This is an optimization exercise on Yosys and OpenROAD, whose aim is small area, a short achievable clock period and few clock cycles per item, not a production implementation.
In this exercise RTL edits were held to simulation tests only and were not proved equivalent to the original.
Some runs may be left out. An edit can pass the tests and still lose a function that they never use.

===== flow/config.mk =====
export PLATFORM = sky130hd
export DESIGN_NAME = geofence
export DESIGN_NICKNAME = geofence
export VERILOG_FILES = /design/flow/design.v
export SDC_FILE = /design/flow/constraint.sdc
export NUM_CORES = 4
export LEC_CHECK = 0
export ABC_AREA = 1
export CAP_MARGIN = 20
export CORE_MARGIN = 2
export CORE_UTILIZATION = 40
export CTS_CLUSTER_DIAMETER = 100
export CTS_CLUSTER_SIZE = 20
export SLEW_MARGIN = 20

===== flow/constraint.sdc =====
create_clock -name core_clock -period 25.0 [get_ports {clk}]
set_input_delay 5.0000 -clock core_clock [delete_from_list [all_inputs] [get_ports {clk}]]
set_output_delay 5.0000 -clock core_clock [all_outputs]
set_load 0.01 [all_outputs]

===== flow/design.v =====
module geofence (clk, reset, X, Y, R, valid, is_inside);
input clk;
input reset;
input [9:0] X;
input [9:0] Y;
input [10:0] R;
output reg valid;
output reg is_inside;
reg [5:0] n;                        
wire [5:0] n_n = (n == 6'd37) ? 6'd0 : n + 6'd1;
reg [2:0] g;                        
wire [2:0] g_n = (n == 6'd37 || g == 3'd5) ? 3'd0 : g + 3'd1;
reg inph;
reg [30:0] ring [0:5];              
reg [9:0] X0, Y0;
integer k;
always @(posedge clk) begin
    for (k = 0; k < 5; k = k + 1) ring[k] <= ring[k+1];
    ring[5] <= inph ? {X, Y, R} : ring[0];
    if (n == 6'd0) begin X0 <= X; Y0 <= Y; end
end
function [2:0] posof;               
    input [2:0] j;
    input [2:0] gg;
    reg [3:0] d;
    begin
        d = {1'b0, j} + 4'd6 - {1'b0, gg};
        posof = (d >= 4'd6) ? d[2:0] - 3'd6 : d[2:0];
    end
endfunction
reg [2:0] rk1, rk2, rk3, rk4, rk5;
wire [2:0] rf1, rf2, rf3, rf4, rf5;    
function [2:0] lsel;                
    input [2:0] r;
    begin
        lsel = (rf1 == r) ? 3'd1 : (rf2 == r) ? 3'd2 : (rf3 == r) ? 3'd3 :
               (rf4 == r) ? 3'd4 : 3'd5;
    end
endfunction
reg [5:0] selA, selB;               
reg       amb;                      
wire      bef;
wire       sw = amb & ~bef;
wire [5:0] selBe = {selB[5:4], selB[3] | sw, selB[2] & ~sw, selB[1:0]};
reg [30:0] pA, pB;
integer kk;
always @(*) begin
    pA = 31'd0; pB = 31'd0;
    for (kk = 0; kk < 6; kk = kk + 1) begin
        pA = pA | (ring[kk] & {31{selA[kk]}});
        pB = pB | (ring[kk] & {31{selBe[kk]}});
    end
end
wire [9:0]  ax = pA[30:21], ay = pA[20:11];
wire [10:0] ar = pA[10:0];
wire [9:0]  bx = pB[30:21], by = pB[20:11];
wire [10:0] br = pB[10:0];
reg rld, sload, smul, scmp, aph, sph, eph, uvl, aqsh, aacc, tsel, fin, radsum, radodd;
reg [3:0] asel;                     
function [5:0] pairof;
    input [5:0] nn;
    case (nn)
        6'd3:  pairof = {3'd1, 3'd2};
        6'd4:  pairof = {3'd1, 3'd3};
        6'd5:  pairof = {3'd2, 3'd3};
        6'd6:  pairof = {3'd1, 3'd4};
        6'd7:  pairof = {3'd2, 3'd4};
        6'd8:  pairof = {3'd3, 3'd4};
        6'd9:  pairof = {3'd1, 3'd5};
        6'd10: pairof = {3'd2, 3'd5};
        6'd11: pairof = {3'd3, 3'd5};
        default: pairof = {3'd4, 3'd5};
    endcase
endfunction
function [2:0] qsel;
    input [2:0] m;
    case (m)
        3'd1: qsel = lsel(3'd0);
        3'd2: qsel = lsel(3'd1);
        3'd3: qsel = lsel(3'd2);
        3'd4: qsel = lsel(3'd3);
        3'd5: qsel = lsel(3'd4);
        default: qsel = 3'd0;
    endcase
endfunction
wire [5:0] cn = n_n - 6'd14;        
reg  [2:0] kA_n;                    
reg  [2:0] jA_n, jB_n;
always @(*) begin
    kA_n = (cn <= 6'd5) ? cn[2:0] : cn[0] ? cn[3:1] - 3'd2 : cn[3:1] - 3'd3;
    if (n_n >= 6'd3 && n_n <= 6'd12) begin
        {jA_n, jB_n} = pairof(n_n);
    end else begin
        jA_n = qsel(kA_n);
        jB_n = qsel(kA_n + 3'd1);
    end
end
wire cph_n = (n_n >= 6'd14);
always @(posedge clk or posedge reset) begin
    if (reset) begin
        n <= 6'd0; g <= 3'd0; inph <= 1'b1; valid <= 1'b0;
    end else begin
        n <= n_n; g <= g_n;
        inph <= (n_n <= 6'd5);
        valid <= fin;
    end
end
always @(posedge clk) begin
    selA   <= 6'd1 << posof(jA_n, g_n);
    selB   <= 6'd1 << posof(jB_n, g_n);
    amb    <= (n_n == 6'd14) && (rf4 == 3'd0) && (rf5 == 3'd0);
    sload  <= (n_n >= 6'd3) && (n_n <= 6'd12);
    rld    <= cph_n && ((cn == 6'd0) || ((cn >= 6'd7) && (cn <= 6'd15) && cn[0]));
    smul   <= (n_n >= 6'd4) && (n_n <= 6'd13);
    scmp   <= smul;
    aph    <= cph_n && (cn <= 6'd5);
    sph    <= cph_n && (cn >= 6'd6) && (cn <= 6'd16) && !cn[0];
    eph    <= cph_n && (cn >= 6'd7) && (cn <= 6'd17) && cn[0];
    uvl    <= cph_n && (cn >= 6'd11) && (cn <= 6'd21) && cn[0];
    aqsh   <= cph_n && (cn >= 6'd5) && (cn <= 6'd10);
    aacc   <= cph_n && (cn >= 6'd8) && (cn <= 6'd18) && !cn[0];
    tsel   <= cph_n && (cn >= 6'd12) && (cn <= 6'd22) && !cn[0];
    fin    <= cph_n && (cn == 6'd22);
    radsum <= (cn <= 6'd7);
    radodd <= cn[0];
    case (cn)
        6'd6, 6'd16, 6'd17:        asel <= 4'b0001;
        6'd7, 6'd8, 6'd14, 6'd15:  asel <= 4'b0010;
        6'd9, 6'd10, 6'd12, 6'd13: asel <= 4'b0100;
        default:                   asel <= 4'b1000;
    endcase
end
reg  [10:0] oa1, ob1, ob2;
reg  [11:0] oa2;
reg  [21:0] m1r;
reg  [21:0] A, T;
reg  [21:0] m2r;
wire [21:0] m1, m2;
mul_s11x11a u_m1 (.a(oa1), .b(ob1), .c(tsel ? T : 22'd0), .p(m1));    
mul_s12x11 u_m2 (.a(oa2), .b(ob2), .p(m2));
wire signed [21:0] sm1r = m1r, sm2r = m2r;
assign bef = sm1r > sm2r;             
always @(posedge clk) begin
    if (n <= 6'd3) begin
        rk1 <= 3'd0; rk2 <= 3'd0; rk3 <= 3'd0; rk4 <= 3'd0; rk5 <= 3'd0;
    end else begin
        rk1 <= rf1; rk2 <= rf2; rk3 <= rf3; rk4 <= rf4; rk5 <= rf5;
    end
end
wire [5:0] dij = pairof(n - 6'd2);  
wire [2:0] win = bef ? dij[2:0] : dij[5:3];     
assign rf1 = rk1 + {2'd0, scmp && win == 3'd1};
assign rf2 = rk2 + {2'd0, scmp && win == 3'd2};
assign rf3 = rk3 + {2'd0, scmp && win == 3'd3};
assign rf4 = rk4 + {2'd0, scmp && win == 3'd4};
assign rf5 = rk5 + {2'd0, scmp && win == 3'd5};
wire [19:0] radsq;
bk20 u_rad (.a(m1r[19:0]), .b(m2r[19:0]), .cin(1'b0), .s(radsq), .co());
wire [19:0] rad = radsum ? radsq : (radodd ? m2r[19:0] : m1r[19:0]);
function [22:0] nrstep;    
    input [12:0] r;
    input [9:0]  q;
    input [1:0]  b;
    input [3:0]  j;
    reg [12:0] rn, m;
    begin
        if (!r[12]) rn = {r[10:0], b} - {1'b0, q, 2'b01};
        else        rn = {r[10:0], b} + {1'b0, q, 2'b11};
        m = 13'h1fff << (j + 1);
        rn = rn[j+1] ? (rn | m) : (rn & ~m);
        nrstep = {rn, q[8:0], !rn[12]};
    end
endfunction
reg [5:0]  q1r; reg [3:0] q1q; reg [11:0] q1rad;
reg [8:0]  q2r; reg [6:0] q2q; reg [5:0]  q2rad;
reg [9:0]  qout;
reg [22:0] s1, s2, s3;
always @(*) begin
    s1 = 23'd0;
    s1 = nrstep(s1[22:10], s1[9:0], rad[19:18], 4'd1);
    s1 = nrstep(s1[22:10], s1[9:0], rad[17:16], 4'd2);
    s1 = nrstep(s1[22:10], s1[9:0], rad[15:14], 4'd3);
    s1 = nrstep(s1[22:10], s1[9:0], rad[13:12], 4'd4);
    s2 = {{7{q1r[5]}}, q1r, 6'd0, q1q};
    s2 = nrstep(s2[22:10], s2[9:0], q1rad[11:10], 4'd5);
    s2 = nrstep(s2[22:10], s2[9:0], q1rad[9:8], 4'd6);
    s2 = nrstep(s2[22:10], s2[9:0], q1rad[7:6], 4'd7);
    s3 = {{4{q2r[8]}}, q2r, 3'd0, q2q};
    s3 = nrstep(s3[22:10], s3[9:0], q2rad[5:4], 4'd8);
    s3 = nrstep(s3[22:10], s3[9:0], q2rad[3:2], 4'd9);
    s3 = nrstep(s3[22:10], s3[9:0], q2rad[1:0], 4'd10);
end
always @(posedge clk) begin
    q1r <= s1[15:10]; q1q <= s1[3:0]; q1rad <= rad[11:0];
    q2r <= s2[18:10]; q2q <= s2[6:0]; q2rad <= q1rad[5:0];
    qout <= s3[9:0];
end
reg [9:0]  aq0, aq1, aq2, aq3;      
wire [9:0]  acur = asel[0] ? aq0 : asel[1] ? aq1 : asel[2] ? aq2 : aq3;
reg  [10:0] ri, rj;                 
wire [10:0] cs_s = {1'b0, acur} ^ ri ^ rj;
wire [10:0] cs_c = ({1'b0, acur} & ri) | ({1'b0, acur} & rj) | (ri & rj);
wire [10:0] ssum, e1n, e2n, e3n, dx, dy, rax, rby, ray, rbx, shy;
wire [11:0] shx;
wire [21:0] Asum;
wire        ge;
bk11 u_ss (.a(cs_s), .b({cs_c[9:0], 1'b0}), .cin(1'b0), .s(ssum), .co());
wire [9:0]  Sn = ssum[10:1];
bk11 u_e1 (.a({1'b0, Sn}), .b(~{1'b0, acur}),    .cin(1'b1), .s(e1n), .co());
bk11 u_e2 (.a({1'b0, Sn}), .b(~ri),              .cin(1'b1), .s(e2n), .co());
bk11 u_e3 (.a({1'b0, Sn}), .b(~{1'b0, rj[9:0]}), .cin(1'b1), .s(e3n), .co());
bk11 u_dx (.a({1'b0, ax}), .b(~{1'b0, bx}), .cin(1'b1), .s(dx), .co());
bk11 u_dy (.a({1'b0, ay}), .b(~{1'b0, by}), .cin(1'b1), .s(dy), .co());
bk11 u_rax (.a({1'b0, ax}), .b(~{1'b0, X0}), .cin(1'b1), .s(rax), .co());
bk11 u_rby (.a({1'b0, by}), .b(~{1'b0, Y0}), .cin(1'b1), .s(rby), .co());
bk11 u_ray (.a({1'b0, ay}), .b(~{1'b0, Y0}), .cin(1'b1), .s(ray), .co());
bk11 u_rbx (.a({1'b0, bx}), .b(~{1'b0, X0}), .cin(1'b1), .s(rbx), .co());
bk12 u_shx (.a({2'b00, ax}), .b({2'b00, bx}), .cin(1'b0), .s(shx), .co());
bk11 u_shy (.a({1'b0, by}), .b(~{1'b0, ay}), .cin(1'b1), .s(shy), .co());
bk22 u_A (.a(A), .b(m2r), .cin(1'b0), .s(Asum), .co());
bk22 u_ge (.a({1'b0, A[21:1]}), .b(~m1), .cin(1'b1), .s(), .co(ge));
always @(posedge clk) begin
    if (sload) begin
        oa1 <= rax; ob1 <= rby; oa2 <= {ray[10], ray}; ob2 <= rbx;
    end
    if (aph) begin
        oa1 <= dx; ob1 <= dx; oa2 <= {dy[10], dy}; ob2 <= dy;
    end
    if (sph) begin
        oa1 <= {1'b0, Sn}; ob1 <= e1n;
        oa2 <= shx; ob2 <= shy;
    end
    if (eph) begin
        oa2 <= {e2n[10], e2n}; ob2 <= e3n;
    end
    if (uvl) begin
        oa1 <= {1'b0, qout}; ob1 <= {1'b0, s3[9:0]};
    end
    m1r <= m1[21:0];
    if (rld) begin ri <= ar; rj <= br; end
    m2r <= m2[21:0];
    if (aqsh) begin aq0 <= qout; aq1 <= aq0; aq2 <= aq1; aq3 <= aq2; end
    if (n <= 6'd13) begin A <= 22'd0; T <= 22'd0; end
    else begin
        if (aacc) A <= Asum;
        if (tsel) T <= m1;
    end
    is_inside <= ge;                 
end
endmodule
module mul_s11x11a (a, b, c, p);
input [10:0] a;
input [10:0] b;
input [21:0] c;
output [21:0] p;
wire w1, w2, w3, w4, w5, w6, w7, w8, w9, w10, w11, w12, w13, w14, w15, w16;
wire w17, w18, w19, w20, w21, w22, w23, w24, w25, w26, w27, w28, w29, w30, w31, w32;
wire w33, w34, w35, w36, w37, w38, w39, w40, w41, w42, w43, w44, w45, w46, w47, w48;
wire w49, w50, w51, w52, w53, w54, w55, w56, w57, w58, w59, w60, w61, w62, w63, w64;
wire w65, w66, w67, w68, w69, w70, w71, w72, w73, w74, w75, w76, w77, w78, w79, w80;
wire w81, w82, w83, w84, w85, w86, w87, w88, w89, w90, w91, w92, w93, w94, w95, w96;
wire w97, w98, w99, w100, w101, w102, w103, w104, w105, w106, w107, w108, w109, w110, w111, w112;
wire w113, w114, w115, w116, w117, w118, w119, w120, w121, w122, w123, w124, w125, w126, w127, w128;
wire w129, w130, w131, w132, w133, w134, w135, w136, w137, w138, w139, w140, w141, w142, w143, w144;
wire w145, w146, w147, w148, w149, w150, w151, w152, w153, w154, w155, w156, w157, w158, w159, w160;
wire w161, w162, w163, w164, w165, w166, w167, w168, w169, w170, w171, w172, w173, w174, w175, w176;
wire w177, w178, w179, w180, w181, w182, w183, w184, w185, w186, w187, w188, w189, w190, w191, w192;
wire w193, w194, w195, w196, w197, w198, w199, w200, w201, w202, w203, w204, w205, w206, w207, w208;
wire w209, w210, w211, w212, w213, w214, w215, w216, w217, w218, w219, w220, w221, w222;
assign w1 = (a[0] & b[8]) ^ (a[1] & b[7]);
assign w2 = (a[0] & b[8]) & (a[1] & b[7]);
assign w3 = (a[0] & b[9]) ^ (a[1] & b[8]) ^ (a[2] & b[7]);
assign w4 = ((a[0] & b[9]) & (a[1] & b[8])) | ((a[0] & b[9]) & (a[2] & b[7])) | ((a[1] & b[8]) & (a[2] & b[7]));
assign w5 = (a[3] & b[6]) ^ (a[4] & b[5]);
assign w6 = (a[3] & b[6]) & (a[4] & b[5]);
assign w7 = ~(a[0] & b[10]) ^ (a[1] & b[9]) ^ (a[2] & b[8]);
assign w8 = (~(a[0] & b[10]) & (a[1] & b[9])) | (~(a[0] & b[10]) & (a[2] & b[8])) | ((a[1] & b[9]) & (a[2] & b[8]));
assign w9 = (a[3] & b[7]) ^ (a[4] & b[6]) ^ (a[5] & b[5]);
assign w10 = ((a[3] & b[7]) & (a[4] & b[6])) | ((a[3] & b[7]) & (a[5] & b[5])) | ((a[4] & b[6]) & (a[5] & b[5]));
assign w11 = (a[6] & b[4]) ^ (a[7] & b[3]);
assign w12 = (a[6] & b[4]) & (a[7] & b[3]);
assign w13 = ~(a[1] & b[10]) ^ (a[2] & b[9]) ^ (a[3] & b[8]);
assign w14 = (~(a[1] & b[10]) & (a[2] & b[9])) | (~(a[1] & b[10]) & (a[3] & b[8])) | ((a[2] & b[9]) & (a[3] & b[8]));
assign w15 = (a[4] & b[7]) ^ (a[5] & b[6]) ^ (a[6] & b[5]);
assign w16 = ((a[4] & b[7]) & (a[5] & b[6])) | ((a[4] & b[7]) & (a[6] & b[5])) | ((a[5] & b[6]) & (a[6] & b[5]));
assign w17 = (a[7] & b[4]) ^ (a[8] & b[3]) ^ (a[9] & b[2]);
assign w18 = ((a[7] & b[4]) & (a[8] & b[3])) | ((a[7] & b[4]) & (a[9] & b[2])) | ((a[8] & b[3]) & (a[9] & b[2]));
assign w19 = ~(a[2] & b[10]) ^ (a[3] & b[9]) ^ (a[4] & b[8]);
assign w20 = (~(a[2] & b[10]) & (a[3] & b[9])) | (~(a[2] & b[10]) & (a[4] & b[8])) | ((a[3] & b[9]) & (a[4] & b[8]));
assign w21 = (a[5] & b[7]) ^ (a[6] & b[6]) ^ (a[7] & b[5]);
assign w22 = ((a[5] & b[7]) & (a[6] & b[6])) | ((a[5] & b[7]) & (a[7] & b[5])) | ((a[6] & b[6]) & (a[7] & b[5]));
assign w23 = ~(a[3] & b[10]) ^ (a[4] & b[9]) ^ (a[5] & b[8]);
assign w24 = (~(a[3] & b[10]) & (a[4] & b[9])) | (~(a[3] & b[10]) & (a[5] & b[8])) | ((a[4] & b[9]) & (a[5] & b[8]));
assign w25 = (a[0] & b[5]) ^ (a[1] & b[4]);
assign w26 = (a[0] & b[5]) & (a[1] & b[4]);
assign w27 = (a[0] & b[6]) ^ (a[1] & b[5]) ^ (a[2] & b[4]);
assign w28 = ((a[0] & b[6]) & (a[1] & b[5])) | ((a[0] & b[6]) & (a[2] & b[4])) | ((a[1] & b[5]) & (a[2] & b[4]));
assign w29 = (a[3] & b[3]) ^ (a[4] & b[2]);
assign w30 = (a[3] & b[3]) & (a[4] & b[2]);
assign w31 = (a[0] & b[7]) ^ (a[1] & b[6]) ^ (a[2] & b[5]);
assign w32 = ((a[0] & b[7]) & (a[1] & b[6])) | ((a[0] & b[7]) & (a[2] & b[5])) | ((a[1] & b[6]) & (a[2] & b[5]));
assign w33 = (a[3] & b[4]) ^ (a[4] & b[3]) ^ (a[5] & b[2]);
assign w34 = ((a[3] & b[4]) & (a[4] & b[3])) | ((a[3] & b[4]) & (a[5] & b[2])) | ((a[4] & b[3]) & (a[5] & b[2]));
assign w35 = (a[6] & b[1]) ^ (a[7] & b[0]);
assign w36 = (a[6] & b[1]) & (a[7] & b[0]);
assign w37 = (a[2] & b[6]) ^ (a[3] & b[5]) ^ (a[4] & b[4]);
assign w38 = ((a[2] & b[6]) & (a[3] & b[5])) | ((a[2] & b[6]) & (a[4] & b[4])) | ((a[3] & b[5]) & (a[4] & b[4]));
assign w39 = (a[5] & b[3]) ^ (a[6] & b[2]) ^ (a[7] & b[1]);
assign w40 = ((a[5] & b[3]) & (a[6] & b[2])) | ((a[5] & b[3]) & (a[7] & b[1])) | ((a[6] & b[2]) & (a[7] & b[1]));
assign w41 = (a[8] & b[0]) ^ c[8] ^ w1;
assign w42 = ((a[8] & b[0]) & c[8]) | ((a[8] & b[0]) & w1) | (c[8] & w1);
assign w43 = (a[5] & b[4]) ^ (a[6] & b[3]) ^ (a[7] & b[2]);
assign w44 = ((a[5] & b[4]) & (a[6] & b[3])) | ((a[5] & b[4]) & (a[7] & b[2])) | ((a[6] & b[3]) & (a[7] & b[2]));
assign w45 = (a[8] & b[1]) ^ (a[9] & b[0]) ^ c[9];
assign w46 = ((a[8] & b[1]) & (a[9] & b[0])) | ((a[8] & b[1]) & c[9]) | ((a[9] & b[0]) & c[9]);
assign w47 = w2 ^ w3 ^ w5;
assign w48 = (w2 & w3) | (w2 & w5) | (w3 & w5);
assign w49 = (a[8] & b[2]) ^ (a[9] & b[1]) ^ ~(a[10] & b[0]);
assign w50 = ((a[8] & b[2]) & (a[9] & b[1])) | ((a[8] & b[2]) & ~(a[10] & b[0])) | ((a[9] & b[1]) & ~(a[10] & b[0]));
assign w51 = c[10] ^ w4 ^ w6;
assign w52 = (c[10] & w4) | (c[10] & w6) | (w4 & w6);
assign w53 = w7 ^ w9 ^ w11;
assign w54 = (w7 & w9) | (w7 & w11) | (w9 & w11);
assign w55 = ~(a[10] & b[1]) ^ 1'b1 ^ c[11];
assign w56 = (~(a[10] & b[1]) & 1'b1) | (~(a[10] & b[1]) & c[11]) | (1'b1 & c[11]);
assign w57 = w8 ^ w10 ^ w12;
assign w58 = (w8 & w10) | (w8 & w12) | (w10 & w12);
assign w59 = w13 ^ w15 ^ w17;
assign w60 = (w13 & w15) | (w13 & w17) | (w15 & w17);
assign w61 = (a[8] & b[4]) ^ (a[9] & b[3]) ^ ~(a[10] & b[2]);
assign w62 = ((a[8] & b[4]) & (a[9] & b[3])) | ((a[8] & b[4]) & ~(a[10] & b[2])) | ((a[9] & b[3]) & ~(a[10] & b[2]));
assign w63 = c[12] ^ w14 ^ w16;
assign w64 = (c[12] & w14) | (c[12] & w16) | (w14 & w16);
assign w65 = w18 ^ w19 ^ w21;
assign w66 = (w18 & w19) | (w18 & w21) | (w19 & w21);
assign w67 = (a[6] & b[7]) ^ (a[7] & b[6]) ^ (a[8] & b[5]);
assign w68 = ((a[6] & b[7]) & (a[7] & b[6])) | ((a[6] & b[7]) & (a[8] & b[5])) | ((a[7] & b[6]) & (a[8] & b[5]));
assign w69 = (a[9] & b[4]) ^ ~(a[10] & b[3]) ^ c[13];
assign w70 = ((a[9] & b[4]) & ~(a[10] & b[3])) | ((a[9] & b[4]) & c[13]) | (~(a[10] & b[3]) & c[13]);
assign w71 = w20 ^ w22 ^ w23;
assign w72 = (w20 & w22) | (w20 & w23) | (w22 & w23);
assign w73 = ~(a[4] & b[10]) ^ (a[5] & b[9]) ^ (a[6] & b[8]);
assign w74 = (~(a[4] & b[10]) & (a[5] & b[9])) | (~(a[4] & b[10]) & (a[6] & b[8])) | ((a[5] & b[9]) & (a[6] & b[8]));
assign w75 = (a[7] & b[7]) ^ (a[8] & b[6]) ^ (a[9] & b[5]);
assign w76 = ((a[7] & b[7]) & (a[8] & b[6])) | ((a[7] & b[7]) & (a[9] & b[5])) | ((a[8] & b[6]) & (a[9] & b[5]));
assign w77 = ~(a[10] & b[4]) ^ c[14] ^ w24;
assign w78 = (~(a[10] & b[4]) & c[14]) | (~(a[10] & b[4]) & w24) | (c[14] & w24);
assign w79 = ~(a[5] & b[10]) ^ (a[6] & b[9]) ^ (a[7] & b[8]);
assign w80 = (~(a[5] & b[10]) & (a[6] & b[9])) | (~(a[5] & b[10]) & (a[7] & b[8])) | ((a[6] & b[9]) & (a[7] & b[8]));
assign w81 = (a[8] & b[7]) ^ (a[9] & b[6]) ^ ~(a[10] & b[5]);
assign w82 = ((a[8] & b[7]) & (a[9] & b[6])) | ((a[8] & b[7]) & ~(a[10] & b[5])) | ((a[9] & b[6]) & ~(a[10] & b[5]));
assign w83 = ~(a[6] & b[10]) ^ (a[7] & b[9]) ^ (a[8] & b[8]);
assign w84 = (~(a[6] & b[10]) & (a[7] & b[9])) | (~(a[6] & b[10]) & (a[8] & b[8])) | ((a[7] & b[9]) & (a[8] & b[8]));
assign w85 = (a[0] & b[3]) ^ (a[1] & b[2]);
assign w86 = (a[0] & b[3]) & (a[1] & b[2]);
assign w87 = (a[0] & b[4]) ^ (a[1] & b[3]) ^ (a[2] & b[2]);
assign w88 = ((a[0] & b[4]) & (a[1] & b[3])) | ((a[0] & b[4]) & (a[2] & b[2])) | ((a[1] & b[3]) & (a[2] & b[2]));
assign w89 = (a[3] & b[1]) ^ (a[4] & b[0]);
assign w90 = (a[3] & b[1]) & (a[4] & b[0]);
assign w91 = (a[2] & b[3]) ^ (a[3] & b[2]) ^ (a[4] & b[1]);
assign w92 = ((a[2] & b[3]) & (a[3] & b[2])) | ((a[2] & b[3]) & (a[4] & b[1])) | ((a[3] & b[2]) & (a[4] & b[1]));
assign w93 = (a[5] & b[0]) ^ c[5] ^ w25;
assign w94 = ((a[5] & b[0]) & c[5]) | ((a[5] & b[0]) & w25) | (c[5] & w25);
assign w95 = (a[5] & b[1]) ^ (a[6] & b[0]) ^ c[6];
assign w96 = ((a[5] & b[1]) & (a[6] & b[0])) | ((a[5] & b[1]) & c[6]) | ((a[6] & b[0]) & c[6]);
assign w97 = w26 ^ w27 ^ w29;
assign w98 = (w26 & w27) | (w26 & w29) | (w27 & w29);
assign w99 = c[7] ^ w28 ^ w30;
assign w100 = (c[7] & w28) | (c[7] & w30) | (w28 & w30);
assign w101 = w31 ^ w33 ^ w35;
assign w102 = (w31 & w33) | (w31 & w35) | (w33 & w35);
assign w103 = w32 ^ w34 ^ w36;
assign w104 = (w32 & w34) | (w32 & w36) | (w34 & w36);
assign w105 = w37 ^ w39 ^ w41;
assign w106 = (w37 & w39) | (w37 & w41) | (w39 & w41);
assign w107 = w38 ^ w40 ^ w42;
assign w108 = (w38 & w40) | (w38 & w42) | (w40 & w42);
assign w109 = w43 ^ w45 ^ w47;
assign w110 = (w43 & w45) | (w43 & w47) | (w45 & w47);
assign w111 = w44 ^ w46 ^ w48;
assign w112 = (w44 & w46) | (w44 & w48) | (w46 & w48);
assign w113 = w49 ^ w51 ^ w53;
assign w114 = (w49 & w51) | (w49 & w53) | (w51 & w53);
assign w115 = w50 ^ w52 ^ w54;
assign w116 = (w50 & w52) | (w50 & w54) | (w52 & w54);
assign w117 = w55 ^ w57 ^ w59;
assign w118 = (w55 & w57) | (w55 & w59) | (w57 & w59);
assign w119 = w56 ^ w58 ^ w60;
assign w120 = (w56 & w58) | (w56 & w60) | (w58 & w60);
assign w121 = w61 ^ w63 ^ w65;
assign w122 = (w61 & w63) | (w61 & w65) | (w63 & w65);
assign w123 = w62 ^ w64 ^ w66;
assign w124 = (w62 & w64) | (w62 & w66) | (w64 & w66);
assign w125 = w67 ^ w69 ^ w71;
assign w126 = (w67 & w69) | (w67 & w71) | (w69 & w71);
assign w127 = w68 ^ w70 ^ w72;
assign w128 = (w68 & w70) | (w68 & w72) | (w70 & w72);
assign w129 = w73 ^ w75 ^ w77;
assign w130 = (w73 & w75) | (w73 & w77) | (w75 & w77);
assign w131 = c[15] ^ w74 ^ w76;
assign w132 = (c[15] & w74) | (c[15] & w76) | (w74 & w76);
assign w133 = w78 ^ w79 ^ w81;
assign w134 = (w78 & w79) | (w78 & w81) | (w79 & w81);
assign w135 = (a[9] & b[7]) ^ ~(a[10] & b[6]) ^ c[16];
assign w136 = ((a[9] & b[7]) & ~(a[10] & b[6])) | ((a[9] & b[7]) & c[16]) | (~(a[10] & b[6]) & c[16]);
assign w137 = w80 ^ w82 ^ w83;
assign w138 = (w80 & w82) | (w80 & w83) | (w82 & w83);
assign w139 = ~(a[7] & b[10]) ^ (a[8] & b[9]) ^ (a[9] & b[8]);
assign w140 = (~(a[7] & b[10]) & (a[8] & b[9])) | (~(a[7] & b[10]) & (a[9] & b[8])) | ((a[8] & b[9]) & (a[9] & b[8]));
assign w141 = ~(a[10] & b[7]) ^ c[17] ^ w84;
assign w142 = (~(a[10] & b[7]) & c[17]) | (~(a[10] & b[7]) & w84) | (c[17] & w84);
assign w143 = ~(a[8] & b[10]) ^ (a[9] & b[9]) ^ ~(a[10] & b[8]);
assign w144 = (~(a[8] & b[10]) & (a[9] & b[9])) | (~(a[8] & b[10]) & ~(a[10] & b[8])) | ((a[9] & b[9]) & ~(a[10] & b[8]));
assign w145 = (a[0] & b[2]) ^ (a[1] & b[1]);
assign w146 = (a[0] & b[2]) & (a[1] & b[1]);
assign w147 = (a[2] & b[1]) ^ (a[3] & b[0]) ^ c[3];
assign w148 = ((a[2] & b[1]) & (a[3] & b[0])) | ((a[2] & b[1]) & c[3]) | ((a[3] & b[0]) & c[3]);
assign w149 = c[4] ^ w86 ^ w87;
assign w150 = (c[4] & w86) | (c[4] & w87) | (w86 & w87);
assign w151 = w88 ^ w90 ^ w91;
assign w152 = (w88 & w90) | (w88 & w91) | (w90 & w91);
assign w153 = w92 ^ w94 ^ w95;
assign w154 = (w92 & w94) | (w92 & w95) | (w94 & w95);
assign w155 = w96 ^ w98 ^ w99;
assign w156 = (w96 & w98) | (w96 & w99) | (w98 & w99);
assign w157 = w100 ^ w102 ^ w103;
assign w158 = (w100 & w102) | (w100 & w103) | (w102 & w103);
assign w159 = w104 ^ w106 ^ w107;
assign w160 = (w104 & w106) | (w104 & w107) | (w106 & w107);
assign w161 = w108 ^ w110 ^ w111;
assign w162 = (w108 & w110) | (w108 & w111) | (w110 & w111);
assign w163 = w112 ^ w114 ^ w115;
assign w164 = (w112 & w114) | (w112 & w115) | (w114 & w115);
assign w165 = w116 ^ w118 ^ w119;
assign w166 = (w116 & w118) | (w116 & w119) | (w118 & w119);
assign w167 = w120 ^ w122 ^ w123;
assign w168 = (w120 & w122) | (w120 & w123) | (w122 & w123);
assign w169 = w124 ^ w126 ^ w127;
assign w170 = (w124 & w126) | (w124 & w127) | (w126 & w127);
assign w171 = w128 ^ w130 ^ w131;
assign w172 = (w128 & w130) | (w128 & w131) | (w130 & w131);
assign w173 = w132 ^ w134 ^ w135;
assign w174 = (w132 & w134) | (w132 & w135) | (w134 & w135);
assign w175 = w136 ^ w138 ^ w139;
assign w176 = (w136 & w138) | (w136 & w139) | (w138 & w139);
assign w177 = c[18] ^ w140 ^ w142;
assign w178 = (c[18] & w140) | (c[18] & w142) | (w140 & w142);
assign w179 = ~(a[9] & b[10]) ^ ~(a[10] & b[9]) ^ c[19];
assign w180 = (~(a[9] & b[10]) & ~(a[10] & b[9])) | (~(a[9] & b[10]) & c[19]) | (~(a[10] & b[9]) & c[19]);
assign w181 = (a[0] & b[1]) ^ (a[1] & b[0]);
assign w182 = (a[0] & b[1]) & (a[1] & b[0]);
assign w183 = (a[2] & b[0]) ^ c[2] ^ w145;
assign w184 = ((a[2] & b[0]) & c[2]) | ((a[2] & b[0]) & w145) | (c[2] & w145);
assign w185 = w85 ^ w146 ^ w147;
assign w186 = (w85 & w146) | (w85 & w147) | (w146 & w147);
assign w187 = w89 ^ w148 ^ w149;
assign w188 = (w89 & w148) | (w89 & w149) | (w148 & w149);
assign w189 = w93 ^ w150 ^ w151;
assign w190 = (w93 & w150) | (w93 & w151) | (w150 & w151);
assign w191 = w97 ^ w152 ^ w153;
assign w192 = (w97 & w152) | (w97 & w153) | (w152 & w153);
assign w193 = w101 ^ w154 ^ w155;
assign w194 = (w101 & w154) | (w101 & w155) | (w154 & w155);
assign w195 = w105 ^ w156 ^ w157;
assign w196 = (w105 & w156) | (w105 & w157) | (w156 & w157);
assign w197 = w109 ^ w158 ^ w159;
assign w198 = (w109 & w158) | (w109 & w159) | (w158 & w159);
assign w199 = w113 ^ w160 ^ w161;
assign w200 = (w113 & w160) | (w113 & w161) | (w160 & w161);
assign w201 = w117 ^ w162 ^ w163;
assign w202 = (w117 & w162) | (w117 & w163) | (w162 & w163);
assign w203 = w121 ^ w164 ^ w165;
assign w204 = (w121 & w164) | (w121 & w165) | (w164 & w165);
assign w205 = w125 ^ w166 ^ w167;
assign w206 = (w125 & w166) | (w125 & w167) | (w166 & w167);
assign w207 = w129 ^ w168 ^ w169;
assign w208 = (w129 & w168) | (w129 & w169) | (w168 & w169);
assign w209 = w133 ^ w170 ^ w171;
assign w210 = (w133 & w170) | (w133 & w171) | (w170 & w171);
assign w211 = w137 ^ w172 ^ w173;
assign w212 = (w137 & w172) | (w137 & w173) | (w172 & w173);
assign w213 = w141 ^ w174 ^ w175;
assign w214 = (w141 & w174) | (w141 & w175) | (w174 & w175);
assign w215 = w143 ^ w176 ^ w177;
assign w216 = (w143 & w176) | (w143 & w177) | (w176 & w177);
assign w217 = w144 ^ w178 ^ w179;
assign w218 = (w144 & w178) | (w144 & w179) | (w178 & w179);
assign w219 = (a[10] & b[10]) ^ c[20] ^ w180;
assign w220 = ((a[10] & b[10]) & c[20]) | ((a[10] & b[10]) & w180) | (c[20] & w180);
assign w221 = 1'b1 ^ c[21];
assign w222 = 1'b1 & c[21];
wire [21:0] r0 = {w220, w218, w216, w214, w212, w210, w208, w206, w204, w202, w200, w198, w196, w194, w192, w190, w188, w186, w184, w182, c[1], (a[0] & b[0])};
wire [21:0] r1 = {w221, w219, w217, w215, w213, w211, w209, w207, w205, w203, w201, w199, w197, w195, w193, w191, w189, w187, w185, w183, w181, c[0]};
bk22 u_fa (.a(r0), .b(r1), .cin(1'b0), .s(p), .co());
endmodule
module mul_s12x11 (a, b, p);
input [11:0] a;
input [10:0] b;
output [21:0] p;
wire w1, w2, w3, w4, w5, w6, w7, w8, w9, w10, w11, w12, w13, w14, w15, w16;
wire w17, w18, w19, w20, w21, w22, w23, w24, w25, w26, w27, w28, w29, w30, w31, w32;
wire w33, w34, w35, w36, w37, w38, w39, w40, w41, w42, w43, w44, w45, w46, w47, w48;
wire w49, w50, w51, w52, w53, w54, w55, w56, w57, w58, w59, w60, w61, w62, w63, w64;
wire w65, w66, w67, w68, w69, w70, w71, w72, w73, w74, w75, w76, w77, w78, w79, w80;
wire w81, w82, w83, w84, w85, w86, w87, w88, w89, w90, w91, w92, w93, w94, w95, w96;
wire w97, w98, w99, w100, w101, w102, w103, w104, w105, w106, w107, w108, w109, w110, w111, w112;
wire w113, w114, w115, w116, w117, w118, w119, w120, w121, w122, w123, w124, w125, w126, w127, w128;
wire w129, w130, w131, w132, w133, w134, w135, w136, w137, w138, w139, w140, w141, w142, w143, w144;
wire w145, w146, w147, w148, w149, w150, w151, w152, w153, w154, w155, w156, w157, w158, w159, w160;
wire w161, w162, w163, w164, w165, w166, w167, w168, w169, w170, w171, w172, w173, w174, w175, w176;
wire w177, w178, w179, w180, w181, w182, w183, w184, w185, w186, w187, w188, w189, w190, w191, w192;
wire w193, w194, w195, w196, w197, w198, w199, w200;
assign w1 = (a[0] & b[9]) ^ (a[1] & b[8]);
assign w2 = (a[0] & b[9]) & (a[1] & b[8]);
assign w3 = ~(a[0] & b[10]) ^ (a[1] & b[9]) ^ (a[2] & b[8]);
assign w4 = (~(a[0] & b[10]) & (a[1] & b[9])) | (~(a[0] & b[10]) & (a[2] & b[8])) | ((a[1] & b[9]) & (a[2] & b[8]));
assign w5 = (a[3] & b[7]) ^ (a[4] & b[6]) ^ (a[5] & b[5]);
assign w6 = ((a[3] & b[7]) & (a[4] & b[6])) | ((a[3] & b[7]) & (a[5] & b[5])) | ((a[4] & b[6]) & (a[5] & b[5]));
assign w7 = ~(a[1] & b[10]) ^ (a[2] & b[9]) ^ (a[3] & b[8]);
assign w8 = (~(a[1] & b[10]) & (a[2] & b[9])) | (~(a[1] & b[10]) & (a[3] & b[8])) | ((a[2] & b[9]) & (a[3] & b[8]));
assign w9 = (a[4] & b[7]) ^ (a[5] & b[6]) ^ (a[6] & b[5]);
assign w10 = ((a[4] & b[7]) & (a[5] & b[6])) | ((a[4] & b[7]) & (a[6] & b[5])) | ((a[5] & b[6]) & (a[6] & b[5]));
assign w11 = (a[7] & b[4]) ^ (a[8] & b[3]);
assign w12 = (a[7] & b[4]) & (a[8] & b[3]);
assign w13 = ~(a[2] & b[10]) ^ (a[3] & b[9]) ^ (a[4] & b[8]);
assign w14 = (~(a[2] & b[10]) & (a[3] & b[9])) | (~(a[2] & b[10]) & (a[4] & b[8])) | ((a[3] & b[9]) & (a[4] & b[8]));
assign w15 = (a[5] & b[7]) ^ (a[6] & b[6]) ^ (a[7] & b[5]);
assign w16 = ((a[5] & b[7]) & (a[6] & b[6])) | ((a[5] & b[7]) & (a[7] & b[5])) | ((a[6] & b[6]) & (a[7] & b[5]));
assign w17 = ~(a[3] & b[10]) ^ (a[4] & b[9]) ^ (a[5] & b[8]);
assign w18 = (~(a[3] & b[10]) & (a[4] & b[9])) | (~(a[3] & b[10]) & (a[5] & b[8])) | ((a[4] & b[9]) & (a[5] & b[8]));
assign w19 = (a[0] & b[6]) ^ (a[1] & b[5]);
assign w20 = (a[0] & b[6]) & (a[1] & b[5]);
assign w21 = (a[0] & b[7]) ^ (a[1] & b[6]) ^ (a[2] & b[5]);
assign w22 = ((a[0] & b[7]) & (a[1] & b[6])) | ((a[0] & b[7]) & (a[2] & b[5])) | ((a[1] & b[6]) & (a[2] & b[5]));
assign w23 = (a[3] & b[4]) ^ (a[4] & b[3]);
assign w24 = (a[3] & b[4]) & (a[4] & b[3]);
assign w25 = (a[0] & b[8]) ^ (a[1] & b[7]) ^ (a[2] & b[6]);
assign w26 = ((a[0] & b[8]) & (a[1] & b[7])) | ((a[0] & b[8]) & (a[2] & b[6])) | ((a[1] & b[7]) & (a[2] & b[6]));
assign w27 = (a[3] & b[5]) ^ (a[4] & b[4]) ^ (a[5] & b[3]);
assign w28 = ((a[3] & b[5]) & (a[4] & b[4])) | ((a[3] & b[5]) & (a[5] & b[3])) | ((a[4] & b[4]) & (a[5] & b[3]));
assign w29 = (a[6] & b[2]) ^ (a[7] & b[1]);
assign w30 = (a[6] & b[2]) & (a[7] & b[1]);
assign w31 = (a[2] & b[7]) ^ (a[3] & b[6]) ^ (a[4] & b[5]);
assign w32 = ((a[2] & b[7]) & (a[3] & b[6])) | ((a[2] & b[7]) & (a[4] & b[5])) | ((a[3] & b[6]) & (a[4] & b[5]));
assign w33 = (a[5] & b[4]) ^ (a[6] & b[3]) ^ (a[7] & b[2]);
assign w34 = ((a[5] & b[4]) & (a[6] & b[3])) | ((a[5] & b[4]) & (a[7] & b[2])) | ((a[6] & b[3]) & (a[7] & b[2]));
assign w35 = (a[8] & b[1]) ^ (a[9] & b[0]) ^ w1;
assign w36 = ((a[8] & b[1]) & (a[9] & b[0])) | ((a[8] & b[1]) & w1) | ((a[9] & b[0]) & w1);
assign w37 = (a[6] & b[4]) ^ (a[7] & b[3]) ^ (a[8] & b[2]);
assign w38 = ((a[6] & b[4]) & (a[7] & b[3])) | ((a[6] & b[4]) & (a[8] & b[2])) | ((a[7] & b[3]) & (a[8] & b[2]));
assign w39 = (a[9] & b[1]) ^ (a[10] & b[0]) ^ 1'b1;
assign w40 = ((a[9] & b[1]) & (a[10] & b[0])) | ((a[9] & b[1]) & 1'b1) | ((a[10] & b[0]) & 1'b1);
assign w41 = w2 ^ w3 ^ w5;
assign w42 = (w2 & w3) | (w2 & w5) | (w3 & w5);
assign w43 = (a[9] & b[2]) ^ (a[10] & b[1]) ^ ~(a[11] & b[0]);
assign w44 = ((a[9] & b[2]) & (a[10] & b[1])) | ((a[9] & b[2]) & ~(a[11] & b[0])) | ((a[10] & b[1]) & ~(a[11] & b[0]));
assign w45 = 1'b1 ^ w4 ^ w6;
assign w46 = (1'b1 & w4) | (1'b1 & w6) | (w4 & w6);
assign w47 = w7 ^ w9 ^ w11;
assign w48 = (w7 & w9) | (w7 & w11) | (w9 & w11);
assign w49 = (a[8] & b[4]) ^ (a[9] & b[3]) ^ (a[10] & b[2]);
assign w50 = ((a[8] & b[4]) & (a[9] & b[3])) | ((a[8] & b[4]) & (a[10] & b[2])) | ((a[9] & b[3]) & (a[10] & b[2]));
assign w51 = ~(a[11] & b[1]) ^ w8 ^ w10;
assign w52 = (~(a[11] & b[1]) & w8) | (~(a[11] & b[1]) & w10) | (w8 & w10);
assign w53 = w12 ^ w13 ^ w15;
assign w54 = (w12 & w13) | (w12 & w15) | (w13 & w15);
assign w55 = (a[6] & b[7]) ^ (a[7] & b[6]) ^ (a[8] & b[5]);
assign w56 = ((a[6] & b[7]) & (a[7] & b[6])) | ((a[6] & b[7]) & (a[8] & b[5])) | ((a[7] & b[6]) & (a[8] & b[5]));
assign w57 = (a[9] & b[4]) ^ (a[10] & b[3]) ^ ~(a[11] & b[2]);
assign w58 = ((a[9] & b[4]) & (a[10] & b[3])) | ((a[9] & b[4]) & ~(a[11] & b[2])) | ((a[10] & b[3]) & ~(a[11] & b[2]));
assign w59 = w14 ^ w16 ^ w17;
assign w60 = (w14 & w16) | (w14 & w17) | (w16 & w17);
assign w61 = ~(a[4] & b[10]) ^ (a[5] & b[9]) ^ (a[6] & b[8]);
assign w62 = (~(a[4] & b[10]) & (a[5] & b[9])) | (~(a[4] & b[10]) & (a[6] & b[8])) | ((a[5] & b[9]) & (a[6] & b[8]));
assign w63 = (a[7] & b[7]) ^ (a[8] & b[6]) ^ (a[9] & b[5]);
assign w64 = ((a[7] & b[7]) & (a[8] & b[6])) | ((a[7] & b[7]) & (a[9] & b[5])) | ((a[8] & b[6]) & (a[9] & b[5]));
assign w65 = (a[10] & b[4]) ^ ~(a[11] & b[3]) ^ w18;
assign w66 = ((a[10] & b[4]) & ~(a[11] & b[3])) | ((a[10] & b[4]) & w18) | (~(a[11] & b[3]) & w18);
assign w67 = ~(a[5] & b[10]) ^ (a[6] & b[9]) ^ (a[7] & b[8]);
assign w68 = (~(a[5] & b[10]) & (a[6] & b[9])) | (~(a[5] & b[10]) & (a[7] & b[8])) | ((a[6] & b[9]) & (a[7] & b[8]));
assign w69 = (a[8] & b[7]) ^ (a[9] & b[6]) ^ (a[10] & b[5]);
assign w70 = ((a[8] & b[7]) & (a[9] & b[6])) | ((a[8] & b[7]) & (a[10] & b[5])) | ((a[9] & b[6]) & (a[10] & b[5]));
assign w71 = ~(a[6] & b[10]) ^ (a[7] & b[9]) ^ (a[8] & b[8]);
assign w72 = (~(a[6] & b[10]) & (a[7] & b[9])) | (~(a[6] & b[10]) & (a[8] & b[8])) | ((a[7] & b[9]) & (a[8] & b[8]));
assign w73 = (a[0] & b[4]) ^ (a[1] & b[3]);
assign w74 = (a[0] & b[4]) & (a[1] & b[3]);
assign w75 = (a[0] & b[5]) ^ (a[1] & b[4]) ^ (a[2] & b[3]);
assign w76 = ((a[0] & b[5]) & (a[1] & b[4])) | ((a[0] & b[5]) & (a[2] & b[3])) | ((a[1] & b[4]) & (a[2] & b[3]));
assign w77 = (a[3] & b[2]) ^ (a[4] & b[1]);
assign w78 = (a[3] & b[2]) & (a[4] & b[1]);
assign w79 = (a[2] & b[4]) ^ (a[3] & b[3]) ^ (a[4] & b[2]);
assign w80 = ((a[2] & b[4]) & (a[3] & b[3])) | ((a[2] & b[4]) & (a[4] & b[2])) | ((a[3] & b[3]) & (a[4] & b[2]));
assign w81 = (a[5] & b[1]) ^ (a[6] & b[0]) ^ w19;
assign w82 = ((a[5] & b[1]) & (a[6] & b[0])) | ((a[5] & b[1]) & w19) | ((a[6] & b[0]) & w19);
assign w83 = (a[5] & b[2]) ^ (a[6] & b[1]) ^ (a[7] & b[0]);
assign w84 = ((a[5] & b[2]) & (a[6] & b[1])) | ((a[5] & b[2]) & (a[7] & b[0])) | ((a[6] & b[1]) & (a[7] & b[0]));
assign w85 = w20 ^ w21 ^ w23;
assign w86 = (w20 & w21) | (w20 & w23) | (w21 & w23);
assign w87 = (a[8] & b[0]) ^ w22 ^ w24;
assign w88 = ((a[8] & b[0]) & w22) | ((a[8] & b[0]) & w24) | (w22 & w24);
assign w89 = w25 ^ w27 ^ w29;
assign w90 = (w25 & w27) | (w25 & w29) | (w27 & w29);
assign w91 = w26 ^ w28 ^ w30;
assign w92 = (w26 & w28) | (w26 & w30) | (w28 & w30);
assign w93 = w31 ^ w33 ^ w35;
assign w94 = (w31 & w33) | (w31 & w35) | (w33 & w35);
assign w95 = w32 ^ w34 ^ w36;
assign w96 = (w32 & w34) | (w32 & w36) | (w34 & w36);
assign w97 = w37 ^ w39 ^ w41;
assign w98 = (w37 & w39) | (w37 & w41) | (w39 & w41);
assign w99 = w38 ^ w40 ^ w42;
assign w100 = (w38 & w40) | (w38 & w42) | (w40 & w42);
assign w101 = w43 ^ w45 ^ w47;
assign w102 = (w43 & w45) | (w43 & w47) | (w45 & w47);
assign w103 = w44 ^ w46 ^ w48;
assign w104 = (w44 & w46) | (w44 & w48) | (w46 & w48);
assign w105 = w49 ^ w51 ^ w53;
assign w106 = (w49 & w51) | (w49 & w53) | (w51 & w53);
assign w107 = w50 ^ w52 ^ w54;
assign w108 = (w50 & w52) | (w50 & w54) | (w52 & w54);
assign w109 = w55 ^ w57 ^ w59;
assign w110 = (w55 & w57) | (w55 & w59) | (w57 & w59);
assign w111 = w56 ^ w58 ^ w60;
assign w112 = (w56 & w58) | (w56 & w60) | (w58 & w60);
assign w113 = w61 ^ w63 ^ w65;
assign w114 = (w61 & w63) | (w61 & w65) | (w63 & w65);
assign w115 = ~(a[11] & b[4]) ^ w62 ^ w64;
assign w116 = (~(a[11] & b[4]) & w62) | (~(a[11] & b[4]) & w64) | (w62 & w64);
assign w117 = w66 ^ w67 ^ w69;
assign w118 = (w66 & w67) | (w66 & w69) | (w67 & w69);
assign w119 = (a[9] & b[7]) ^ (a[10] & b[6]) ^ ~(a[11] & b[5]);
assign w120 = ((a[9] & b[7]) & (a[10] & b[6])) | ((a[9] & b[7]) & ~(a[11] & b[5])) | ((a[10] & b[6]) & ~(a[11] & b[5]));
assign w121 = w68 ^ w70 ^ w71;
assign w122 = (w68 & w70) | (w68 & w71) | (w70 & w71);
assign w123 = ~(a[7] & b[10]) ^ (a[8] & b[9]) ^ (a[9] & b[8]);
assign w124 = (~(a[7] & b[10]) & (a[8] & b[9])) | (~(a[7] & b[10]) & (a[9] & b[8])) | ((a[8] & b[9]) & (a[9] & b[8]));
assign w125 = (a[10] & b[7]) ^ ~(a[11] & b[6]) ^ w72;
assign w126 = ((a[10] & b[7]) & ~(a[11] & b[6])) | ((a[10] & b[7]) & w72) | (~(a[11] & b[6]) & w72);
assign w127 = ~(a[8] & b[10]) ^ (a[9] & b[9]) ^ (a[10] & b[8]);
assign w128 = (~(a[8] & b[10]) & (a[9] & b[9])) | (~(a[8] & b[10]) & (a[10] & b[8])) | ((a[9] & b[9]) & (a[10] & b[8]));
assign w129 = (a[0] & b[3]) ^ (a[1] & b[2]);
assign w130 = (a[0] & b[3]) & (a[1] & b[2]);
assign w131 = (a[2] & b[2]) ^ (a[3] & b[1]) ^ (a[4] & b[0]);
assign w132 = ((a[2] & b[2]) & (a[3] & b[1])) | ((a[2] & b[2]) & (a[4] & b[0])) | ((a[3] & b[1]) & (a[4] & b[0]));
assign w133 = (a[5] & b[0]) ^ w74 ^ w75;
assign w134 = ((a[5] & b[0]) & w74) | ((a[5] & b[0]) & w75) | (w74 & w75);
assign w135 = w76 ^ w78 ^ w79;
assign w136 = (w76 & w78) | (w76 & w79) | (w78 & w79);
assign w137 = w80 ^ w82 ^ w83;
assign w138 = (w80 & w82) | (w80 & w83) | (w82 & w83);
assign w139 = w84 ^ w86 ^ w87;
assign w140 = (w84 & w86) | (w84 & w87) | (w86 & w87);
assign w141 = w88 ^ w90 ^ w91;
assign w142 = (w88 & w90) | (w88 & w91) | (w90 & w91);
assign w143 = w92 ^ w94 ^ w95;
assign w144 = (w92 & w94) | (w92 & w95) | (w94 & w95);
assign w145 = w96 ^ w98 ^ w99;
assign w146 = (w96 & w98) | (w96 & w99) | (w98 & w99);
assign w147 = w100 ^ w102 ^ w103;
assign w148 = (w100 & w102) | (w100 & w103) | (w102 & w103);
assign w149 = w104 ^ w106 ^ w107;
assign w150 = (w104 & w106) | (w104 & w107) | (w106 & w107);
assign w151 = w108 ^ w110 ^ w111;
assign w152 = (w108 & w110) | (w108 & w111) | (w110 & w111);
assign w153 = w112 ^ w114 ^ w115;
assign w154 = (w112 & w114) | (w112 & w115) | (w114 & w115);
assign w155 = w116 ^ w118 ^ w119;
assign w156 = (w116 & w118) | (w116 & w119) | (w118 & w119);
assign w157 = w120 ^ w122 ^ w123;
assign w158 = (w120 & w122) | (w120 & w123) | (w122 & w123);
assign w159 = ~(a[11] & b[7]) ^ w124 ^ w126;
assign w160 = (~(a[11] & b[7]) & w124) | (~(a[11] & b[7]) & w126) | (w124 & w126);
assign w161 = ~(a[9] & b[10]) ^ (a[10] & b[9]) ^ ~(a[11] & b[8]);
assign w162 = (~(a[9] & b[10]) & (a[10] & b[9])) | (~(a[9] & b[10]) & ~(a[11] & b[8])) | ((a[10] & b[9]) & ~(a[11] & b[8]));
assign w163 = (a[0] & b[2]) ^ (a[1] & b[1]);
assign w164 = (a[0] & b[2]) & (a[1] & b[1]);
assign w165 = (a[2] & b[1]) ^ (a[3] & b[0]) ^ w129;
assign w166 = ((a[2] & b[1]) & (a[3] & b[0])) | ((a[2] & b[1]) & w129) | ((a[3] & b[0]) & w129);
assign w167 = w73 ^ w130 ^ w131;
assign w168 = (w73 & w130) | (w73 & w131) | (w130 & w131);
assign w169 = w77 ^ w132 ^ w133;
assign w170 = (w77 & w132) | (w77 & w133) | (w132 & w133);
assign w171 = w81 ^ w134 ^ w135;
assign w172 = (w81 & w134) | (w81 & w135) | (w134 & w135);
assign w173 = w85 ^ w136 ^ w137;
assign w174 = (w85 & w136) | (w85 & w137) | (w136 & w137);
assign w175 = w89 ^ w138 ^ w139;
assign w176 = (w89 & w138) | (w89 & w139) | (w138 & w139);
assign w177 = w93 ^ w140 ^ w141;
assign w178 = (w93 & w140) | (w93 & w141) | (w140 & w141);
assign w179 = w97 ^ w142 ^ w143;
assign w180 = (w97 & w142) | (w97 & w143) | (w142 & w143);
assign w181 = w101 ^ w144 ^ w145;
assign w182 = (w101 & w144) | (w101 & w145) | (w144 & w145);
assign w183 = w105 ^ w146 ^ w147;
assign w184 = (w105 & w146) | (w105 & w147) | (w146 & w147);
assign w185 = w109 ^ w148 ^ w149;
assign w186 = (w109 & w148) | (w109 & w149) | (w148 & w149);
assign w187 = w113 ^ w150 ^ w151;
assign w188 = (w113 & w150) | (w113 & w151) | (w150 & w151);
assign w189 = w117 ^ w152 ^ w153;
assign w190 = (w117 & w152) | (w117 & w153) | (w152 & w153);
assign w191 = w121 ^ w154 ^ w155;
assign w192 = (w121 & w154) | (w121 & w155) | (w154 & w155);
assign w193 = w125 ^ w156 ^ w157;
assign w194 = (w125 & w156) | (w125 & w157) | (w156 & w157);
assign w195 = w127 ^ w158 ^ w159;
assign w196 = (w127 & w158) | (w127 & w159) | (w158 & w159);
assign w197 = w128 ^ w160 ^ w161;
assign w198 = (w128 & w160) | (w128 & w161) | (w160 & w161);
assign w199 = ~(a[10] & b[10]) ^ ~(a[11] & b[9]) ^ w162;
assign w200 = (~(a[10] & b[10]) & ~(a[11] & b[9])) | (~(a[10] & b[10]) & w162) | (~(a[11] & b[9]) & w162);
wire [21:0] r0 = {(a[11] & b[10]), w198, w196, w194, w192, w190, w188, w186, w184, w182, w180, w178, w176, w174, w172, w170, w168, w166, w164, (a[2] & b[0]), (a[0] & b[1]), (a[0] & b[0])};
wire [21:0] r1 = {w200, w199, w197, w195, w193, w191, w189, w187, w185, w183, w181, w179, w177, w175, w173, w171, w169, w167, w165, w163, (a[1] & b[0]), 1'b0};
bk22 u_fa (.a(r0), .b(r1), .cin(1'b0), .s(p), .co());
endmodule
module bk11 (a, b, cin, s, co);
input [10:0] a;
input [10:0] b;
input cin;
output [10:0] s;
output co;
wire [10:0] p = a ^ b;
wire [10:0] g = a & b;
wire G1 = g[0] | (p[0] & cin);
wire P1 = p[0] & 1'b0;
wire G2 = g[2] | (p[2] & g[1]);
wire P2 = p[2] & p[1];
wire G3 = g[4] | (p[4] & g[3]);
wire P3 = p[4] & p[3];
wire G4 = g[6] | (p[6] & g[5]);
wire P4 = p[6] & p[5];
wire G5 = g[8] | (p[8] & g[7]);
wire P5 = p[8] & p[7];
wire G6 = g[10] | (p[10] & g[9]);
wire P6 = p[10] & p[9];
wire G7 = G2 | (P2 & G1);
wire P7 = P2 & P1;
wire G8 = G4 | (P4 & G3);
wire P8 = P4 & P3;
wire G9 = G6 | (P6 & G5);
wire P9 = P6 & P5;
wire G10 = G8 | (P8 & G7);
wire P10 = P8 & P7;
wire G11 = G9 | (P9 & G10);
wire P11 = P9 & P10;
wire G12 = G3 | (P3 & G7);
wire P12 = P3 & P7;
wire G13 = G5 | (P5 & G10);
wire P13 = P5 & P10;
wire G14 = g[1] | (p[1] & G1);
wire P14 = p[1] & P1;
wire G15 = g[3] | (p[3] & G7);
wire P15 = p[3] & P7;
wire G16 = g[5] | (p[5] & G12);
wire P16 = p[5] & P12;
wire G17 = g[7] | (p[7] & G10);
wire P17 = p[7] & P10;
wire G18 = g[9] | (p[9] & G13);
wire P18 = p[9] & P13;
assign s = p ^ {G18, G13, G17, G10, G16, G12, G15, G7, G14, G1, cin};
assign co = G11;
endmodule
module bk12 (a, b, cin, s, co);
input [11:0] a;
input [11:0] b;
input cin;
output [11:0] s;
output co;
wire [11:0] p = a ^ b;
wire [11:0] g = a & b;
wire G1 = g[0] | (p[0] & cin);
wire P1 = p[0] & 1'b0;
wire G2 = g[2] | (p[2] & g[1]);
wire P2 = p[2] & p[1];
wire G3 = g[4] | (p[4] & g[3]);
wire P3 = p[4] & p[3];
wire G4 = g[6] | (p[6] & g[5]);
wire P4 = p[6] & p[5];
wire G5 = g[8] | (p[8] & g[7]);
wire P5 = p[8] & p[7];
wire G6 = g[10] | (p[10] & g[9]);
wire P6 = p[10] & p[9];
wire G7 = G2 | (P2 & G1);
wire P7 = P2 & P1;
wire G8 = G4 | (P4 & G3);
wire P8 = P4 & P3;
wire G9 = G6 | (P6 & G5);
wire P9 = P6 & P5;
wire G10 = G8 | (P8 & G7);
wire P10 = P8 & P7;
wire G11 = G9 | (P9 & G10);
wire P11 = P9 & P10;
wire G12 = G3 | (P3 & G7);
wire P12 = P3 & P7;
wire G13 = G5 | (P5 & G10);
wire P13 = P5 & P10;
wire G14 = g[1] | (p[1] & G1);
wire P14 = p[1] & P1;
wire G15 = g[3] | (p[3] & G7);
wire P15 = p[3] & P7;
wire G16 = g[5] | (p[5] & G12);
wire P16 = p[5] & P12;
wire G17 = g[7] | (p[7] & G10);
wire P17 = p[7] & P10;
wire G18 = g[9] | (p[9] & G13);
wire P18 = p[9] & P13;
wire G19 = g[11] | (p[11] & G11);
wire P19 = p[11] & P11;
assign s = p ^ {G11, G18, G13, G17, G10, G16, G12, G15, G7, G14, G1, cin};
assign co = G19;
endmodule
module bk20 (a, b, cin, s, co);
input [19:0] a;
input [19:0] b;
input cin;
output [19:0] s;
output co;
wire [19:0] p = a ^ b;
wire [19:0] g = a & b;
wire G1 = g[0] | (p[0] & cin);
wire P1 = p[0] & 1'b0;
wire G2 = g[2] | (p[2] & g[1]);
wire P2 = p[2] & p[1];
wire G3 = g[4] | (p[4] & g[3]);
wire P3 = p[4] & p[3];
wire G4 = g[6] | (p[6] & g[5]);
wire P4 = p[6] & p[5];
wire G5 = g[8] | (p[8] & g[7]);
wire P5 = p[8] & p[7];
wire G6 = g[10] | (p[10] & g[9]);
wire P6 = p[10] & p[9];
wire G7 = g[12] | (p[12] & g[11]);
wire P7 = p[12] & p[11];
wire G8 = g[14] | (p[14] & g[13]);
wire P8 = p[14] & p[13];
wire G9 = g[16] | (p[16] & g[15]);
wire P9 = p[16] & p[15];
wire G10 = g[18] | (p[18] & g[17]);
wire P10 = p[18] & p[17];
wire G11 = G2 | (P2 & G1);
wire P11 = P2 & P1;
wire G12 = G4 | (P4 & G3);
wire P12 = P4 & P3;
wire G13 = G6 | (P6 & G5);
wire P13 = P6 & P5;
wire G14 = G8 | (P8 & G7);
wire P14 = P8 & P7;
wire G15 = G10 | (P10 & G9);
wire P15 = P10 & P9;
wire G16 = G12 | (P12 & G11);
wire P16 = P12 & P11;
wire G17 = G14 | (P14 & G13);
wire P17 = P14 & P13;
wire G18 = G17 | (P17 & G16);
wire P18 = P17 & P16;
wire G19 = G13 | (P13 & G16);
wire P19 = P13 & P16;
wire G20 = G15 | (P15 & G18);
wire P20 = P15 & P18;
wire G21 = G3 | (P3 & G11);
wire P21 = P3 & P11;
wire G22 = G5 | (P5 & G16);
wire P22 = P5 & P16;
wire G23 = G7 | (P7 & G19);
wire P23 = P7 & P19;
wire G24 = G9 | (P9 & G18);
wire P24 = P9 & P18;
wire G25 = g[1] | (p[1] & G1);
wire P25 = p[1] & P1;
wire G26 = g[3] | (p[3] & G11);
wire P26 = p[3] & P11;
wire G27 = g[5] | (p[5] & G21);
wire P27 = p[5] & P21;
wire G28 = g[7] | (p[7] & G16);
wire P28 = p[7] & P16;
wire G29 = g[9] | (p[9] & G22);
wire P29 = p[9] & P22;
wire G30 = g[11] | (p[11] & G19);
wire P30 = p[11] & P19;
wire G31 = g[13] | (p[13] & G23);
wire P31 = p[13] & P23;
wire G32 = g[15] | (p[15] & G18);
wire P32 = p[15] & P18;
wire G33 = g[17] | (p[17] & G24);
wire P33 = p[17] & P24;
wire G34 = g[19] | (p[19] & G20);
wire P34 = p[19] & P20;
assign s = p ^ {G20, G33, G24, G32, G18, G31, G23, G30, G19, G29, G22, G28, G16, G27, G21, G26, G11, G25, G1, cin};
assign co = G34;
endmodule
module bk22 (a, b, cin, s, co);
input [21:0] a;
input [21:0] b;
input cin;
output [21:0] s;
output co;
wire [21:0] p = a ^ b;
wire [21:0] g = a & b;
wire G1 = g[0] | (p[0] & cin);
wire P1 = p[0] & 1'b0;
wire G2 = g[2] | (p[2] & g[1]);
wire P2 = p[2] & p[1];
wire G3 = g[4] | (p[4] & g[3]);
wire P3 = p[4] & p[3];
wire G4 = g[6] | (p[6] & g[5]);
wire P4 = p[6] & p[5];
wire G5 = g[8] | (p[8] & g[7]);
wire P5 = p[8] & p[7];
wire G6 = g[10] | (p[10] & g[9]);
wire P6 = p[10] & p[9];
wire G7 = g[12] | (p[12] & g[11]);
wire P7 = p[12] & p[11];
wire G8 = g[14] | (p[14] & g[13]);
wire P8 = p[14] & p[13];
wire G9 = g[16] | (p[16] & g[15]);
wire P9 = p[16] & p[15];
wire G10 = g[18] | (p[18] & g[17]);
wire P10 = p[18] & p[17];
wire G11 = g[20] | (p[20] & g[19]);
wire P11 = p[20] & p[19];
wire G12 = G2 | (P2 & G1);
wire P12 = P2 & P1;
wire G13 = G4 | (P4 & G3);
wire P13 = P4 & P3;
wire G14 = G6 | (P6 & G5);
wire P14 = P6 & P5;
wire G15 = G8 | (P8 & G7);
wire P15 = P8 & P7;
wire G16 = G10 | (P10 & G9);
wire P16 = P10 & P9;
wire G17 = G13 | (P13 & G12);
wire P17 = P13 & P12;
wire G18 = G15 | (P15 & G14);
wire P18 = P15 & P14;
wire G19 = G18 | (P18 & G17);
wire P19 = P18 & P17;
wire G20 = G14 | (P14 & G17);
wire P20 = P14 & P17;
wire G21 = G16 | (P16 & G19);
wire P21 = P16 & P19;
wire G22 = G3 | (P3 & G12);
wire P22 = P3 & P12;
wire G23 = G5 | (P5 & G17);
wire P23 = P5 & P17;
wire G24 = G7 | (P7 & G20);
wire P24 = P7 & P20;
wire G25 = G9 | (P9 & G19);
wire P25 = P9 & P19;
wire G26 = G11 | (P11 & G21);
wire P26 = P11 & P21;
wire G27 = g[1] | (p[1] & G1);
wire P27 = p[1] & P1;
wire G28 = g[3] | (p[3] & G12);
wire P28 = p[3] & P12;
wire G29 = g[5] | (p[5] & G22);
wire P29 = p[5] & P22;
wire G30 = g[7] | (p[7] & G17);
wire P30 = p[7] & P17;
wire G31 = g[9] | (p[9] & G23);
wire P31 = p[9] & P23;
wire G32 = g[11] | (p[11] & G20);
wire P32 = p[11] & P20;
wire G33 = g[13] | (p[13] & G24);
wire P33 = p[13] & P24;
wire G34 = g[15] | (p[15] & G19);
wire P34 = p[15] & P19;
wire G35 = g[17] | (p[17] & G25);
wire P35 = p[17] & P25;
wire G36 = g[19] | (p[19] & G21);
wire P36 = p[19] & P21;
wire G37 = g[21] | (p[21] & G26);
wire P37 = p[21] & P26;
assign s = p ^ {G26, G36, G21, G35, G25, G34, G19, G33, G24, G32, G20, G31, G23, G30, G17, G29, G22, G28, G12, G27, G1, cin};
assign co = G37;
endmodule

===== flow/flow/run.sh =====
#!/bin/bash
# Standard ORFS layout at the design's clock and constraints, with two changes:
# the ports are buffered with a plain buf_2 (instead of the delay buffer
# buffer_ports picks by default), and repair_timing is asked for 19 ns of
# setup margin so that it also works on paths that already meet the clock.
set -euo pipefail
export BUFFER_PORTS_ARGS="-buffer_cell sky130_fd_sc_hd__buf_2"
export SETUP_SLACK_MARGIN=19
bash standard.sh > standard.log 2>&1

===== flow/standard.sh =====
#!/bin/bash
# synth_recipe.tcl (not shown) runs the flow's synth.tcl, then flattens the netlist and writes it again
# the make line also repeats each setting of config.mk as NAME=value (left out here)
make -C /OpenROAD-flow-scripts/flow DESIGN_CONFIG=/design/flow/config.mk WORK_HOME=/design/flow/orfs CLKGATE_MAP_FILE= SYNTH_SCRIPT=/design/flow/synth_recipe.tcl "${@:-finish}"

==> run_1/placed.png <==
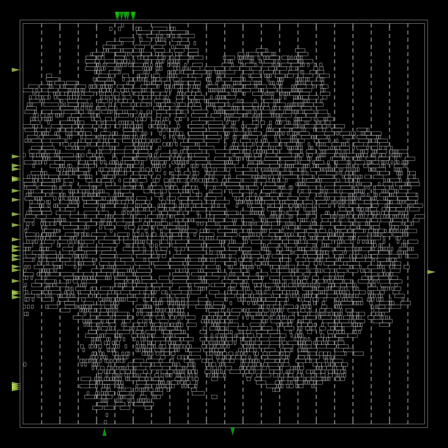
Core Region: 0.0914 mm^2
tap cells: 1,186
FFs & Latches: 512

==> run_1/port_trees.png <==
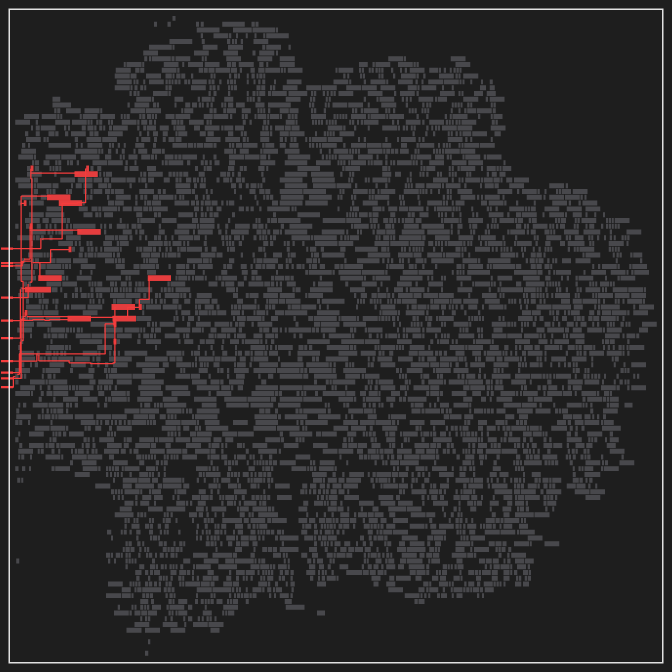
Red stands for X, direction input, edge west, end cells 20, buffers 10, wire 701 um.
port bufs: 34
Boundary Pins: 35

==> run_1/m1.png <==
Bar = 100 um. Supply wires on this layer in gray.
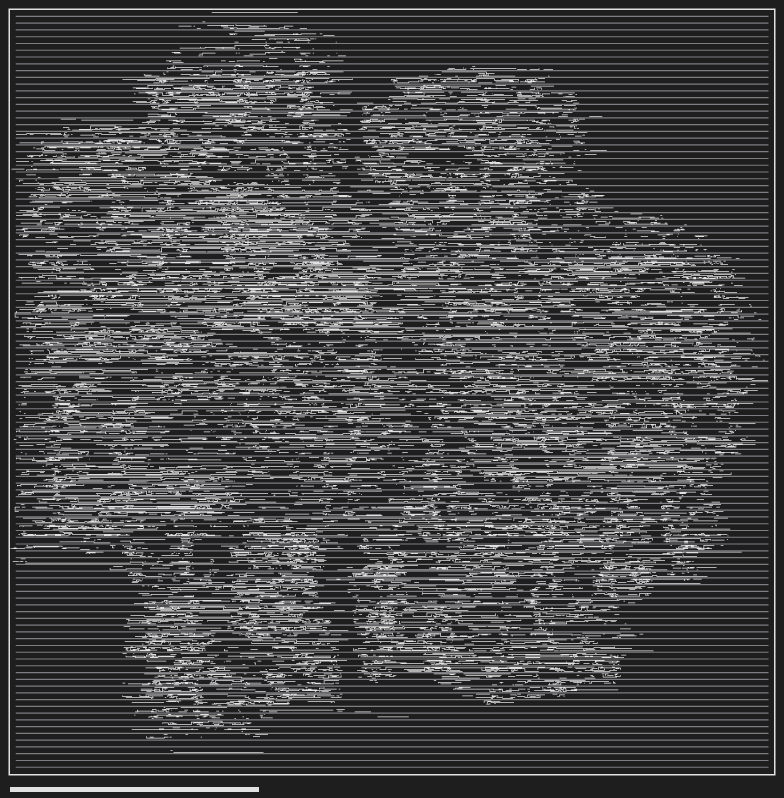
The longest straight run is 56.6 um. The layer holds 45% of the routed length.
Via Count: 28,100
grt met1 use: 28.0%
DRT Wirelength: 96.1 mm

==> reports/results.tsv, run 1 <==
metric	value	unit
status	no timing/DRC/antenna violations	
Area contributors post-synth	dfxtp_1, fa_1, ha_1	
H-tree Lvls	2	
DRC viols	0	
Vias/cell	5.02	
overall die height	307	um
routed wl met2	44.3	mm
most frequent cells in the layout	nand2_1, inv_1, dfxtp_1	
maxcap violations	0	
row cnt	111	
Post-Syn Nets	5044	
critical path endpoint category	output pin	
first-pass GRT wire length	153	mm
delay-heaviest family, CP	flip-flops	
M1 WL	43.7	mm
Max Buffers Root-to-Sink	3	
hold buffer count at cts	0	
clock root buffer	clkbuf_16	
TritonRoute pass-1 iters	6	
Testbench counts for the RTL of run 1, summed over its fixed seeds: cycles 60,800, items 1,600.
[run 1: logic make-up after synthesis]
logic type      share of synthesized area [%]
simple gates                             15.7
buf+inv                                  10.7
compound gates                           10.8
fa+ha+maj                                27.6
flops                                    31.4
xor+xnor                                 3.79
[run 1: cell type report]
class	instances	area [um^2]	share of cell area (%)
Multi-Input combinational cell	2828	21500	54.1
Sequential cell	512	11600	29.2
Inverter	902	3400	8.54
Tap cell	1186	1480	3.73
Clock buffer	47	931	2.34
Timing Repair Buffer	102	706	1.77
Clock inverter	11	130	0.327
[run 1: layer usage]
layer / vias up / global-route usage (%)
met5: - / 0
met4: 0 / 6.25
met3: 158 / 2.55
met2: 707 / 33.7
met1: 13400 / 28.0
li1: 13800 / -
[run 1: timing repair]
action                                  4_1_cts  5_1_grt
cloned                                        0        0
buffers inserted                              5       39
endpoints found under the setup margin       13       30
pin swaps                                     0       22
gates resized for setup                       6       93
[run 1: synthesized netlist by cell type, drive strengths merged (7+ instances only)]
library cell	number
dfrtp	10
nor3	43
o22a	7
o21ai	208
fa	298
dfxtp	376
clkbuf	123
a221oi	47
a22oi	13
o221ai	9
nand2	931
a211oi	14
nor2	182
o211ai	20
edfxtp	125
buf	13
nand4	32
a21oi	226
a31oi	15
xnor2	91
o21bai	19
or2	19
nand3b	7
inv	897
o21a	12
a21o	15
ha	335
xor2	68
nand3	147
o22ai	38
[run 1: state kept, by name (all words and copies together) (netlist names), 12 cells and up]
signal  count
m2r        22
ring      186
oa2        12
q1rad      12
A          22
m1r        22
T          22
[run 1: metrics by stage]
step	hold slack, ns	instance area (um^2)	worst slack, ns	instances
3_5_place_dp	0.314	38100	18.92	5486
4_1_cts	0.333	39200	18.89	5549
6_report	0.330	39800	18.92	5588
2_1_floorplan	0.310	36800	19.50	4378
5_1_grt	0.339	39800	18.88	5588
3_3_place_gp	0.312	38100	19.03	5486
[run 1: path summary, 6_finish.rpt]
| path | startpoint | end | slack (ns) | depth (start not counted) |
|---|---|---|---|---|
| max in group asynchronous | reset | n[1] | 20.12 | 2 |
| min reg2reg | smul | scmp | 0.33 | 0 |
| min | smul | scmp | 0.33 | 0 |
| max reg2reg | oa1[1] | is_inside | 19.20 | 23 |
| min in group asynchronous | reset | n[5] | 4.46 | 2 |
| max | valid | valid | 18.92 | 1 |
==> run_1/ff_map.png <==
Other sequential cells in the stronger gray, the rest of the logic in the fainter gray.
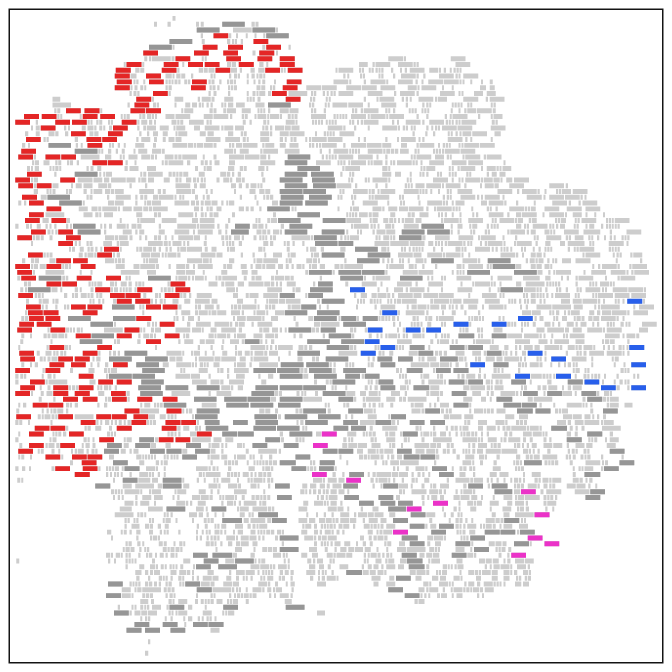

--- run 2 (diff from run 1) ---
--- a/flow/design.v
+++ b/flow/design.v
@@ -221,20 +221,8 @@
 bk22 u_ge (.a({1'b0, A[21:1]}), .b(~m1), .cin(1'b1), .s(), .co(ge));
 always @(posedge clk) begin
-    if (sload) begin
-        oa1 <= rax; ob1 <= rby; oa2 <= {ray[10], ray}; ob2 <= rbx;
-    end
-    if (aph) begin
-        oa1 <= dx; ob1 <= dx; oa2 <= {dy[10], dy}; ob2 <= dy;
-    end
-    if (sph) begin
-        oa1 <= {1'b0, Sn}; ob1 <= e1n;
-        oa2 <= shx; ob2 <= shy;
-    end
-    if (eph) begin
-        oa2 <= {e2n[10], e2n}; ob2 <= e3n;
-    end
-    if (uvl) begin
-        oa1 <= {1'b0, qout}; ob1 <= {1'b0, s3[9:0]};
-    end
+    oa1 <= sload ? rax : aph ? dx : uvl ? {1'b0, qout} : {1'b0, Sn};
+    ob1 <= sload ? rby : aph ? dx : uvl ? {1'b0, s3[9:0]} : e1n;
+    oa2 <= sload ? {ray[10], ray} : aph ? {dy[10], dy} : eph ? {e2n[10], e2n} : shx;
+    ob2 <= sload ? rbx : aph ? dy : eph ? e3n : shy;
     m1r <= m1[21:0];
     if (rld) begin ri <= ar; rj <= br; end
==> run_2/ff_map.png <==
Other sequential cells in the stronger gray, the rest of the logic in the fainter gray.
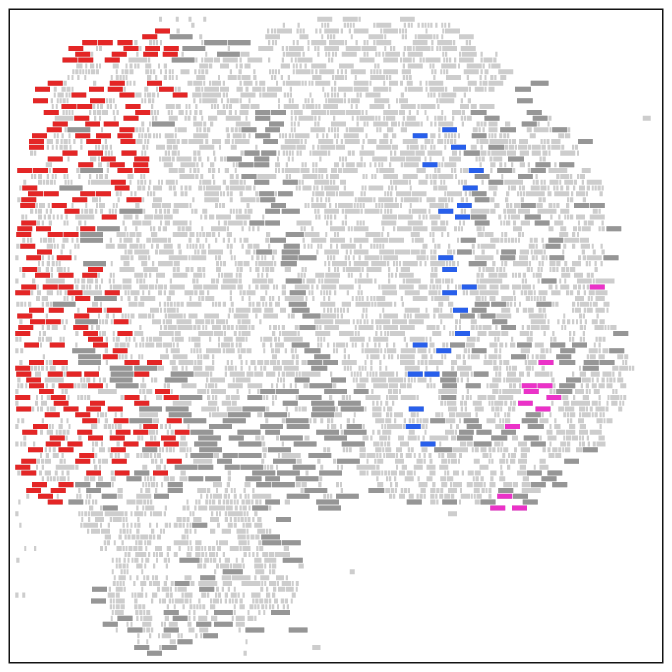
Blue stands for T, placed flops 22. Red stands for ring, placed flops 186. Magenta stands for q1rad, placed flops 12, where east.
Another 291 sequential cells are not colored.
Final Core Density: 43.5%
sequential cell area share: 28.7%
Register Area: 0.0112 mm^2

==> run_2/port_trees.png <==
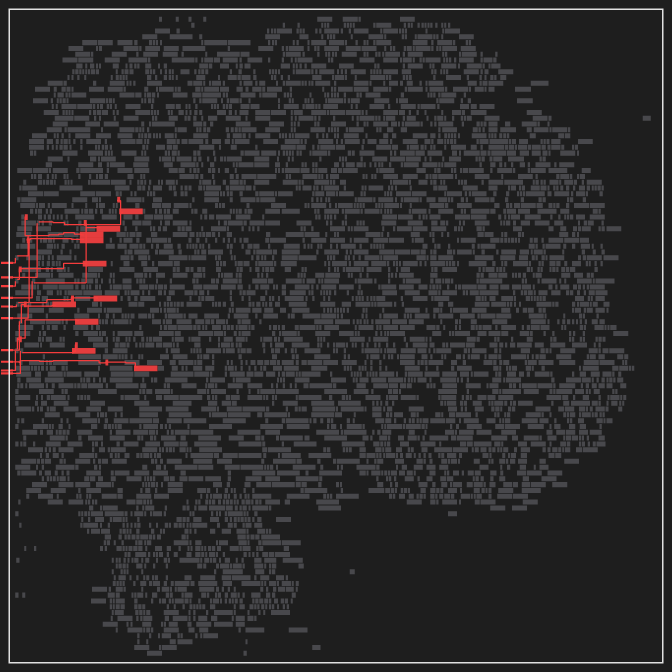

==> reports/results.tsv, run 2 <==
metric	value	unit	change
DP Area	0.0375	mm^2	-1.5%
met3 Track Usage GR	2.14	%	-0.40 points
design area	0.0391	mm^2	-1.8%
row cnt	110		-0.90%
final setup margin	18.91	ns	-0.0102 ns
worst hold slack	0.328	ns	-0.00187 ns
DRC viols	0		unchanged
port bufs	34		unchanged
status	no timing/DRC/antenna violations		
most frequent cells in the layout	inv_1, nand2_1, dfxtp_1		
first-pass GRT wire length	150	mm	-1.5%
busiest grt layer	met2		
TritonRoute pass-1 iters	6		unchanged
Vias/cell	5.00		-0.48%
most numerous cell in the Yosys netlist	inv_1		
number of flip-flops in the largest register	186		unchanged
Post-Syn Nets	5056		+0.24%
met2 Use GR	33.2	%	-0.50 points
Core Region	0.0899	mm^2	-1.7%
maxcap violations	0		unchanged
Area contributors post-synth	dfxtp_1, fa_1, ha_1		
most frequent cells after synthesis	inv_1, nand2_1, dfxtp_1, ha_1, fa_1		
overall die height	305	um	-0.75%
Testbench counts for the RTL of run 2, summed over its fixed seeds: cycles 60,800, items 1,600.
==> run_2/m1.png <==
Bar = 100 um. Supply wires on this layer in gray.
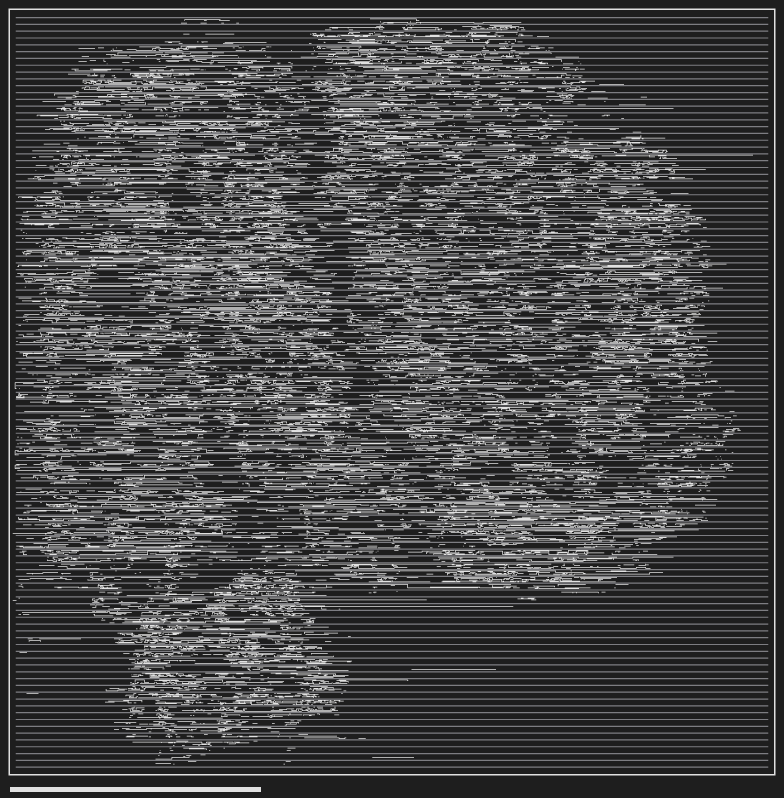
Via Count: 27,800
grt met1 use: 27.9%
DRT Wirelength: 93.7 mm

-- run 2: cell count changes in the layout (fill, tap and decap cells not counted), moves of 11 or more --
cell,change
buf_4,-25
a211oi_1,+22
nand2_1,-26
nor2_1,+85
dfxtp_1,+20
edfxtp_1,-43
o21ai_0,-11
xnor2_1,-14
a221oi_1,-17
dfxtp_2,+16
-- run 2: what timing repair did --
action,CTS,global route
setup buffers,0,13
endpoints found under the hold margin,0,0
resized for setup,8,119
hold buffers,0,0
pin swaps,0,13
endpoints found under the setup margin,6,33
-- run 2: cells by family after synthesis --
logic type	count (synthesis)	synth area share (%)
AND/OR/NAND/NOR	1403	16.1
buffers and inverters	1030	10.7
AO/OA/AOI/OAI	659	10.8
adder cells (fa/ha/maj)	634	28.1
flip-flops	511	30.7
XOR/XNOR	152	3.67
multiplexers	1	0.0276
-- run 2: routing by layer --
metal | vias up | share of wire (%) | wire (um)
met5 | - | 0 | 0
met4 | 0 | 3.1 | 2910
met3 | 178 | 4.7 | 4410
met2 | 735 | 46 | 43000
met1 | 13200 | 46 | 43400
li1 | 13700 | - | -
-- run 2: area by class of cell --
| cell class | instances | share of cell area, % |
|---|---|---|
| timing repair buffer | 73 | 1.23 |
| clock buffer | 45 | 2.28 |
| inverter | 892 | 8.58 |
| tap | 1176 | 3.77 |
| sequential | 511 | 28.7 |
| multi-input combinational | 2849 | 55.2 |
| clock inverter | 11 | 0.327 |
-- run 2: worst paths after layout --
path	from	to	slack, ns	cells past startpoint
worst max-delay path	valid	valid	18.91	1
worst min-delay path	q1rad[3]	q2rad[3]	0.33	0
max in group asynchronous	reset	n[0]	20.21	2
worst min register to register	q1rad[3]	q2rad[3]	0.33	0
worst max register to register	oa1[4]	is_inside	19.32	24
min in group asynchronous	reset	g[2]	4.43	2
==> run_2/m2.png <==
Cells faint in the background.
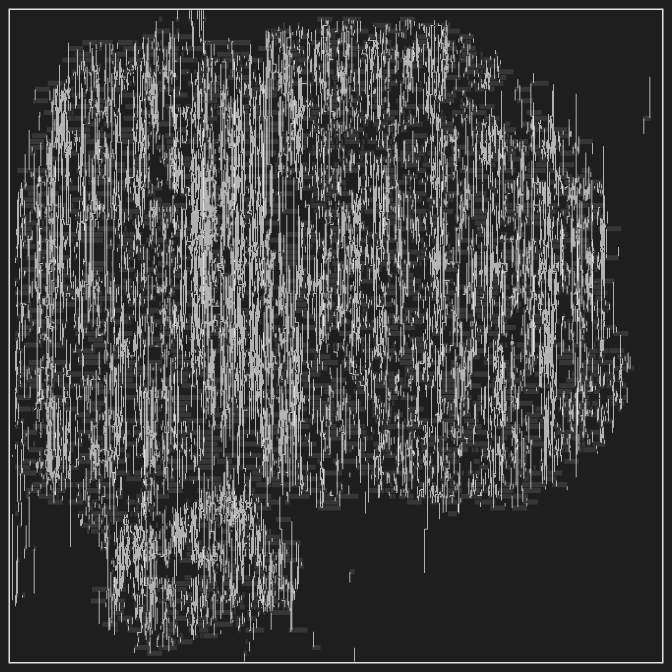

--- run 3 (diff from run 2) ---
--- a/flow/config.mk
+++ b/flow/config.mk
@@ -11,4 +11,4 @@
 export CORE_UTILIZATION = 40
 export CTS_CLUSTER_DIAMETER = 100
-export CTS_CLUSTER_SIZE = 20
+export CTS_CLUSTER_SIZE = 26
 export SLEW_MARGIN = 20
==> run_3/m2.png <==
Cells faint in the background.
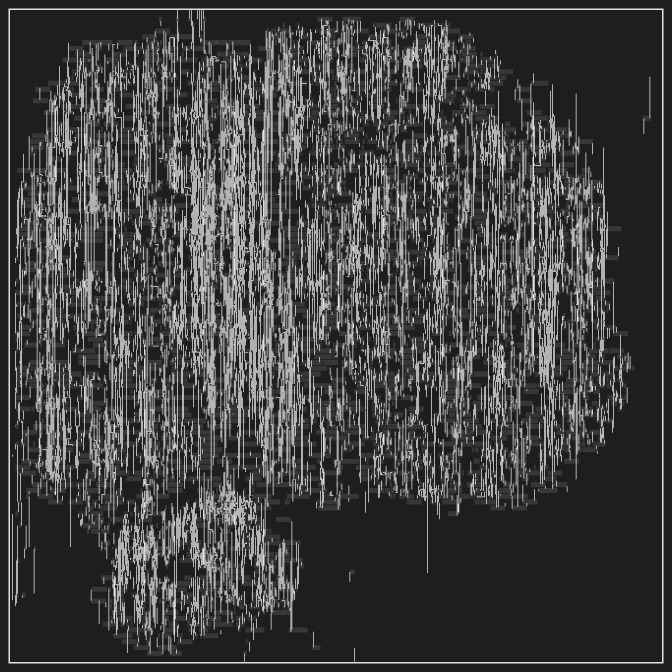
The layer holds 46% of the routed length. 3,911 nets have wire on it.
DRT Wirelength: 93.4 mm
met2 Use GR: 32.8%

==> run_3/placed.png <==
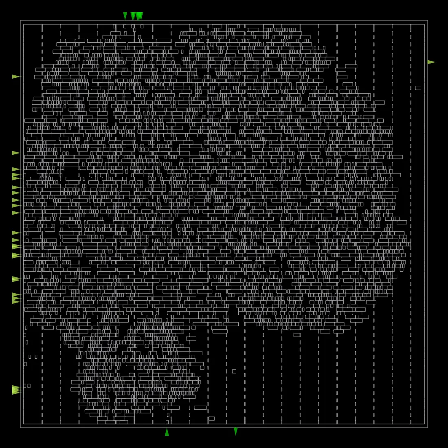
sequential cell area share: 28.6%
FFs & Latches: 511
Non-Filler Instances: 5,552

==> reports/results.tsv, run 3 <==
metric	value	unit	change
Vias/cell	4.99		about the same
Post-Syn Nets	5056		unchanged
maxcap violations	0		unchanged
row cnt	110		unchanged
Final Core Density	43.4	%	about the same
most numerous cell in the Yosys netlist	inv_1		
overall die height	305	um	unchanged
most frequent cells after synthesis	inv_1, nand2_1, dfxtp_1, ha_1, fa_1		
design area	0.0390	mm^2	about the same
most frequent cells in the layout	inv_1, nand2_1, dfxtp_1		
port bufs	34		unchanged
DP Area	0.0375	mm^2	unchanged
highest routed layer	met4		
hold buffer count at cts	0		unchanged
M1 WL	43.8	mm	+0.92%
metal3 WL	4.01	mm	-9.1%
status	no timing/DRC/antenna violations		
reg2reg setup slack	19.31	ns	about the same
first-pass GRT wire length	150	mm	-0.45%
number of flip-flops in the largest register	186		unchanged
TritonRoute pass-1 iters	6		unchanged
Register Area	0.0112	mm^2	-0.16%
==> run_3/m1.png <==
Bar = 100 um. Supply wires on this layer in gray.
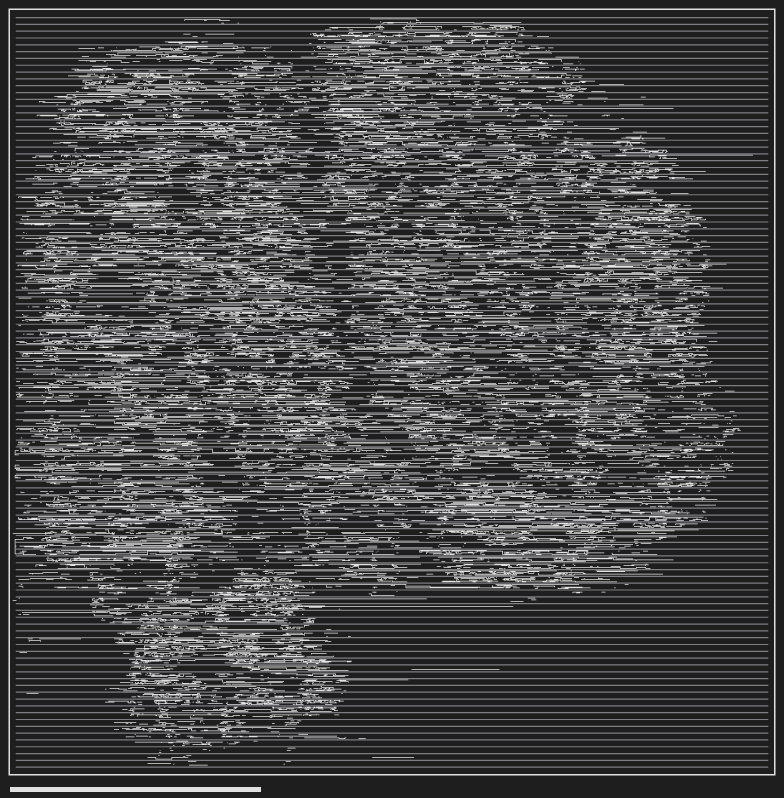
The wires run mostly horizontal. The longest straight run is 104 um.
grt met1 use: 27.9%
Via Count: 27,700

-- run 3: cell counts after synthesis --
No cell type changed its count.
-- run 3: kinds of logic (layout without fill, tap and decap cells) --
kind of cell    Yosys count  count (layout)  synth area share [%]
xor+xnor                152             152                  3.67
compound gates          659             659                  10.8
other cells               0               1                     0
buf+inv                1030            1015                  10.7
mux                       1               1                0.0276
simple gates           1403            1403                  16.1
fa+ha+maj               634             634                  28.1
flops                   511             511                  30.7
-- run 3: through the flow --
step / setup WS, ns / instances / hold WS (ns)
CTS: 18.81 / 5539 / 0.334
floorplan: 19.46 / 4390 / 0.310
global route: 18.81 / 5551 / 0.347
global placement: 18.68 / 5488 / 0.311
detailed placement: 18.62 / 5488 / 0.315
finish: 18.87 / 5552 / 0.333
-- run 3: worst paths after layout --
| kind | depth (start not counted) | start | end |
|---|---|---|---|
| setup / recovery | 1 | valid | valid |
| hold / removal | 0 | q1rad[3] | q2rad[3] |
| setup reg to reg | 35 | m2r[15] | selB[3] |
| hold reg to reg | 0 | q1rad[3] | q2rad[3] |
| max in group asynchronous | 2 | reset | n[0] |
| min in group asynchronous | 2 | reset | g[2] |
-- run 3: metal layers --
| layer | vias up | global-route usage, % |
|---|---|---|
| met5 | - | 0 |
| met2 | 659 | 32.8 |
| met4 | 0 | 6.16 |
| met1 | 13200 | 27.9 |
| met3 | 162 | 1.89 |
| li1 | 13700 | - |
-- run 3: repair_timing --
| action | CTS | global route |
|---|---|---|
| buffers inserted | 0 | 12 |
| setup endpoints to repair | 8 | 33 |
| gates resized for setup | 8 | 123 |
| cloned | 0 | 0 |
| pin swaps | 0 | 12 |
-- run 3: area by class of cell --
type	instances	share of cell area (%)
well taps	1176	3.77
inverters	892	8.59
diodes	1	0.00641
clock buffers	41	2.05
flip-flops and latches	511	28.6
clock inverters	10	0.417
repair buffers	72	1.21
multi-input cells	2849	55.3
==> run_3/port_trees.png <==
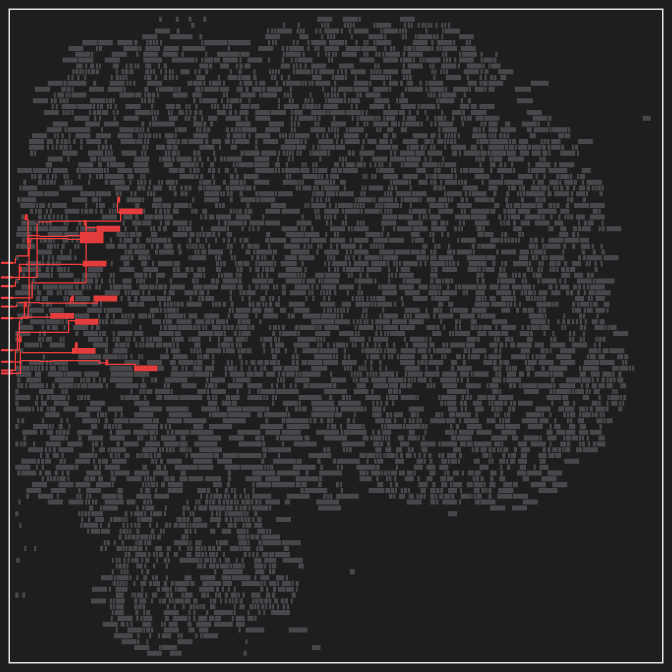

--- run 4 (diff from run 3) ---
--- a/flow/design.v
+++ b/flow/design.v
@@ -201,28 +201,23 @@
 wire [10:0] cs_s = {1'b0, acur} ^ ri ^ rj;
 wire [10:0] cs_c = ({1'b0, acur} & ri) | ({1'b0, acur} & rj) | (ri & rj);
-wire [10:0] ssum, e1n, e2n, e3n, dx, dy, rax, rby, ray, rbx, shy;
-wire [11:0] shx;
+wire [10:0] ssum, e12, e3n, x1, y1, y2;
+wire [11:0] x2;
 wire [21:0] Asum;
 wire        ge;
 bk11 u_ss (.a(cs_s), .b({cs_c[9:0], 1'b0}), .cin(1'b0), .s(ssum), .co());
 wire [9:0]  Sn = ssum[10:1];
-bk11 u_e1 (.a({1'b0, Sn}), .b(~{1'b0, acur}),    .cin(1'b1), .s(e1n), .co());
-bk11 u_e2 (.a({1'b0, Sn}), .b(~ri),              .cin(1'b1), .s(e2n), .co());
+bk11 u_e12 (.a({1'b0, Sn}), .b(~(eph ? ri : {1'b0, acur})), .cin(1'b1), .s(e12), .co());
 bk11 u_e3 (.a({1'b0, Sn}), .b(~{1'b0, rj[9:0]}), .cin(1'b1), .s(e3n), .co());
-bk11 u_dx (.a({1'b0, ax}), .b(~{1'b0, bx}), .cin(1'b1), .s(dx), .co());
-bk11 u_dy (.a({1'b0, ay}), .b(~{1'b0, by}), .cin(1'b1), .s(dy), .co());
-bk11 u_rax (.a({1'b0, ax}), .b(~{1'b0, X0}), .cin(1'b1), .s(rax), .co());
-bk11 u_rby (.a({1'b0, by}), .b(~{1'b0, Y0}), .cin(1'b1), .s(rby), .co());
-bk11 u_ray (.a({1'b0, ay}), .b(~{1'b0, Y0}), .cin(1'b1), .s(ray), .co());
-bk11 u_rbx (.a({1'b0, bx}), .b(~{1'b0, X0}), .cin(1'b1), .s(rbx), .co());
-bk12 u_shx (.a({2'b00, ax}), .b({2'b00, bx}), .cin(1'b0), .s(shx), .co());
-bk11 u_shy (.a({1'b0, by}), .b(~{1'b0, ay}), .cin(1'b1), .s(shy), .co());
+bk11 u_x1 (.a({1'b0, ax}), .b(~{1'b0, sload ? X0 : bx}), .cin(1'b1), .s(x1), .co());
+bk11 u_y1 (.a({1'b0, ay}), .b(~{1'b0, sload ? Y0 : by}), .cin(1'b1), .s(y1), .co());
+bk11 u_y2 (.a({1'b0, by}), .b(~{1'b0, sload ? Y0 : ay}), .cin(1'b1), .s(y2), .co());
+bk12 u_x2 (.a({2'b00, bx}), .b(sload ? ~{2'b00, X0} : {2'b00, ax}), .cin(sload), .s(x2), .co());
 bk22 u_A (.a(A), .b(m2r), .cin(1'b0), .s(Asum), .co());
 bk22 u_ge (.a({1'b0, A[21:1]}), .b(~m1), .cin(1'b1), .s(), .co(ge));
 always @(posedge clk) begin
-    oa1 <= sload ? rax : aph ? dx : uvl ? {1'b0, qout} : {1'b0, Sn};
-    ob1 <= sload ? rby : aph ? dx : uvl ? {1'b0, s3[9:0]} : e1n;
-    oa2 <= sload ? {ray[10], ray} : aph ? {dy[10], dy} : eph ? {e2n[10], e2n} : shx;
-    ob2 <= sload ? rbx : aph ? dy : eph ? e3n : shy;
+    oa1 <= (sload | aph) ? x1 : uvl ? {1'b0, qout} : {1'b0, Sn};
+    ob1 <= sload ? y2 : aph ? x1 : uvl ? {1'b0, s3[9:0]} : e12;
+    oa2 <= (sload | aph) ? {y1[10], y1} : eph ? {e12[10], e12} : x2;
+    ob2 <= sload ? x2[10:0] : aph ? y1 : eph ? e3n : y2;
     m1r <= m1[21:0];
     if (rld) begin ri <= ar; rj <= br; end
--- a/flow/config.mk
+++ b/flow/config.mk
@@ -11,4 +11,4 @@
 export CORE_UTILIZATION = 40
 export CTS_CLUSTER_DIAMETER = 100
-export CTS_CLUSTER_SIZE = 26
+export CTS_CLUSTER_SIZE = 20
 export SLEW_MARGIN = 20
==> run_4/port_trees.png <==
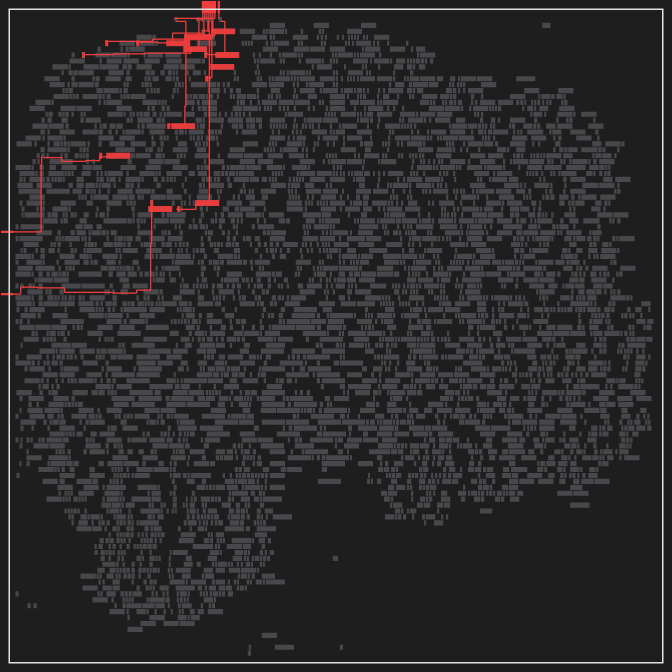
Red stands for X, direction input, edge 8 north, 2 west, end cells 20, buffers 10, wire 669 um.

==> run_4/m2.png <==
Cells faint in the background.
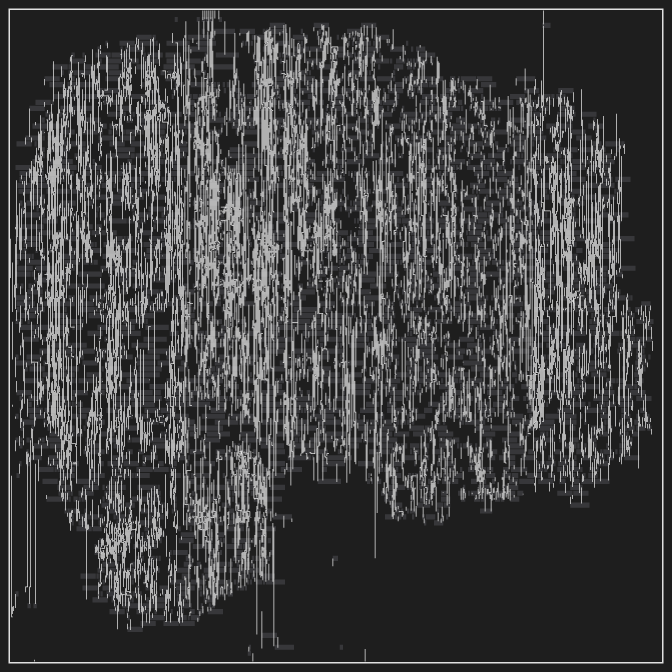
The wires run mostly vertical. The longest straight run is 88.5 um. The layer carries 40.4 mm of wire. 3,693 nets have wire on it. The layer holds 45% of the routed length.
Via Count: 26,700
met2 Use GR: 32.7%

==> run_4/placed.png <==
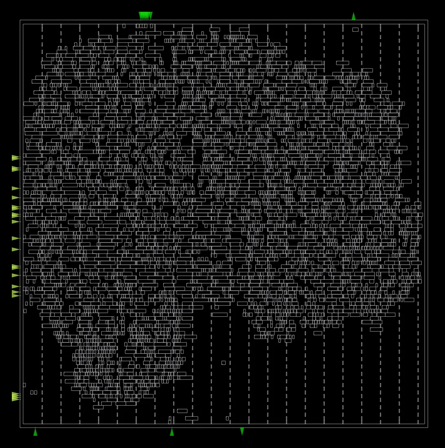
Core Region: 0.0866 mm^2
sequential cell area share: 29.6%
fill count: 8,569
row cnt: 108

==> reports/results.tsv, run 4 <==
metric	value	unit	change
R2R depth	29		-17%
Critical path origin	valid		
worst hold slack	0.332	ns	-0.000634 ns
crit path to	valid		
Final Core Density	43.5	%	+0.063 points
Final Max Slew Viols	0		
status	no timing/DRC/antenna violations		
main combinational cell family by area after synthesis	adder cells		
most frequent cells after synthesis	nand2_1, inv_1, dfxtp_1, ha_1, fa_1		
Vias/cell	4.96		-0.62%
Post-Synth XOR/XNOR Area	3.74	%	+0.069 points
complex-gate fraction of the synthesized area	10.8	%	-0.011 points
Register Area	0.0112	mm^2	-0.17%
mux cell area share after synthesis	0.487	%	+0.46 points
Synth area leader	dfxtp_1		
DRT Wirelength	89.3	mm	-4.4%
most frequent cells in the layout	nand2_1, inv_1, dfxtp_1		
most numerous cell in the Yosys netlist	nand2_1		
CP Data Arrival Time	1.10	ns	
simple-gate share of the synthesized area	16.6	%	+0.49 points
reg2reg setup slack	19.21	ns	-0.10 ns
R2R Path Start	ob1[9]		
met3 Track Usage GR	2.06	%	+0.17 points
maxcap violations	0		unchanged
predominant post-synthesis flop cell	dfxtp_1		
first-pass GRT wire length	143	mm	-4.4%
Post-Syn Nets	4827		-4.5%
number of flip-flops in the largest register	186		unchanged
WHS Path Cells	0		unchanged
overall die height	299	um	-1.8%
Post-Place Cells	5301		-3.4%
grt met1 use	27.9	%	about the same
TritonRoute pass-1 iters	6		unchanged
adder-cell area share of the yosys netlist	26.2	%	-1.9 points
port bufs	34		unchanged
R2R Path End	is_inside		
busiest grt layer	met2		
Post-Synthesis Cells	4227		
Ant. Diodes	0		-1
Area contributors post-synth	dfxtp_1, fa_1, ha_1		
Testbench counts for the RTL of run 4, summed over its fixed seeds: cycles 60,800, items 1,600.
run 4: cell count changes after synthesis, moves of 13 or more:
cell,change
a21oi_1,-30
nand2_1,+32
o22ai_1,+18
nand3_1,+13
ha_1,-42
xnor2_1,-18
nor2_1,-57
inv_1,-67
mux2i_1,+16
fa_1,-24
a211oi_1,-21
o211ai_1,+17
run 4: how the worst min path moves through the flow:
stage | startpoint | to | slack [ns]
5_1_grt | q1rad[0] | q2rad[0] | 0.34
3_5_place_dp | smul | scmp | 0.31
4_1_cts | q1rad[0] | q2rad[0] | 0.34
2_1_floorplan | q1rad[0] | q2rad[0] | 0.31
6_report | fin | valid | 0.33
3_3_place_gp | q1rad[2] | q2rad[2] | 0.31
run 4: what timing repair did:
item | in CTS | in global routing
hold buffers | 0 | 0
gates resized for setup | 8 | 83
setup endpoints to repair | 5 | 25
pin swaps | 0 | 16
buffers inserted | 0 | 14
run 4: final cells by class:
| cell class | instances | share of cell area, % |
|---|---|---|
| clock buffers | 52 | 2.46 |
| multi-input cells | 2749 | 54.1 |
| inverters | 826 | 8.24 |
| repair buffers | 75 | 1.40 |
| flip-flops and latches | 511 | 29.6 |
| clock inverters | 9 | 0.315 |
| well taps | 1155 | 3.84 |
run 4: logic make-up after synthesis:
kind of cell	count (synthesis)
xor+xnor	145
buf+inv	967
flops	511
fa+ha+maj	567
compound gates	631
mux	17
simple gates	1389
run 4: through the flow:
step | cell area (um^2) | worst slack [ns]
after global placement | 36200 | 19.02
after CTS | 37300 | 18.85
after global routing | 37700 | 18.83
after floorplan | 34900 | 19.44
after detailed placement | 36200 | 18.94
final | 37700 | 18.90
run 4: per-layer routing:
layer  up-vias  routed length, um  share of wire [%]
met5         -                  0                  0
met4         0               2640                3.0
met3       147               4030                4.5
met2       624              40400                 45
met1     12700              42200                 47
li1      13300                  -                  -
run 4: worst register-to-register path: cells and delay by family, from the launching register on:
kind / cells / cell delay, ns
fa+ha+maj: 8 / 3.04
simple gates: 11 / 1.35
compound gates: 6 / 0.68
flops: 1 / 0.37
buf+inv: 4 / 0.28
==> run_4/m1.png <==
Bar = 100 um. Supply wires on this layer in gray.
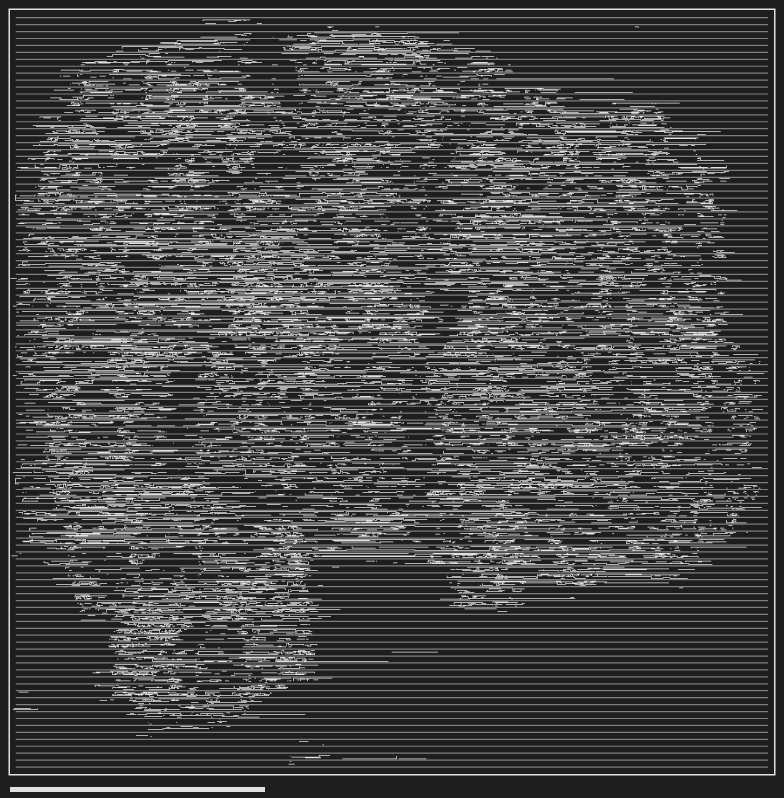

--- run 5 (diff from run 4) ---
--- a/flow/design.v
+++ b/flow/design.v
@@ -155,7 +155,7 @@
 assign rf4 = rk4 + {2'd0, scmp && win == 3'd4};
 assign rf5 = rk5 + {2'd0, scmp && win == 3'd5};
-wire [19:0] radsq;
-bk20 u_rad (.a(m1r[19:0]), .b(m2r[19:0]), .cin(1'b0), .s(radsq), .co());
-wire [19:0] rad = radsum ? radsq : (radodd ? m2r[19:0] : m1r[19:0]);
+wire [21:0] Asum;
+bk22 u_A (.a(radsum ? {2'b00, m1r[19:0]} : A), .b(radsum ? {2'b00, m2r[19:0]} : m2r), .cin(1'b0), .s(Asum), .co());
+wire [19:0] rad = radsum ? Asum[19:0] : (radodd ? m2r[19:0] : m1r[19:0]);
 function [22:0] nrstep;    
     input [12:0] r;
@@ -203,5 +203,4 @@
 wire [10:0] ssum, e12, e3n, x1, y1, y2;
 wire [11:0] x2;
-wire [21:0] Asum;
 wire        ge;
 bk11 u_ss (.a(cs_s), .b({cs_c[9:0], 1'b0}), .cin(1'b0), .s(ssum), .co());
@@ -213,5 +212,4 @@
 bk11 u_y2 (.a({1'b0, by}), .b(~{1'b0, sload ? Y0 : ay}), .cin(1'b1), .s(y2), .co());
 bk12 u_x2 (.a({2'b00, bx}), .b(sload ? ~{2'b00, X0} : {2'b00, ax}), .cin(sload), .s(x2), .co());
-bk22 u_A (.a(A), .b(m2r), .cin(1'b0), .s(Asum), .co());
 bk22 u_ge (.a({1'b0, A[21:1]}), .b(~m1), .cin(1'b1), .s(), .co(ge));
 always @(posedge clk) begin
==> run_5/m1.png <==
Bar = 100 um. Supply wires on this layer in gray.
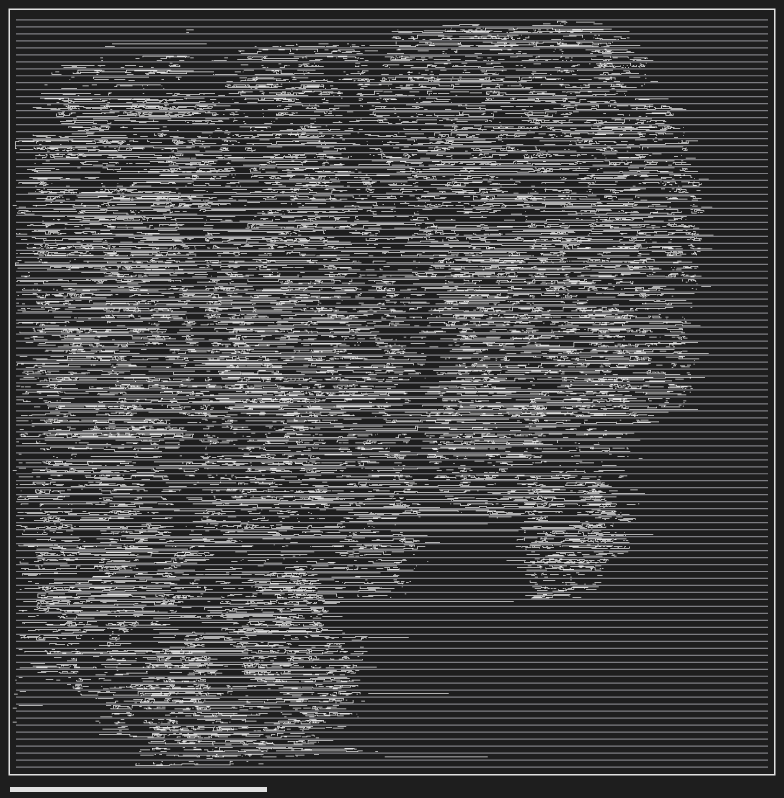
The layer holds 46% of the routed length. 4,526 nets have wire on it. The longest straight run is 74.5 um.
grt met1 use: 27.7%
Via Count: 26,500
DRT Wirelength: 90.8 mm

==> run_5/placed.png <==
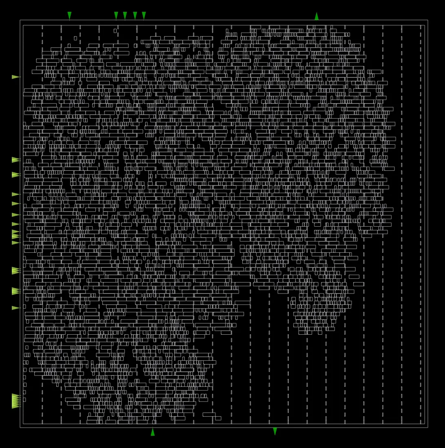
Final Core Density: 43.9%
Core Region: 0.0853 mm^2
Non-Filler Instances: 5,348
tap cells: 1,144
row cnt: 107

==> reports/results.tsv, run 5 <==
metric	value	unit	change
busiest grt layer	met2		
CP Data Arrival Time	1.15	ns	+0.05 ns
predominant post-synthesis flop cell	dfxtp_1		
Area contributors post-synth	dfxtp_1, fa_1, nand2_1		
Synth area leader	dfxtp_1		
Post-Synthesis Cells	4198		-0.69%
syn_area_per_cell	8.21	um^2	
crit path max-delay cell type	dfrtp_1		
share of the synthesized area in the top cell type	24.3	%	
DRC viols	0		
worst hold slack	0.333	ns	+0.000536 ns
number of flip-flops in the largest register	186		unchanged
port bufs	34		unchanged
Vias/cell	4.96		about the same
design area	0.0374	mm^2	-0.71%
most numerous cell in the Yosys netlist	nand2_1		
Register Area	0.0112	mm^2	+0.23%
first-pass GRT wire length	144	mm	+0.59%
overall die height	298	um	-0.63%
Final Max Slew Viols	0		unchanged
Post-Syn Nets	4770		-1.2%
hold buffer count at cts	0		unchanged
DP Area	0.0357	mm^2	-1.3%
status	no timing/DRC/antenna violations		
met3 Track Usage GR	2.10	%	+0.038 points
final setup margin	18.85	ns	-0.0533 ns
Setup WS pre-CTS	18.55	ns	-0.387 ns
most frequent cells in the layout	nand2_1, inv_1, dfxtp_1		
fill count	8476		-1.1%
most frequent cells after synthesis	nand2_1, inv_1, dfxtp_1, ha_1, fa_1		
TritonRoute pass-1 iters	6		unchanged
Testbench counts for the RTL of run 5, summed over its fixed seeds: cycles 60,800, items 1,600.
==> run_5/m2.png <==
Cells faint in the background.
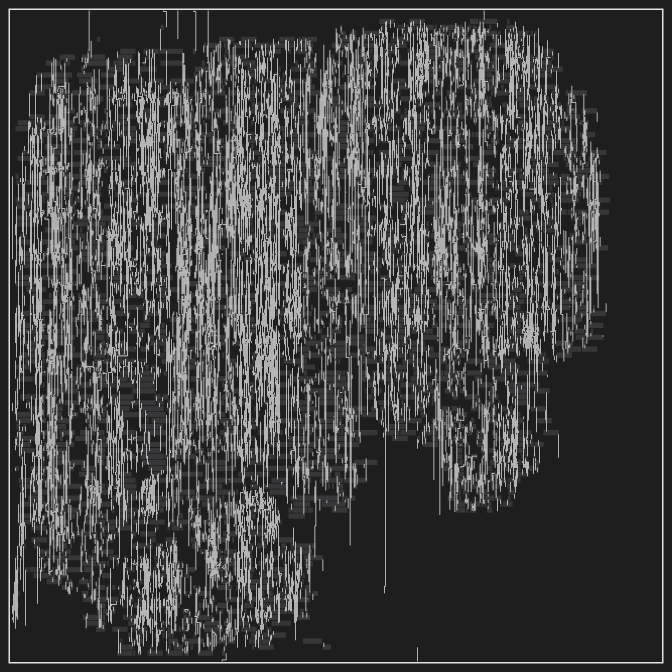
3,683 nets have wire on it. The longest straight run is 108 um. The layer carries 42.7 mm of wire. The wires run mostly vertical. The layer holds 47% of the routed length.
met2 Use GR: 34.3%

==> run 5: cell types whose count changed after synthesis, sizes merged, moves of 9 or more <==
cell   change
a21oi     -24
o22ai      -9
nor2      -29
ha        -19
or2       +12
o21ai     +13
nand3     -18
fa         -9
xnor2     -11
nand2     +56
==> run 5: per-layer routing <==
| metal | vias to the layer above | part of all wire, % |
|---|---|---|
| met1 | 12600 | 46 |
| met5 | - | 0.015 |
| met3 | 145 | 4.7 |
| met2 | 634 | 47 |
| li1 | 13200 | - |
| met4 | 2 | 2.6 |
==> run 5: layout make-up <==
| cell class | instances | area share, % |
|---|---|---|
| sequential | 511 | 29.9 |
| multi-input combinational | 2719 | 53.3 |
| clock buffer | 45 | 2.30 |
| inverter | 825 | 8.34 |
| timing repair buffer | 94 | 1.91 |
| antenna | 1 | 0.00669 |
| clock inverter | 9 | 0.405 |
| tap | 1144 | 3.83 |
==> run 5: cell families (layout without fill, tap and decap cells) <==
group,after synthesis,in the layout,synth area share (%)
compound gates,605,605,10.5
xor+xnor,136,136,3.53
fa+ha+maj,539,539,25.3
buf+inv,968,973,10.6
flops,511,511,32.2
mux,18,18,0.522
other cells,0,1,0
simple gates,1421,1421,17.2
==> run 5: repair_timing <==
action                     in CTS  in global routing
resized for setup              26                103
gates cloned                    1                  2
setup buffers                   1                 32
pin swaps                       1                 25
setup endpoints to repair       5                 28
==> run 5: path summary, 6_finish.rpt <==
path	slack (ns)	start	cells after the start	endpoint
setup / recovery	18.85	valid	1	valid
hold / removal	0.33	q1rad[0]	0	q2rad[0]
setup reg to reg	19.23	ob1[9]	25	is_inside
hold reg to reg	0.33	q1rad[0]	0	q2rad[0]
max in group asynchronous	20.15	reset	2	n[0]
min in group asynchronous	4.41	reset	2	g[2]
==> run 5: stage by stage <==
step,utilization (%),std cells
final,43.9,5348
after global routing,43.9,5347
after CTS,43.2,5313
after detailed placement,41.9,5257
after global placement,41.9,5257
after floorplan,-,4198
==> run_5/port_trees.png <==
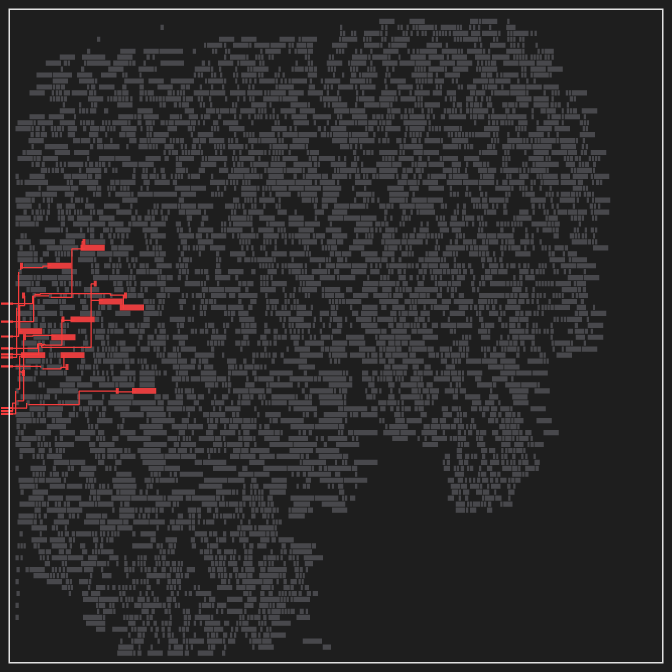

## Run 6: files that changed since run 5, shown whole
==> flow/design.v <==
module geofence (clk, reset, X, Y, R, valid, is_inside);
input clk;
input reset;
input [9:0] X;
input [9:0] Y;
input [10:0] R;
output reg valid;
output reg is_inside;
reg [5:0] n;                        
wire [5:0] n_n = (n == 6'd37) ? 6'd0 : n + 6'd1;
reg [2:0] g;                        
wire [2:0] g_n = (n == 6'd37 || g == 3'd5) ? 3'd0 : g + 3'd1;
reg inph;
reg [30:0] ring [0:5];              
reg [9:0] X0, Y0;
integer k;
always @(posedge clk) begin
    for (k = 0; k < 5; k = k + 1) ring[k] <= ring[k+1];
    ring[5] <= inph ? {X, Y, R} : ring[0];
    if (n == 6'd0) begin X0 <= X; Y0 <= Y; end
end
function [2:0] posof;               
    input [2:0] j;
    input [2:0] gg;
    reg [3:0] d;
    begin
        d = {1'b0, j} + 4'd6 - {1'b0, gg};
        posof = (d >= 4'd6) ? d[2:0] - 3'd6 : d[2:0];
    end
endfunction
reg [2:0] rk1, rk2, rk3, rk4, rk5;
wire [2:0] rf1, rf2, rf3, rf4, rf5;    
function [2:0] lsel;                
    input [2:0] r;
    begin
        lsel = (rf1 == r) ? 3'd1 : (rf2 == r) ? 3'd2 : (rf3 == r) ? 3'd3 :
               (rf4 == r) ? 3'd4 : 3'd5;
    end
endfunction
reg [5:0] selA, selB;               
reg       amb;                      
wire      bef;
wire       sw = amb & ~bef;
wire [5:0] selBe = {selB[5:4], selB[3] | sw, selB[2] & ~sw, selB[1:0]};
reg [30:0] pA, pB;
integer kk;
always @(*) begin
    pA = 31'd0; pB = 31'd0;
    for (kk = 0; kk < 6; kk = kk + 1) begin
        pA = pA | (ring[kk] & {31{selA[kk]}});
        pB = pB | (ring[kk] & {31{selBe[kk]}});
    end
end
wire [9:0]  ax = pA[30:21], ay = pA[20:11];
wire [10:0] ar = pA[10:0];
wire [9:0]  bx = pB[30:21], by = pB[20:11];
wire [10:0] br = pB[10:0];
reg rld, sload, smul, scmp, aph, sph, eph, uvl, aqsh, aacc, tsel, fin, radsum, radodd;
reg [3:0] asel;                     
function [5:0] pairof;
    input [5:0] nn;
    case (nn)
        6'd3:  pairof = {3'd1, 3'd2};
        6'd4:  pairof = {3'd1, 3'd3};
        6'd5:  pairof = {3'd2, 3'd3};
        6'd6:  pairof = {3'd1, 3'd4};
        6'd7:  pairof = {3'd2, 3'd4};
        6'd8:  pairof = {3'd3, 3'd4};
        6'd9:  pairof = {3'd1, 3'd5};
        6'd10: pairof = {3'd2, 3'd5};
        6'd11: pairof = {3'd3, 3'd5};
        default: pairof = {3'd4, 3'd5};
    endcase
endfunction
function [2:0] qsel;
    input [2:0] m;
    case (m)
        3'd1: qsel = lsel(3'd0);
        3'd2: qsel = lsel(3'd1);
        3'd3: qsel = lsel(3'd2);
        3'd4: qsel = lsel(3'd3);
        3'd5: qsel = lsel(3'd4);
        default: qsel = 3'd0;
    endcase
endfunction
wire [5:0] cn = n_n - 6'd14;        
reg  [2:0] kA_n;                    
reg  [2:0] jA_n, jB_n;
always @(*) begin
    kA_n = (cn <= 6'd5) ? cn[2:0] : cn[0] ? cn[3:1] - 3'd2 : cn[3:1] - 3'd3;
    if (n_n >= 6'd3 && n_n <= 6'd12) begin
        {jA_n, jB_n} = pairof(n_n);
    end else begin
        jA_n = qsel(kA_n);
        jB_n = qsel(kA_n + 3'd1);
    end
end
wire cph_n = (n_n >= 6'd14);
always @(posedge clk or posedge reset) begin
    if (reset) begin
        n <= 6'd0; g <= 3'd0; inph <= 1'b1; valid <= 1'b0;
    end else begin
        n <= n_n; g <= g_n;
        inph <= (n_n <= 6'd5);
        valid <= fin;
    end
end
always @(posedge clk) begin
    selA   <= 6'd1 << posof(jA_n, g_n);
    selB   <= 6'd1 << posof(jB_n, g_n);
    amb    <= (n_n == 6'd14) && (rf4 == 3'd0) && (rf5 == 3'd0);
    sload  <= (n_n >= 6'd3) && (n_n <= 6'd12);
    rld    <= cph_n && ((cn == 6'd0) || ((cn >= 6'd7) && (cn <= 6'd15) && cn[0]));
    smul   <= (n_n >= 6'd4) && (n_n <= 6'd13);
    scmp   <= smul;
    aph    <= cph_n && (cn <= 6'd5);
    sph    <= cph_n && (cn >= 6'd6) && (cn <= 6'd16) && !cn[0];
    eph    <= cph_n && (cn >= 6'd7) && (cn <= 6'd17) && cn[0];
    uvl    <= cph_n && (cn >= 6'd11) && (cn <= 6'd21) && cn[0];
    aqsh   <= cph_n && (cn >= 6'd5) && (cn <= 6'd10);
    aacc   <= cph_n && (cn >= 6'd8) && (cn <= 6'd18) && !cn[0];
    tsel   <= cph_n && (cn >= 6'd12) && (cn <= 6'd22) && !cn[0];
    fin    <= cph_n && (cn == 6'd22);
    radsum <= (cn <= 6'd7);
    radodd <= cn[0];
    case (cn)
        6'd6, 6'd16, 6'd17:        asel <= 4'b0001;
        6'd7, 6'd8, 6'd14, 6'd15:  asel <= 4'b0010;
        6'd9, 6'd10, 6'd12, 6'd13: asel <= 4'b0100;
        default:                   asel <= 4'b1000;
    endcase
end
reg  [10:0] oa1, ob1, ob2;
reg  [10:0] oa2;
reg  [21:0] m1r;
reg  [21:0] A, T;
reg  [21:0] m2r;
wire [21:0] m1, m2;
mul_s11x11a u_m1 (.a(oa1), .b(ob1), .c(tsel ? T : 22'd0), .p(m1));    
mul_s11x11 u_m2 (.a(oa2), .b(ob2), .p(m2));
wire signed [21:0] sm1r = m1r, sm2r = m2r;
assign bef = sm1r > sm2r;             
always @(posedge clk) begin
    if (n <= 6'd3) begin
        rk1 <= 3'd0; rk2 <= 3'd0; rk3 <= 3'd0; rk4 <= 3'd0; rk5 <= 3'd0;
    end else begin
        rk1 <= rf1; rk2 <= rf2; rk3 <= rf3; rk4 <= rf4; rk5 <= rf5;
    end
end
wire [5:0] dij = pairof(n - 6'd2);  
wire [2:0] win = bef ? dij[2:0] : dij[5:3];     
assign rf1 = rk1 + {2'd0, scmp && win == 3'd1};
assign rf2 = rk2 + {2'd0, scmp && win == 3'd2};
assign rf3 = rk3 + {2'd0, scmp && win == 3'd3};
assign rf4 = rk4 + {2'd0, scmp && win == 3'd4};
assign rf5 = rk5 + {2'd0, scmp && win == 3'd5};
wire [21:0] Asum;
bk22 u_A (.a(radsum ? {2'b00, m1r[19:0]} : A), .b(radsum ? {2'b00, m2r[19:0]} : m2r), .cin(1'b0), .s(Asum), .co());
wire [19:0] rad = radsum ? Asum[19:0] : (radodd ? m2r[19:0] : m1r[19:0]);
function [22:0] nrstep;    
    input [12:0] r;
    input [9:0]  q;
    input [1:0]  b;
    input [3:0]  j;
    reg [12:0] rn, m;
    begin
        if (!r[12]) rn = {r[10:0], b} - {1'b0, q, 2'b01};
        else        rn = {r[10:0], b} + {1'b0, q, 2'b11};
        m = 13'h1fff << (j + 1);
        rn = rn[j+1] ? (rn | m) : (rn & ~m);
        nrstep = {rn, q[8:0], !rn[12]};
    end
endfunction
reg [5:0]  q1r; reg [3:0] q1q; reg [11:0] q1rad;
reg [8:0]  q2r; reg [6:0] q2q; reg [5:0]  q2rad;
reg [9:0]  qout;
reg [22:0] s1, s2, s3;
always @(*) begin
    s1 = 23'd0;
    s1 = nrstep(s1[22:10], s1[9:0], rad[19:18], 4'd1);
    s1 = nrstep(s1[22:10], s1[9:0], rad[17:16], 4'd2);
    s1 = nrstep(s1[22:10], s1[9:0], rad[15:14], 4'd3);
    s1 = nrstep(s1[22:10], s1[9:0], rad[13:12], 4'd4);
    s2 = {{7{q1r[5]}}, q1r, 6'd0, q1q};
    s2 = nrstep(s2[22:10], s2[9:0], q1rad[11:10], 4'd5);
    s2 = nrstep(s2[22:10], s2[9:0], q1rad[9:8], 4'd6);
    s2 = nrstep(s2[22:10], s2[9:0], q1rad[7:6], 4'd7);
    s3 = {{4{q2r[8]}}, q2r, 3'd0, q2q};
    s3 = nrstep(s3[22:10], s3[9:0], q2rad[5:4], 4'd8);
    s3 = nrstep(s3[22:10], s3[9:0], q2rad[3:2], 4'd9);
    s3 = nrstep(s3[22:10], s3[9:0], q2rad[1:0], 4'd10);
end
always @(posedge clk) begin
    q1r <= s1[15:10]; q1q <= s1[3:0]; q1rad <= rad[11:0];
    q2r <= s2[18:10]; q2q <= s2[6:0]; q2rad <= q1rad[5:0];
    qout <= s3[9:0];
end
reg [9:0]  aq0, aq1, aq2, aq3;      
wire [9:0]  acur = asel[0] ? aq0 : asel[1] ? aq1 : asel[2] ? aq2 : aq3;
reg  [10:0] ri, rj;                 
wire [10:0] cs_s = {1'b0, acur} ^ ri ^ rj;
wire [10:0] cs_c = ({1'b0, acur} & ri) | ({1'b0, acur} & rj) | (ri & rj);
wire [10:0] ssum, e12, e3n, x1, y1, y2;
wire [10:0] x2;
wire        ge;
bk11 u_ss (.a(cs_s), .b({cs_c[9:0], 1'b0}), .cin(1'b0), .s(ssum), .co());
wire [9:0]  Sn = ssum[10:1];
bk11 u_e12 (.a({1'b0, Sn}), .b(~(eph ? ri : {1'b0, acur})), .cin(1'b1), .s(e12), .co());
bk11 u_e3 (.a({1'b0, Sn}), .b(~{1'b0, rj[9:0]}), .cin(1'b1), .s(e3n), .co());
bk11 u_x1 (.a({1'b0, ax}), .b(~{1'b0, sload ? X0 : bx}), .cin(1'b1), .s(x1), .co());
bk11 u_y1 (.a({1'b0, ay}), .b(~{1'b0, sload ? Y0 : by}), .cin(1'b1), .s(y1), .co());
bk11 u_y2 (.a({1'b0, by}), .b(~{1'b0, sload ? Y0 : ay}), .cin(1'b1), .s(y2), .co());
bk11 u_x2 (.a({1'b0, bx}), .b(sload ? ~{1'b0, X0} : {1'b0, ax}), .cin(sload), .s(x2), .co());
bk22 u_ge (.a({1'b0, A[21:1]}), .b(~m1), .cin(1'b1), .s(), .co(ge));
always @(posedge clk) begin
    oa1 <= (sload | aph) ? x1 : uvl ? {1'b0, qout} : {1'b0, Sn};
    ob1 <= sload ? y2 : aph ? x1 : uvl ? {1'b0, s3[9:0]} : e12;
    oa2 <= (sload | aph) ? y1 : eph ? e12 : {~x2[10], x2[9:0]};
    ob2 <= sload ? x2 : aph ? y1 : eph ? e3n : y2;
    m1r <= m1[21:0];
    if (rld) begin ri <= ar; rj <= br; end
    m2r <= m2[21:0];
    if (aqsh) begin aq0 <= qout; aq1 <= aq0; aq2 <= aq1; aq3 <= aq2; end
    if (n <= 6'd13) begin A <= 22'd0; T <= 22'd0; end
    else begin
        if (aacc) A <= Asum;
        if (tsel) T <= m1;
    end
    is_inside <= ge;                 
end
endmodule
module mul_s11x11a (a, b, c, p);
input [10:0] a;
input [10:0] b;
input [21:0] c;
output [21:0] p;
wire w1, w2, w3, w4, w5, w6, w7, w8, w9, w10, w11, w12, w13, w14, w15, w16;
wire w17, w18, w19, w20, w21, w22, w23, w24, w25, w26, w27, w28, w29, w30, w31, w32;
wire w33, w34, w35, w36, w37, w38, w39, w40, w41, w42, w43, w44, w45, w46, w47, w48;
wire w49, w50, w51, w52, w53, w54, w55, w56, w57, w58, w59, w60, w61, w62, w63, w64;
wire w65, w66, w67, w68, w69, w70, w71, w72, w73, w74, w75, w76, w77, w78, w79, w80;
wire w81, w82, w83, w84, w85, w86, w87, w88, w89, w90, w91, w92, w93, w94, w95, w96;
wire w97, w98, w99, w100, w101, w102, w103, w104, w105, w106, w107, w108, w109, w110, w111, w112;
wire w113, w114, w115, w116, w117, w118, w119, w120, w121, w122, w123, w124, w125, w126, w127, w128;
wire w129, w130, w131, w132, w133, w134, w135, w136, w137, w138, w139, w140, w141, w142, w143, w144;
wire w145, w146, w147, w148, w149, w150, w151, w152, w153, w154, w155, w156, w157, w158, w159, w160;
wire w161, w162, w163, w164, w165, w166, w167, w168, w169, w170, w171, w172, w173, w174, w175, w176;
wire w177, w178, w179, w180, w181, w182, w183, w184, w185, w186, w187, w188, w189, w190, w191, w192;
wire w193, w194, w195, w196, w197, w198, w199, w200, w201, w202, w203, w204, w205, w206, w207, w208;
wire w209, w210, w211, w212, w213, w214, w215, w216, w217, w218, w219, w220, w221, w222;
assign w1 = (a[0] & b[8]) ^ (a[1] & b[7]);
assign w2 = (a[0] & b[8]) & (a[1] & b[7]);
assign w3 = (a[0] & b[9]) ^ (a[1] & b[8]) ^ (a[2] & b[7]);
assign w4 = ((a[0] & b[9]) & (a[1] & b[8])) | ((a[0] & b[9]) & (a[2] & b[7])) | ((a[1] & b[8]) & (a[2] & b[7]));
assign w5 = (a[3] & b[6]) ^ (a[4] & b[5]);
assign w6 = (a[3] & b[6]) & (a[4] & b[5]);
assign w7 = ~(a[0] & b[10]) ^ (a[1] & b[9]) ^ (a[2] & b[8]);
assign w8 = (~(a[0] & b[10]) & (a[1] & b[9])) | (~(a[0] & b[10]) & (a[2] & b[8])) | ((a[1] & b[9]) & (a[2] & b[8]));
assign w9 = (a[3] & b[7]) ^ (a[4] & b[6]) ^ (a[5] & b[5]);
assign w10 = ((a[3] & b[7]) & (a[4] & b[6])) | ((a[3] & b[7]) & (a[5] & b[5])) | ((a[4] & b[6]) & (a[5] & b[5]));
assign w11 = (a[6] & b[4]) ^ (a[7] & b[3]);
assign w12 = (a[6] & b[4]) & (a[7] & b[3]);
assign w13 = ~(a[1] & b[10]) ^ (a[2] & b[9]) ^ (a[3] & b[8]);
assign w14 = (~(a[1] & b[10]) & (a[2] & b[9])) | (~(a[1] & b[10]) & (a[3] & b[8])) | ((a[2] & b[9]) & (a[3] & b[8]));
assign w15 = (a[4] & b[7]) ^ (a[5] & b[6]) ^ (a[6] & b[5]);
assign w16 = ((a[4] & b[7]) & (a[5] & b[6])) | ((a[4] & b[7]) & (a[6] & b[5])) | ((a[5] & b[6]) & (a[6] & b[5]));
assign w17 = (a[7] & b[4]) ^ (a[8] & b[3]) ^ (a[9] & b[2]);
assign w18 = ((a[7] & b[4]) & (a[8] & b[3])) | ((a[7] & b[4]) & (a[9] & b[2])) | ((a[8] & b[3]) & (a[9] & b[2]));
assign w19 = ~(a[2] & b[10]) ^ (a[3] & b[9]) ^ (a[4] & b[8]);
assign w20 = (~(a[2] & b[10]) & (a[3] & b[9])) | (~(a[2] & b[10]) & (a[4] & b[8])) | ((a[3] & b[9]) & (a[4] & b[8]));
assign w21 = (a[5] & b[7]) ^ (a[6] & b[6]) ^ (a[7] & b[5]);
assign w22 = ((a[5] & b[7]) & (a[6] & b[6])) | ((a[5] & b[7]) & (a[7] & b[5])) | ((a[6] & b[6]) & (a[7] & b[5]));
assign w23 = ~(a[3] & b[10]) ^ (a[4] & b[9]) ^ (a[5] & b[8]);
assign w24 = (~(a[3] & b[10]) & (a[4] & b[9])) | (~(a[3] & b[10]) & (a[5] & b[8])) | ((a[4] & b[9]) & (a[5] & b[8]));
assign w25 = (a[0] & b[5]) ^ (a[1] & b[4]);
assign w26 = (a[0] & b[5]) & (a[1] & b[4]);
assign w27 = (a[0] & b[6]) ^ (a[1] & b[5]) ^ (a[2] & b[4]);
assign w28 = ((a[0] & b[6]) & (a[1] & b[5])) | ((a[0] & b[6]) & (a[2] & b[4])) | ((a[1] & b[5]) & (a[2] & b[4]));
assign w29 = (a[3] & b[3]) ^ (a[4] & b[2]);
assign w30 = (a[3] & b[3]) & (a[4] & b[2]);
assign w31 = (a[0] & b[7]) ^ (a[1] & b[6]) ^ (a[2] & b[5]);
assign w32 = ((a[0] & b[7]) & (a[1] & b[6])) | ((a[0] & b[7]) & (a[2] & b[5])) | ((a[1] & b[6]) & (a[2] & b[5]));
assign w33 = (a[3] & b[4]) ^ (a[4] & b[3]) ^ (a[5] & b[2]);
assign w34 = ((a[3] & b[4]) & (a[4] & b[3])) | ((a[3] & b[4]) & (a[5] & b[2])) | ((a[4] & b[3]) & (a[5] & b[2]));
assign w35 = (a[6] & b[1]) ^ (a[7] & b[0]);
assign w36 = (a[6] & b[1]) & (a[7] & b[0]);
assign w37 = (a[2] & b[6]) ^ (a[3] & b[5]) ^ (a[4] & b[4]);
assign w38 = ((a[2] & b[6]) & (a[3] & b[5])) | ((a[2] & b[6]) & (a[4] & b[4])) | ((a[3] & b[5]) & (a[4] & b[4]));
assign w39 = (a[5] & b[3]) ^ (a[6] & b[2]) ^ (a[7] & b[1]);
assign w40 = ((a[5] & b[3]) & (a[6] & b[2])) | ((a[5] & b[3]) & (a[7] & b[1])) | ((a[6] & b[2]) & (a[7] & b[1]));
assign w41 = (a[8] & b[0]) ^ c[8] ^ w1;
assign w42 = ((a[8] & b[0]) & c[8]) | ((a[8] & b[0]) & w1) | (c[8] & w1);
assign w43 = (a[5] & b[4]) ^ (a[6] & b[3]) ^ (a[7] & b[2]);
assign w44 = ((a[5] & b[4]) & (a[6] & b[3])) | ((a[5] & b[4]) & (a[7] & b[2])) | ((a[6] & b[3]) & (a[7] & b[2]));
assign w45 = (a[8] & b[1]) ^ (a[9] & b[0]) ^ c[9];
assign w46 = ((a[8] & b[1]) & (a[9] & b[0])) | ((a[8] & b[1]) & c[9]) | ((a[9] & b[0]) & c[9]);
assign w47 = w2 ^ w3 ^ w5;
assign w48 = (w2 & w3) | (w2 & w5) | (w3 & w5);
assign w49 = (a[8] & b[2]) ^ (a[9] & b[1]) ^ ~(a[10] & b[0]);
assign w50 = ((a[8] & b[2]) & (a[9] & b[1])) | ((a[8] & b[2]) & ~(a[10] & b[0])) | ((a[9] & b[1]) & ~(a[10] & b[0]));
assign w51 = c[10] ^ w4 ^ w6;
assign w52 = (c[10] & w4) | (c[10] & w6) | (w4 & w6);
assign w53 = w7 ^ w9 ^ w11;
assign w54 = (w7 & w9) | (w7 & w11) | (w9 & w11);
assign w55 = ~(a[10] & b[1]) ^ 1'b1 ^ c[11];
assign w56 = (~(a[10] & b[1]) & 1'b1) | (~(a[10] & b[1]) & c[11]) | (1'b1 & c[11]);
assign w57 = w8 ^ w10 ^ w12;
assign w58 = (w8 & w10) | (w8 & w12) | (w10 & w12);
assign w59 = w13 ^ w15 ^ w17;
assign w60 = (w13 & w15) | (w13 & w17) | (w15 & w17);
assign w61 = (a[8] & b[4]) ^ (a[9] & b[3]) ^ ~(a[10] & b[2]);
assign w62 = ((a[8] & b[4]) & (a[9] & b[3])) | ((a[8] & b[4]) & ~(a[10] & b[2])) | ((a[9] & b[3]) & ~(a[10] & b[2]));
assign w63 = c[12] ^ w14 ^ w16;
assign w64 = (c[12] & w14) | (c[12] & w16) | (w14 & w16);
assign w65 = w18 ^ w19 ^ w21;
assign w66 = (w18 & w19) | (w18 & w21) | (w19 & w21);
assign w67 = (a[6] & b[7]) ^ (a[7] & b[6]) ^ (a[8] & b[5]);
assign w68 = ((a[6] & b[7]) & (a[7] & b[6])) | ((a[6] & b[7]) & (a[8] & b[5])) | ((a[7] & b[6]) & (a[8] & b[5]));
assign w69 = (a[9] & b[4]) ^ ~(a[10] & b[3]) ^ c[13];
assign w70 = ((a[9] & b[4]) & ~(a[10] & b[3])) | ((a[9] & b[4]) & c[13]) | (~(a[10] & b[3]) & c[13]);
assign w71 = w20 ^ w22 ^ w23;
assign w72 = (w20 & w22) | (w20 & w23) | (w22 & w23);
assign w73 = ~(a[4] & b[10]) ^ (a[5] & b[9]) ^ (a[6] & b[8]);
assign w74 = (~(a[4] & b[10]) & (a[5] & b[9])) | (~(a[4] & b[10]) & (a[6] & b[8])) | ((a[5] & b[9]) & (a[6] & b[8]));
assign w75 = (a[7] & b[7]) ^ (a[8] & b[6]) ^ (a[9] & b[5]);
assign w76 = ((a[7] & b[7]) & (a[8] & b[6])) | ((a[7] & b[7]) & (a[9] & b[5])) | ((a[8] & b[6]) & (a[9] & b[5]));
assign w77 = ~(a[10] & b[4]) ^ c[14] ^ w24;
assign w78 = (~(a[10] & b[4]) & c[14]) | (~(a[10] & b[4]) & w24) | (c[14] & w24);
assign w79 = ~(a[5] & b[10]) ^ (a[6] & b[9]) ^ (a[7] & b[8]);
assign w80 = (~(a[5] & b[10]) & (a[6] & b[9])) | (~(a[5] & b[10]) & (a[7] & b[8])) | ((a[6] & b[9]) & (a[7] & b[8]));
assign w81 = (a[8] & b[7]) ^ (a[9] & b[6]) ^ ~(a[10] & b[5]);
assign w82 = ((a[8] & b[7]) & (a[9] & b[6])) | ((a[8] & b[7]) & ~(a[10] & b[5])) | ((a[9] & b[6]) & ~(a[10] & b[5]));
assign w83 = ~(a[6] & b[10]) ^ (a[7] & b[9]) ^ (a[8] & b[8]);
assign w84 = (~(a[6] & b[10]) & (a[7] & b[9])) | (~(a[6] & b[10]) & (a[8] & b[8])) | ((a[7] & b[9]) & (a[8] & b[8]));
assign w85 = (a[0] & b[3]) ^ (a[1] & b[2]);
assign w86 = (a[0] & b[3]) & (a[1] & b[2]);
assign w87 = (a[0] & b[4]) ^ (a[1] & b[3]) ^ (a[2] & b[2]);
assign w88 = ((a[0] & b[4]) & (a[1] & b[3])) | ((a[0] & b[4]) & (a[2] & b[2])) | ((a[1] & b[3]) & (a[2] & b[2]));
assign w89 = (a[3] & b[1]) ^ (a[4] & b[0]);
assign w90 = (a[3] & b[1]) & (a[4] & b[0]);
assign w91 = (a[2] & b[3]) ^ (a[3] & b[2]) ^ (a[4] & b[1]);
assign w92 = ((a[2] & b[3]) & (a[3] & b[2])) | ((a[2] & b[3]) & (a[4] & b[1])) | ((a[3] & b[2]) & (a[4] & b[1]));
assign w93 = (a[5] & b[0]) ^ c[5] ^ w25;
assign w94 = ((a[5] & b[0]) & c[5]) | ((a[5] & b[0]) & w25) | (c[5] & w25);
assign w95 = (a[5] & b[1]) ^ (a[6] & b[0]) ^ c[6];
assign w96 = ((a[5] & b[1]) & (a[6] & b[0])) | ((a[5] & b[1]) & c[6]) | ((a[6] & b[0]) & c[6]);
assign w97 = w26 ^ w27 ^ w29;
assign w98 = (w26 & w27) | (w26 & w29) | (w27 & w29);
assign w99 = c[7] ^ w28 ^ w30;
assign w100 = (c[7] & w28) | (c[7] & w30) | (w28 & w30);
assign w101 = w31 ^ w33 ^ w35;
assign w102 = (w31 & w33) | (w31 & w35) | (w33 & w35);
assign w103 = w32 ^ w34 ^ w36;
assign w104 = (w32 & w34) | (w32 & w36) | (w34 & w36);
assign w105 = w37 ^ w39 ^ w41;
assign w106 = (w37 & w39) | (w37 & w41) | (w39 & w41);
assign w107 = w38 ^ w40 ^ w42;
assign w108 = (w38 & w40) | (w38 & w42) | (w40 & w42);
assign w109 = w43 ^ w45 ^ w47;
assign w110 = (w43 & w45) | (w43 & w47) | (w45 & w47);
assign w111 = w44 ^ w46 ^ w48;
assign w112 = (w44 & w46) | (w44 & w48) | (w46 & w48);
assign w113 = w49 ^ w51 ^ w53;
assign w114 = (w49 & w51) | (w49 & w53) | (w51 & w53);
assign w115 = w50 ^ w52 ^ w54;
assign w116 = (w50 & w52) | (w50 & w54) | (w52 & w54);
assign w117 = w55 ^ w57 ^ w59;
assign w118 = (w55 & w57) | (w55 & w59) | (w57 & w59);
assign w119 = w56 ^ w58 ^ w60;
assign w120 = (w56 & w58) | (w56 & w60) | (w58 & w60);
assign w121 = w61 ^ w63 ^ w65;
assign w122 = (w61 & w63) | (w61 & w65) | (w63 & w65);
assign w123 = w62 ^ w64 ^ w66;
assign w124 = (w62 & w64) | (w62 & w66) | (w64 & w66);
assign w125 = w67 ^ w69 ^ w71;
assign w126 = (w67 & w69) | (w67 & w71) | (w69 & w71);
assign w127 = w68 ^ w70 ^ w72;
assign w128 = (w68 & w70) | (w68 & w72) | (w70 & w72);
assign w129 = w73 ^ w75 ^ w77;
assign w130 = (w73 & w75) | (w73 & w77) | (w75 & w77);
assign w131 = c[15] ^ w74 ^ w76;
assign w132 = (c[15] & w74) | (c[15] & w76) | (w74 & w76);
assign w133 = w78 ^ w79 ^ w81;
assign w134 = (w78 & w79) | (w78 & w81) | (w79 & w81);
assign w135 = (a[9] & b[7]) ^ ~(a[10] & b[6]) ^ c[16];
assign w136 = ((a[9] & b[7]) & ~(a[10] & b[6])) | ((a[9] & b[7]) & c[16]) | (~(a[10] & b[6]) & c[16]);
assign w137 = w80 ^ w82 ^ w83;
assign w138 = (w80 & w82) | (w80 & w83) | (w82 & w83);
assign w139 = ~(a[7] & b[10]) ^ (a[8] & b[9]) ^ (a[9] & b[8]);
assign w140 = (~(a[7] & b[10]) & (a[8] & b[9])) | (~(a[7] & b[10]) & (a[9] & b[8])) | ((a[8] & b[9]) & (a[9] & b[8]));
assign w141 = ~(a[10] & b[7]) ^ c[17] ^ w84;
assign w142 = (~(a[10] & b[7]) & c[17]) | (~(a[10] & b[7]) & w84) | (c[17] & w84);
assign w143 = ~(a[8] & b[10]) ^ (a[9] & b[9]) ^ ~(a[10] & b[8]);
assign w144 = (~(a[8] & b[10]) & (a[9] & b[9])) | (~(a[8] & b[10]) & ~(a[10] & b[8])) | ((a[9] & b[9]) & ~(a[10] & b[8]));
assign w145 = (a[0] & b[2]) ^ (a[1] & b[1]);
assign w146 = (a[0] & b[2]) & (a[1] & b[1]);
assign w147 = (a[2] & b[1]) ^ (a[3] & b[0]) ^ c[3];
assign w148 = ((a[2] & b[1]) & (a[3] & b[0])) | ((a[2] & b[1]) & c[3]) | ((a[3] & b[0]) & c[3]);
assign w149 = c[4] ^ w86 ^ w87;
assign w150 = (c[4] & w86) | (c[4] & w87) | (w86 & w87);
assign w151 = w88 ^ w90 ^ w91;
assign w152 = (w88 & w90) | (w88 & w91) | (w90 & w91);
assign w153 = w92 ^ w94 ^ w95;
assign w154 = (w92 & w94) | (w92 & w95) | (w94 & w95);
assign w155 = w96 ^ w98 ^ w99;
assign w156 = (w96 & w98) | (w96 & w99) | (w98 & w99);
assign w157 = w100 ^ w102 ^ w103;
assign w158 = (w100 & w102) | (w100 & w103) | (w102 & w103);
assign w159 = w104 ^ w106 ^ w107;
assign w160 = (w104 & w106) | (w104 & w107) | (w106 & w107);
assign w161 = w108 ^ w110 ^ w111;
assign w162 = (w108 & w110) | (w108 & w111) | (w110 & w111);
assign w163 = w112 ^ w114 ^ w115;
assign w164 = (w112 & w114) | (w112 & w115) | (w114 & w115);
assign w165 = w116 ^ w118 ^ w119;
assign w166 = (w116 & w118) | (w116 & w119) | (w118 & w119);
assign w167 = w120 ^ w122 ^ w123;
assign w168 = (w120 & w122) | (w120 & w123) | (w122 & w123);
assign w169 = w124 ^ w126 ^ w127;
assign w170 = (w124 & w126) | (w124 & w127) | (w126 & w127);
assign w171 = w128 ^ w130 ^ w131;
assign w172 = (w128 & w130) | (w128 & w131) | (w130 & w131);
assign w173 = w132 ^ w134 ^ w135;
assign w174 = (w132 & w134) | (w132 & w135) | (w134 & w135);
assign w175 = w136 ^ w138 ^ w139;
assign w176 = (w136 & w138) | (w136 & w139) | (w138 & w139);
assign w177 = c[18] ^ w140 ^ w142;
assign w178 = (c[18] & w140) | (c[18] & w142) | (w140 & w142);
assign w179 = ~(a[9] & b[10]) ^ ~(a[10] & b[9]) ^ c[19];
assign w180 = (~(a[9] & b[10]) & ~(a[10] & b[9])) | (~(a[9] & b[10]) & c[19]) | (~(a[10] & b[9]) & c[19]);
assign w181 = (a[0] & b[1]) ^ (a[1] & b[0]);
assign w182 = (a[0] & b[1]) & (a[1] & b[0]);
assign w183 = (a[2] & b[0]) ^ c[2] ^ w145;
assign w184 = ((a[2] & b[0]) & c[2]) | ((a[2] & b[0]) & w145) | (c[2] & w145);
assign w185 = w85 ^ w146 ^ w147;
assign w186 = (w85 & w146) | (w85 & w147) | (w146 & w147);
assign w187 = w89 ^ w148 ^ w149;
assign w188 = (w89 & w148) | (w89 & w149) | (w148 & w149);
assign w189 = w93 ^ w150 ^ w151;
assign w190 = (w93 & w150) | (w93 & w151) | (w150 & w151);
assign w191 = w97 ^ w152 ^ w153;
assign w192 = (w97 & w152) | (w97 & w153) | (w152 & w153);
assign w193 = w101 ^ w154 ^ w155;
assign w194 = (w101 & w154) | (w101 & w155) | (w154 & w155);
assign w195 = w105 ^ w156 ^ w157;
assign w196 = (w105 & w156) | (w105 & w157) | (w156 & w157);
assign w197 = w109 ^ w158 ^ w159;
assign w198 = (w109 & w158) | (w109 & w159) | (w158 & w159);
assign w199 = w113 ^ w160 ^ w161;
assign w200 = (w113 & w160) | (w113 & w161) | (w160 & w161);
assign w201 = w117 ^ w162 ^ w163;
assign w202 = (w117 & w162) | (w117 & w163) | (w162 & w163);
assign w203 = w121 ^ w164 ^ w165;
assign w204 = (w121 & w164) | (w121 & w165) | (w164 & w165);
assign w205 = w125 ^ w166 ^ w167;
assign w206 = (w125 & w166) | (w125 & w167) | (w166 & w167);
assign w207 = w129 ^ w168 ^ w169;
assign w208 = (w129 & w168) | (w129 & w169) | (w168 & w169);
assign w209 = w133 ^ w170 ^ w171;
assign w210 = (w133 & w170) | (w133 & w171) | (w170 & w171);
assign w211 = w137 ^ w172 ^ w173;
assign w212 = (w137 & w172) | (w137 & w173) | (w172 & w173);
assign w213 = w141 ^ w174 ^ w175;
assign w214 = (w141 & w174) | (w141 & w175) | (w174 & w175);
assign w215 = w143 ^ w176 ^ w177;
assign w216 = (w143 & w176) | (w143 & w177) | (w176 & w177);
assign w217 = w144 ^ w178 ^ w179;
assign w218 = (w144 & w178) | (w144 & w179) | (w178 & w179);
assign w219 = (a[10] & b[10]) ^ c[20] ^ w180;
assign w220 = ((a[10] & b[10]) & c[20]) | ((a[10] & b[10]) & w180) | (c[20] & w180);
assign w221 = 1'b1 ^ c[21];
assign w222 = 1'b1 & c[21];
wire [21:0] r0 = {w220, w218, w216, w214, w212, w210, w208, w206, w204, w202, w200, w198, w196, w194, w192, w190, w188, w186, w184, w182, c[1], (a[0] & b[0])};
wire [21:0] r1 = {w221, w219, w217, w215, w213, w211, w209, w207, w205, w203, w201, w199, w197, w195, w193, w191, w189, w187, w185, w183, w181, c[0]};
bk22 u_fa (.a(r0), .b(r1), .cin(1'b0), .s(p), .co());
endmodule
module mul_s11x11 (a, b, p);
input [10:0] a;
input [10:0] b;
output [21:0] p;
wire w1, w2, w3, w4, w5, w6, w7, w8, w9, w10, w11, w12, w13, w14, w15, w16;
wire w17, w18, w19, w20, w21, w22, w23, w24, w25, w26, w27, w28, w29, w30, w31, w32;
wire w33, w34, w35, w36, w37, w38, w39, w40, w41, w42, w43, w44, w45, w46, w47, w48;
wire w49, w50, w51, w52, w53, w54, w55, w56, w57, w58, w59, w60, w61, w62, w63, w64;
wire w65, w66, w67, w68, w69, w70, w71, w72, w73, w74, w75, w76, w77, w78, w79, w80;
wire w81, w82, w83, w84, w85, w86, w87, w88, w89, w90, w91, w92, w93, w94, w95, w96;
wire w97, w98, w99, w100, w101, w102, w103, w104, w105, w106, w107, w108, w109, w110, w111, w112;
wire w113, w114, w115, w116, w117, w118, w119, w120, w121, w122, w123, w124, w125, w126, w127, w128;
wire w129, w130, w131, w132, w133, w134, w135, w136, w137, w138, w139, w140, w141, w142, w143, w144;
wire w145, w146, w147, w148, w149, w150, w151, w152, w153, w154, w155, w156, w157, w158, w159, w160;
wire w161, w162, w163, w164, w165, w166, w167, w168, w169, w170, w171, w172, w173, w174, w175, w176;
wire w177, w178, w179, w180;
assign w1 = (a[0] & b[9]) ^ (a[1] & b[8]);
assign w2 = (a[0] & b[9]) & (a[1] & b[8]);
assign w3 = ~(a[0] & b[10]) ^ (a[1] & b[9]) ^ (a[2] & b[8]);
assign w4 = (~(a[0] & b[10]) & (a[1] & b[9])) | (~(a[0] & b[10]) & (a[2] & b[8])) | ((a[1] & b[9]) & (a[2] & b[8]));
assign w5 = (a[3] & b[7]) ^ (a[4] & b[6]);
assign w6 = (a[3] & b[7]) & (a[4] & b[6]);
assign w7 = ~(a[1] & b[10]) ^ (a[2] & b[9]) ^ (a[3] & b[8]);
assign w8 = (~(a[1] & b[10]) & (a[2] & b[9])) | (~(a[1] & b[10]) & (a[3] & b[8])) | ((a[2] & b[9]) & (a[3] & b[8]));
assign w9 = (a[4] & b[7]) ^ (a[5] & b[6]) ^ (a[6] & b[5]);
assign w10 = ((a[4] & b[7]) & (a[5] & b[6])) | ((a[4] & b[7]) & (a[6] & b[5])) | ((a[5] & b[6]) & (a[6] & b[5]));
assign w11 = ~(a[2] & b[10]) ^ (a[3] & b[9]) ^ (a[4] & b[8]);
assign w12 = (~(a[2] & b[10]) & (a[3] & b[9])) | (~(a[2] & b[10]) & (a[4] & b[8])) | ((a[3] & b[9]) & (a[4] & b[8]));
assign w13 = (a[0] & b[6]) ^ (a[1] & b[5]);
assign w14 = (a[0] & b[6]) & (a[1] & b[5]);
assign w15 = (a[0] & b[7]) ^ (a[1] & b[6]) ^ (a[2] & b[5]);
assign w16 = ((a[0] & b[7]) & (a[1] & b[6])) | ((a[0] & b[7]) & (a[2] & b[5])) | ((a[1] & b[6]) & (a[2] & b[5]));
assign w17 = (a[3] & b[4]) ^ (a[4] & b[3]);
assign w18 = (a[3] & b[4]) & (a[4] & b[3]);
assign w19 = (a[0] & b[8]) ^ (a[1] & b[7]) ^ (a[2] & b[6]);
assign w20 = ((a[0] & b[8]) & (a[1] & b[7])) | ((a[0] & b[8]) & (a[2] & b[6])) | ((a[1] & b[7]) & (a[2] & b[6]));
assign w21 = (a[3] & b[5]) ^ (a[4] & b[4]) ^ (a[5] & b[3]);
assign w22 = ((a[3] & b[5]) & (a[4] & b[4])) | ((a[3] & b[5]) & (a[5] & b[3])) | ((a[4] & b[4]) & (a[5] & b[3]));
assign w23 = (a[6] & b[2]) ^ (a[7] & b[1]);
assign w24 = (a[6] & b[2]) & (a[7] & b[1]);
assign w25 = (a[2] & b[7]) ^ (a[3] & b[6]) ^ (a[4] & b[5]);
assign w26 = ((a[2] & b[7]) & (a[3] & b[6])) | ((a[2] & b[7]) & (a[4] & b[5])) | ((a[3] & b[6]) & (a[4] & b[5]));
assign w27 = (a[5] & b[4]) ^ (a[6] & b[3]) ^ (a[7] & b[2]);
assign w28 = ((a[5] & b[4]) & (a[6] & b[3])) | ((a[5] & b[4]) & (a[7] & b[2])) | ((a[6] & b[3]) & (a[7] & b[2]));
assign w29 = (a[8] & b[1]) ^ (a[9] & b[0]) ^ w1;
assign w30 = ((a[8] & b[1]) & (a[9] & b[0])) | ((a[8] & b[1]) & w1) | ((a[9] & b[0]) & w1);
assign w31 = (a[5] & b[5]) ^ (a[6] & b[4]) ^ (a[7] & b[3]);
assign w32 = ((a[5] & b[5]) & (a[6] & b[4])) | ((a[5] & b[5]) & (a[7] & b[3])) | ((a[6] & b[4]) & (a[7] & b[3]));
assign w33 = (a[8] & b[2]) ^ (a[9] & b[1]) ^ ~(a[10] & b[0]);
assign w34 = ((a[8] & b[2]) & (a[9] & b[1])) | ((a[8] & b[2]) & ~(a[10] & b[0])) | ((a[9] & b[1]) & ~(a[10] & b[0]));
assign w35 = w2 ^ w3 ^ w5;
assign w36 = (w2 & w3) | (w2 & w5) | (w3 & w5);
assign w37 = (a[7] & b[4]) ^ (a[8] & b[3]) ^ (a[9] & b[2]);
assign w38 = ((a[7] & b[4]) & (a[8] & b[3])) | ((a[7] & b[4]) & (a[9] & b[2])) | ((a[8] & b[3]) & (a[9] & b[2]));
assign w39 = ~(a[10] & b[1]) ^ 1'b1 ^ w4;
assign w40 = (~(a[10] & b[1]) & 1'b1) | (~(a[10] & b[1]) & w4) | (1'b1 & w4);
assign w41 = w6 ^ w7 ^ w9;
assign w42 = (w6 & w7) | (w6 & w9) | (w7 & w9);
assign w43 = (a[5] & b[7]) ^ (a[6] & b[6]) ^ (a[7] & b[5]);
assign w44 = ((a[5] & b[7]) & (a[6] & b[6])) | ((a[5] & b[7]) & (a[7] & b[5])) | ((a[6] & b[6]) & (a[7] & b[5]));
assign w45 = (a[8] & b[4]) ^ (a[9] & b[3]) ^ ~(a[10] & b[2]);
assign w46 = ((a[8] & b[4]) & (a[9] & b[3])) | ((a[8] & b[4]) & ~(a[10] & b[2])) | ((a[9] & b[3]) & ~(a[10] & b[2]));
assign w47 = w8 ^ w10 ^ w11;
assign w48 = (w8 & w10) | (w8 & w11) | (w10 & w11);
assign w49 = ~(a[3] & b[10]) ^ (a[4] & b[9]) ^ (a[5] & b[8]);
assign w50 = (~(a[3] & b[10]) & (a[4] & b[9])) | (~(a[3] & b[10]) & (a[5] & b[8])) | ((a[4] & b[9]) & (a[5] & b[8]));
assign w51 = (a[6] & b[7]) ^ (a[7] & b[6]) ^ (a[8] & b[5]);
assign w52 = ((a[6] & b[7]) & (a[7] & b[6])) | ((a[6] & b[7]) & (a[8] & b[5])) | ((a[7] & b[6]) & (a[8] & b[5]));
assign w53 = (a[9] & b[4]) ^ ~(a[10] & b[3]) ^ w12;
assign w54 = ((a[9] & b[4]) & ~(a[10] & b[3])) | ((a[9] & b[4]) & w12) | (~(a[10] & b[3]) & w12);
assign w55 = ~(a[4] & b[10]) ^ (a[5] & b[9]) ^ (a[6] & b[8]);
assign w56 = (~(a[4] & b[10]) & (a[5] & b[9])) | (~(a[4] & b[10]) & (a[6] & b[8])) | ((a[5] & b[9]) & (a[6] & b[8]));
assign w57 = (a[7] & b[7]) ^ (a[8] & b[6]) ^ (a[9] & b[5]);
assign w58 = ((a[7] & b[7]) & (a[8] & b[6])) | ((a[7] & b[7]) & (a[9] & b[5])) | ((a[8] & b[6]) & (a[9] & b[5]));
assign w59 = ~(a[5] & b[10]) ^ (a[6] & b[9]) ^ (a[7] & b[8]);
assign w60 = (~(a[5] & b[10]) & (a[6] & b[9])) | (~(a[5] & b[10]) & (a[7] & b[8])) | ((a[6] & b[9]) & (a[7] & b[8]));
assign w61 = (a[0] & b[4]) ^ (a[1] & b[3]);
assign w62 = (a[0] & b[4]) & (a[1] & b[3]);
assign w63 = (a[0] & b[5]) ^ (a[1] & b[4]) ^ (a[2] & b[3]);
assign w64 = ((a[0] & b[5]) & (a[1] & b[4])) | ((a[0] & b[5]) & (a[2] & b[3])) | ((a[1] & b[4]) & (a[2] & b[3]));
assign w65 = (a[3] & b[2]) ^ (a[4] & b[1]);
assign w66 = (a[3] & b[2]) & (a[4] & b[1]);
assign w67 = (a[2] & b[4]) ^ (a[3] & b[3]) ^ (a[4] & b[2]);
assign w68 = ((a[2] & b[4]) & (a[3] & b[3])) | ((a[2] & b[4]) & (a[4] & b[2])) | ((a[3] & b[3]) & (a[4] & b[2]));
assign w69 = (a[5] & b[1]) ^ (a[6] & b[0]) ^ w13;
assign w70 = ((a[5] & b[1]) & (a[6] & b[0])) | ((a[5] & b[1]) & w13) | ((a[6] & b[0]) & w13);
assign w71 = (a[5] & b[2]) ^ (a[6] & b[1]) ^ (a[7] & b[0]);
assign w72 = ((a[5] & b[2]) & (a[6] & b[1])) | ((a[5] & b[2]) & (a[7] & b[0])) | ((a[6] & b[1]) & (a[7] & b[0]));
assign w73 = w14 ^ w15 ^ w17;
assign w74 = (w14 & w15) | (w14 & w17) | (w15 & w17);
assign w75 = (a[8] & b[0]) ^ w16 ^ w18;
assign w76 = ((a[8] & b[0]) & w16) | ((a[8] & b[0]) & w18) | (w16 & w18);
assign w77 = w19 ^ w21 ^ w23;
assign w78 = (w19 & w21) | (w19 & w23) | (w21 & w23);
assign w79 = w20 ^ w22 ^ w24;
assign w80 = (w20 & w22) | (w20 & w24) | (w22 & w24);
assign w81 = w25 ^ w27 ^ w29;
assign w82 = (w25 & w27) | (w25 & w29) | (w27 & w29);
assign w83 = w26 ^ w28 ^ w30;
assign w84 = (w26 & w28) | (w26 & w30) | (w28 & w30);
assign w85 = w31 ^ w33 ^ w35;
assign w86 = (w31 & w33) | (w31 & w35) | (w33 & w35);
assign w87 = w32 ^ w34 ^ w36;
assign w88 = (w32 & w34) | (w32 & w36) | (w34 & w36);
assign w89 = w37 ^ w39 ^ w41;
assign w90 = (w37 & w39) | (w37 & w41) | (w39 & w41);
assign w91 = w38 ^ w40 ^ w42;
assign w92 = (w38 & w40) | (w38 & w42) | (w40 & w42);
assign w93 = w43 ^ w45 ^ w47;
assign w94 = (w43 & w45) | (w43 & w47) | (w45 & w47);
assign w95 = w44 ^ w46 ^ w48;
assign w96 = (w44 & w46) | (w44 & w48) | (w46 & w48);
assign w97 = w49 ^ w51 ^ w53;
assign w98 = (w49 & w51) | (w49 & w53) | (w51 & w53);
assign w99 = ~(a[10] & b[4]) ^ w50 ^ w52;
assign w100 = (~(a[10] & b[4]) & w50) | (~(a[10] & b[4]) & w52) | (w50 & w52);
assign w101 = w54 ^ w55 ^ w57;
assign w102 = (w54 & w55) | (w54 & w57) | (w55 & w57);
assign w103 = (a[8] & b[7]) ^ (a[9] & b[6]) ^ ~(a[10] & b[5]);
assign w104 = ((a[8] & b[7]) & (a[9] & b[6])) | ((a[8] & b[7]) & ~(a[10] & b[5])) | ((a[9] & b[6]) & ~(a[10] & b[5]));
assign w105 = w56 ^ w58 ^ w59;
assign w106 = (w56 & w58) | (w56 & w59) | (w58 & w59);
assign w107 = ~(a[6] & b[10]) ^ (a[7] & b[9]) ^ (a[8] & b[8]);
assign w108 = (~(a[6] & b[10]) & (a[7] & b[9])) | (~(a[6] & b[10]) & (a[8] & b[8])) | ((a[7] & b[9]) & (a[8] & b[8]));
assign w109 = (a[9] & b[7]) ^ ~(a[10] & b[6]) ^ w60;
assign w110 = ((a[9] & b[7]) & ~(a[10] & b[6])) | ((a[9] & b[7]) & w60) | (~(a[10] & b[6]) & w60);
assign w111 = ~(a[7] & b[10]) ^ (a[8] & b[9]) ^ (a[9] & b[8]);
assign w112 = (~(a[7] & b[10]) & (a[8] & b[9])) | (~(a[7] & b[10]) & (a[9] & b[8])) | ((a[8] & b[9]) & (a[9] & b[8]));
assign w113 = (a[0] & b[3]) ^ (a[1] & b[2]);
assign w114 = (a[0] & b[3]) & (a[1] & b[2]);
assign w115 = (a[2] & b[2]) ^ (a[3] & b[1]) ^ (a[4] & b[0]);
assign w116 = ((a[2] & b[2]) & (a[3] & b[1])) | ((a[2] & b[2]) & (a[4] & b[0])) | ((a[3] & b[1]) & (a[4] & b[0]));
assign w117 = (a[5] & b[0]) ^ w62 ^ w63;
assign w118 = ((a[5] & b[0]) & w62) | ((a[5] & b[0]) & w63) | (w62 & w63);
assign w119 = w64 ^ w66 ^ w67;
assign w120 = (w64 & w66) | (w64 & w67) | (w66 & w67);
assign w121 = w68 ^ w70 ^ w71;
assign w122 = (w68 & w70) | (w68 & w71) | (w70 & w71);
assign w123 = w72 ^ w74 ^ w75;
assign w124 = (w72 & w74) | (w72 & w75) | (w74 & w75);
assign w125 = w76 ^ w78 ^ w79;
assign w126 = (w76 & w78) | (w76 & w79) | (w78 & w79);
assign w127 = w80 ^ w82 ^ w83;
assign w128 = (w80 & w82) | (w80 & w83) | (w82 & w83);
assign w129 = w84 ^ w86 ^ w87;
assign w130 = (w84 & w86) | (w84 & w87) | (w86 & w87);
assign w131 = w88 ^ w90 ^ w91;
assign w132 = (w88 & w90) | (w88 & w91) | (w90 & w91);
assign w133 = w92 ^ w94 ^ w95;
assign w134 = (w92 & w94) | (w92 & w95) | (w94 & w95);
assign w135 = w96 ^ w98 ^ w99;
assign w136 = (w96 & w98) | (w96 & w99) | (w98 & w99);
assign w137 = w100 ^ w102 ^ w103;
assign w138 = (w100 & w102) | (w100 & w103) | (w102 & w103);
assign w139 = w104 ^ w106 ^ w107;
assign w140 = (w104 & w106) | (w104 & w107) | (w106 & w107);
assign w141 = ~(a[10] & b[7]) ^ w108 ^ w110;
assign w142 = (~(a[10] & b[7]) & w108) | (~(a[10] & b[7]) & w110) | (w108 & w110);
assign w143 = ~(a[8] & b[10]) ^ (a[9] & b[9]) ^ ~(a[10] & b[8]);
assign w144 = (~(a[8] & b[10]) & (a[9] & b[9])) | (~(a[8] & b[10]) & ~(a[10] & b[8])) | ((a[9] & b[9]) & ~(a[10] & b[8]));
assign w145 = (a[0] & b[2]) ^ (a[1] & b[1]);
assign w146 = (a[0] & b[2]) & (a[1] & b[1]);
assign w147 = (a[2] & b[1]) ^ (a[3] & b[0]) ^ w113;
assign w148 = ((a[2] & b[1]) & (a[3] & b[0])) | ((a[2] & b[1]) & w113) | ((a[3] & b[0]) & w113);
assign w149 = w61 ^ w114 ^ w115;
assign w150 = (w61 & w114) | (w61 & w115) | (w114 & w115);
assign w151 = w65 ^ w116 ^ w117;
assign w152 = (w65 & w116) | (w65 & w117) | (w116 & w117);
assign w153 = w69 ^ w118 ^ w119;
assign w154 = (w69 & w118) | (w69 & w119) | (w118 & w119);
assign w155 = w73 ^ w120 ^ w121;
assign w156 = (w73 & w120) | (w73 & w121) | (w120 & w121);
assign w157 = w77 ^ w122 ^ w123;
assign w158 = (w77 & w122) | (w77 & w123) | (w122 & w123);
assign w159 = w81 ^ w124 ^ w125;
assign w160 = (w81 & w124) | (w81 & w125) | (w124 & w125);
assign w161 = w85 ^ w126 ^ w127;
assign w162 = (w85 & w126) | (w85 & w127) | (w126 & w127);
assign w163 = w89 ^ w128 ^ w129;
assign w164 = (w89 & w128) | (w89 & w129) | (w128 & w129);
assign w165 = w93 ^ w130 ^ w131;
assign w166 = (w93 & w130) | (w93 & w131) | (w130 & w131);
assign w167 = w97 ^ w132 ^ w133;
assign w168 = (w97 & w132) | (w97 & w133) | (w132 & w133);
assign w169 = w101 ^ w134 ^ w135;
assign w170 = (w101 & w134) | (w101 & w135) | (w134 & w135);
assign w171 = w105 ^ w136 ^ w137;
assign w172 = (w105 & w136) | (w105 & w137) | (w136 & w137);
assign w173 = w109 ^ w138 ^ w139;
assign w174 = (w109 & w138) | (w109 & w139) | (w138 & w139);
assign w175 = w111 ^ w140 ^ w141;
assign w176 = (w111 & w140) | (w111 & w141) | (w140 & w141);
assign w177 = w112 ^ w142 ^ w143;
assign w178 = (w112 & w142) | (w112 & w143) | (w142 & w143);
assign w179 = ~(a[9] & b[10]) ^ ~(a[10] & b[9]) ^ w144;
assign w180 = (~(a[9] & b[10]) & ~(a[10] & b[9])) | (~(a[9] & b[10]) & w144) | (~(a[10] & b[9]) & w144);
wire [21:0] r0 = {1'b1, (a[10] & b[10]), w178, w176, w174, w172, w170, w168, w166, w164, w162, w160, w158, w156, w154, w152, w150, w148, w146, (a[2] & b[0]), (a[0] & b[1]), (a[0] & b[0])};
wire [21:0] r1 = {1'b0, w180, w179, w177, w175, w173, w171, w169, w167, w165, w163, w161, w159, w157, w155, w153, w151, w149, w147, w145, (a[1] & b[0]), 1'b0};
bk22 u_fa (.a(r0), .b(r1), .cin(1'b0), .s(p), .co());
endmodule
module bk11 (a, b, cin, s, co);
input [10:0] a;
input [10:0] b;
input cin;
output [10:0] s;
output co;
wire [10:0] p = a ^ b;
wire [10:0] g = a & b;
wire G1 = g[0] | (p[0] & cin);
wire P1 = p[0] & 1'b0;
wire G2 = g[2] | (p[2] & g[1]);
wire P2 = p[2] & p[1];
wire G3 = g[4] | (p[4] & g[3]);
wire P3 = p[4] & p[3];
wire G4 = g[6] | (p[6] & g[5]);
wire P4 = p[6] & p[5];
wire G5 = g[8] | (p[8] & g[7]);
wire P5 = p[8] & p[7];
wire G6 = g[10] | (p[10] & g[9]);
wire P6 = p[10] & p[9];
wire G7 = G2 | (P2 & G1);
wire P7 = P2 & P1;
wire G8 = G4 | (P4 & G3);
wire P8 = P4 & P3;
wire G9 = G6 | (P6 & G5);
wire P9 = P6 & P5;
wire G10 = G8 | (P8 & G7);
wire P10 = P8 & P7;
wire G11 = G9 | (P9 & G10);
wire P11 = P9 & P10;
wire G12 = G3 | (P3 & G7);
wire P12 = P3 & P7;
wire G13 = G5 | (P5 & G10);
wire P13 = P5 & P10;
wire G14 = g[1] | (p[1] & G1);
wire P14 = p[1] & P1;
wire G15 = g[3] | (p[3] & G7);
wire P15 = p[3] & P7;
wire G16 = g[5] | (p[5] & G12);
wire P16 = p[5] & P12;
wire G17 = g[7] | (p[7] & G10);
wire P17 = p[7] & P10;
wire G18 = g[9] | (p[9] & G13);
wire P18 = p[9] & P13;
assign s = p ^ {G18, G13, G17, G10, G16, G12, G15, G7, G14, G1, cin};
assign co = G11;
endmodule
module bk22 (a, b, cin, s, co);
input [21:0] a;
input [21:0] b;
input cin;
output [21:0] s;
output co;
wire [21:0] p = a ^ b;
wire [21:0] g = a & b;
wire G1 = g[0] | (p[0] & cin);
wire P1 = p[0] & 1'b0;
wire G2 = g[2] | (p[2] & g[1]);
wire P2 = p[2] & p[1];
wire G3 = g[4] | (p[4] & g[3]);
wire P3 = p[4] & p[3];
wire G4 = g[6] | (p[6] & g[5]);
wire P4 = p[6] & p[5];
wire G5 = g[8] | (p[8] & g[7]);
wire P5 = p[8] & p[7];
wire G6 = g[10] | (p[10] & g[9]);
wire P6 = p[10] & p[9];
wire G7 = g[12] | (p[12] & g[11]);
wire P7 = p[12] & p[11];
wire G8 = g[14] | (p[14] & g[13]);
wire P8 = p[14] & p[13];
wire G9 = g[16] | (p[16] & g[15]);
wire P9 = p[16] & p[15];
wire G10 = g[18] | (p[18] & g[17]);
wire P10 = p[18] & p[17];
wire G11 = g[20] | (p[20] & g[19]);
wire P11 = p[20] & p[19];
wire G12 = G2 | (P2 & G1);
wire P12 = P2 & P1;
wire G13 = G4 | (P4 & G3);
wire P13 = P4 & P3;
wire G14 = G6 | (P6 & G5);
wire P14 = P6 & P5;
wire G15 = G8 | (P8 & G7);
wire P15 = P8 & P7;
wire G16 = G10 | (P10 & G9);
wire P16 = P10 & P9;
wire G17 = G13 | (P13 & G12);
wire P17 = P13 & P12;
wire G18 = G15 | (P15 & G14);
wire P18 = P15 & P14;
wire G19 = G18 | (P18 & G17);
wire P19 = P18 & P17;
wire G20 = G14 | (P14 & G17);
wire P20 = P14 & P17;
wire G21 = G16 | (P16 & G19);
wire P21 = P16 & P19;
wire G22 = G3 | (P3 & G12);
wire P22 = P3 & P12;
wire G23 = G5 | (P5 & G17);
wire P23 = P5 & P17;
wire G24 = G7 | (P7 & G20);
wire P24 = P7 & P20;
wire G25 = G9 | (P9 & G19);
wire P25 = P9 & P19;
wire G26 = G11 | (P11 & G21);
wire P26 = P11 & P21;
wire G27 = g[1] | (p[1] & G1);
wire P27 = p[1] & P1;
wire G28 = g[3] | (p[3] & G12);
wire P28 = p[3] & P12;
wire G29 = g[5] | (p[5] & G22);
wire P29 = p[5] & P22;
wire G30 = g[7] | (p[7] & G17);
wire P30 = p[7] & P17;
wire G31 = g[9] | (p[9] & G23);
wire P31 = p[9] & P23;
wire G32 = g[11] | (p[11] & G20);
wire P32 = p[11] & P20;
wire G33 = g[13] | (p[13] & G24);
wire P33 = p[13] & P24;
wire G34 = g[15] | (p[15] & G19);
wire P34 = p[15] & P19;
wire G35 = g[17] | (p[17] & G25);
wire P35 = p[17] & P25;
wire G36 = g[19] | (p[19] & G21);
wire P36 = p[19] & P21;
wire G37 = g[21] | (p[21] & G26);
wire P37 = p[21] & P26;
assign s = p ^ {G26, G36, G21, G35, G25, G34, G19, G33, G24, G32, G20, G31, G23, G30, G17, G29, G22, G28, G12, G27, G1, cin};
assign co = G37;
endmodule
==> run_6/port_trees.png <==
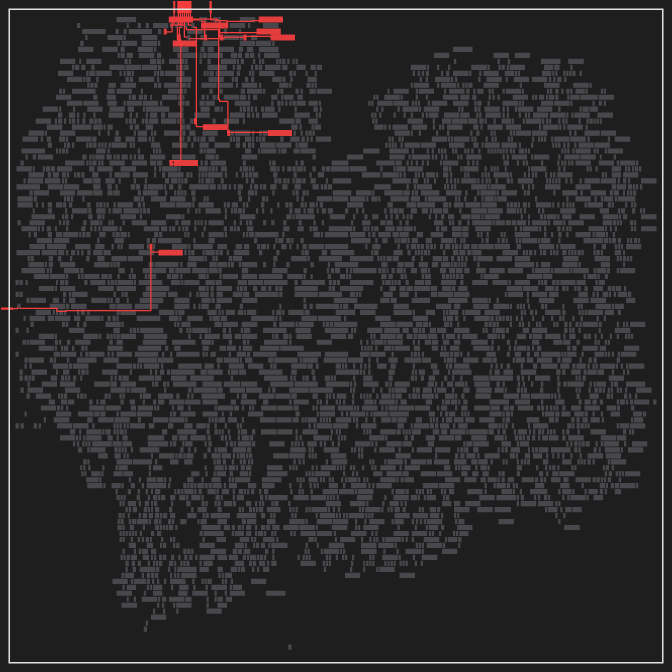
Red stands for X, direction input, edge 9 north, 1 west, end cells 20, buffers 10, wire 519 um.

==> run_6/placed.png <==
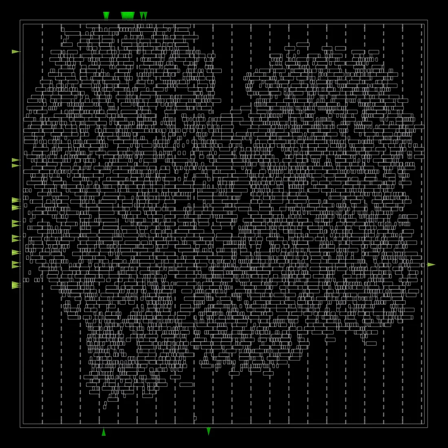
Non-Filler Instances: 5,320
sequential cell area share: 30.1%
Final Core Density: 43.7%
FFs & Latches: 510
Core Region: 0.0850 mm^2

==> run_6/ff_map.png <==
Other sequential cells in the stronger gray, the rest of the logic in the fainter gray.
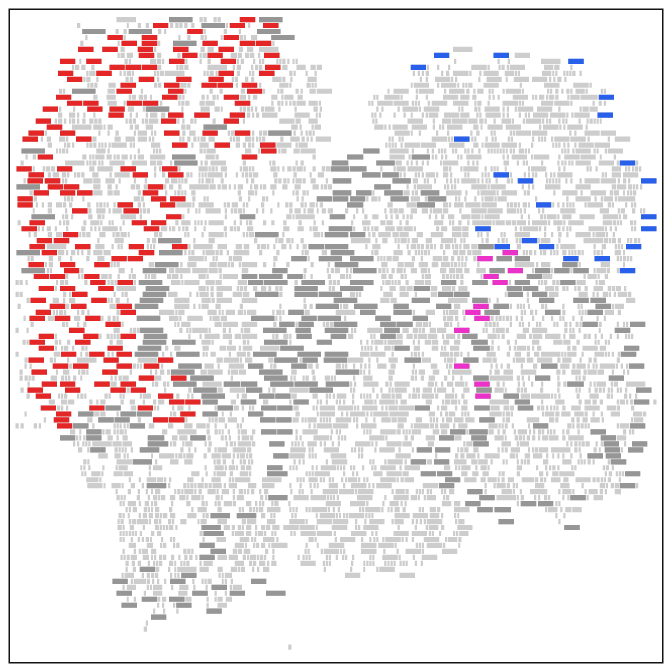
Magenta stands for q1rad, placed flops 12, where east. Blue stands for T, placed flops 22. Red stands for ring, placed flops 186.
Another 290 sequential cells are not colored.
Register Area: 0.0112 mm^2

==> reports/results.tsv, run 6 <==
metric	value	unit	change
status	no timing/DRC/antenna violations		
syn_area_per_cell	8.20	um^2	-0.14%
hold buffer count at cts	0		unchanged
ANT nets after route	0		
port bufs	34		unchanged
crit path max-delay cell type	dfrtp_1		
most numerous cell in the Yosys netlist	nand2_1		
CTS Sinks	510		
Starting Density	40.3	%	
Setup WS pre-CTS	18.85	ns	+0.295 ns
Synth area leader	dfxtp_1		
TritonRoute pass-1 iters	6		unchanged
DRC viols	0		unchanged
DRT Wirelength	91.1	mm	+0.39%
overall die height	297	um	-0.29%
Max Buffers Root-to-Sink	3		
Post-Synthesis Cells	4179		-0.45%
Area contributors post-synth	dfxtp_1, fa_1, nand2_1		
Final Max Slew Viols	0		unchanged
Via Count	26600		+0.019%
share of the synthesized area in the top cell type	24.4	%	+0.085 points
row cnt	107		unchanged
first-pass GRT wire length	145	mm	+0.64%
commonest non-fill, non-tap cell in the layout	nand2_1		
Vias/cell	4.99		+0.55%
CP Data Arrival Time	1.08	ns	-0.07 ns
number of flip-flops in the largest register	186		unchanged
post-DP HPWL	68.2	mm	
worst hold slack	0.331	ns	-0.00120 ns
Worst Setup Start Kind	flip-flop		
most frequent cells in the layout	nand2_1, inv_1, dfxtp_1		
DP Area	0.0355	mm^2	-0.61%
design area	0.0372	mm^2	-0.66%
worst hold path class	reg -> reg		
fill count	8549		+0.86%
final setup margin	18.92	ns	+0.0748 ns
maxcap violations	0		
Post-Syn Nets	4741		-0.61%
predominant post-synthesis flop cell	dfxtp_1		
Ant. Diodes	0		-1
Testbench counts for the RTL of run 6, summed over its fixed seeds: cycles 60,800, items 1,600.
## run 6: cell types whose count changed after synthesis, sizes merged, moves of 6 or more
cell    before  now
or2         39   30
nand2      987  953
xor2        85   73
clkbuf     125  132
nor2       181  171
xnor2       51   61
inv        817  823
nand4       41   51
nand3      129  157
fa         265  256
a21oi      173  181
a211oi      17   10
## run 6: logic make-up after synthesis
family / Yosys count / share of synthesized area, %
buffers and inverters: 980 / 10.9
adders and majority gates: 529 / 24.9
AOI/OAI and AO/OA: 610 / 10.6
and+or+nand+nor: 1398 / 17.3
DFF: 510 / 32.3
muxes: 18 / 0.526
xor gates and xnor gates: 134 / 3.49
## run 6: routing by layer
metal | wire (um) | GRT usage (%) | vias to the layer above
met3 | 4140 | 2.37 | 120
met5 | 0 | 0 | -
met2 | 41500 | 33.6 | 633
met1 | 42700 | 28.3 | 12700
met4 | 2840 | 6.74 | 0
li1 | - | - | 13100
## run 6: what timing repair did
action	in CTS	in global routing
setup buffers	0	26
pin swaps	0	25
resized for setup	9	111
cloned	0	2
endpoints found under the setup margin	7	31
hold endpoints to repair	0	0
## run 6: final timing paths
kind,startpoint,endpoint,slack [ns],depth (start not counted)
max,valid,valid,18.92,1
min,smul,scmp,0.33,0
max reg2reg,oa1[2],is_inside,19.27,22
min reg2reg,smul,scmp,0.33,0
max in group asynchronous,reset,n[0],20.06,2
min in group asynchronous,reset,n[3],4.49,2
## run 6: area by class of cell
cell class	instances	area, um^2	share of cell area [%]
clock buffers	51	925	2.49
clock inverters	9	141	0.380
multi-input cells	2689	19700	53.0
well taps	1144	1430	3.85
repair buffers	89	659	1.77
inverters	828	3130	8.41
flip-flops and latches	510	11200	30.1
## run 6: metrics by stage
| step | cells |
|---|---|
| floorplan | 4179 |
| global placement | 5232 |
| detailed placement | 5232 |
| CTS | 5292 |
| global route | 5320 |
| finish | 5320 |
==> run_6/m1.png <==
Bar = 100 um. Supply wires on this layer in gray.
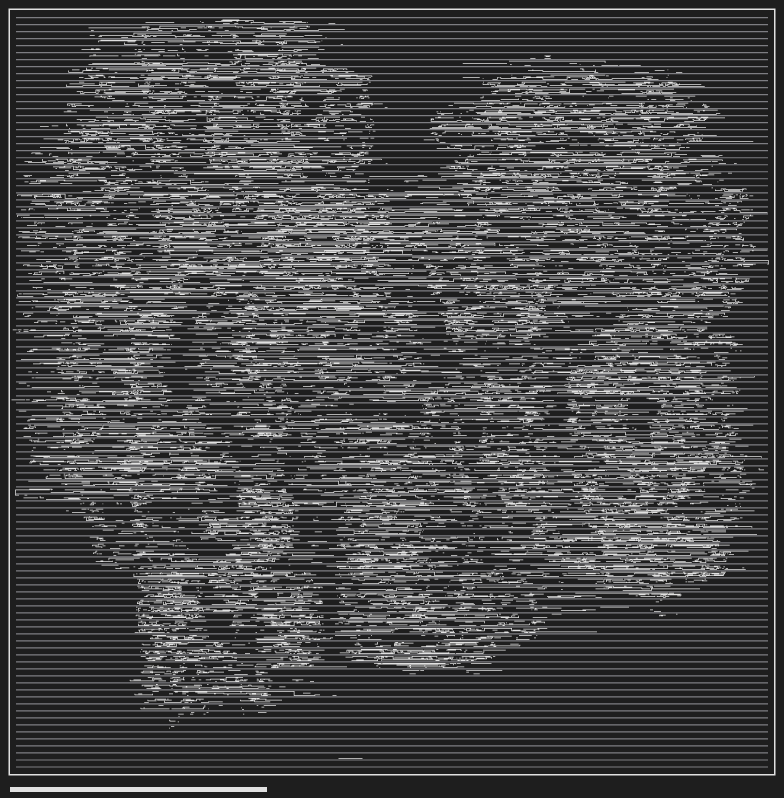

--- run 7 (diff from run 6) ---
--- a/flow/config.mk
+++ b/flow/config.mk
@@ -9,5 +9,5 @@
 export CAP_MARGIN = 20
 export CORE_MARGIN = 2
-export CORE_UTILIZATION = 40
+export CORE_UTILIZATION = 55
 export CTS_CLUSTER_DIAMETER = 100
 export CTS_CLUSTER_SIZE = 20
==> run_7/m1.png <==
Bar = 100 um. Supply wires on this layer in gray.
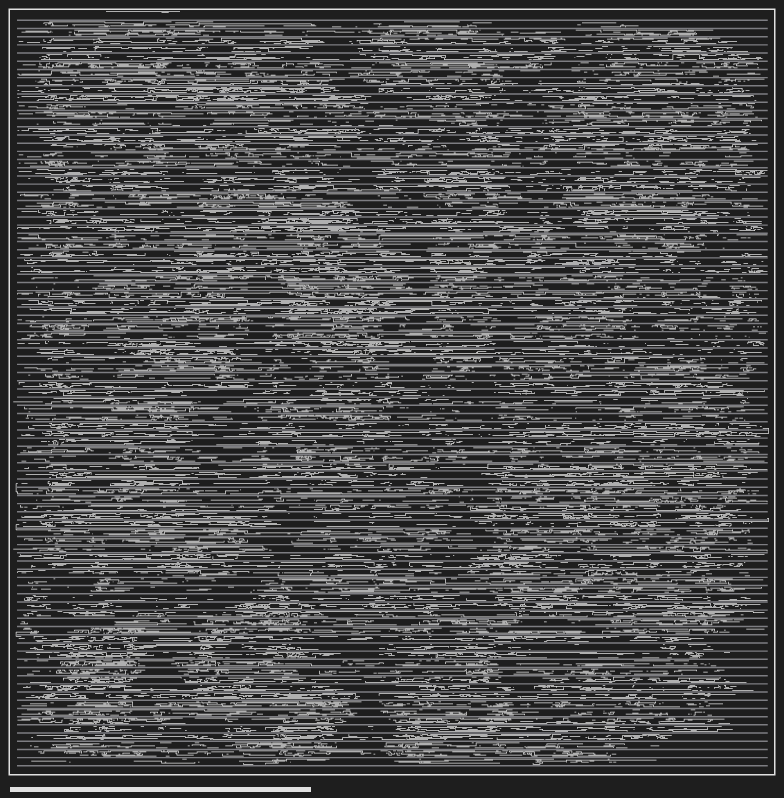
Via Count: 26,300
grt met1 use: 38.4%
DRT Wirelength: 90.5 mm

==> run_7/ff_map.png <==
Other sequential cells in the stronger gray, the rest of the logic in the fainter gray.
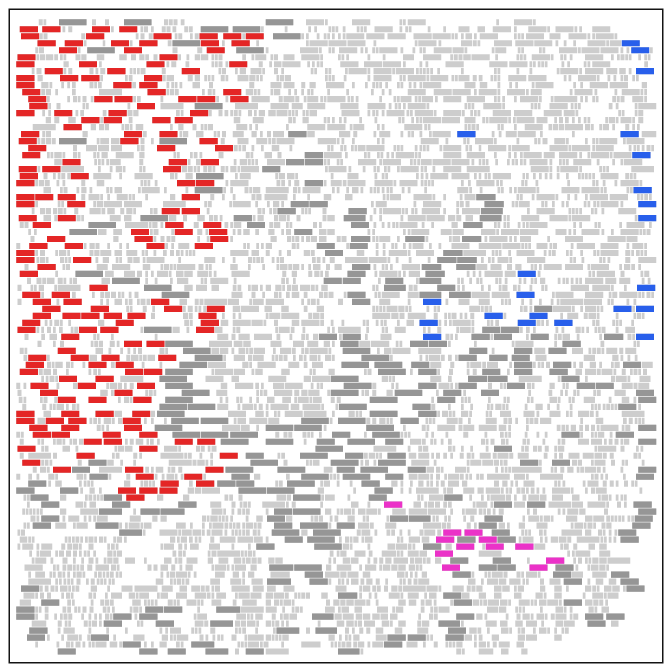
Red stands for ring, placed flops 186. Blue stands for T, placed flops 22. Magenta stands for q1rad, placed flops 12.
Another 290 sequential cells are not colored.
Final Core Density: 59.7%
sequential cell area share: 30.3%
Register Area: 0.0112 mm^2

==> reports/results.tsv, run 7 <==
metric	value	unit	change
status	no timing/DRC/antenna violations		
TritonRoute pass-1 iters	5		-1
Post-Synthesis Cells	4179		unchanged
port bufs	34		unchanged
hold buffer count at cts	0		unchanged
fin nets	4706		
fin crit share	24.3	%	
Final Max Slew Viols	0		unchanged
Synth area leader	dfxtp_1		
Worst Setup Start Kind	flip-flop		
CP Data Arrival Time	1.08	ns	about the same
CP Class	reg -> out		
Max Clock Freq	165	MHz	
number of flip-flops in the largest register	186		unchanged
area growth from synthesis to layout	7.42	%	
CTS Sinks	510		unchanged
first-pass GRT wire length	142	mm	-1.7%
Ant. Diodes	0		unchanged
Post-Syn Nets	4741		unchanged
syn_area_per_cell	8.20	um^2	unchanged
commonest non-fill, non-tap cell in the layout	nand2_1		
Starting Density	55.5	%	+15 points
share of the synthesized area in the top cell type	24.4	%	unchanged
worst hold path class	reg -> reg		
ANT nets after route	0		unchanged
footprint of the multi-input gates	0.0198	mm^2	+0.32%
DRC viols	0		unchanged
post-DP HPWL	67.8	mm	-0.61%
Max Buffers Root-to-Sink	3		unchanged
worst hold slack	0.325	ns	-0.00619 ns
DP Area	0.0351	mm^2	-1.2%
row cnt	91		-15%
Vias/cell	5.26		+5.5%
design area	0.0368	mm^2	-0.92%
Area contributors post-synth	dfxtp_1, fa_1, nand2_1		
most numerous cell in the Yosys netlist	nand2_1		
==> run_7/placed.png <==
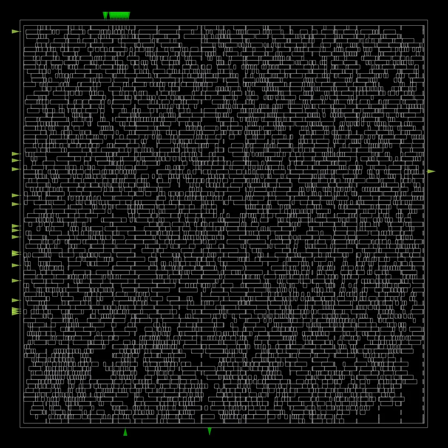
Non-Filler Instances: 5,005
fill count: 5,699
tap cells: 837
Core Region: 0.0617 mm^2

[run 7: changes by cell type in the layout (fill, tap and decap cells not counted), moves of 3 or more]
cell and change:
a21oi_2 -3, buf_4 -9, ha_1 -3, clkbuf_1 -3
dfxtp_1 +5, ha_4 +4, dfxtp_4 -3, clkbuf_16 +3
[run 7: timing repair]
item                       4_1_cts  5_1_grt
setup endpoints to repair       24       31
gates cloned                     1        2
resized for setup               26       92
pin swaps                        2       19
setup buffers                    1       18
[run 7: final timing paths]
path | start | to | slack (ns) | cells past startpoint
setup / recovery | valid | valid | 18.92 | 1
hold / removal | smul | scmp | 0.33 | 0
setup reg to reg | asel[1] | ob1[9] | 19.25 | 21
hold reg to reg | smul | scmp | 0.33 | 0
max in group asynchronous | reset | n[1] | 20.19 | 2
min in group asynchronous | reset | n[4] | 4.43 | 2
[run 7: final cells by class]
class / count / area share [%]
Timing Repair Buffer: 80 / 1.67
Clock buffer: 50 / 2.65
Inverter: 828 / 8.48
Tap cell: 837 / 2.84
Sequential cell: 510 / 30.3
Multi-Input combinational cell: 2689 / 53.7
Clock inverter: 11 / 0.357
[run 7: per-stage QoR]
stage	worst slack [ns]	cells
after detailed placement	18.51	4922
after global placement	18.51	4922
after global routing	18.89	5005
after floorplan	19.47	4179
after CTS	18.89	4985
final	18.92	5005
[run 7: layer usage]
metal,part of all wire [%],global-route usage [%]
met5,0,0
met4,2.7,8.27
met3,4.7,2.98
met2,48,48.6
met1,45,38.4
[run 7: kinds of logic (layout without fill, tap and decap cells)]
group           after synthesis  count (layout)  share of synthesized area (%)
fa+ha+maj                   529             529                           24.9
simple gates               1398            1398                           17.3
xor+xnor                    134             134                           3.49
flops                       510             510                           32.3
compound gates              610             610                           10.6
mux                          18              18                          0.526
buf+inv                     980             969                           10.9
==> run_7/m2.png <==
Cells faint in the background.
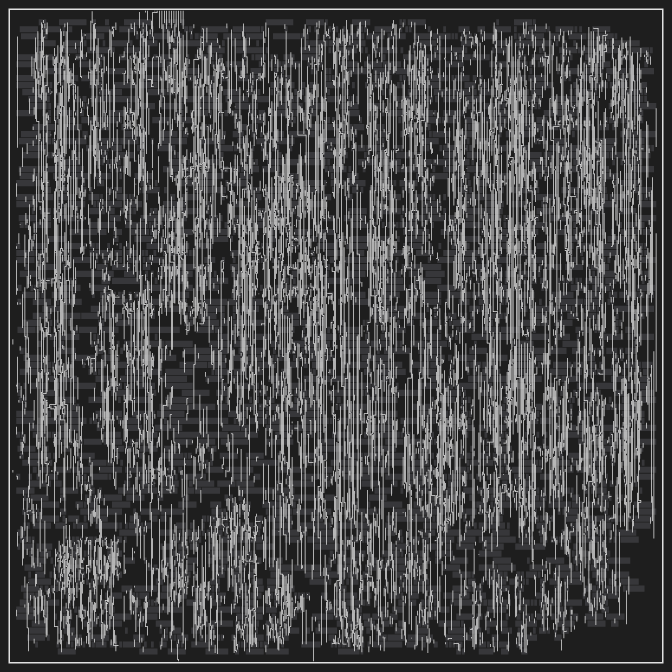

--- run 8 (diff from run 7) ---
--- a/flow/config.mk
+++ b/flow/config.mk
@@ -6,5 +6,5 @@
 export NUM_CORES = 4
 export LEC_CHECK = 0
-export ABC_AREA = 1
+export ABC_AREA = 0
 export CAP_MARGIN = 20
 export CORE_MARGIN = 2
==> run_8/m2.png <==
Cells faint in the background.
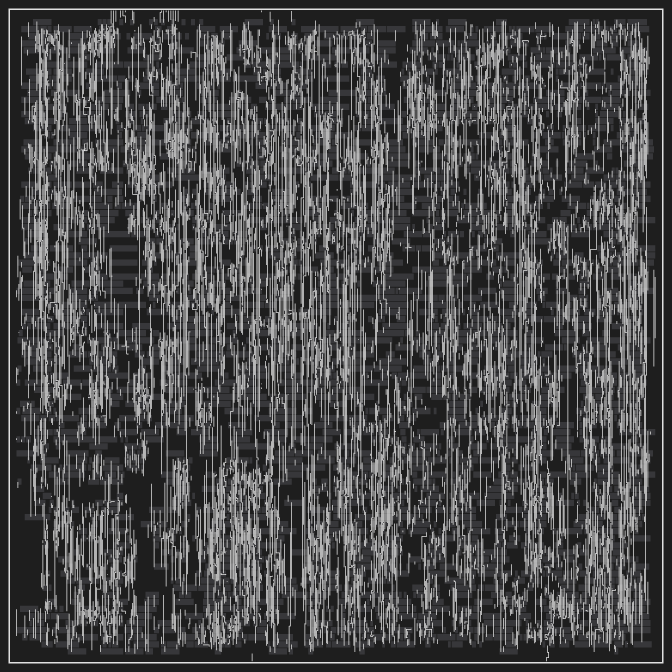
3,387 nets have wire on it. The layer carries 42.4 mm of wire. The wires run mostly vertical. The longest straight run is 139 um.
DRT Wirelength: 89.9 mm
met2 Use GR: 47.5%
Via Count: 24,500

==> run_8/m1.png <==
Bar = 100 um. Supply wires on this layer in gray.
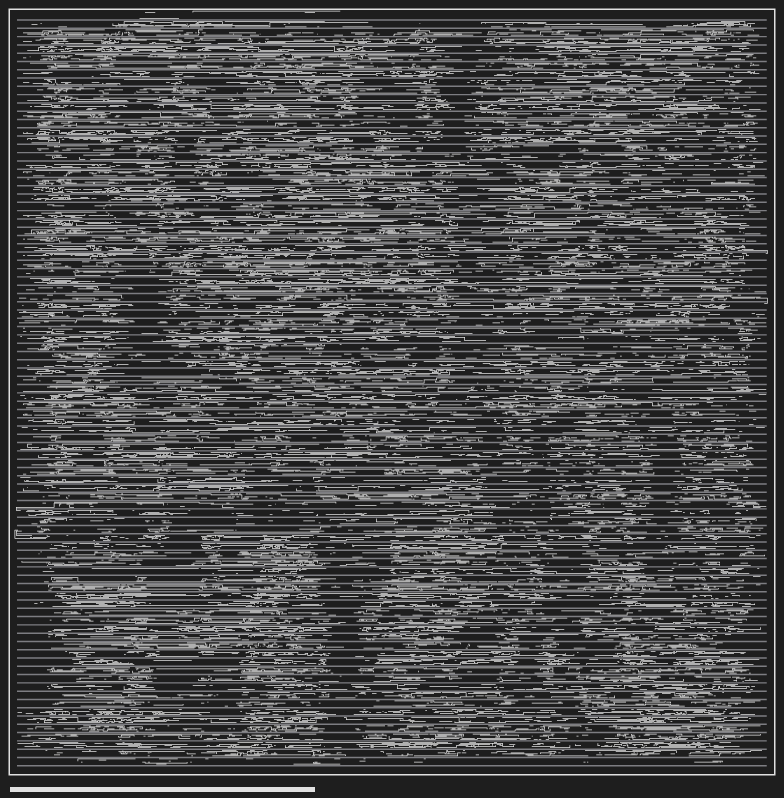
3,734 nets have wire on it. The longest straight run is 70.4 um. The layer holds 44% of the routed length. The wires run mostly horizontal.
grt met1 use: 38.7%

==> reports/results.tsv, run 8 <==
metric	value	unit	change
status	no timing/DRC/antenna violations		
R2R Path Start	ob1[10]		
ANT nets after route	0		unchanged
Post-Syn Nets	3949		-17%
WHS Path Cells	0		unchanged
Max Clock Freq	162	MHz	-1.5%
Setup WS pre-CTS	17.65	ns	-0.860 ns
Synth area leader	dfxtp_1		
TritonRoute pass-1 iters	6		+1
share of the synthesized area in the top cell type	24.9	%	+0.56 points
fin crit share	24.7	%	+0.38 points
CTS Sinks	510		unchanged
Max Buffers Root-to-Sink	3		unchanged
area growth from synthesis to layout	10.5	%	
CP Class	reg -> out		
commonest non-fill, non-tap cell in the layout	dfxtp_1		
reg2reg setup slack	18.95	ns	-0.30 ns
busiest grt layer	met2		
port bufs	34		unchanged
Core Region	0.0602	mm^2	-2.4%
worst hold path class	reg -> reg		
R2R depth	24		+14%
met3 Track Usage GR	3.22	%	+0.24 points
Die ar.	0.0629	mm^2	
Post-Place Cells	4079		-17%
fill count	5044		-11%
post-DP HPWL	65.3	mm	-3.6%
hold worst-path end	q2rad[1]		
H-tree Lvls	1		
Area contributors post-synth	dfxtp_1, fa_1, ha_1		
DRC viols	0		unchanged
row cnt	90		-1.1%
hold path startpoint	q1rad[1]		
Vias/cell	5.81		+10%
R2R Path End	is_inside		
syn_area_per_cell	9.89	um^2	+21%
Post-Synthesis Cells	3387		-19%
Critical path origin	valid		
Final Max Slew Viols	0		unchanged
CP Data Arrival Time	1.17	ns	+0.09 ns
==> run_8/ff_map.png <==
Other sequential cells in the stronger gray, the rest of the logic in the fainter gray.
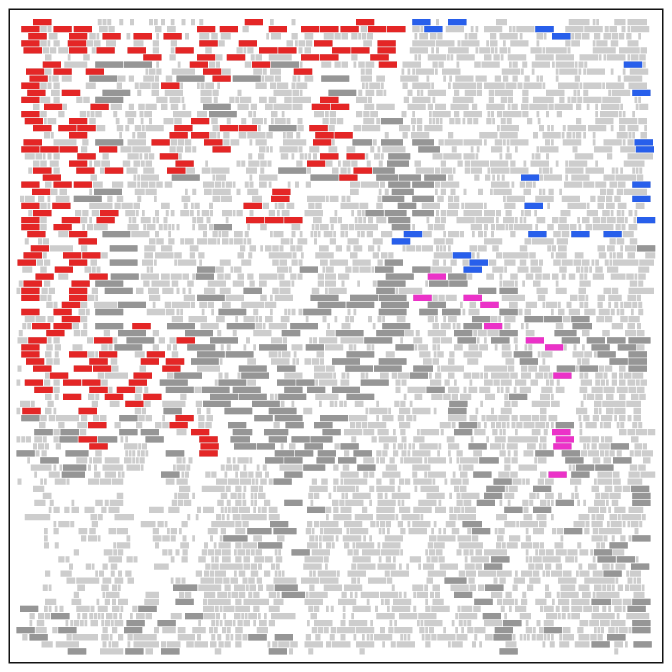
Blue stands for T, placed flops 22. Magenta stands for q1rad, placed flops 12, where east. Red stands for ring, placed flops 186.
Another 290 sequential cells are not colored.
Final Core Density: 61.4%
sequential cell area share: 30.3%

[run 8: layer usage]
metal	up-vias	routed length, um	part of all wire [%]
met2	690	42400	47
li1	11600	-	-
met5	-	13	0.014
met3	163	5030	5.6
met1	12100	39500	44
met4	2	3070	3.4
[run 8: logic make-up (layout without fill, tap and decap cells)]
kind of cell / count (synthesis) / in the layout / synth area share [%]
adders and majority gates: 531 / 531 / 25.5
DFF: 510 / 510 / 33.1
xor gates and xnor gates: 169 / 169 / 4.54
other: 0 / 1 / 0
buffers and inverters: 512 / 563 / 5.75
and+or+nand+nor: 808 / 808 / 11.9
AOI/OAI and AO/OA: 691 / 691 / 14.0
muxes: 166 / 166 / 5.21
[run 8: final cells by class]
type	count	area [um^2]	share of cell area, %
multi-input cells	2365	21400	57.8
flip-flops and latches	510	11200	30.3
inverters	358	1350	3.64
repair buffers	151	1170	3.16
well taps	782	978	2.64
clock buffers	46	832	2.25
clock inverters	8	82.6	0.223
diodes	1	2.50	0.00676
[run 8: stage by stage]
stage / area (um^2) / hold WS, ns
2_1_floorplan: 33600 / 0.310
3_5_place_dp: 34400 / 0.313
6_report: 37000 / 0.326
4_1_cts: 36100 / 0.328
5_1_grt: 37000 / 0.327
3_3_place_gp: 34400 / 0.312
[run 8: worst max path at each step]
stage          slack [ns]  cells past startpoint        end
2_1_floorplan       19.00                     31    selB[1]
3_3_place_gp        17.74                     29    selB[1]
3_5_place_dp        17.65                     28    selB[0]
4_1_cts             18.78                      1      valid
5_1_grt             18.75                     25  is_inside
6_report            18.83                      1      valid
[run 8: timing repair]
item | in CTS | in global routing
hold endpoints to repair | 0 | 0
setup buffers | 29 | 56
hold buffers | 0 | 0
endpoints found under the setup margin | 34 | 32
pin swaps | 35 | 68
gates cloned | 2 | 0
gates resized for setup | 132 | 117
==> run_8/placed.png <==
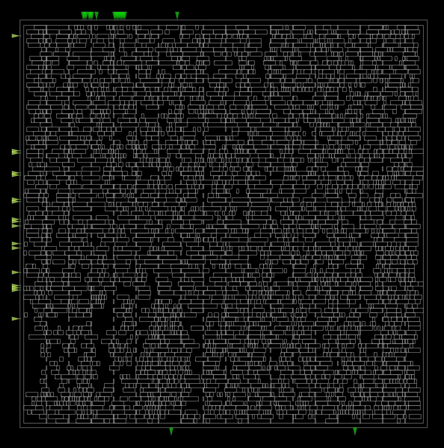

--- run 9 (diff from run 8) ---
--- a/flow/design.v
+++ b/flow/design.v
@@ -48,10 +48,9 @@
     pA = 31'd0; pB = 31'd0;
     for (kk = 0; kk < 6; kk = kk + 1) begin
-        pA = pA | (ring[kk] & {31{selA[kk]}});
+        pA = pA | (ring[kk] & {{20{selA[kk]}}, 11'd0});    
         pB = pB | (ring[kk] & {31{selBe[kk]}});
     end
 end
 wire [9:0]  ax = pA[30:21], ay = pA[20:11];
-wire [10:0] ar = pA[10:0];
 wire [9:0]  bx = pB[30:21], by = pB[20:11];
 wire [10:0] br = pB[10:0];
@@ -219,5 +218,5 @@
     ob2 <= sload ? x2 : aph ? y1 : eph ? e3n : y2;
     m1r <= m1[21:0];
-    if (rld) begin ri <= ar; rj <= br; end
+    if (rld) begin ri <= (n == 6'd14) ? ring[4][10:0] : rj; rj <= br; end
     m2r <= m2[21:0];
     if (aqsh) begin aq0 <= qout; aq1 <= aq0; aq2 <= aq1; aq3 <= aq2; end
--- a/flow/config.mk
+++ b/flow/config.mk
@@ -6,5 +6,5 @@
 export NUM_CORES = 4
 export LEC_CHECK = 0
-export ABC_AREA = 0
+export ABC_AREA = 1
 export CAP_MARGIN = 20
 export CORE_MARGIN = 2
==> run_9/placed.png <==
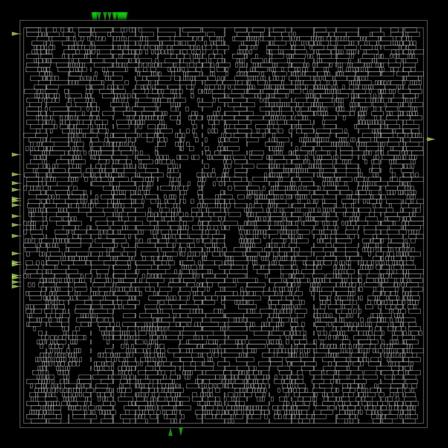
Core Region: 0.0606 mm^2
tap cells: 782
sequential cell area share: 30.5%
fill count: 5,399

==> run_9/ff_map.png <==
Other sequential cells in the stronger gray, the rest of the logic in the fainter gray.
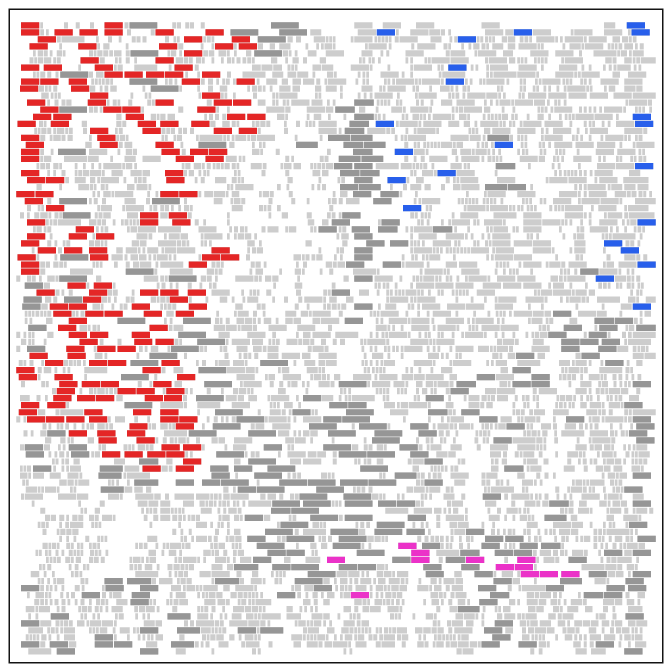
Red stands for ring, placed flops 186. Magenta stands for q1rad, placed flops 12. Blue stands for T, placed flops 22, where north-east.
Another 290 sequential cells are not colored.
Register Area: 0.0112 mm^2
Final Core Density: 60.4%

==> reports/results.tsv, run 9 <==
metric	value	unit	change
status	no timing/DRC/antenna violations		
yosys warns	2		
CP Data Arrival Time	1.09	ns	-0.08 ns
CTS Sinks	510		unchanged
port bufs	34		unchanged
H-tree Lvls	2		+1
Max Clock Freq	164	MHz	+1.4%
post-DP HPWL	69.8	mm	+6.9%
Vias/cell	5.47		-6.0%
syn_area_per_cell	8.32	um^2	-16%
Max Buffers Root-to-Sink	3		unchanged
commonest non-fill, non-tap cell in the layout	nand2_1		
Post-Synthesis Cells	4066		+20%
Post-Syn Nets	4624		+17%
Post-Place Cells	4771		+17%
ANT nets after route	0		unchanged
Die ar.	0.0635	mm^2	+1.0%
Area contributors post-synth	dfxtp_1, fa_1, ha_1		
worst hold path class	reg -> reg		
Worst Setup Start Kind	flip-flop		
Ant. Diodes	0		-1
row cnt	90		unchanged
TritonRoute pass-1 iters	5		-1
fin crit share	24.3	%	-0.34 points
area growth from synthesis to layout	8.12	%	
Final Max Slew Viols	0		unchanged
Testbench counts for the RTL of run 9, summed over its fixed seeds: cycles 60,800, items 1,600.
==> run_9/m1.png <==
Bar = 100 um. Supply wires on this layer in gray.
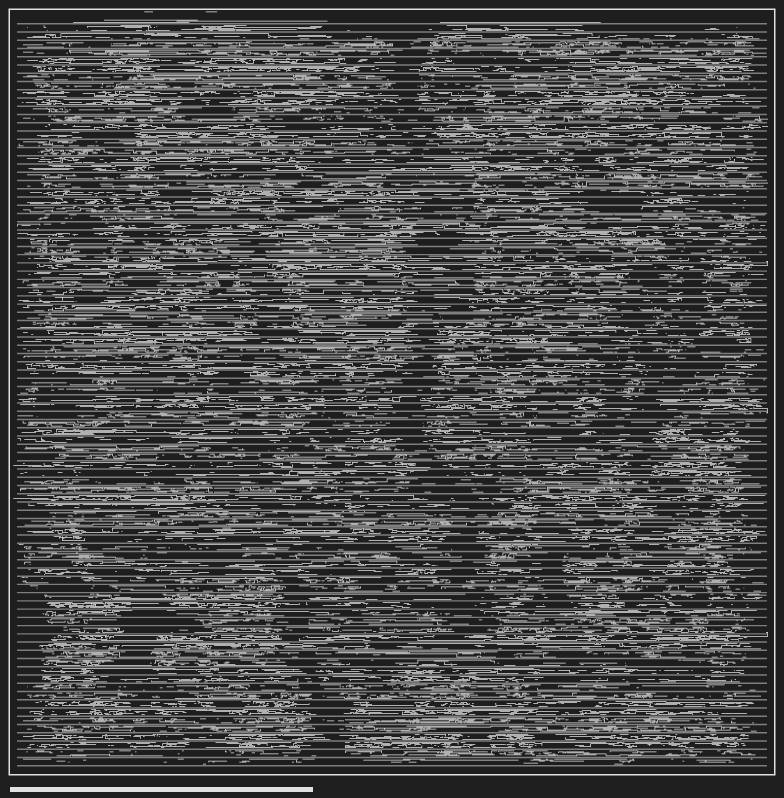
The layer holds 43% of the routed length. The wires run mostly horizontal. The longest straight run is 63.0 um.
Via Count: 26,600
grt met1 use: 38.7%
DRT Wirelength: 93.6 mm

-- run 9: worst paths after layout --
kind	from	to	slack, ns	cells past startpoint
min in group asynchronous	reset	n[1]	4.44	2
max in group asynchronous	reset	inph	20.17	2
worst min register to register	q1rad[3]	q2rad[3]	0.33	0
worst min-delay path	q1rad[3]	q2rad[3]	0.33	0
worst max register to register	oa1[1]	is_inside	19.27	24
worst max-delay path	valid	valid	18.91	1
-- run 9: cells by family after synthesis --
group	after synthesis	synth area share, %
AND/OR/NAND/NOR	1313	16.6
buffers and inverters	943	10.5
AO/OA/AOI/OAI	610	10.6
adder cells (fa/ha/maj)	525	25.1
flip-flops	510	32.8
XOR/XNOR	145	3.82
multiplexers	20	0.603
-- run 9: timing repair --
| item | CTS | global route |
|---|---|---|
| gates cloned | 0 | 2 |
| hold buffers | 0 | 0 |
| hold endpoints to repair | 0 | 0 |
| setup buffers | 2 | 26 |
| endpoints found under the setup margin | 20 | 31 |
| gates resized for setup | 37 | 117 |
| pin swaps | 1 | 20 |
-- run 9: per-layer routing --
metal / GRT usage (%) / part of all wire (%)
met4: 11.6 / 4.1
met5: 0 / 0.014
met1: 38.7 / 43
met2: 49.9 / 48
met3: 3.03 / 5.2
-- run 9: through the flow --
stage	instance area [um^2]	util (%)	hold slack (ns)
after CTS	35900	59.3	0.332
after detailed placement	34700	57.3	0.316
final	36600	60.4	0.329
after global placement	34700	57.3	0.316
after floorplan	33800	-	0.310
after global routing	36600	60.4	0.341
-- run 9: area by class of cell --
type	count	area (um^2)
Fill cell	5399	24000
Multi-Input combinational cell	2613	19600
Clock buffer	51	957
Clock inverter	10	129
Sequential cell	510	11200
Timing Repair Buffer	94	689
Inverter	802	3030
Tap cell	782	978
==> run_9/port_trees.png <==
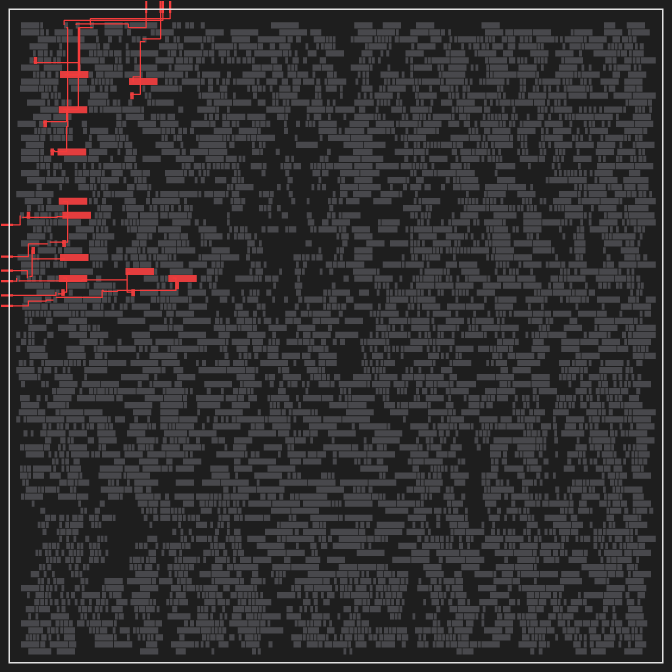

--- run 10 (diff from run 9) ---
==> flow/flow/run.sh (replaced) <==
#!/bin/bash
# Standard ORFS layout at the design's clock and constraints, with two changes:
# the ports are buffered with a plain buf_2 (instead of the delay buffer
# buffer_ports picks by default), and repair_timing is asked for 18.9 ns of
# setup margin so that it also works on paths that already meet the clock.
set -euo pipefail
export BUFFER_PORTS_ARGS="-buffer_cell sky130_fd_sc_hd__buf_2"
export SETUP_SLACK_MARGIN=18.9
bash standard.sh > standard.log 2>&1
==> run_10/port_trees.png <==
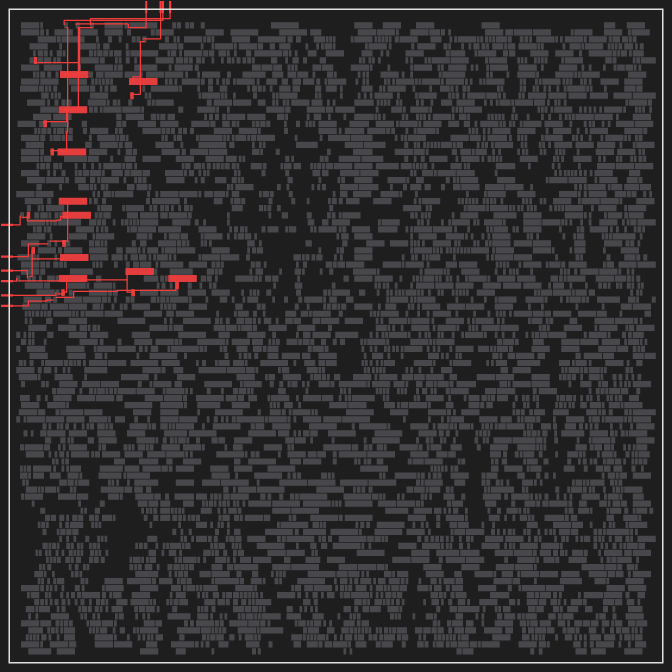
Red stands for X, direction input, edge 6 west, 4 north, end cells 20, buffers 10, wire 582 um.

==> run_10/ff_map.png <==
Other sequential cells in the stronger gray, the rest of the logic in the fainter gray.
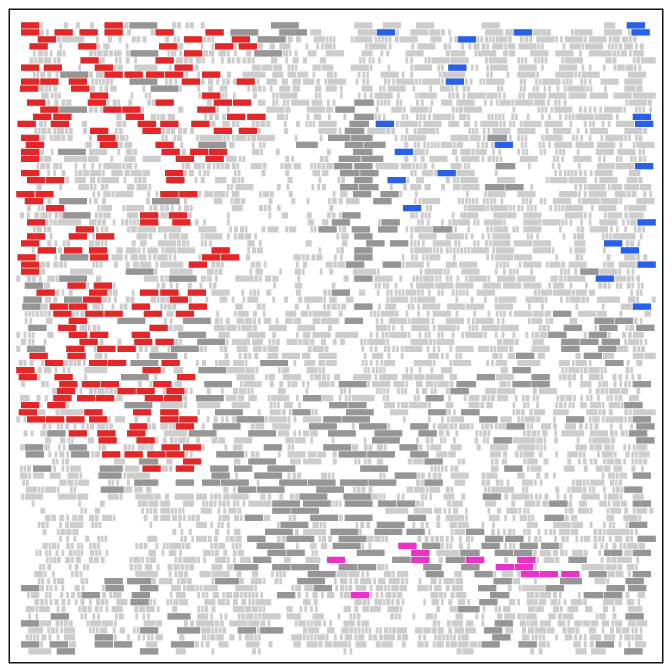
Magenta stands for q1rad, placed flops 12. Blue stands for T, placed flops 22, where north-east. Red stands for ring, placed flops 186.
Final Core Density: 59.9%
sequential cell area share: 30.7%
Register Area: 0.0112 mm^2

==> reports/results.tsv, run 10 <==
metric	value	unit	change
status	no timing/DRC/antenna violations		
Ant. Diodes	0		unchanged
TritonRoute pass-1 iters	7		+2
hold path startpoint	q1rad[0]		
row cnt	90		unchanged
fin crit share	24.3	%	-0.034 points
Netlist cell types	67		
Final Max Slew Viols	0		unchanged
CTS Sinks	510		unchanged
Post-Syn Nets	4624		unchanged
Vias/cell	5.47		about the same
Area contributors post-synth	dfxtp_1, fa_1, ha_1		
R2R Path End	is_inside		
port bufs	34		unchanged
R2R depth	23		-4.2%
Die ar.	0.0635	mm^2	unchanged
TritonCTS buffer count	35		
Clk Latency, worst-skew pair	0.59	ns	
Core Region	0.0606	mm^2	unchanged
worst hold path class	reg -> reg		
commonest non-fill, non-tap cell in the layout	nand2_1		
fill count	5430		+0.57%
area growth from synthesis to layout	7.22	%	
H-tree Lvls	2		unchanged
reg2reg setup slack	19.21	ns	-0.06 ns
R2R Path Start	oa1[4]		
Post-Synthesis Cells	4066		unchanged
yosys warns	2		unchanged
post-DP HPWL	69.8	mm	unchanged
CP Data Arrival Time	1.08	ns	about the same
syn_area_per_cell	8.32	um^2	unchanged
hold worst-path end	q2rad[0]		
Max Buffers Root-to-Sink	3		unchanged
==> run_10/m1.png <==
Bar = 100 um. Supply wires on this layer in gray.
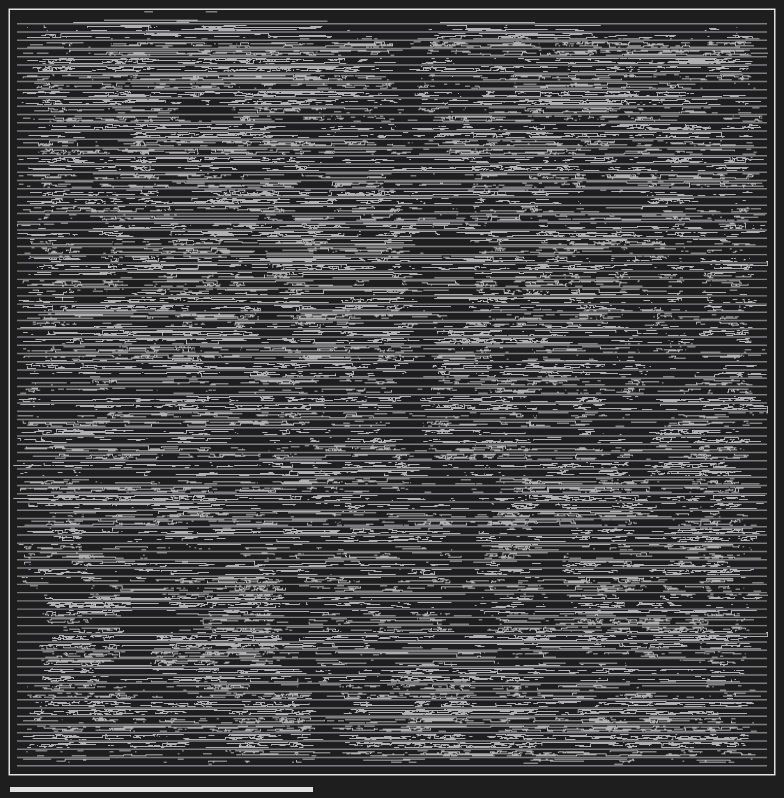
The layer carries 39.8 mm of wire. The longest straight run is 63.0 um.
Via Count: 26,500
grt met1 use: 38.6%
DRT Wirelength: 93.2 mm

## run 10: per-stage QoR
stage | hold WS (ns) | setup slack (ns) | instance area (um^2)
after floorplan | 0.310 | 19.50 | 33800
after global placement | 0.316 | 18.60 | 34700
after detailed placement | 0.316 | 18.44 | 34700
after CTS | 0.332 | 18.89 | 35800
after global routing | 0.341 | 18.77 | 36300
final | 0.329 | 18.92 | 36300
## run 10: cell type report
type	count	area (um^2)	share of cell area, %
Inverter	802	3030	8.34
Tap cell	782	978	2.70
Clock inverter	10	129	0.355
Sequential cell	510	11200	30.7
Multi-Input combinational cell	2613	19500	53.7
Clock buffer	51	957	2.64
Timing Repair Buffer	79	563	1.55
## run 10: timing repair
item	in CTS	in global routing
pin swaps	1	11
gates cloned	0	2
setup buffers	2	11
setup endpoints to repair	13	27
hold buffers	0	0
resized for setup	18	93
## run 10: worst max path at each step
stage          startpoint         to  cells after the start
6_report            valid      valid                      1
5_1_grt            radsum     q1r[5]                     33
4_1_cts             valid      valid                      1
3_5_place_dp       radsum     q1r[5]                     33
3_3_place_gp       radsum     q1r[5]                     33
2_1_floorplan        tsel  is_inside                     23
## run 10: per-layer routing
metal,vias to the layer above,part of all wire [%],track usage [%]
met5,-,0.014,0
met4,2,4.0,11.5
met3,185,5.4,3.05
met2,806,48,50.0
met1,12700,43,38.6
li1,12800,-,-
## run 10: cells by family (layout without fill, tap and decap cells)
logic type      Yosys count  in the layout  synth area share (%)
compound gates          610            610                  10.6
xor+xnor                145            145                  3.82
fa+ha+maj               525            525                  25.1
buf+inv                 943            942                  10.5
flops                   510            510                  32.8
mux                      20             20                 0.603
simple gates           1313           1313                  16.6
==> run_10/m2.png <==
Cells faint in the background.
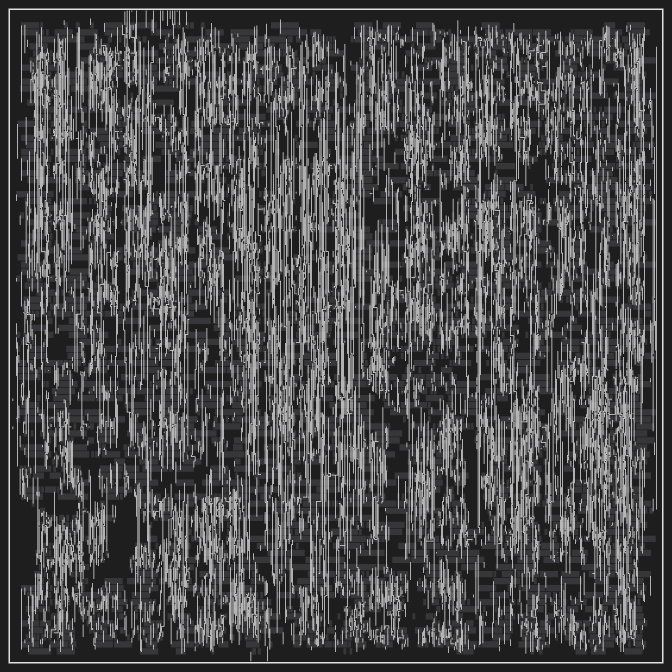

--- run 11 (diff from run 10) ---
--- a/flow/design.v
+++ b/flow/design.v
@@ -55,5 +55,5 @@
 wire [9:0]  bx = pB[30:21], by = pB[20:11];
 wire [10:0] br = pB[10:0];
-reg rld, sload, smul, scmp, aph, sph, eph, uvl, aqsh, aacc, tsel, fin, radsum, radodd;
+reg tadd, afst, rld, sload, smul, scmp, aph, sph, eph, uvl, aqsh, aacc, tsel, fin, radsum, radodd;
 reg [3:0] asel;                     
 function [5:0] pairof;
@@ -120,4 +120,6 @@
     aacc   <= cph_n && (cn >= 6'd8) && (cn <= 6'd18) && !cn[0];
     tsel   <= cph_n && (cn >= 6'd12) && (cn <= 6'd22) && !cn[0];
+    tadd   <= cph_n && (cn >= 6'd14) && (cn <= 6'd22) && !cn[0];    
+    afst   <= cph_n && (cn == 6'd8);                                
     fin    <= cph_n && (cn == 6'd22);
     radsum <= (cn <= 6'd7);
@@ -136,5 +138,5 @@
 reg  [21:0] m2r;
 wire [21:0] m1, m2;
-mul_s11x11a u_m1 (.a(oa1), .b(ob1), .c(tsel ? T : 22'd0), .p(m1));    
+mul_s11x11a u_m1 (.a(oa1), .b(ob1), .c(tadd ? T : 22'd0), .p(m1));    
 mul_s11x11 u_m2 (.a(oa2), .b(ob2), .p(m2));
 wire signed [21:0] sm1r = m1r, sm2r = m2r;
@@ -155,5 +157,5 @@
 assign rf5 = rk5 + {2'd0, scmp && win == 3'd5};
 wire [21:0] Asum;
-bk22 u_A (.a(radsum ? {2'b00, m1r[19:0]} : A), .b(radsum ? {2'b00, m2r[19:0]} : m2r), .cin(1'b0), .s(Asum), .co());
+bk22 u_A (.a(radsum ? m1r : afst ? 22'd0 : A), .b(m2r), .cin(1'b0), .s(Asum), .co());
 wire [19:0] rad = radsum ? Asum[19:0] : (radodd ? m2r[19:0] : m1r[19:0]);
 function [22:0] nrstep;    
@@ -221,9 +223,6 @@
     m2r <= m2[21:0];
     if (aqsh) begin aq0 <= qout; aq1 <= aq0; aq2 <= aq1; aq3 <= aq2; end
-    if (n <= 6'd13) begin A <= 22'd0; T <= 22'd0; end
-    else begin
-        if (aacc) A <= Asum;
-        if (tsel) T <= m1;
-    end
+    if (aacc) A <= Asum;
+    if (tsel) T <= m1;
     is_inside <= ge;                 
 end
==> run_11/m2.png <==
Cells faint in the background.
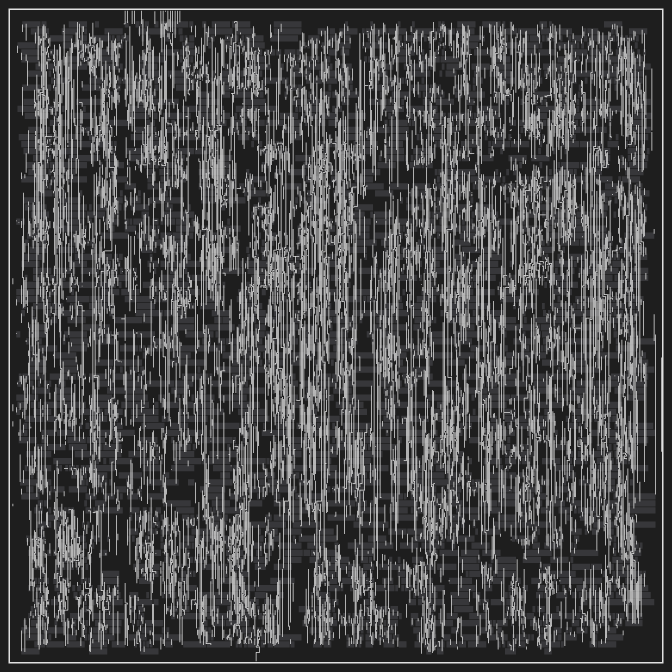
Via Count: 25,700
DRT Wirelength: 91.3 mm
met2 Use GR: 48.4%

==> run_11/ff_map.png <==
Other sequential cells in the stronger gray, the rest of the logic in the fainter gray.
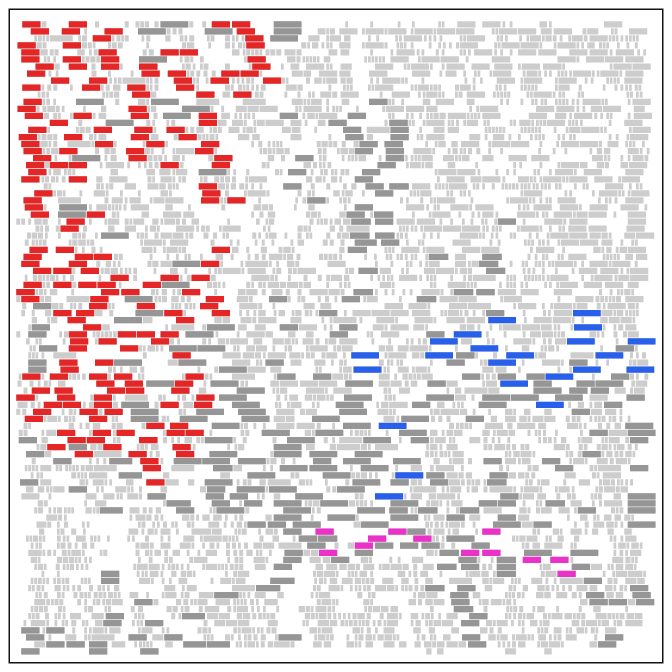
Final Core Density: 59.2%
Register Area: 0.0116 mm^2
sequential cell area share: 32.5%

==> reports/results.tsv, run 11 <==
metric	value	unit	change
status	no timing/DRC/antenna violations		
worst hold slack	0.331	ns	+0.00174 ns
area growth from synthesis to layout	6.04	%	
Netlist cell types	65		-3.0%
Vias/cell	5.48		+0.24%
design area	0.0358	mm^2	-1.4%
share of cells above drive strength 1	6.14	%	
fin nets	4447		
R2R Path Start	ob1[3]		
Die ar.	0.0633	mm^2	-0.33%
CTS Sinks	512		+0.39%
yosys warns	2		unchanged
port bufs	34		unchanged
TritonCTS buffer count	30		-14%
asr flop ratio synth	2.15	%	
hold path startpoint	q1rad[2]		
number of global-route vias before repair	25900		
Post-Syn Nets	4487		-3.0%
# Post-CTS Setup Buffers	0		-2
Worst Setup Start Kind	flip-flop		
DP Area	0.0346	mm^2	-0.41%
Setup WS pre-CTS	18.29	ns	-0.147 ns
fin crit share	24.4	%	+0.084 points
syn_area_per_cell	8.60	um^2	+3.2%
R2R depth	20		-13%
reg2reg setup slack	19.23	ns	+0.02 ns
Clk Latency, worst-skew pair	0.62	ns	+0.03 ns
Max Buffers Root-to-Sink	3		unchanged
TritonRoute pass-1 iters	6		-1
Area contributors post-synth	dfxtp_1, fa_1, edfxtp_1		
CP Data Arrival Time	1.10	ns	+0.02 ns
Post-Synthesis Cells	3925		-3.5%
commonest non-fill, non-tap cell in the layout	nand2_1		
hold worst-path end	q2rad[2]		
H-tree Lvls	1		-1
R2R Path End	is_inside		
Testbench counts for the RTL of run 11, summed over its fixed seeds: cycles 60,800, items 1,600.
==> run_11/placed.png <==
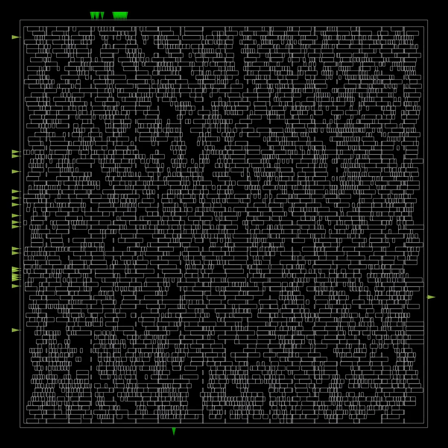
Core Region: 0.0605 mm^2
row cnt: 90
Non-Filler Instances: 4,693
fill count: 5,371
FFs & Latches: 512

run 11: routing by layer:
metal / wire length [um] / GRT usage, % / up-vias
li1: - / - / 12300
met1: 40200 / 39.8 / 12400
met2: 42800 / 48.4 / 821
met3: 4990 / 2.41 / 160
met4: 3350 / 9.80 / 0
met5: 0 / 0 / -
run 11: kinds of logic (layout without fill, tap and decap cells):
logic type      count (synthesis)  in the layout  synth area share (%)
fa+ha+maj                     529            529                  25.3
mux                            23             23                 0.701
other cells                     0              3                     0
simple gates                 1220           1220                  15.4
flops                         512            512                  34.3
xor+xnor                      140            140                  3.68
compound gates                571            571                  10.2
buf+inv                       930            913                  10.4
run 11: worst max path at each step:
stage	start	to	slack (ns)	depth (start not counted)
after floorplan	radsum	q1q[0]	19.50	33
after global placement	m2r[17]	ob1[9]	18.40	27
after detailed placement	m2r[17]	ob1[10]	18.29	30
after CTS	valid	valid	18.87	1
after global routing	m2r[15]	selA[2]	18.79	37
final	valid	valid	18.90	1
run 11: layout make-up:
cell class | instances | area (um^2) | share of cell area, %
Inverter | 798 | 3010 | 8.41
Antenna cell | 3 | 7.51 | 0.0210
Tap cell | 782 | 978 | 2.74
Multi-Input combinational cell | 2483 | 18800 | 52.6
Clock buffer | 52 | 886 | 2.48
Clock inverter | 3 | 53.8 | 0.150
Timing Repair Buffer | 60 | 407 | 1.14
Sequential cell | 512 | 11600 | 32.5
run 11: repair_timing:
action | 4_1_cts | 5_1_grt
hold buffers | 0 | 0
gates cloned | 0 | 1
pin swaps | 0 | 4
gates resized for setup | 8 | 75
setup endpoints to repair | 26 | 31
==> run_11/m1.png <==
Bar = 100 um. Supply wires on this layer in gray.
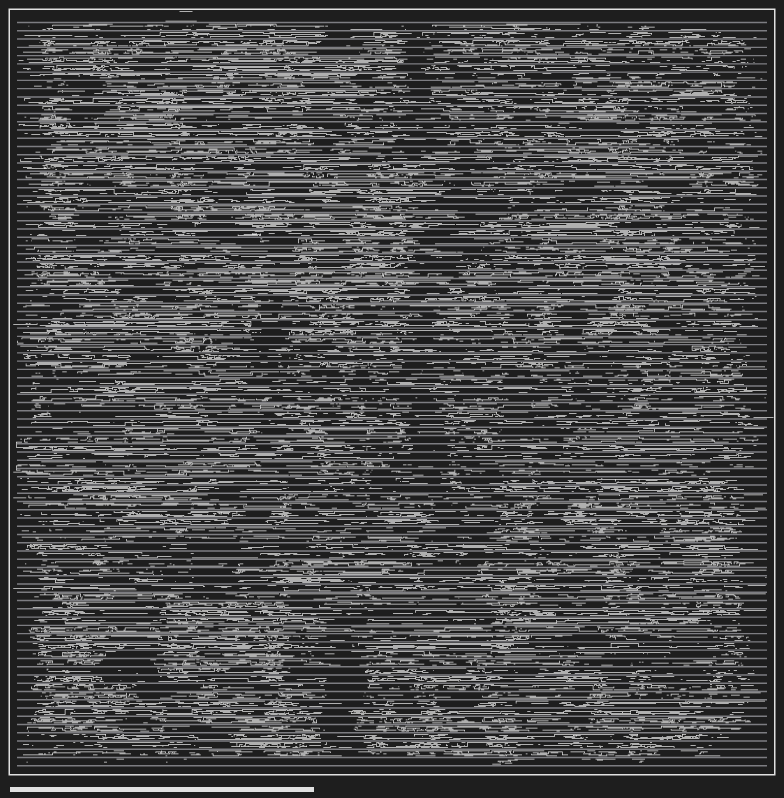

--- run 12 (diff from run 11) ---
==> flow/flow/run.sh (replaced) <==
#!/bin/bash
# Standard ORFS layout at the design's clock and constraints, with two changes:
# the ports are buffered with a plain buf_2 (instead of the delay buffer
# buffer_ports picks by default), and repair_timing is asked for 19 ns of
# setup margin so that it also works on paths that already meet the clock.
set -euo pipefail
export BUFFER_PORTS_ARGS="-buffer_cell sky130_fd_sc_hd__buf_2"
export SETUP_SLACK_MARGIN=19
bash standard.sh > standard.log 2>&1
==> run_12/m1.png <==
Bar = 100 um. Supply wires on this layer in gray.
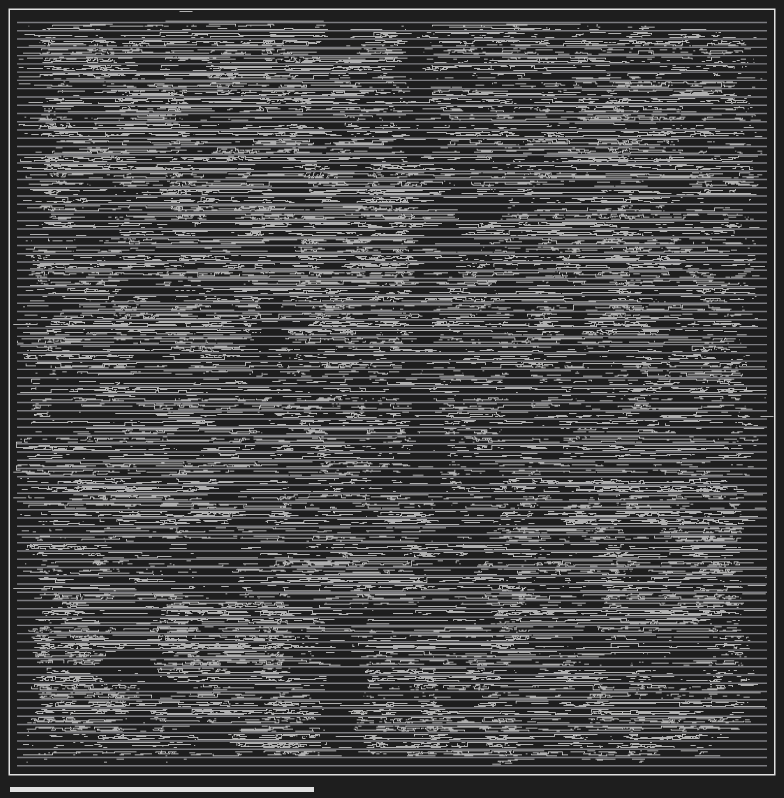
The layer holds 44% of the routed length. The layer carries 40.4 mm of wire. The wires run mostly horizontal.
Via Count: 25,800
grt met1 use: 39.8%

==> run_12/ff_map.png <==
Other sequential cells in the stronger gray, the rest of the logic in the fainter gray.
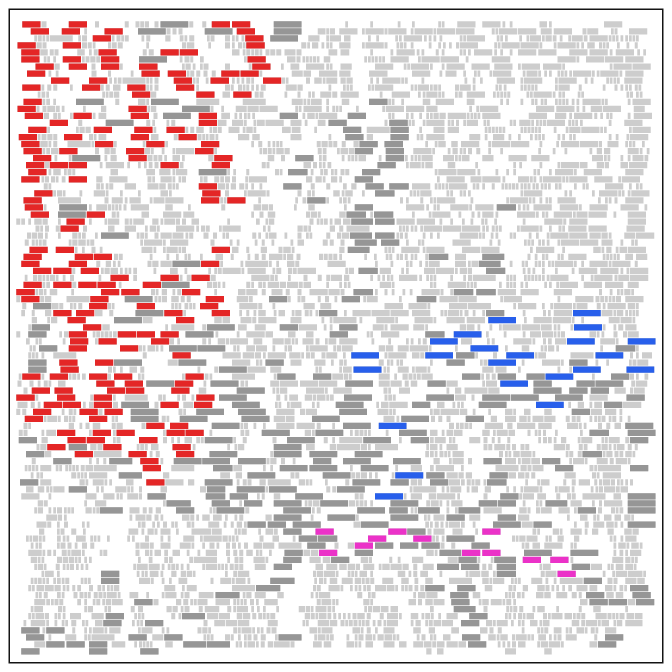
sequential cell area share: 32.4%
Final Core Density: 59.5%
Register Area: 0.0117 mm^2

==> run_12/placed.png <==
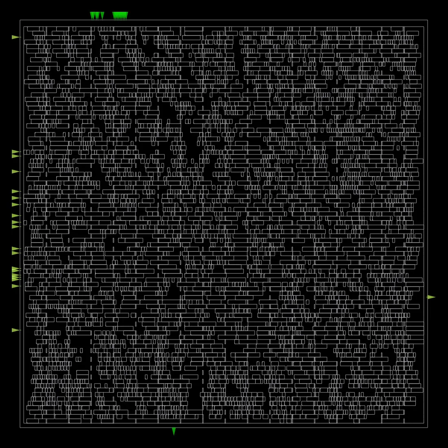
Non-Filler Instances: 4,698
fill count: 5,352

==> reports/results.tsv, run 12 <==
metric	value	unit	change
status	no timing/DRC/antenna violations		
Post-Synthesis Cells	3925		unchanged
Worst Setup Start Kind	flip-flop		
H-tree Lvls	1		unchanged
fin crit share	24.4	%	about the same
CTS Sinks	512		unchanged
row cnt	90		unchanged
area growth from synthesis to layout	6.61	%	
syn_area_per_cell	8.60	um^2	unchanged
port bufs	34		unchanged
TritonCTS buffer count	30		unchanged
hold path startpoint	q1rad[2]		
Max Buffers Root-to-Sink	3		unchanged
commonest non-fill, non-tap cell in the layout	nand2_1		
R2R Path Start	radsum		
hold worst-path end	q2rad[2]		
share of cells above drive strength 1	6.82	%	+0.68 points
Vias/cell	5.49		+0.11%
worst hold slack	0.330	ns	-0.000849 ns
DRT Wirelength	91.9	mm	+0.57%
Area contributors post-synth	dfxtp_1, fa_1, edfxtp_1		
Post-Syn Nets	4487		unchanged
Clk Latency, worst-skew pair	0.62	ns	about the same
fin nets	4453		+0.13%
R2R depth	32		+60%
reg2reg setup slack	19.30	ns	+0.07 ns
Die ar.	0.0633	mm^2	unchanged
R2R Path End	q1q[0]		
[run 12: cells by family after synthesis]
| family | share of synthesized area (%) |
|---|---|
| buffers and inverters | 10.4 |
| AO/OA/AOI/OAI | 10.2 |
| flip-flops | 34.3 |
| AND/OR/NAND/NOR | 15.4 |
| multiplexers | 0.701 |
| adder cells (fa/ha/maj) | 25.3 |
| XOR/XNOR | 3.68 |
[run 12: what timing repair did]
action	in CTS	in global routing
setup endpoints to repair	33	34
hold buffers	0	0
pin swaps	0	13
gates cloned	0	3
setup buffers	0	4
gates resized for setup	15	112
endpoints found under the hold margin	0	0
[run 12: per-stage QoR]
step / util [%] / std cells / setup WS [ns] / area [um^2]
3_3_place_gp: 57.2 / 4634 / 18.40 / 34600
3_5_place_dp: 57.2 / 4634 / 18.29 / 34600
2_1_floorplan: - / 3925 / 19.50 / 33700
4_1_cts: 58.8 / 4689 / 18.87 / 35500
5_1_grt: 59.5 / 4696 / 18.86 / 36000
6_report: 59.5 / 4698 / 18.90 / 36000
[run 12: how the worst max path moves through the flow]
stage          depth (start not counted)    start  slack [ns]  endpoint
2_1_floorplan                         33   radsum       19.50    q1q[0]
4_1_cts                                1    valid       18.87     valid
3_5_place_dp                          30  m2r[17]       18.29   ob1[10]
3_3_place_gp                          27  m2r[17]       18.40    ob1[9]
6_report                               1    valid       18.90     valid
5_1_grt                                1    valid       18.86     valid
[run 12: metal layers]
| metal | track usage, % | routed length [um] |
|---|---|---|
| met1 | 39.8 | 40400 |
| met2 | 48.4 | 43200 |
| met3 | 2.41 | 5020 |
| met4 | 9.88 | 3310 |
| met5 | 0 | 0 |
[run 12: layout make-up]
class	instances	area (um^2)	area share, %
Antenna cell	2	5.00	0.0139
Tap cell	782	978	2.72
Multi-Input combinational cell	2483	18900	52.5
Clock inverter	3	53.8	0.150
Clock buffer	52	886	2.46
Inverter	798	3010	8.37
Sequential cell	512	11700	32.4
Timing Repair Buffer	66	485	1.35
==> run_12/port_trees.png <==
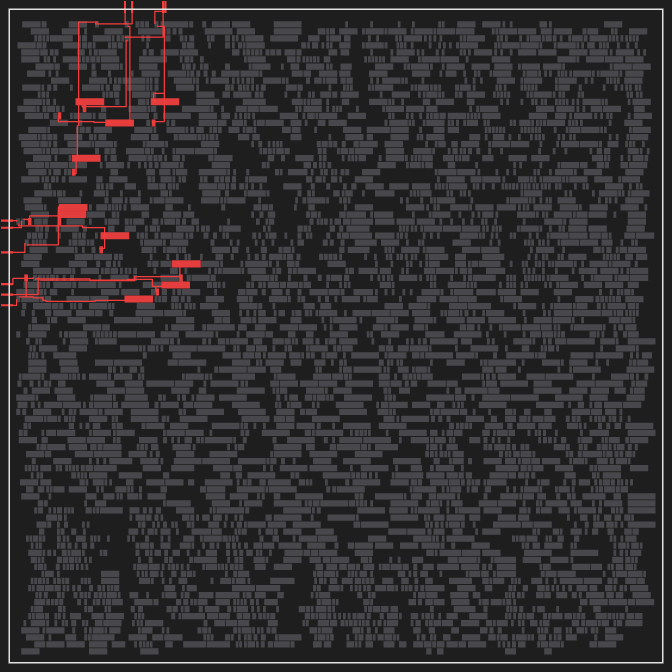

--- run 13 (diff from run 12) ---
--- a/flow/design.v
+++ b/flow/design.v
@@ -56,5 +56,5 @@
 wire [10:0] br = pB[10:0];
 reg tadd, afst, rld, sload, smul, scmp, aph, sph, eph, uvl, aqsh, aacc, tsel, fin, radsum, radodd;
-reg [3:0] asel;                     
+reg [2:0] asel;                     
 function [5:0] pairof;
     input [5:0] nn;
@@ -126,8 +126,7 @@
     radodd <= cn[0];
     case (cn)
-        6'd6, 6'd16, 6'd17:        asel <= 4'b0001;
-        6'd7, 6'd8, 6'd14, 6'd15:  asel <= 4'b0010;
-        6'd9, 6'd10, 6'd12, 6'd13: asel <= 4'b0100;
-        default:                   asel <= 4'b1000;
+        6'd6, 6'd16:  asel <= 3'b001;
+        6'd8, 6'd14:  asel <= 3'b010;
+        default:      asel <= 3'b100;
     endcase
 end
@@ -197,6 +196,6 @@
     qout <= s3[9:0];
 end
-reg [9:0]  aq0, aq1, aq2, aq3;      
-wire [9:0]  acur = asel[0] ? aq0 : asel[1] ? aq1 : asel[2] ? aq2 : aq3;
+reg [9:0]  aq0, aq1, aq2;           
+wire [9:0]  acur = asel[0] ? aq0 : asel[1] ? aq1 : aq2;
 reg  [10:0] ri, rj;                 
 wire [10:0] cs_s = {1'b0, acur} ^ ri ^ rj;
@@ -207,6 +206,6 @@
 bk11 u_ss (.a(cs_s), .b({cs_c[9:0], 1'b0}), .cin(1'b0), .s(ssum), .co());
 wire [9:0]  Sn = ssum[10:1];
-bk11 u_e12 (.a({1'b0, Sn}), .b(~(eph ? ri : {1'b0, acur})), .cin(1'b1), .s(e12), .co());
-bk11 u_e3 (.a({1'b0, Sn}), .b(~{1'b0, rj[9:0]}), .cin(1'b1), .s(e3n), .co());
+bk11 u_e12 (.a({1'b0, eph ? oa1[9:0] : Sn}), .b(~(eph ? ri : {1'b0, acur})), .cin(1'b1), .s(e12), .co());
+bk11 u_e3 (.a({1'b0, oa1[9:0]}), .b(~{1'b0, rj[9:0]}), .cin(1'b1), .s(e3n), .co());
 bk11 u_x1 (.a({1'b0, ax}), .b(~{1'b0, sload ? X0 : bx}), .cin(1'b1), .s(x1), .co());
 bk11 u_y1 (.a({1'b0, ay}), .b(~{1'b0, sload ? Y0 : by}), .cin(1'b1), .s(y1), .co());
@@ -222,5 +221,5 @@
     if (rld) begin ri <= (n == 6'd14) ? ring[4][10:0] : rj; rj <= br; end
     m2r <= m2[21:0];
-    if (aqsh) begin aq0 <= qout; aq1 <= aq0; aq2 <= aq1; aq3 <= aq2; end
+    if (aqsh) begin aq0 <= qout; aq1 <= aq0; aq2 <= aq1; end
     if (aacc) A <= Asum;
     if (tsel) T <= m1;
==> flow/flow/run.sh (replaced) <==
#!/bin/bash
# Standard ORFS layout at the design's clock and constraints, with two changes:
# the ports are buffered with a plain buf_2 (instead of the delay buffer
# buffer_ports picks by default), and repair_timing is asked for 18.9 ns of
# setup margin so that it also works on paths that already meet the clock.
set -euo pipefail
export BUFFER_PORTS_ARGS="-buffer_cell sky130_fd_sc_hd__buf_2"
export SETUP_SLACK_MARGIN=18.9
bash standard.sh > standard.log 2>&1
==> run_13/port_trees.png <==
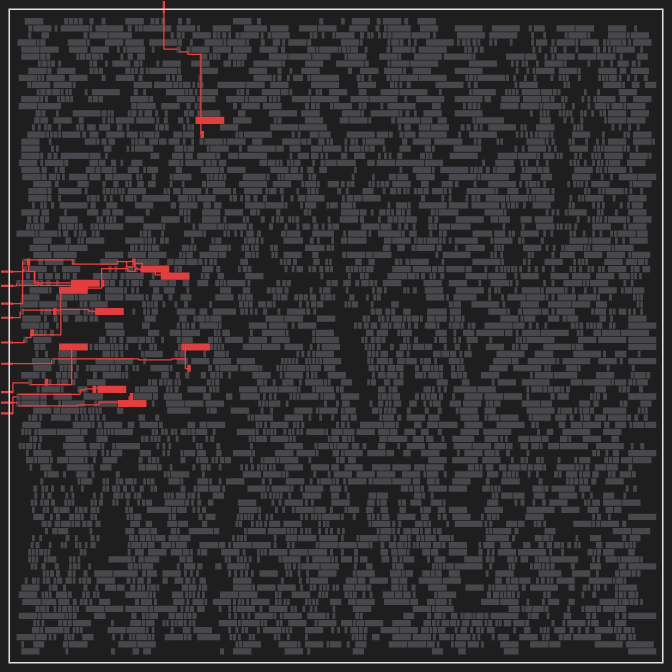
Red stands for X, direction input, edge 9 west, 1 north, end cells 20, buffers 10, wire 536 um.

==> run_13/ff_map.png <==
Other sequential cells in the stronger gray, the rest of the logic in the fainter gray.
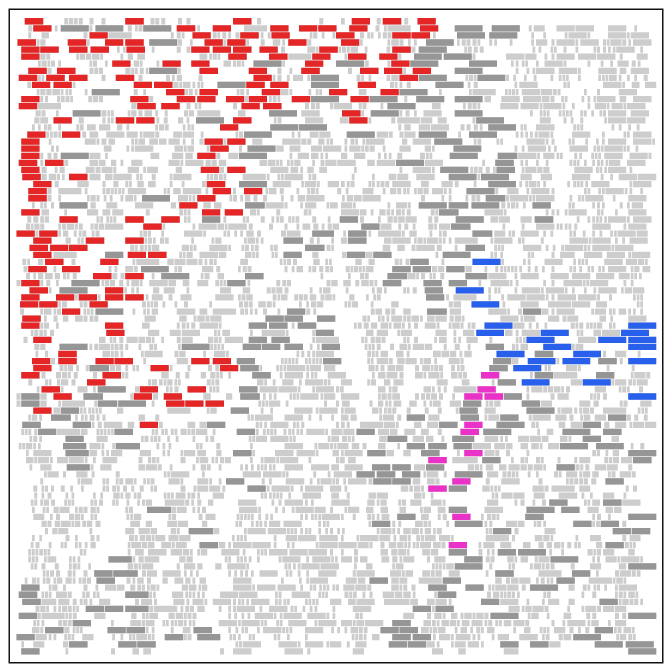
Magenta stands for q1rad, placed flops 12. Blue stands for T, placed flops 22, where east. Red stands for ring, placed flops 186.
Register Area: 0.0113 mm^2
Final Core Density: 58.9%

==> run_13/placed.png <==
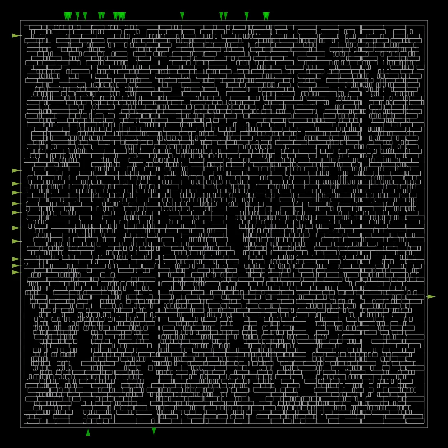
FFs & Latches: 501
sequential cell area share: 31.8%
Non-Filler Instances: 4,684
Core Region: 0.0602 mm^2
fill count: 5,376

==> reports/results.tsv, run 13 <==
metric	value	unit	change
Vias/cell	5.50		+0.30%
area growth from synthesis to layout	6.18	%	
status	no timing/DRC/antenna violations		
Post-Synth XOR/XNOR Area	4.06	%	+0.38 points
H-tree Lvls	1		unchanged
commonest non-fill, non-tap cell in the layout	nand2_1		
syn_area_per_cell	8.56	um^2	-0.42%
share of cells above drive strength 1	6.10	%	-0.72 points
Post-Synthesis Cells	3904		-0.54%
Die ar.	0.0627	mm^2	-0.94%
worst-path fanout max	1		
Post-Syn Nets	4462		-0.56%
row cnt	90		unchanged
CTS Sinks	501		-2.1%
Area contributors post-synth	dfxtp_1, fa_1, edfxtp_1		
Via Count	25800		unchanged
port bufs	34		unchanged
DRT Wirelength	92.1	mm	+0.28%
fin crit share	24.5	%	+0.081 points
adder-cell area share of the yosys netlist	25.4	%	+0.095 points
TritonCTS buffer count	31		+3.3%
Max Buffers Root-to-Sink	3		unchanged
main combinational cell family by area after synthesis	adder cells		
post-DP HPWL	70.8	mm	
Clk Latency, worst-skew pair	0.64	ns	+0.02 ns
complex-gate fraction of the synthesized area	10.3	%	+0.16 points
simple-gate share of the synthesized area	15.5	%	+0.13 points
Testbench counts for the RTL of run 13, summed over its fixed seeds: cycles 60,800, items 1,600.
==> run 13: logic make-up after synthesis <==
group | Yosys count
and+or+nand+nor | 1215
adders and majority gates | 525
muxes | 16
xor gates and xnor gates | 151
AOI/OAI and AO/OA | 569
buffers and inverters | 927
DFF | 501
==> run 13: path summary, 6_finish.rpt <==
| kind | startpoint | to | slack [ns] | cells past startpoint |
|---|---|---|---|---|
| setup / recovery | valid | valid | 18.88 | 1 |
| hold / removal | smul | scmp | 0.33 | 0 |
| setup reg to reg | afst | q1r[5] | 19.15 | 33 |
| hold reg to reg | smul | scmp | 0.33 | 0 |
| max in group asynchronous | reset | n[0] | 20.18 | 2 |
| min in group asynchronous | reset | n[5] | 4.41 | 2 |
==> run 13: routing by layer <==
metal | wire (um) | GRT usage, % | vias to the layer above
met2 | 44800 | 50.9 | 749
met3 | 5520 | 4.70 | 160
met4 | 3150 | 9.65 | 2
li1 | - | - | 12300
met5 | 13 | 0 | -
met1 | 38600 | 37.5 | 12600
==> run 13: timing repair <==
action	4_1_cts	5_1_grt
hold buffers	0	0
endpoints found under the setup margin	3	23
setup buffers	0	13
pin swaps	0	9
gates cloned	0	3
resized for setup	2	53
==> run 13: final cells by class <==
type                            count  area (um^2)
Multi-Input combinational cell   2476        18700
Sequential cell                   501        11300
Inverter                          792         2980
Clock inverter                      9         88.8
Fill cell                        5376        24800
Antenna cell                        1         2.50
Tap cell                          782          978
Clock buffer                       48          840
Timing Repair Buffer               75          554
==> run 13: metrics by stage <==
step                      instances  cell area [um^2]  worst slack (ns)
after global placement         4609             34200             18.99
after floorplan                3904             33400             19.42
after detailed placement       4610             34200             18.74
final                          4684             35500             18.88
after CTS                      4667             35200             18.85
after global routing           4683             35500             18.81
==> run_13/m2.png <==
Cells faint in the background.
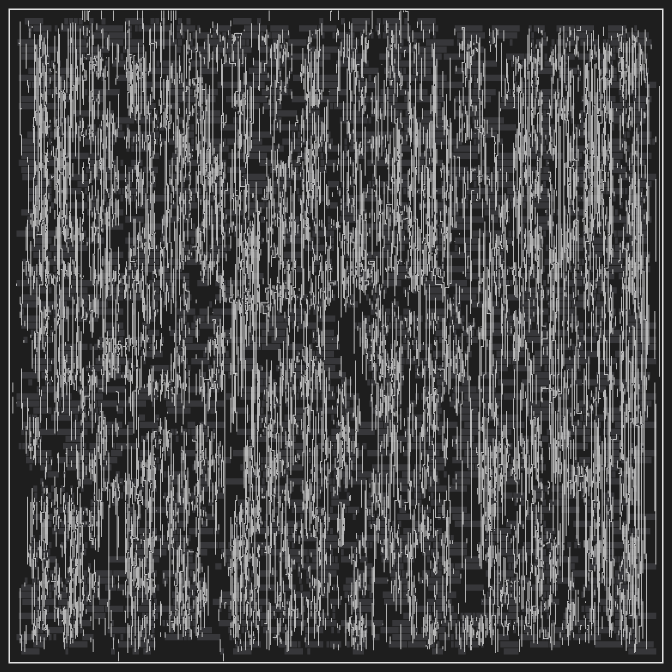

--- run 14 (diff from run 13) ---
--- a/flow/design.v
+++ b/flow/design.v
@@ -48,5 +48,5 @@
     pA = 31'd0; pB = 31'd0;
     for (kk = 0; kk < 6; kk = kk + 1) begin
-        pA = pA | (ring[kk] & {{20{selA[kk]}}, 11'd0});    
+        pA = pA | (ring[kk] & {31{selA[kk]}});
         pB = pB | (ring[kk] & {31{selBe[kk]}});
     end
@@ -55,5 +55,5 @@
 wire [9:0]  bx = pB[30:21], by = pB[20:11];
 wire [10:0] br = pB[10:0];
-reg tadd, afst, rld, sload, smul, scmp, aph, sph, eph, uvl, aqsh, aacc, tsel, fin, radsum, radodd;
+reg tadd, afst, sload, smul, scmp, aph, sph, eph, uvl, aqsh, aacc, tsel, fin, radsum, radodd;
 reg [2:0] asel;                     
 function [5:0] pairof;
@@ -87,5 +87,5 @@
 reg  [2:0] jA_n, jB_n;
 always @(*) begin
-    kA_n = (cn <= 6'd5) ? cn[2:0] : cn[0] ? cn[3:1] - 3'd2 : cn[3:1] - 3'd3;
+    kA_n = (cn <= 6'd5) ? cn[2:0] : cn[3:1] - 3'd3;
     if (n_n >= 6'd3 && n_n <= 6'd12) begin
         {jA_n, jB_n} = pairof(n_n);
@@ -110,5 +110,4 @@
     amb    <= (n_n == 6'd14) && (rf4 == 3'd0) && (rf5 == 3'd0);
     sload  <= (n_n >= 6'd3) && (n_n <= 6'd12);
-    rld    <= cph_n && ((cn == 6'd0) || ((cn >= 6'd7) && (cn <= 6'd15) && cn[0]));
     smul   <= (n_n >= 6'd4) && (n_n <= 6'd13);
     scmp   <= smul;
@@ -198,5 +197,5 @@
 reg [9:0]  aq0, aq1, aq2;           
 wire [9:0]  acur = asel[0] ? aq0 : asel[1] ? aq1 : aq2;
-reg  [10:0] ri, rj;                 
+wire [10:0] ri = pA[10:0], rj = pB[10:0];    
 wire [10:0] cs_s = {1'b0, acur} ^ ri ^ rj;
 wire [10:0] cs_c = ({1'b0, acur} & ri) | ({1'b0, acur} & rj) | (ri & rj);
@@ -219,5 +218,4 @@
     ob2 <= sload ? x2 : aph ? y1 : eph ? e3n : y2;
     m1r <= m1[21:0];
-    if (rld) begin ri <= (n == 6'd14) ? ring[4][10:0] : rj; rj <= br; end
     m2r <= m2[21:0];
     if (aqsh) begin aq0 <= qout; aq1 <= aq0; aq2 <= aq1; end
==> run_14/m2.png <==
Cells faint in the background.
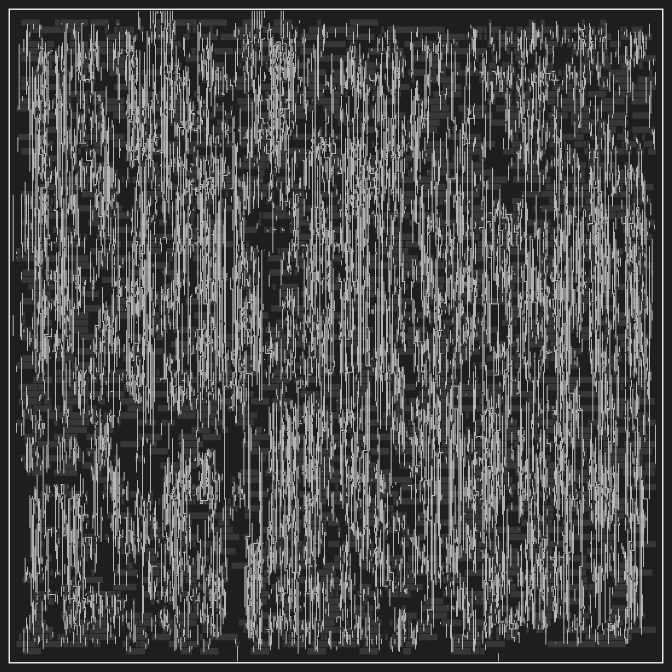
The wires run mostly vertical. The longest straight run is 96.2 um. The layer holds 48% of the routed length.
Via Count: 26,000
DRT Wirelength: 93.3 mm

==> run_14/ff_map.png <==
Other sequential cells in the stronger gray, the rest of the logic in the fainter gray.
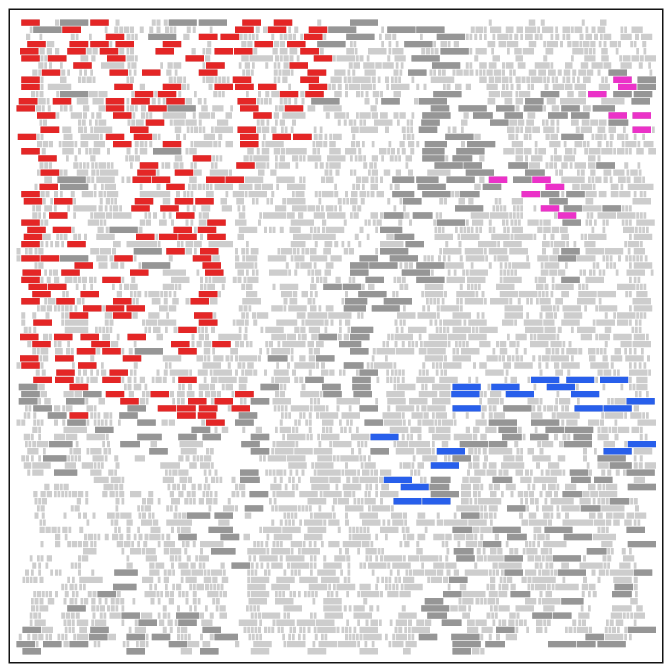
Red stands for ring, placed flops 186. Blue stands for T, placed flops 22, where east. Magenta stands for q1rad, placed flops 12, where north-east.
Another 258 sequential cells are not colored.
Register Area: 0.0107 mm^2
Final Core Density: 60.6%
sequential cell area share: 29.8%

==> run_14/port_trees.png <==
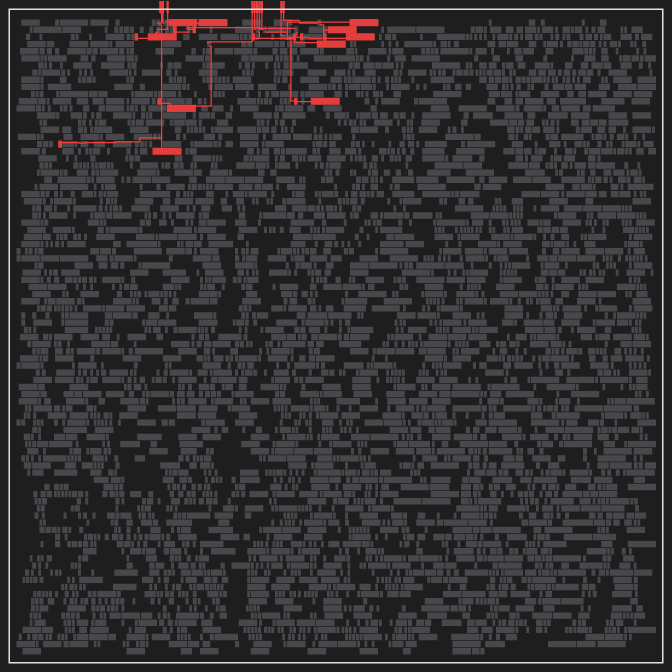
Red stands for X, direction input, edge north, end cells 20, buffers 10, wire 477 um.

==> reports/results.tsv, run 14 <==
metric	value	unit	change
asr flop ratio synth	2.30	%	
post-DP HPWL	70.5	mm	-0.48%
Post-Synthesis Cells	3930		+0.67%
worst-path fanout max	1		unchanged
CTS Sinks	478		-4.6%
Req. time, crit path	20.00	ns	
commonest non-fill, non-tap cell in the layout	nand2_1		
Core Region	0.0590	mm^2	-2.0%
Top reg by flops	ring		
delay-heaviest family, CP	flip-flops		
number of global-route vias before repair	26100		
Vias/cell	5.51		about the same
Die X	248	um	
port bufs	34		unchanged
Synth area leader	dfxtp_1		
Yosys reg bits	478		
fin crit share	24.4	%	-0.084 points
design area	0.0358	mm^2	+0.78%
area growth from synthesis to layout	8.97	%	
Max Buffers Root-to-Sink	3		unchanged
TritonCTS buffer count	28		-9.7%
Non-Filler Instances	4730		+0.98%
fill count	5248		-2.4%
most frequent cells after synthesis	nand2_1, inv_1, dfxtp_1, ha_1, fa_1		
DP Area	0.0336	mm^2	-1.7%
syn_area_per_cell	8.35	um^2	-2.4%
endpoints failing hold	0		
H-tree Lvls	1		unchanged
hold buffer count at cts	0		unchanged
initial drt markers	1967		
Post-Syn Nets	4487		+0.56%
status	no timing/DRC/antenna violations		
share of cells above drive strength 1	9.38	%	+3.3 points
Post-Place Cells	4630		+0.43%
footprint of the multi-input gates	0.0194	mm^2	+3.3%
row cnt	89		-1.1%
Clk Latency, worst-skew pair	0.61	ns	-0.03 ns
Die ar.	0.0616	mm^2	-1.8%
Testbench counts for the RTL of run 14, summed over its fixed seeds: cycles 60,800, items 1,600.
[run 14: routing by layer]
metal	vias up	GRT usage, %	routed length (um)
li1	12400	-	-
met1	12600	40.1	39400
met5	-	0	0
met4	0	11.6	3800
met3	184	2.95	5460
met2	866	51.9	44700
[run 14: what timing repair did]
item                       4_1_cts  5_1_grt
pin swaps                       15       51
resized for setup               77      155
gates cloned                     4        2
setup buffers                   17       26
setup endpoints to repair       26       28
[run 14: final cells by class]
class / instances / share of cell area [%]
Timing Repair Buffer: 110 / 2.50
Inverter: 804 / 8.49
Sequential cell: 478 / 29.8
Antenna cell: 1 / 0.00700
Timing Repair inverter: 1 / 0.0140
Clock inverter: 4 / 0.126
Clock buffer: 46 / 2.15
Multi-Input combinational cell: 2513 / 54.2
Tap cell: 773 / 2.70
[run 14: per-stage QoR]
step	setup WS (ns)	util [%]
after floorplan	19.05	-
after global placement	18.18	57.0
after detailed placement	18.04	57.0
after CTS	18.87	59.2
after global routing	18.81	60.6
final	18.90	60.6
[run 14: path summary, 6_finish.rpt]
kind	start	end	slack [ns]	cells after the start
worst min register to register	smul	scmp	0.32	0
worst min-delay path	smul	scmp	0.32	0
worst max register to register	m2r[13]	ob1[9]	19.09	36
worst max-delay path	valid	valid	18.90	1
min in group asynchronous	reset	n[2]	4.45	2
max in group asynchronous	reset	n[1]	20.12	2
[run 14: kinds of logic after synthesis]
logic type	synth area share, %
adders and majority gates	25.8
DFF	32.2
buffers and inverters	10.8
AOI/OAI and AO/OA	10.9
and+or+nand+nor	15.9
muxes	0.336
xor gates and xnor gates	4.11
==> run_14/m1.png <==
Bar = 50 um. Supply wires on this layer in gray.
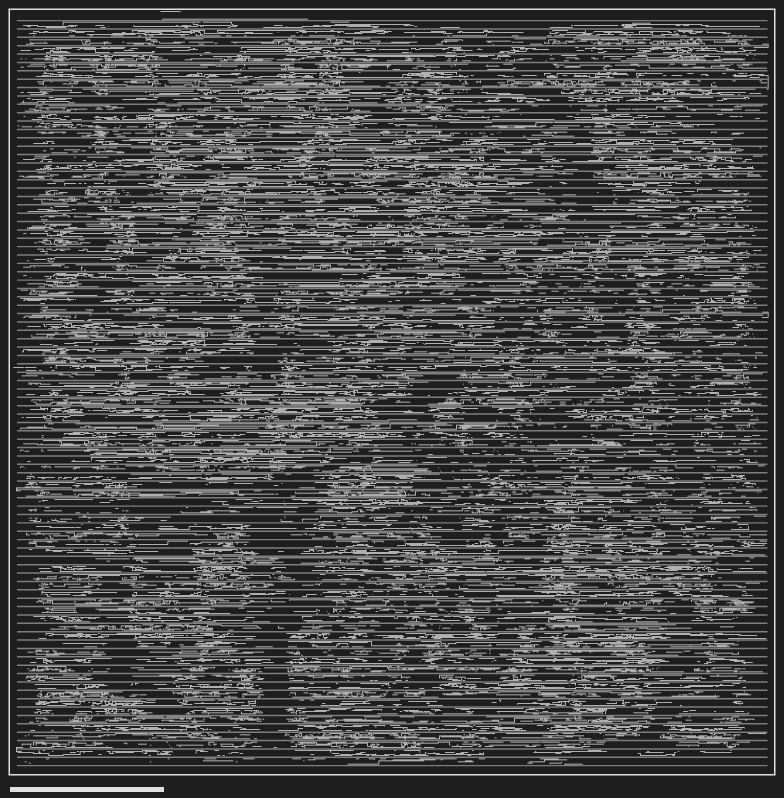

## Run 15: large edit since run 14, in outline
flow/design.v: 803 -> 811 lines; modules unchanged: 4
  geofence: edited, 226 -> 234 lines
==> flow/flow/run.sh (replaced) <==
#!/bin/bash
# Standard ORFS layout at the design's clock and constraints, with two changes:
# the ports are buffered with a plain buf_2 (instead of the delay buffer
# buffer_ports picks by default), and repair_timing is asked for 19 ns of
# setup margin so that it also works on paths that already meet the clock.
set -euo pipefail
export BUFFER_PORTS_ARGS="-buffer_cell sky130_fd_sc_hd__buf_2"
export SETUP_SLACK_MARGIN=19
bash standard.sh > standard.log 2>&1
==> run_15/m1.png <==
Bar = 100 um. Supply wires on this layer in gray.
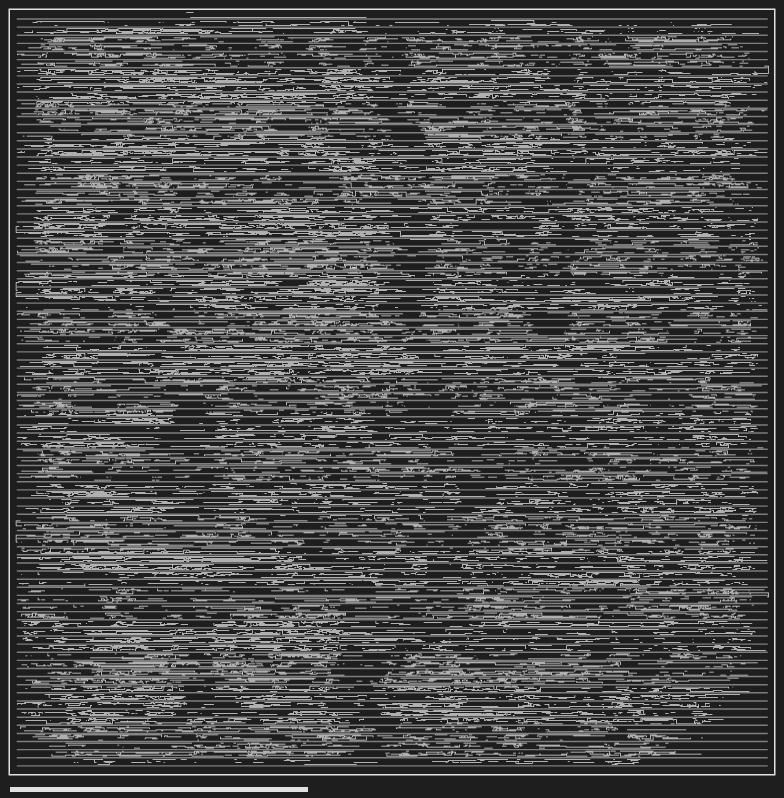
DRT Wirelength: 95.0 mm
grt met1 use: 39.5%
Via Count: 27,400

==> run_15/m2.png <==
Cells faint in the background.
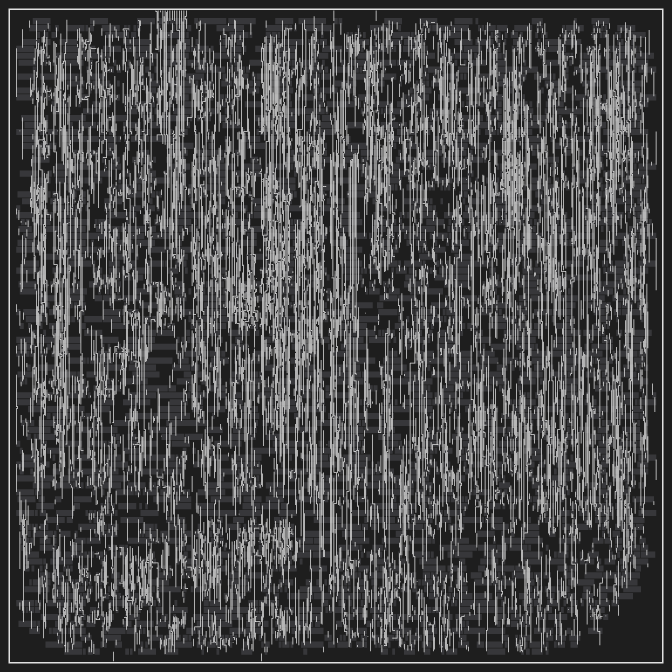
The longest straight run is 107 um. 3,762 nets have wire on it. The layer carries 44.4 mm of wire.
met2 Use GR: 47.3%

==> reports/results.tsv, run 15 <==
metric	value	unit	change
status	no timing/DRC/antenna violations		
delay-heaviest family, CP	compound AO/OA/AOI/OAI gates		
simple-gate share of the synthesized area	16.4	%	+0.51 points
worst-path fanout max	3		+2
row cnt	92		+3.4%
Register Area	0.0112	mm^2	+4.6%
R2R depth	21		-42%
R2R Path End	is_inside		
asr flop ratio synth	2.16	%	-0.14 points
Post-Place Cells	5033		+8.7%
Max Buffers Root-to-Sink	3		unchanged
hold path startpoint	q1rad[5]		
WHS Path Cells	0		unchanged
fill count	5790		+10%
Non-Filler Instances	5125		+8.4%
Clk Latency, worst-skew pair	0.66	ns	+0.05 ns
Die X	256	um	+3.1%
Post-Synth XOR/XNOR Area	3.91	%	-0.20 points
main combinational cell family by area after synthesis	adder cells		
commonest non-fill, non-tap cell in the layout	nand2_1		
CTS Sinks	510		+6.7%
maxcap violations	0		
Yosys reg bits	510		+6.7%
largest net degree at the start of global routing	63		
Post-Synthesis Cells	4279		+8.9%
area growth from synthesis to layout	8.24	%	
syn_area_per_cell	8.16	um^2	-2.2%
Synth area leader	dfxtp_1		
R2R Path Start	ob1[0]		
endpoints failing hold	0		unchanged
fin crit share	26.4	%	+2.0 points
complex-gate fraction of the synthesized area	11.3	%	+0.46 points
Core Region	0.0630	mm^2	+6.7%
Top reg by flops	ring		
post-DP HPWL	70.2	mm	-0.46%
most frequent cells in the layout	nand2_1, inv_1, dfxtp_1		
hold worst-path end	q2rad[5]		
Post-Syn Nets	4863		+8.4%
footprint of the multi-input gates	0.0206	mm^2	+6.5%
Req. time, crit path	25.58	ns	+5.58 ns
port bufs	34		unchanged
reg2reg setup slack	19.20	ns	+0.11 ns
initial drt markers	1870		-4.9%
adder-cell area share of the yosys netlist	25.5	%	-0.38 points
Vias/cell	5.34		-2.9%
TritonCTS buffer count	31		+11%
H-tree Lvls	1		unchanged
Die ar.	0.0655	mm^2	+6.3%
most frequent cells after synthesis	nand2_1, inv_1, dfxtp_1, ha_1, fa_1		
share of cells above drive strength 1	8.11	%	-1.3 points
mux cell area share after synthesis	0.258	%	-0.078 points
Testbench counts for the RTL of run 15, summed over its fixed seeds: cycles 59,200, items 1,600.
==> run_15/port_trees.png <==
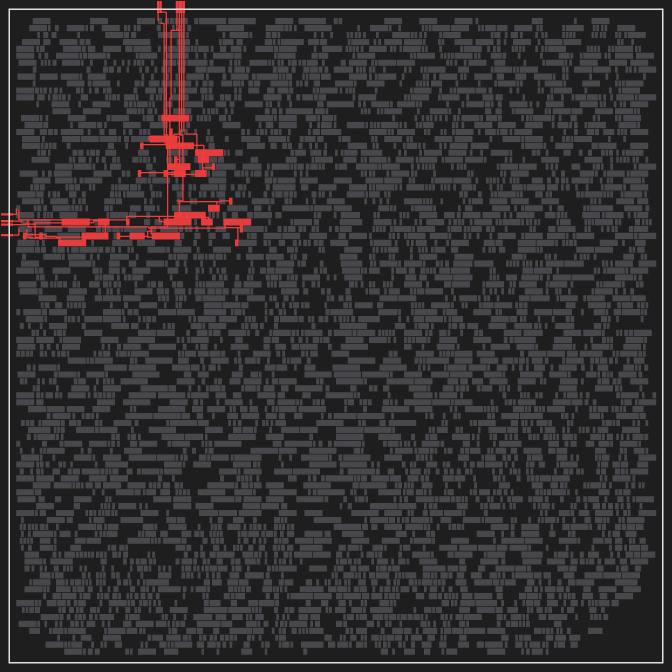

run 15: worst register-to-register path: cells and delay by family (launching register included):
kind,cells,cell delay [ns]
fa+ha+maj,6,2.51
compound gates,7,1.34
flops,1,0.74
simple gates,5,0.44
xor+xnor,1,0.43
buf+inv,2,0.20
run 15: worst max-delay path by stage:
stage / end / startpoint / slack, ns / cells after the start
finish: ob2[9] / X[2] / 18.39 / 15
global route: ob2[9] / X[2] / 18.30 / 15
CTS: ob1[9] / Y[2] / 18.45 / 15
detailed placement: ob1[9] / Y[2] / 17.45 / 15
global placement: ob2[9] / X[2] / 17.48 / 15
floorplan: ob2[9] / X[2] / 17.91 / 14
run 15: per-stage QoR:
step / worst slack [ns] / hold WS, ns / util [%] / instance area [um^2]
floorplan: 17.91 / 0.310 / - / 35000
global placement: 17.48 / 0.310 / 57.0 / 35900
detailed placement: 17.45 / 0.313 / 57.0 / 35900
CTS: 18.45 / 0.336 / 58.8 / 37000
global route: 18.30 / 0.338 / 60.0 / 37800
finish: 18.39 / 0.337 / 60.0 / 37800
run 15: layer usage:
layer / GRT usage (%) / vias to the layer above / share of wire (%)
li1: - / 13500 / -
met1: 39.5 / 13100 / 45
met2: 47.3 / 704 / 47
met3: 2.80 / 143 / 5.0
met4: 9.58 / 0 / 3.5
met5: 0 / - / 0
run 15: layout make-up:
type	count	share of cell area (%)
inverters	851	8.51
multi-input cells	2763	54.6
well taps	846	2.80
flip-flops and latches	510	29.5
diodes	1	0.00662
repair buffers	100	2.10
clock buffers	47	2.29
clock inverters	7	0.209
run 15: cells by family (layout without fill, tap and decap cells):
family / after synthesis / after routing
AND/OR/NAND/NOR: 1368 / 1368
XOR/XNOR: 154 / 154
flip-flops: 510 / 510
other: 0 / 1
AO/OA/AOI/OAI: 681 / 681
multiplexers: 9 / 9
buffers and inverters: 1006 / 1005
adder cells (fa/ha/maj): 551 / 551
run 15: repair_timing:
| action | CTS | global route |
|---|---|---|
| buffers inserted | 11 | 23 |
| gates cloned | 0 | 3 |
| resized for setup | 38 | 157 |
| setup endpoints to repair | 26 | 38 |
| hold buffers | 0 | 0 |
| pin swaps | 26 | 29 |

afterwards: timing with drivers on the ports:
The results above use ideal ports. As a check the final layouts listed here were re-extracted and re-timed, cells and wires unchanged.
Step 1 (the two cells are an assumption about what drives the block):
set clk [get_ports {clk}]
set_driving_cell -lib_cell sky130_fd_sc_hd__clkbuf_16 $clk
set_driving_cell -lib_cell sky130_fd_sc_hd__buf_2 [delete_from_list [all_inputs] $clk]
Step 2 moves the port delays by t, midway between the first and last clock arrival at a register: inputs arrive t later, outputs are due t later. That takes back most of the time a late clock gives input paths.
Slacks: ideal ports / drivers / drivers and shift; pairs: ideal ports / drivers.
run | t (ns) | setup slack, ns | cell pins on the clock port's net
run 1 | 0.651 | 18.925 / 18.858 / 19.197 | 1
run 2 | 0.635 | 18.914 / 18.849 / 19.319 | 1
run 3 | 0.681 | 18.867 / 18.796 / 19.312 | 1
run 4 | 0.623 | 18.901 / 18.845 / 19.206 | 1
run 5 | 0.700 | 18.848 / 18.779 / 19.233 | 1
run 6 | 0.657 | 18.922 / 18.852 / 19.270 | 1
run 7 | 0.642 | 18.925 / 18.856 / 19.246 | 1
run 8 | 0.711 | 18.829 / 18.759 / 18.954 | 1
run 9 | 0.642 | 18.914 / 18.847 / 19.266 | 1
run 10 | 0.641 | 18.922 / 18.854 / 19.207 | 1
run 11 | 0.673 | 18.901 / 18.836 / 19.232 | 1
run 12 | 0.675 | 18.898 / 18.832 / 19.305 | 1
run 13 | 0.678 | 18.878 / 18.816 / 19.153 | 1
run 14 | 0.663 | 18.899 / 18.837 / 19.086 | 1
run 15 | 0.702 | 18.390 / 18.407 / 17.705 | 1
After both steps setup and hold are still met in every run listed. For run 15, which loses most, drivers alone change the setup slack by +0.017 ns; drivers and shift together by -0.685 ns.
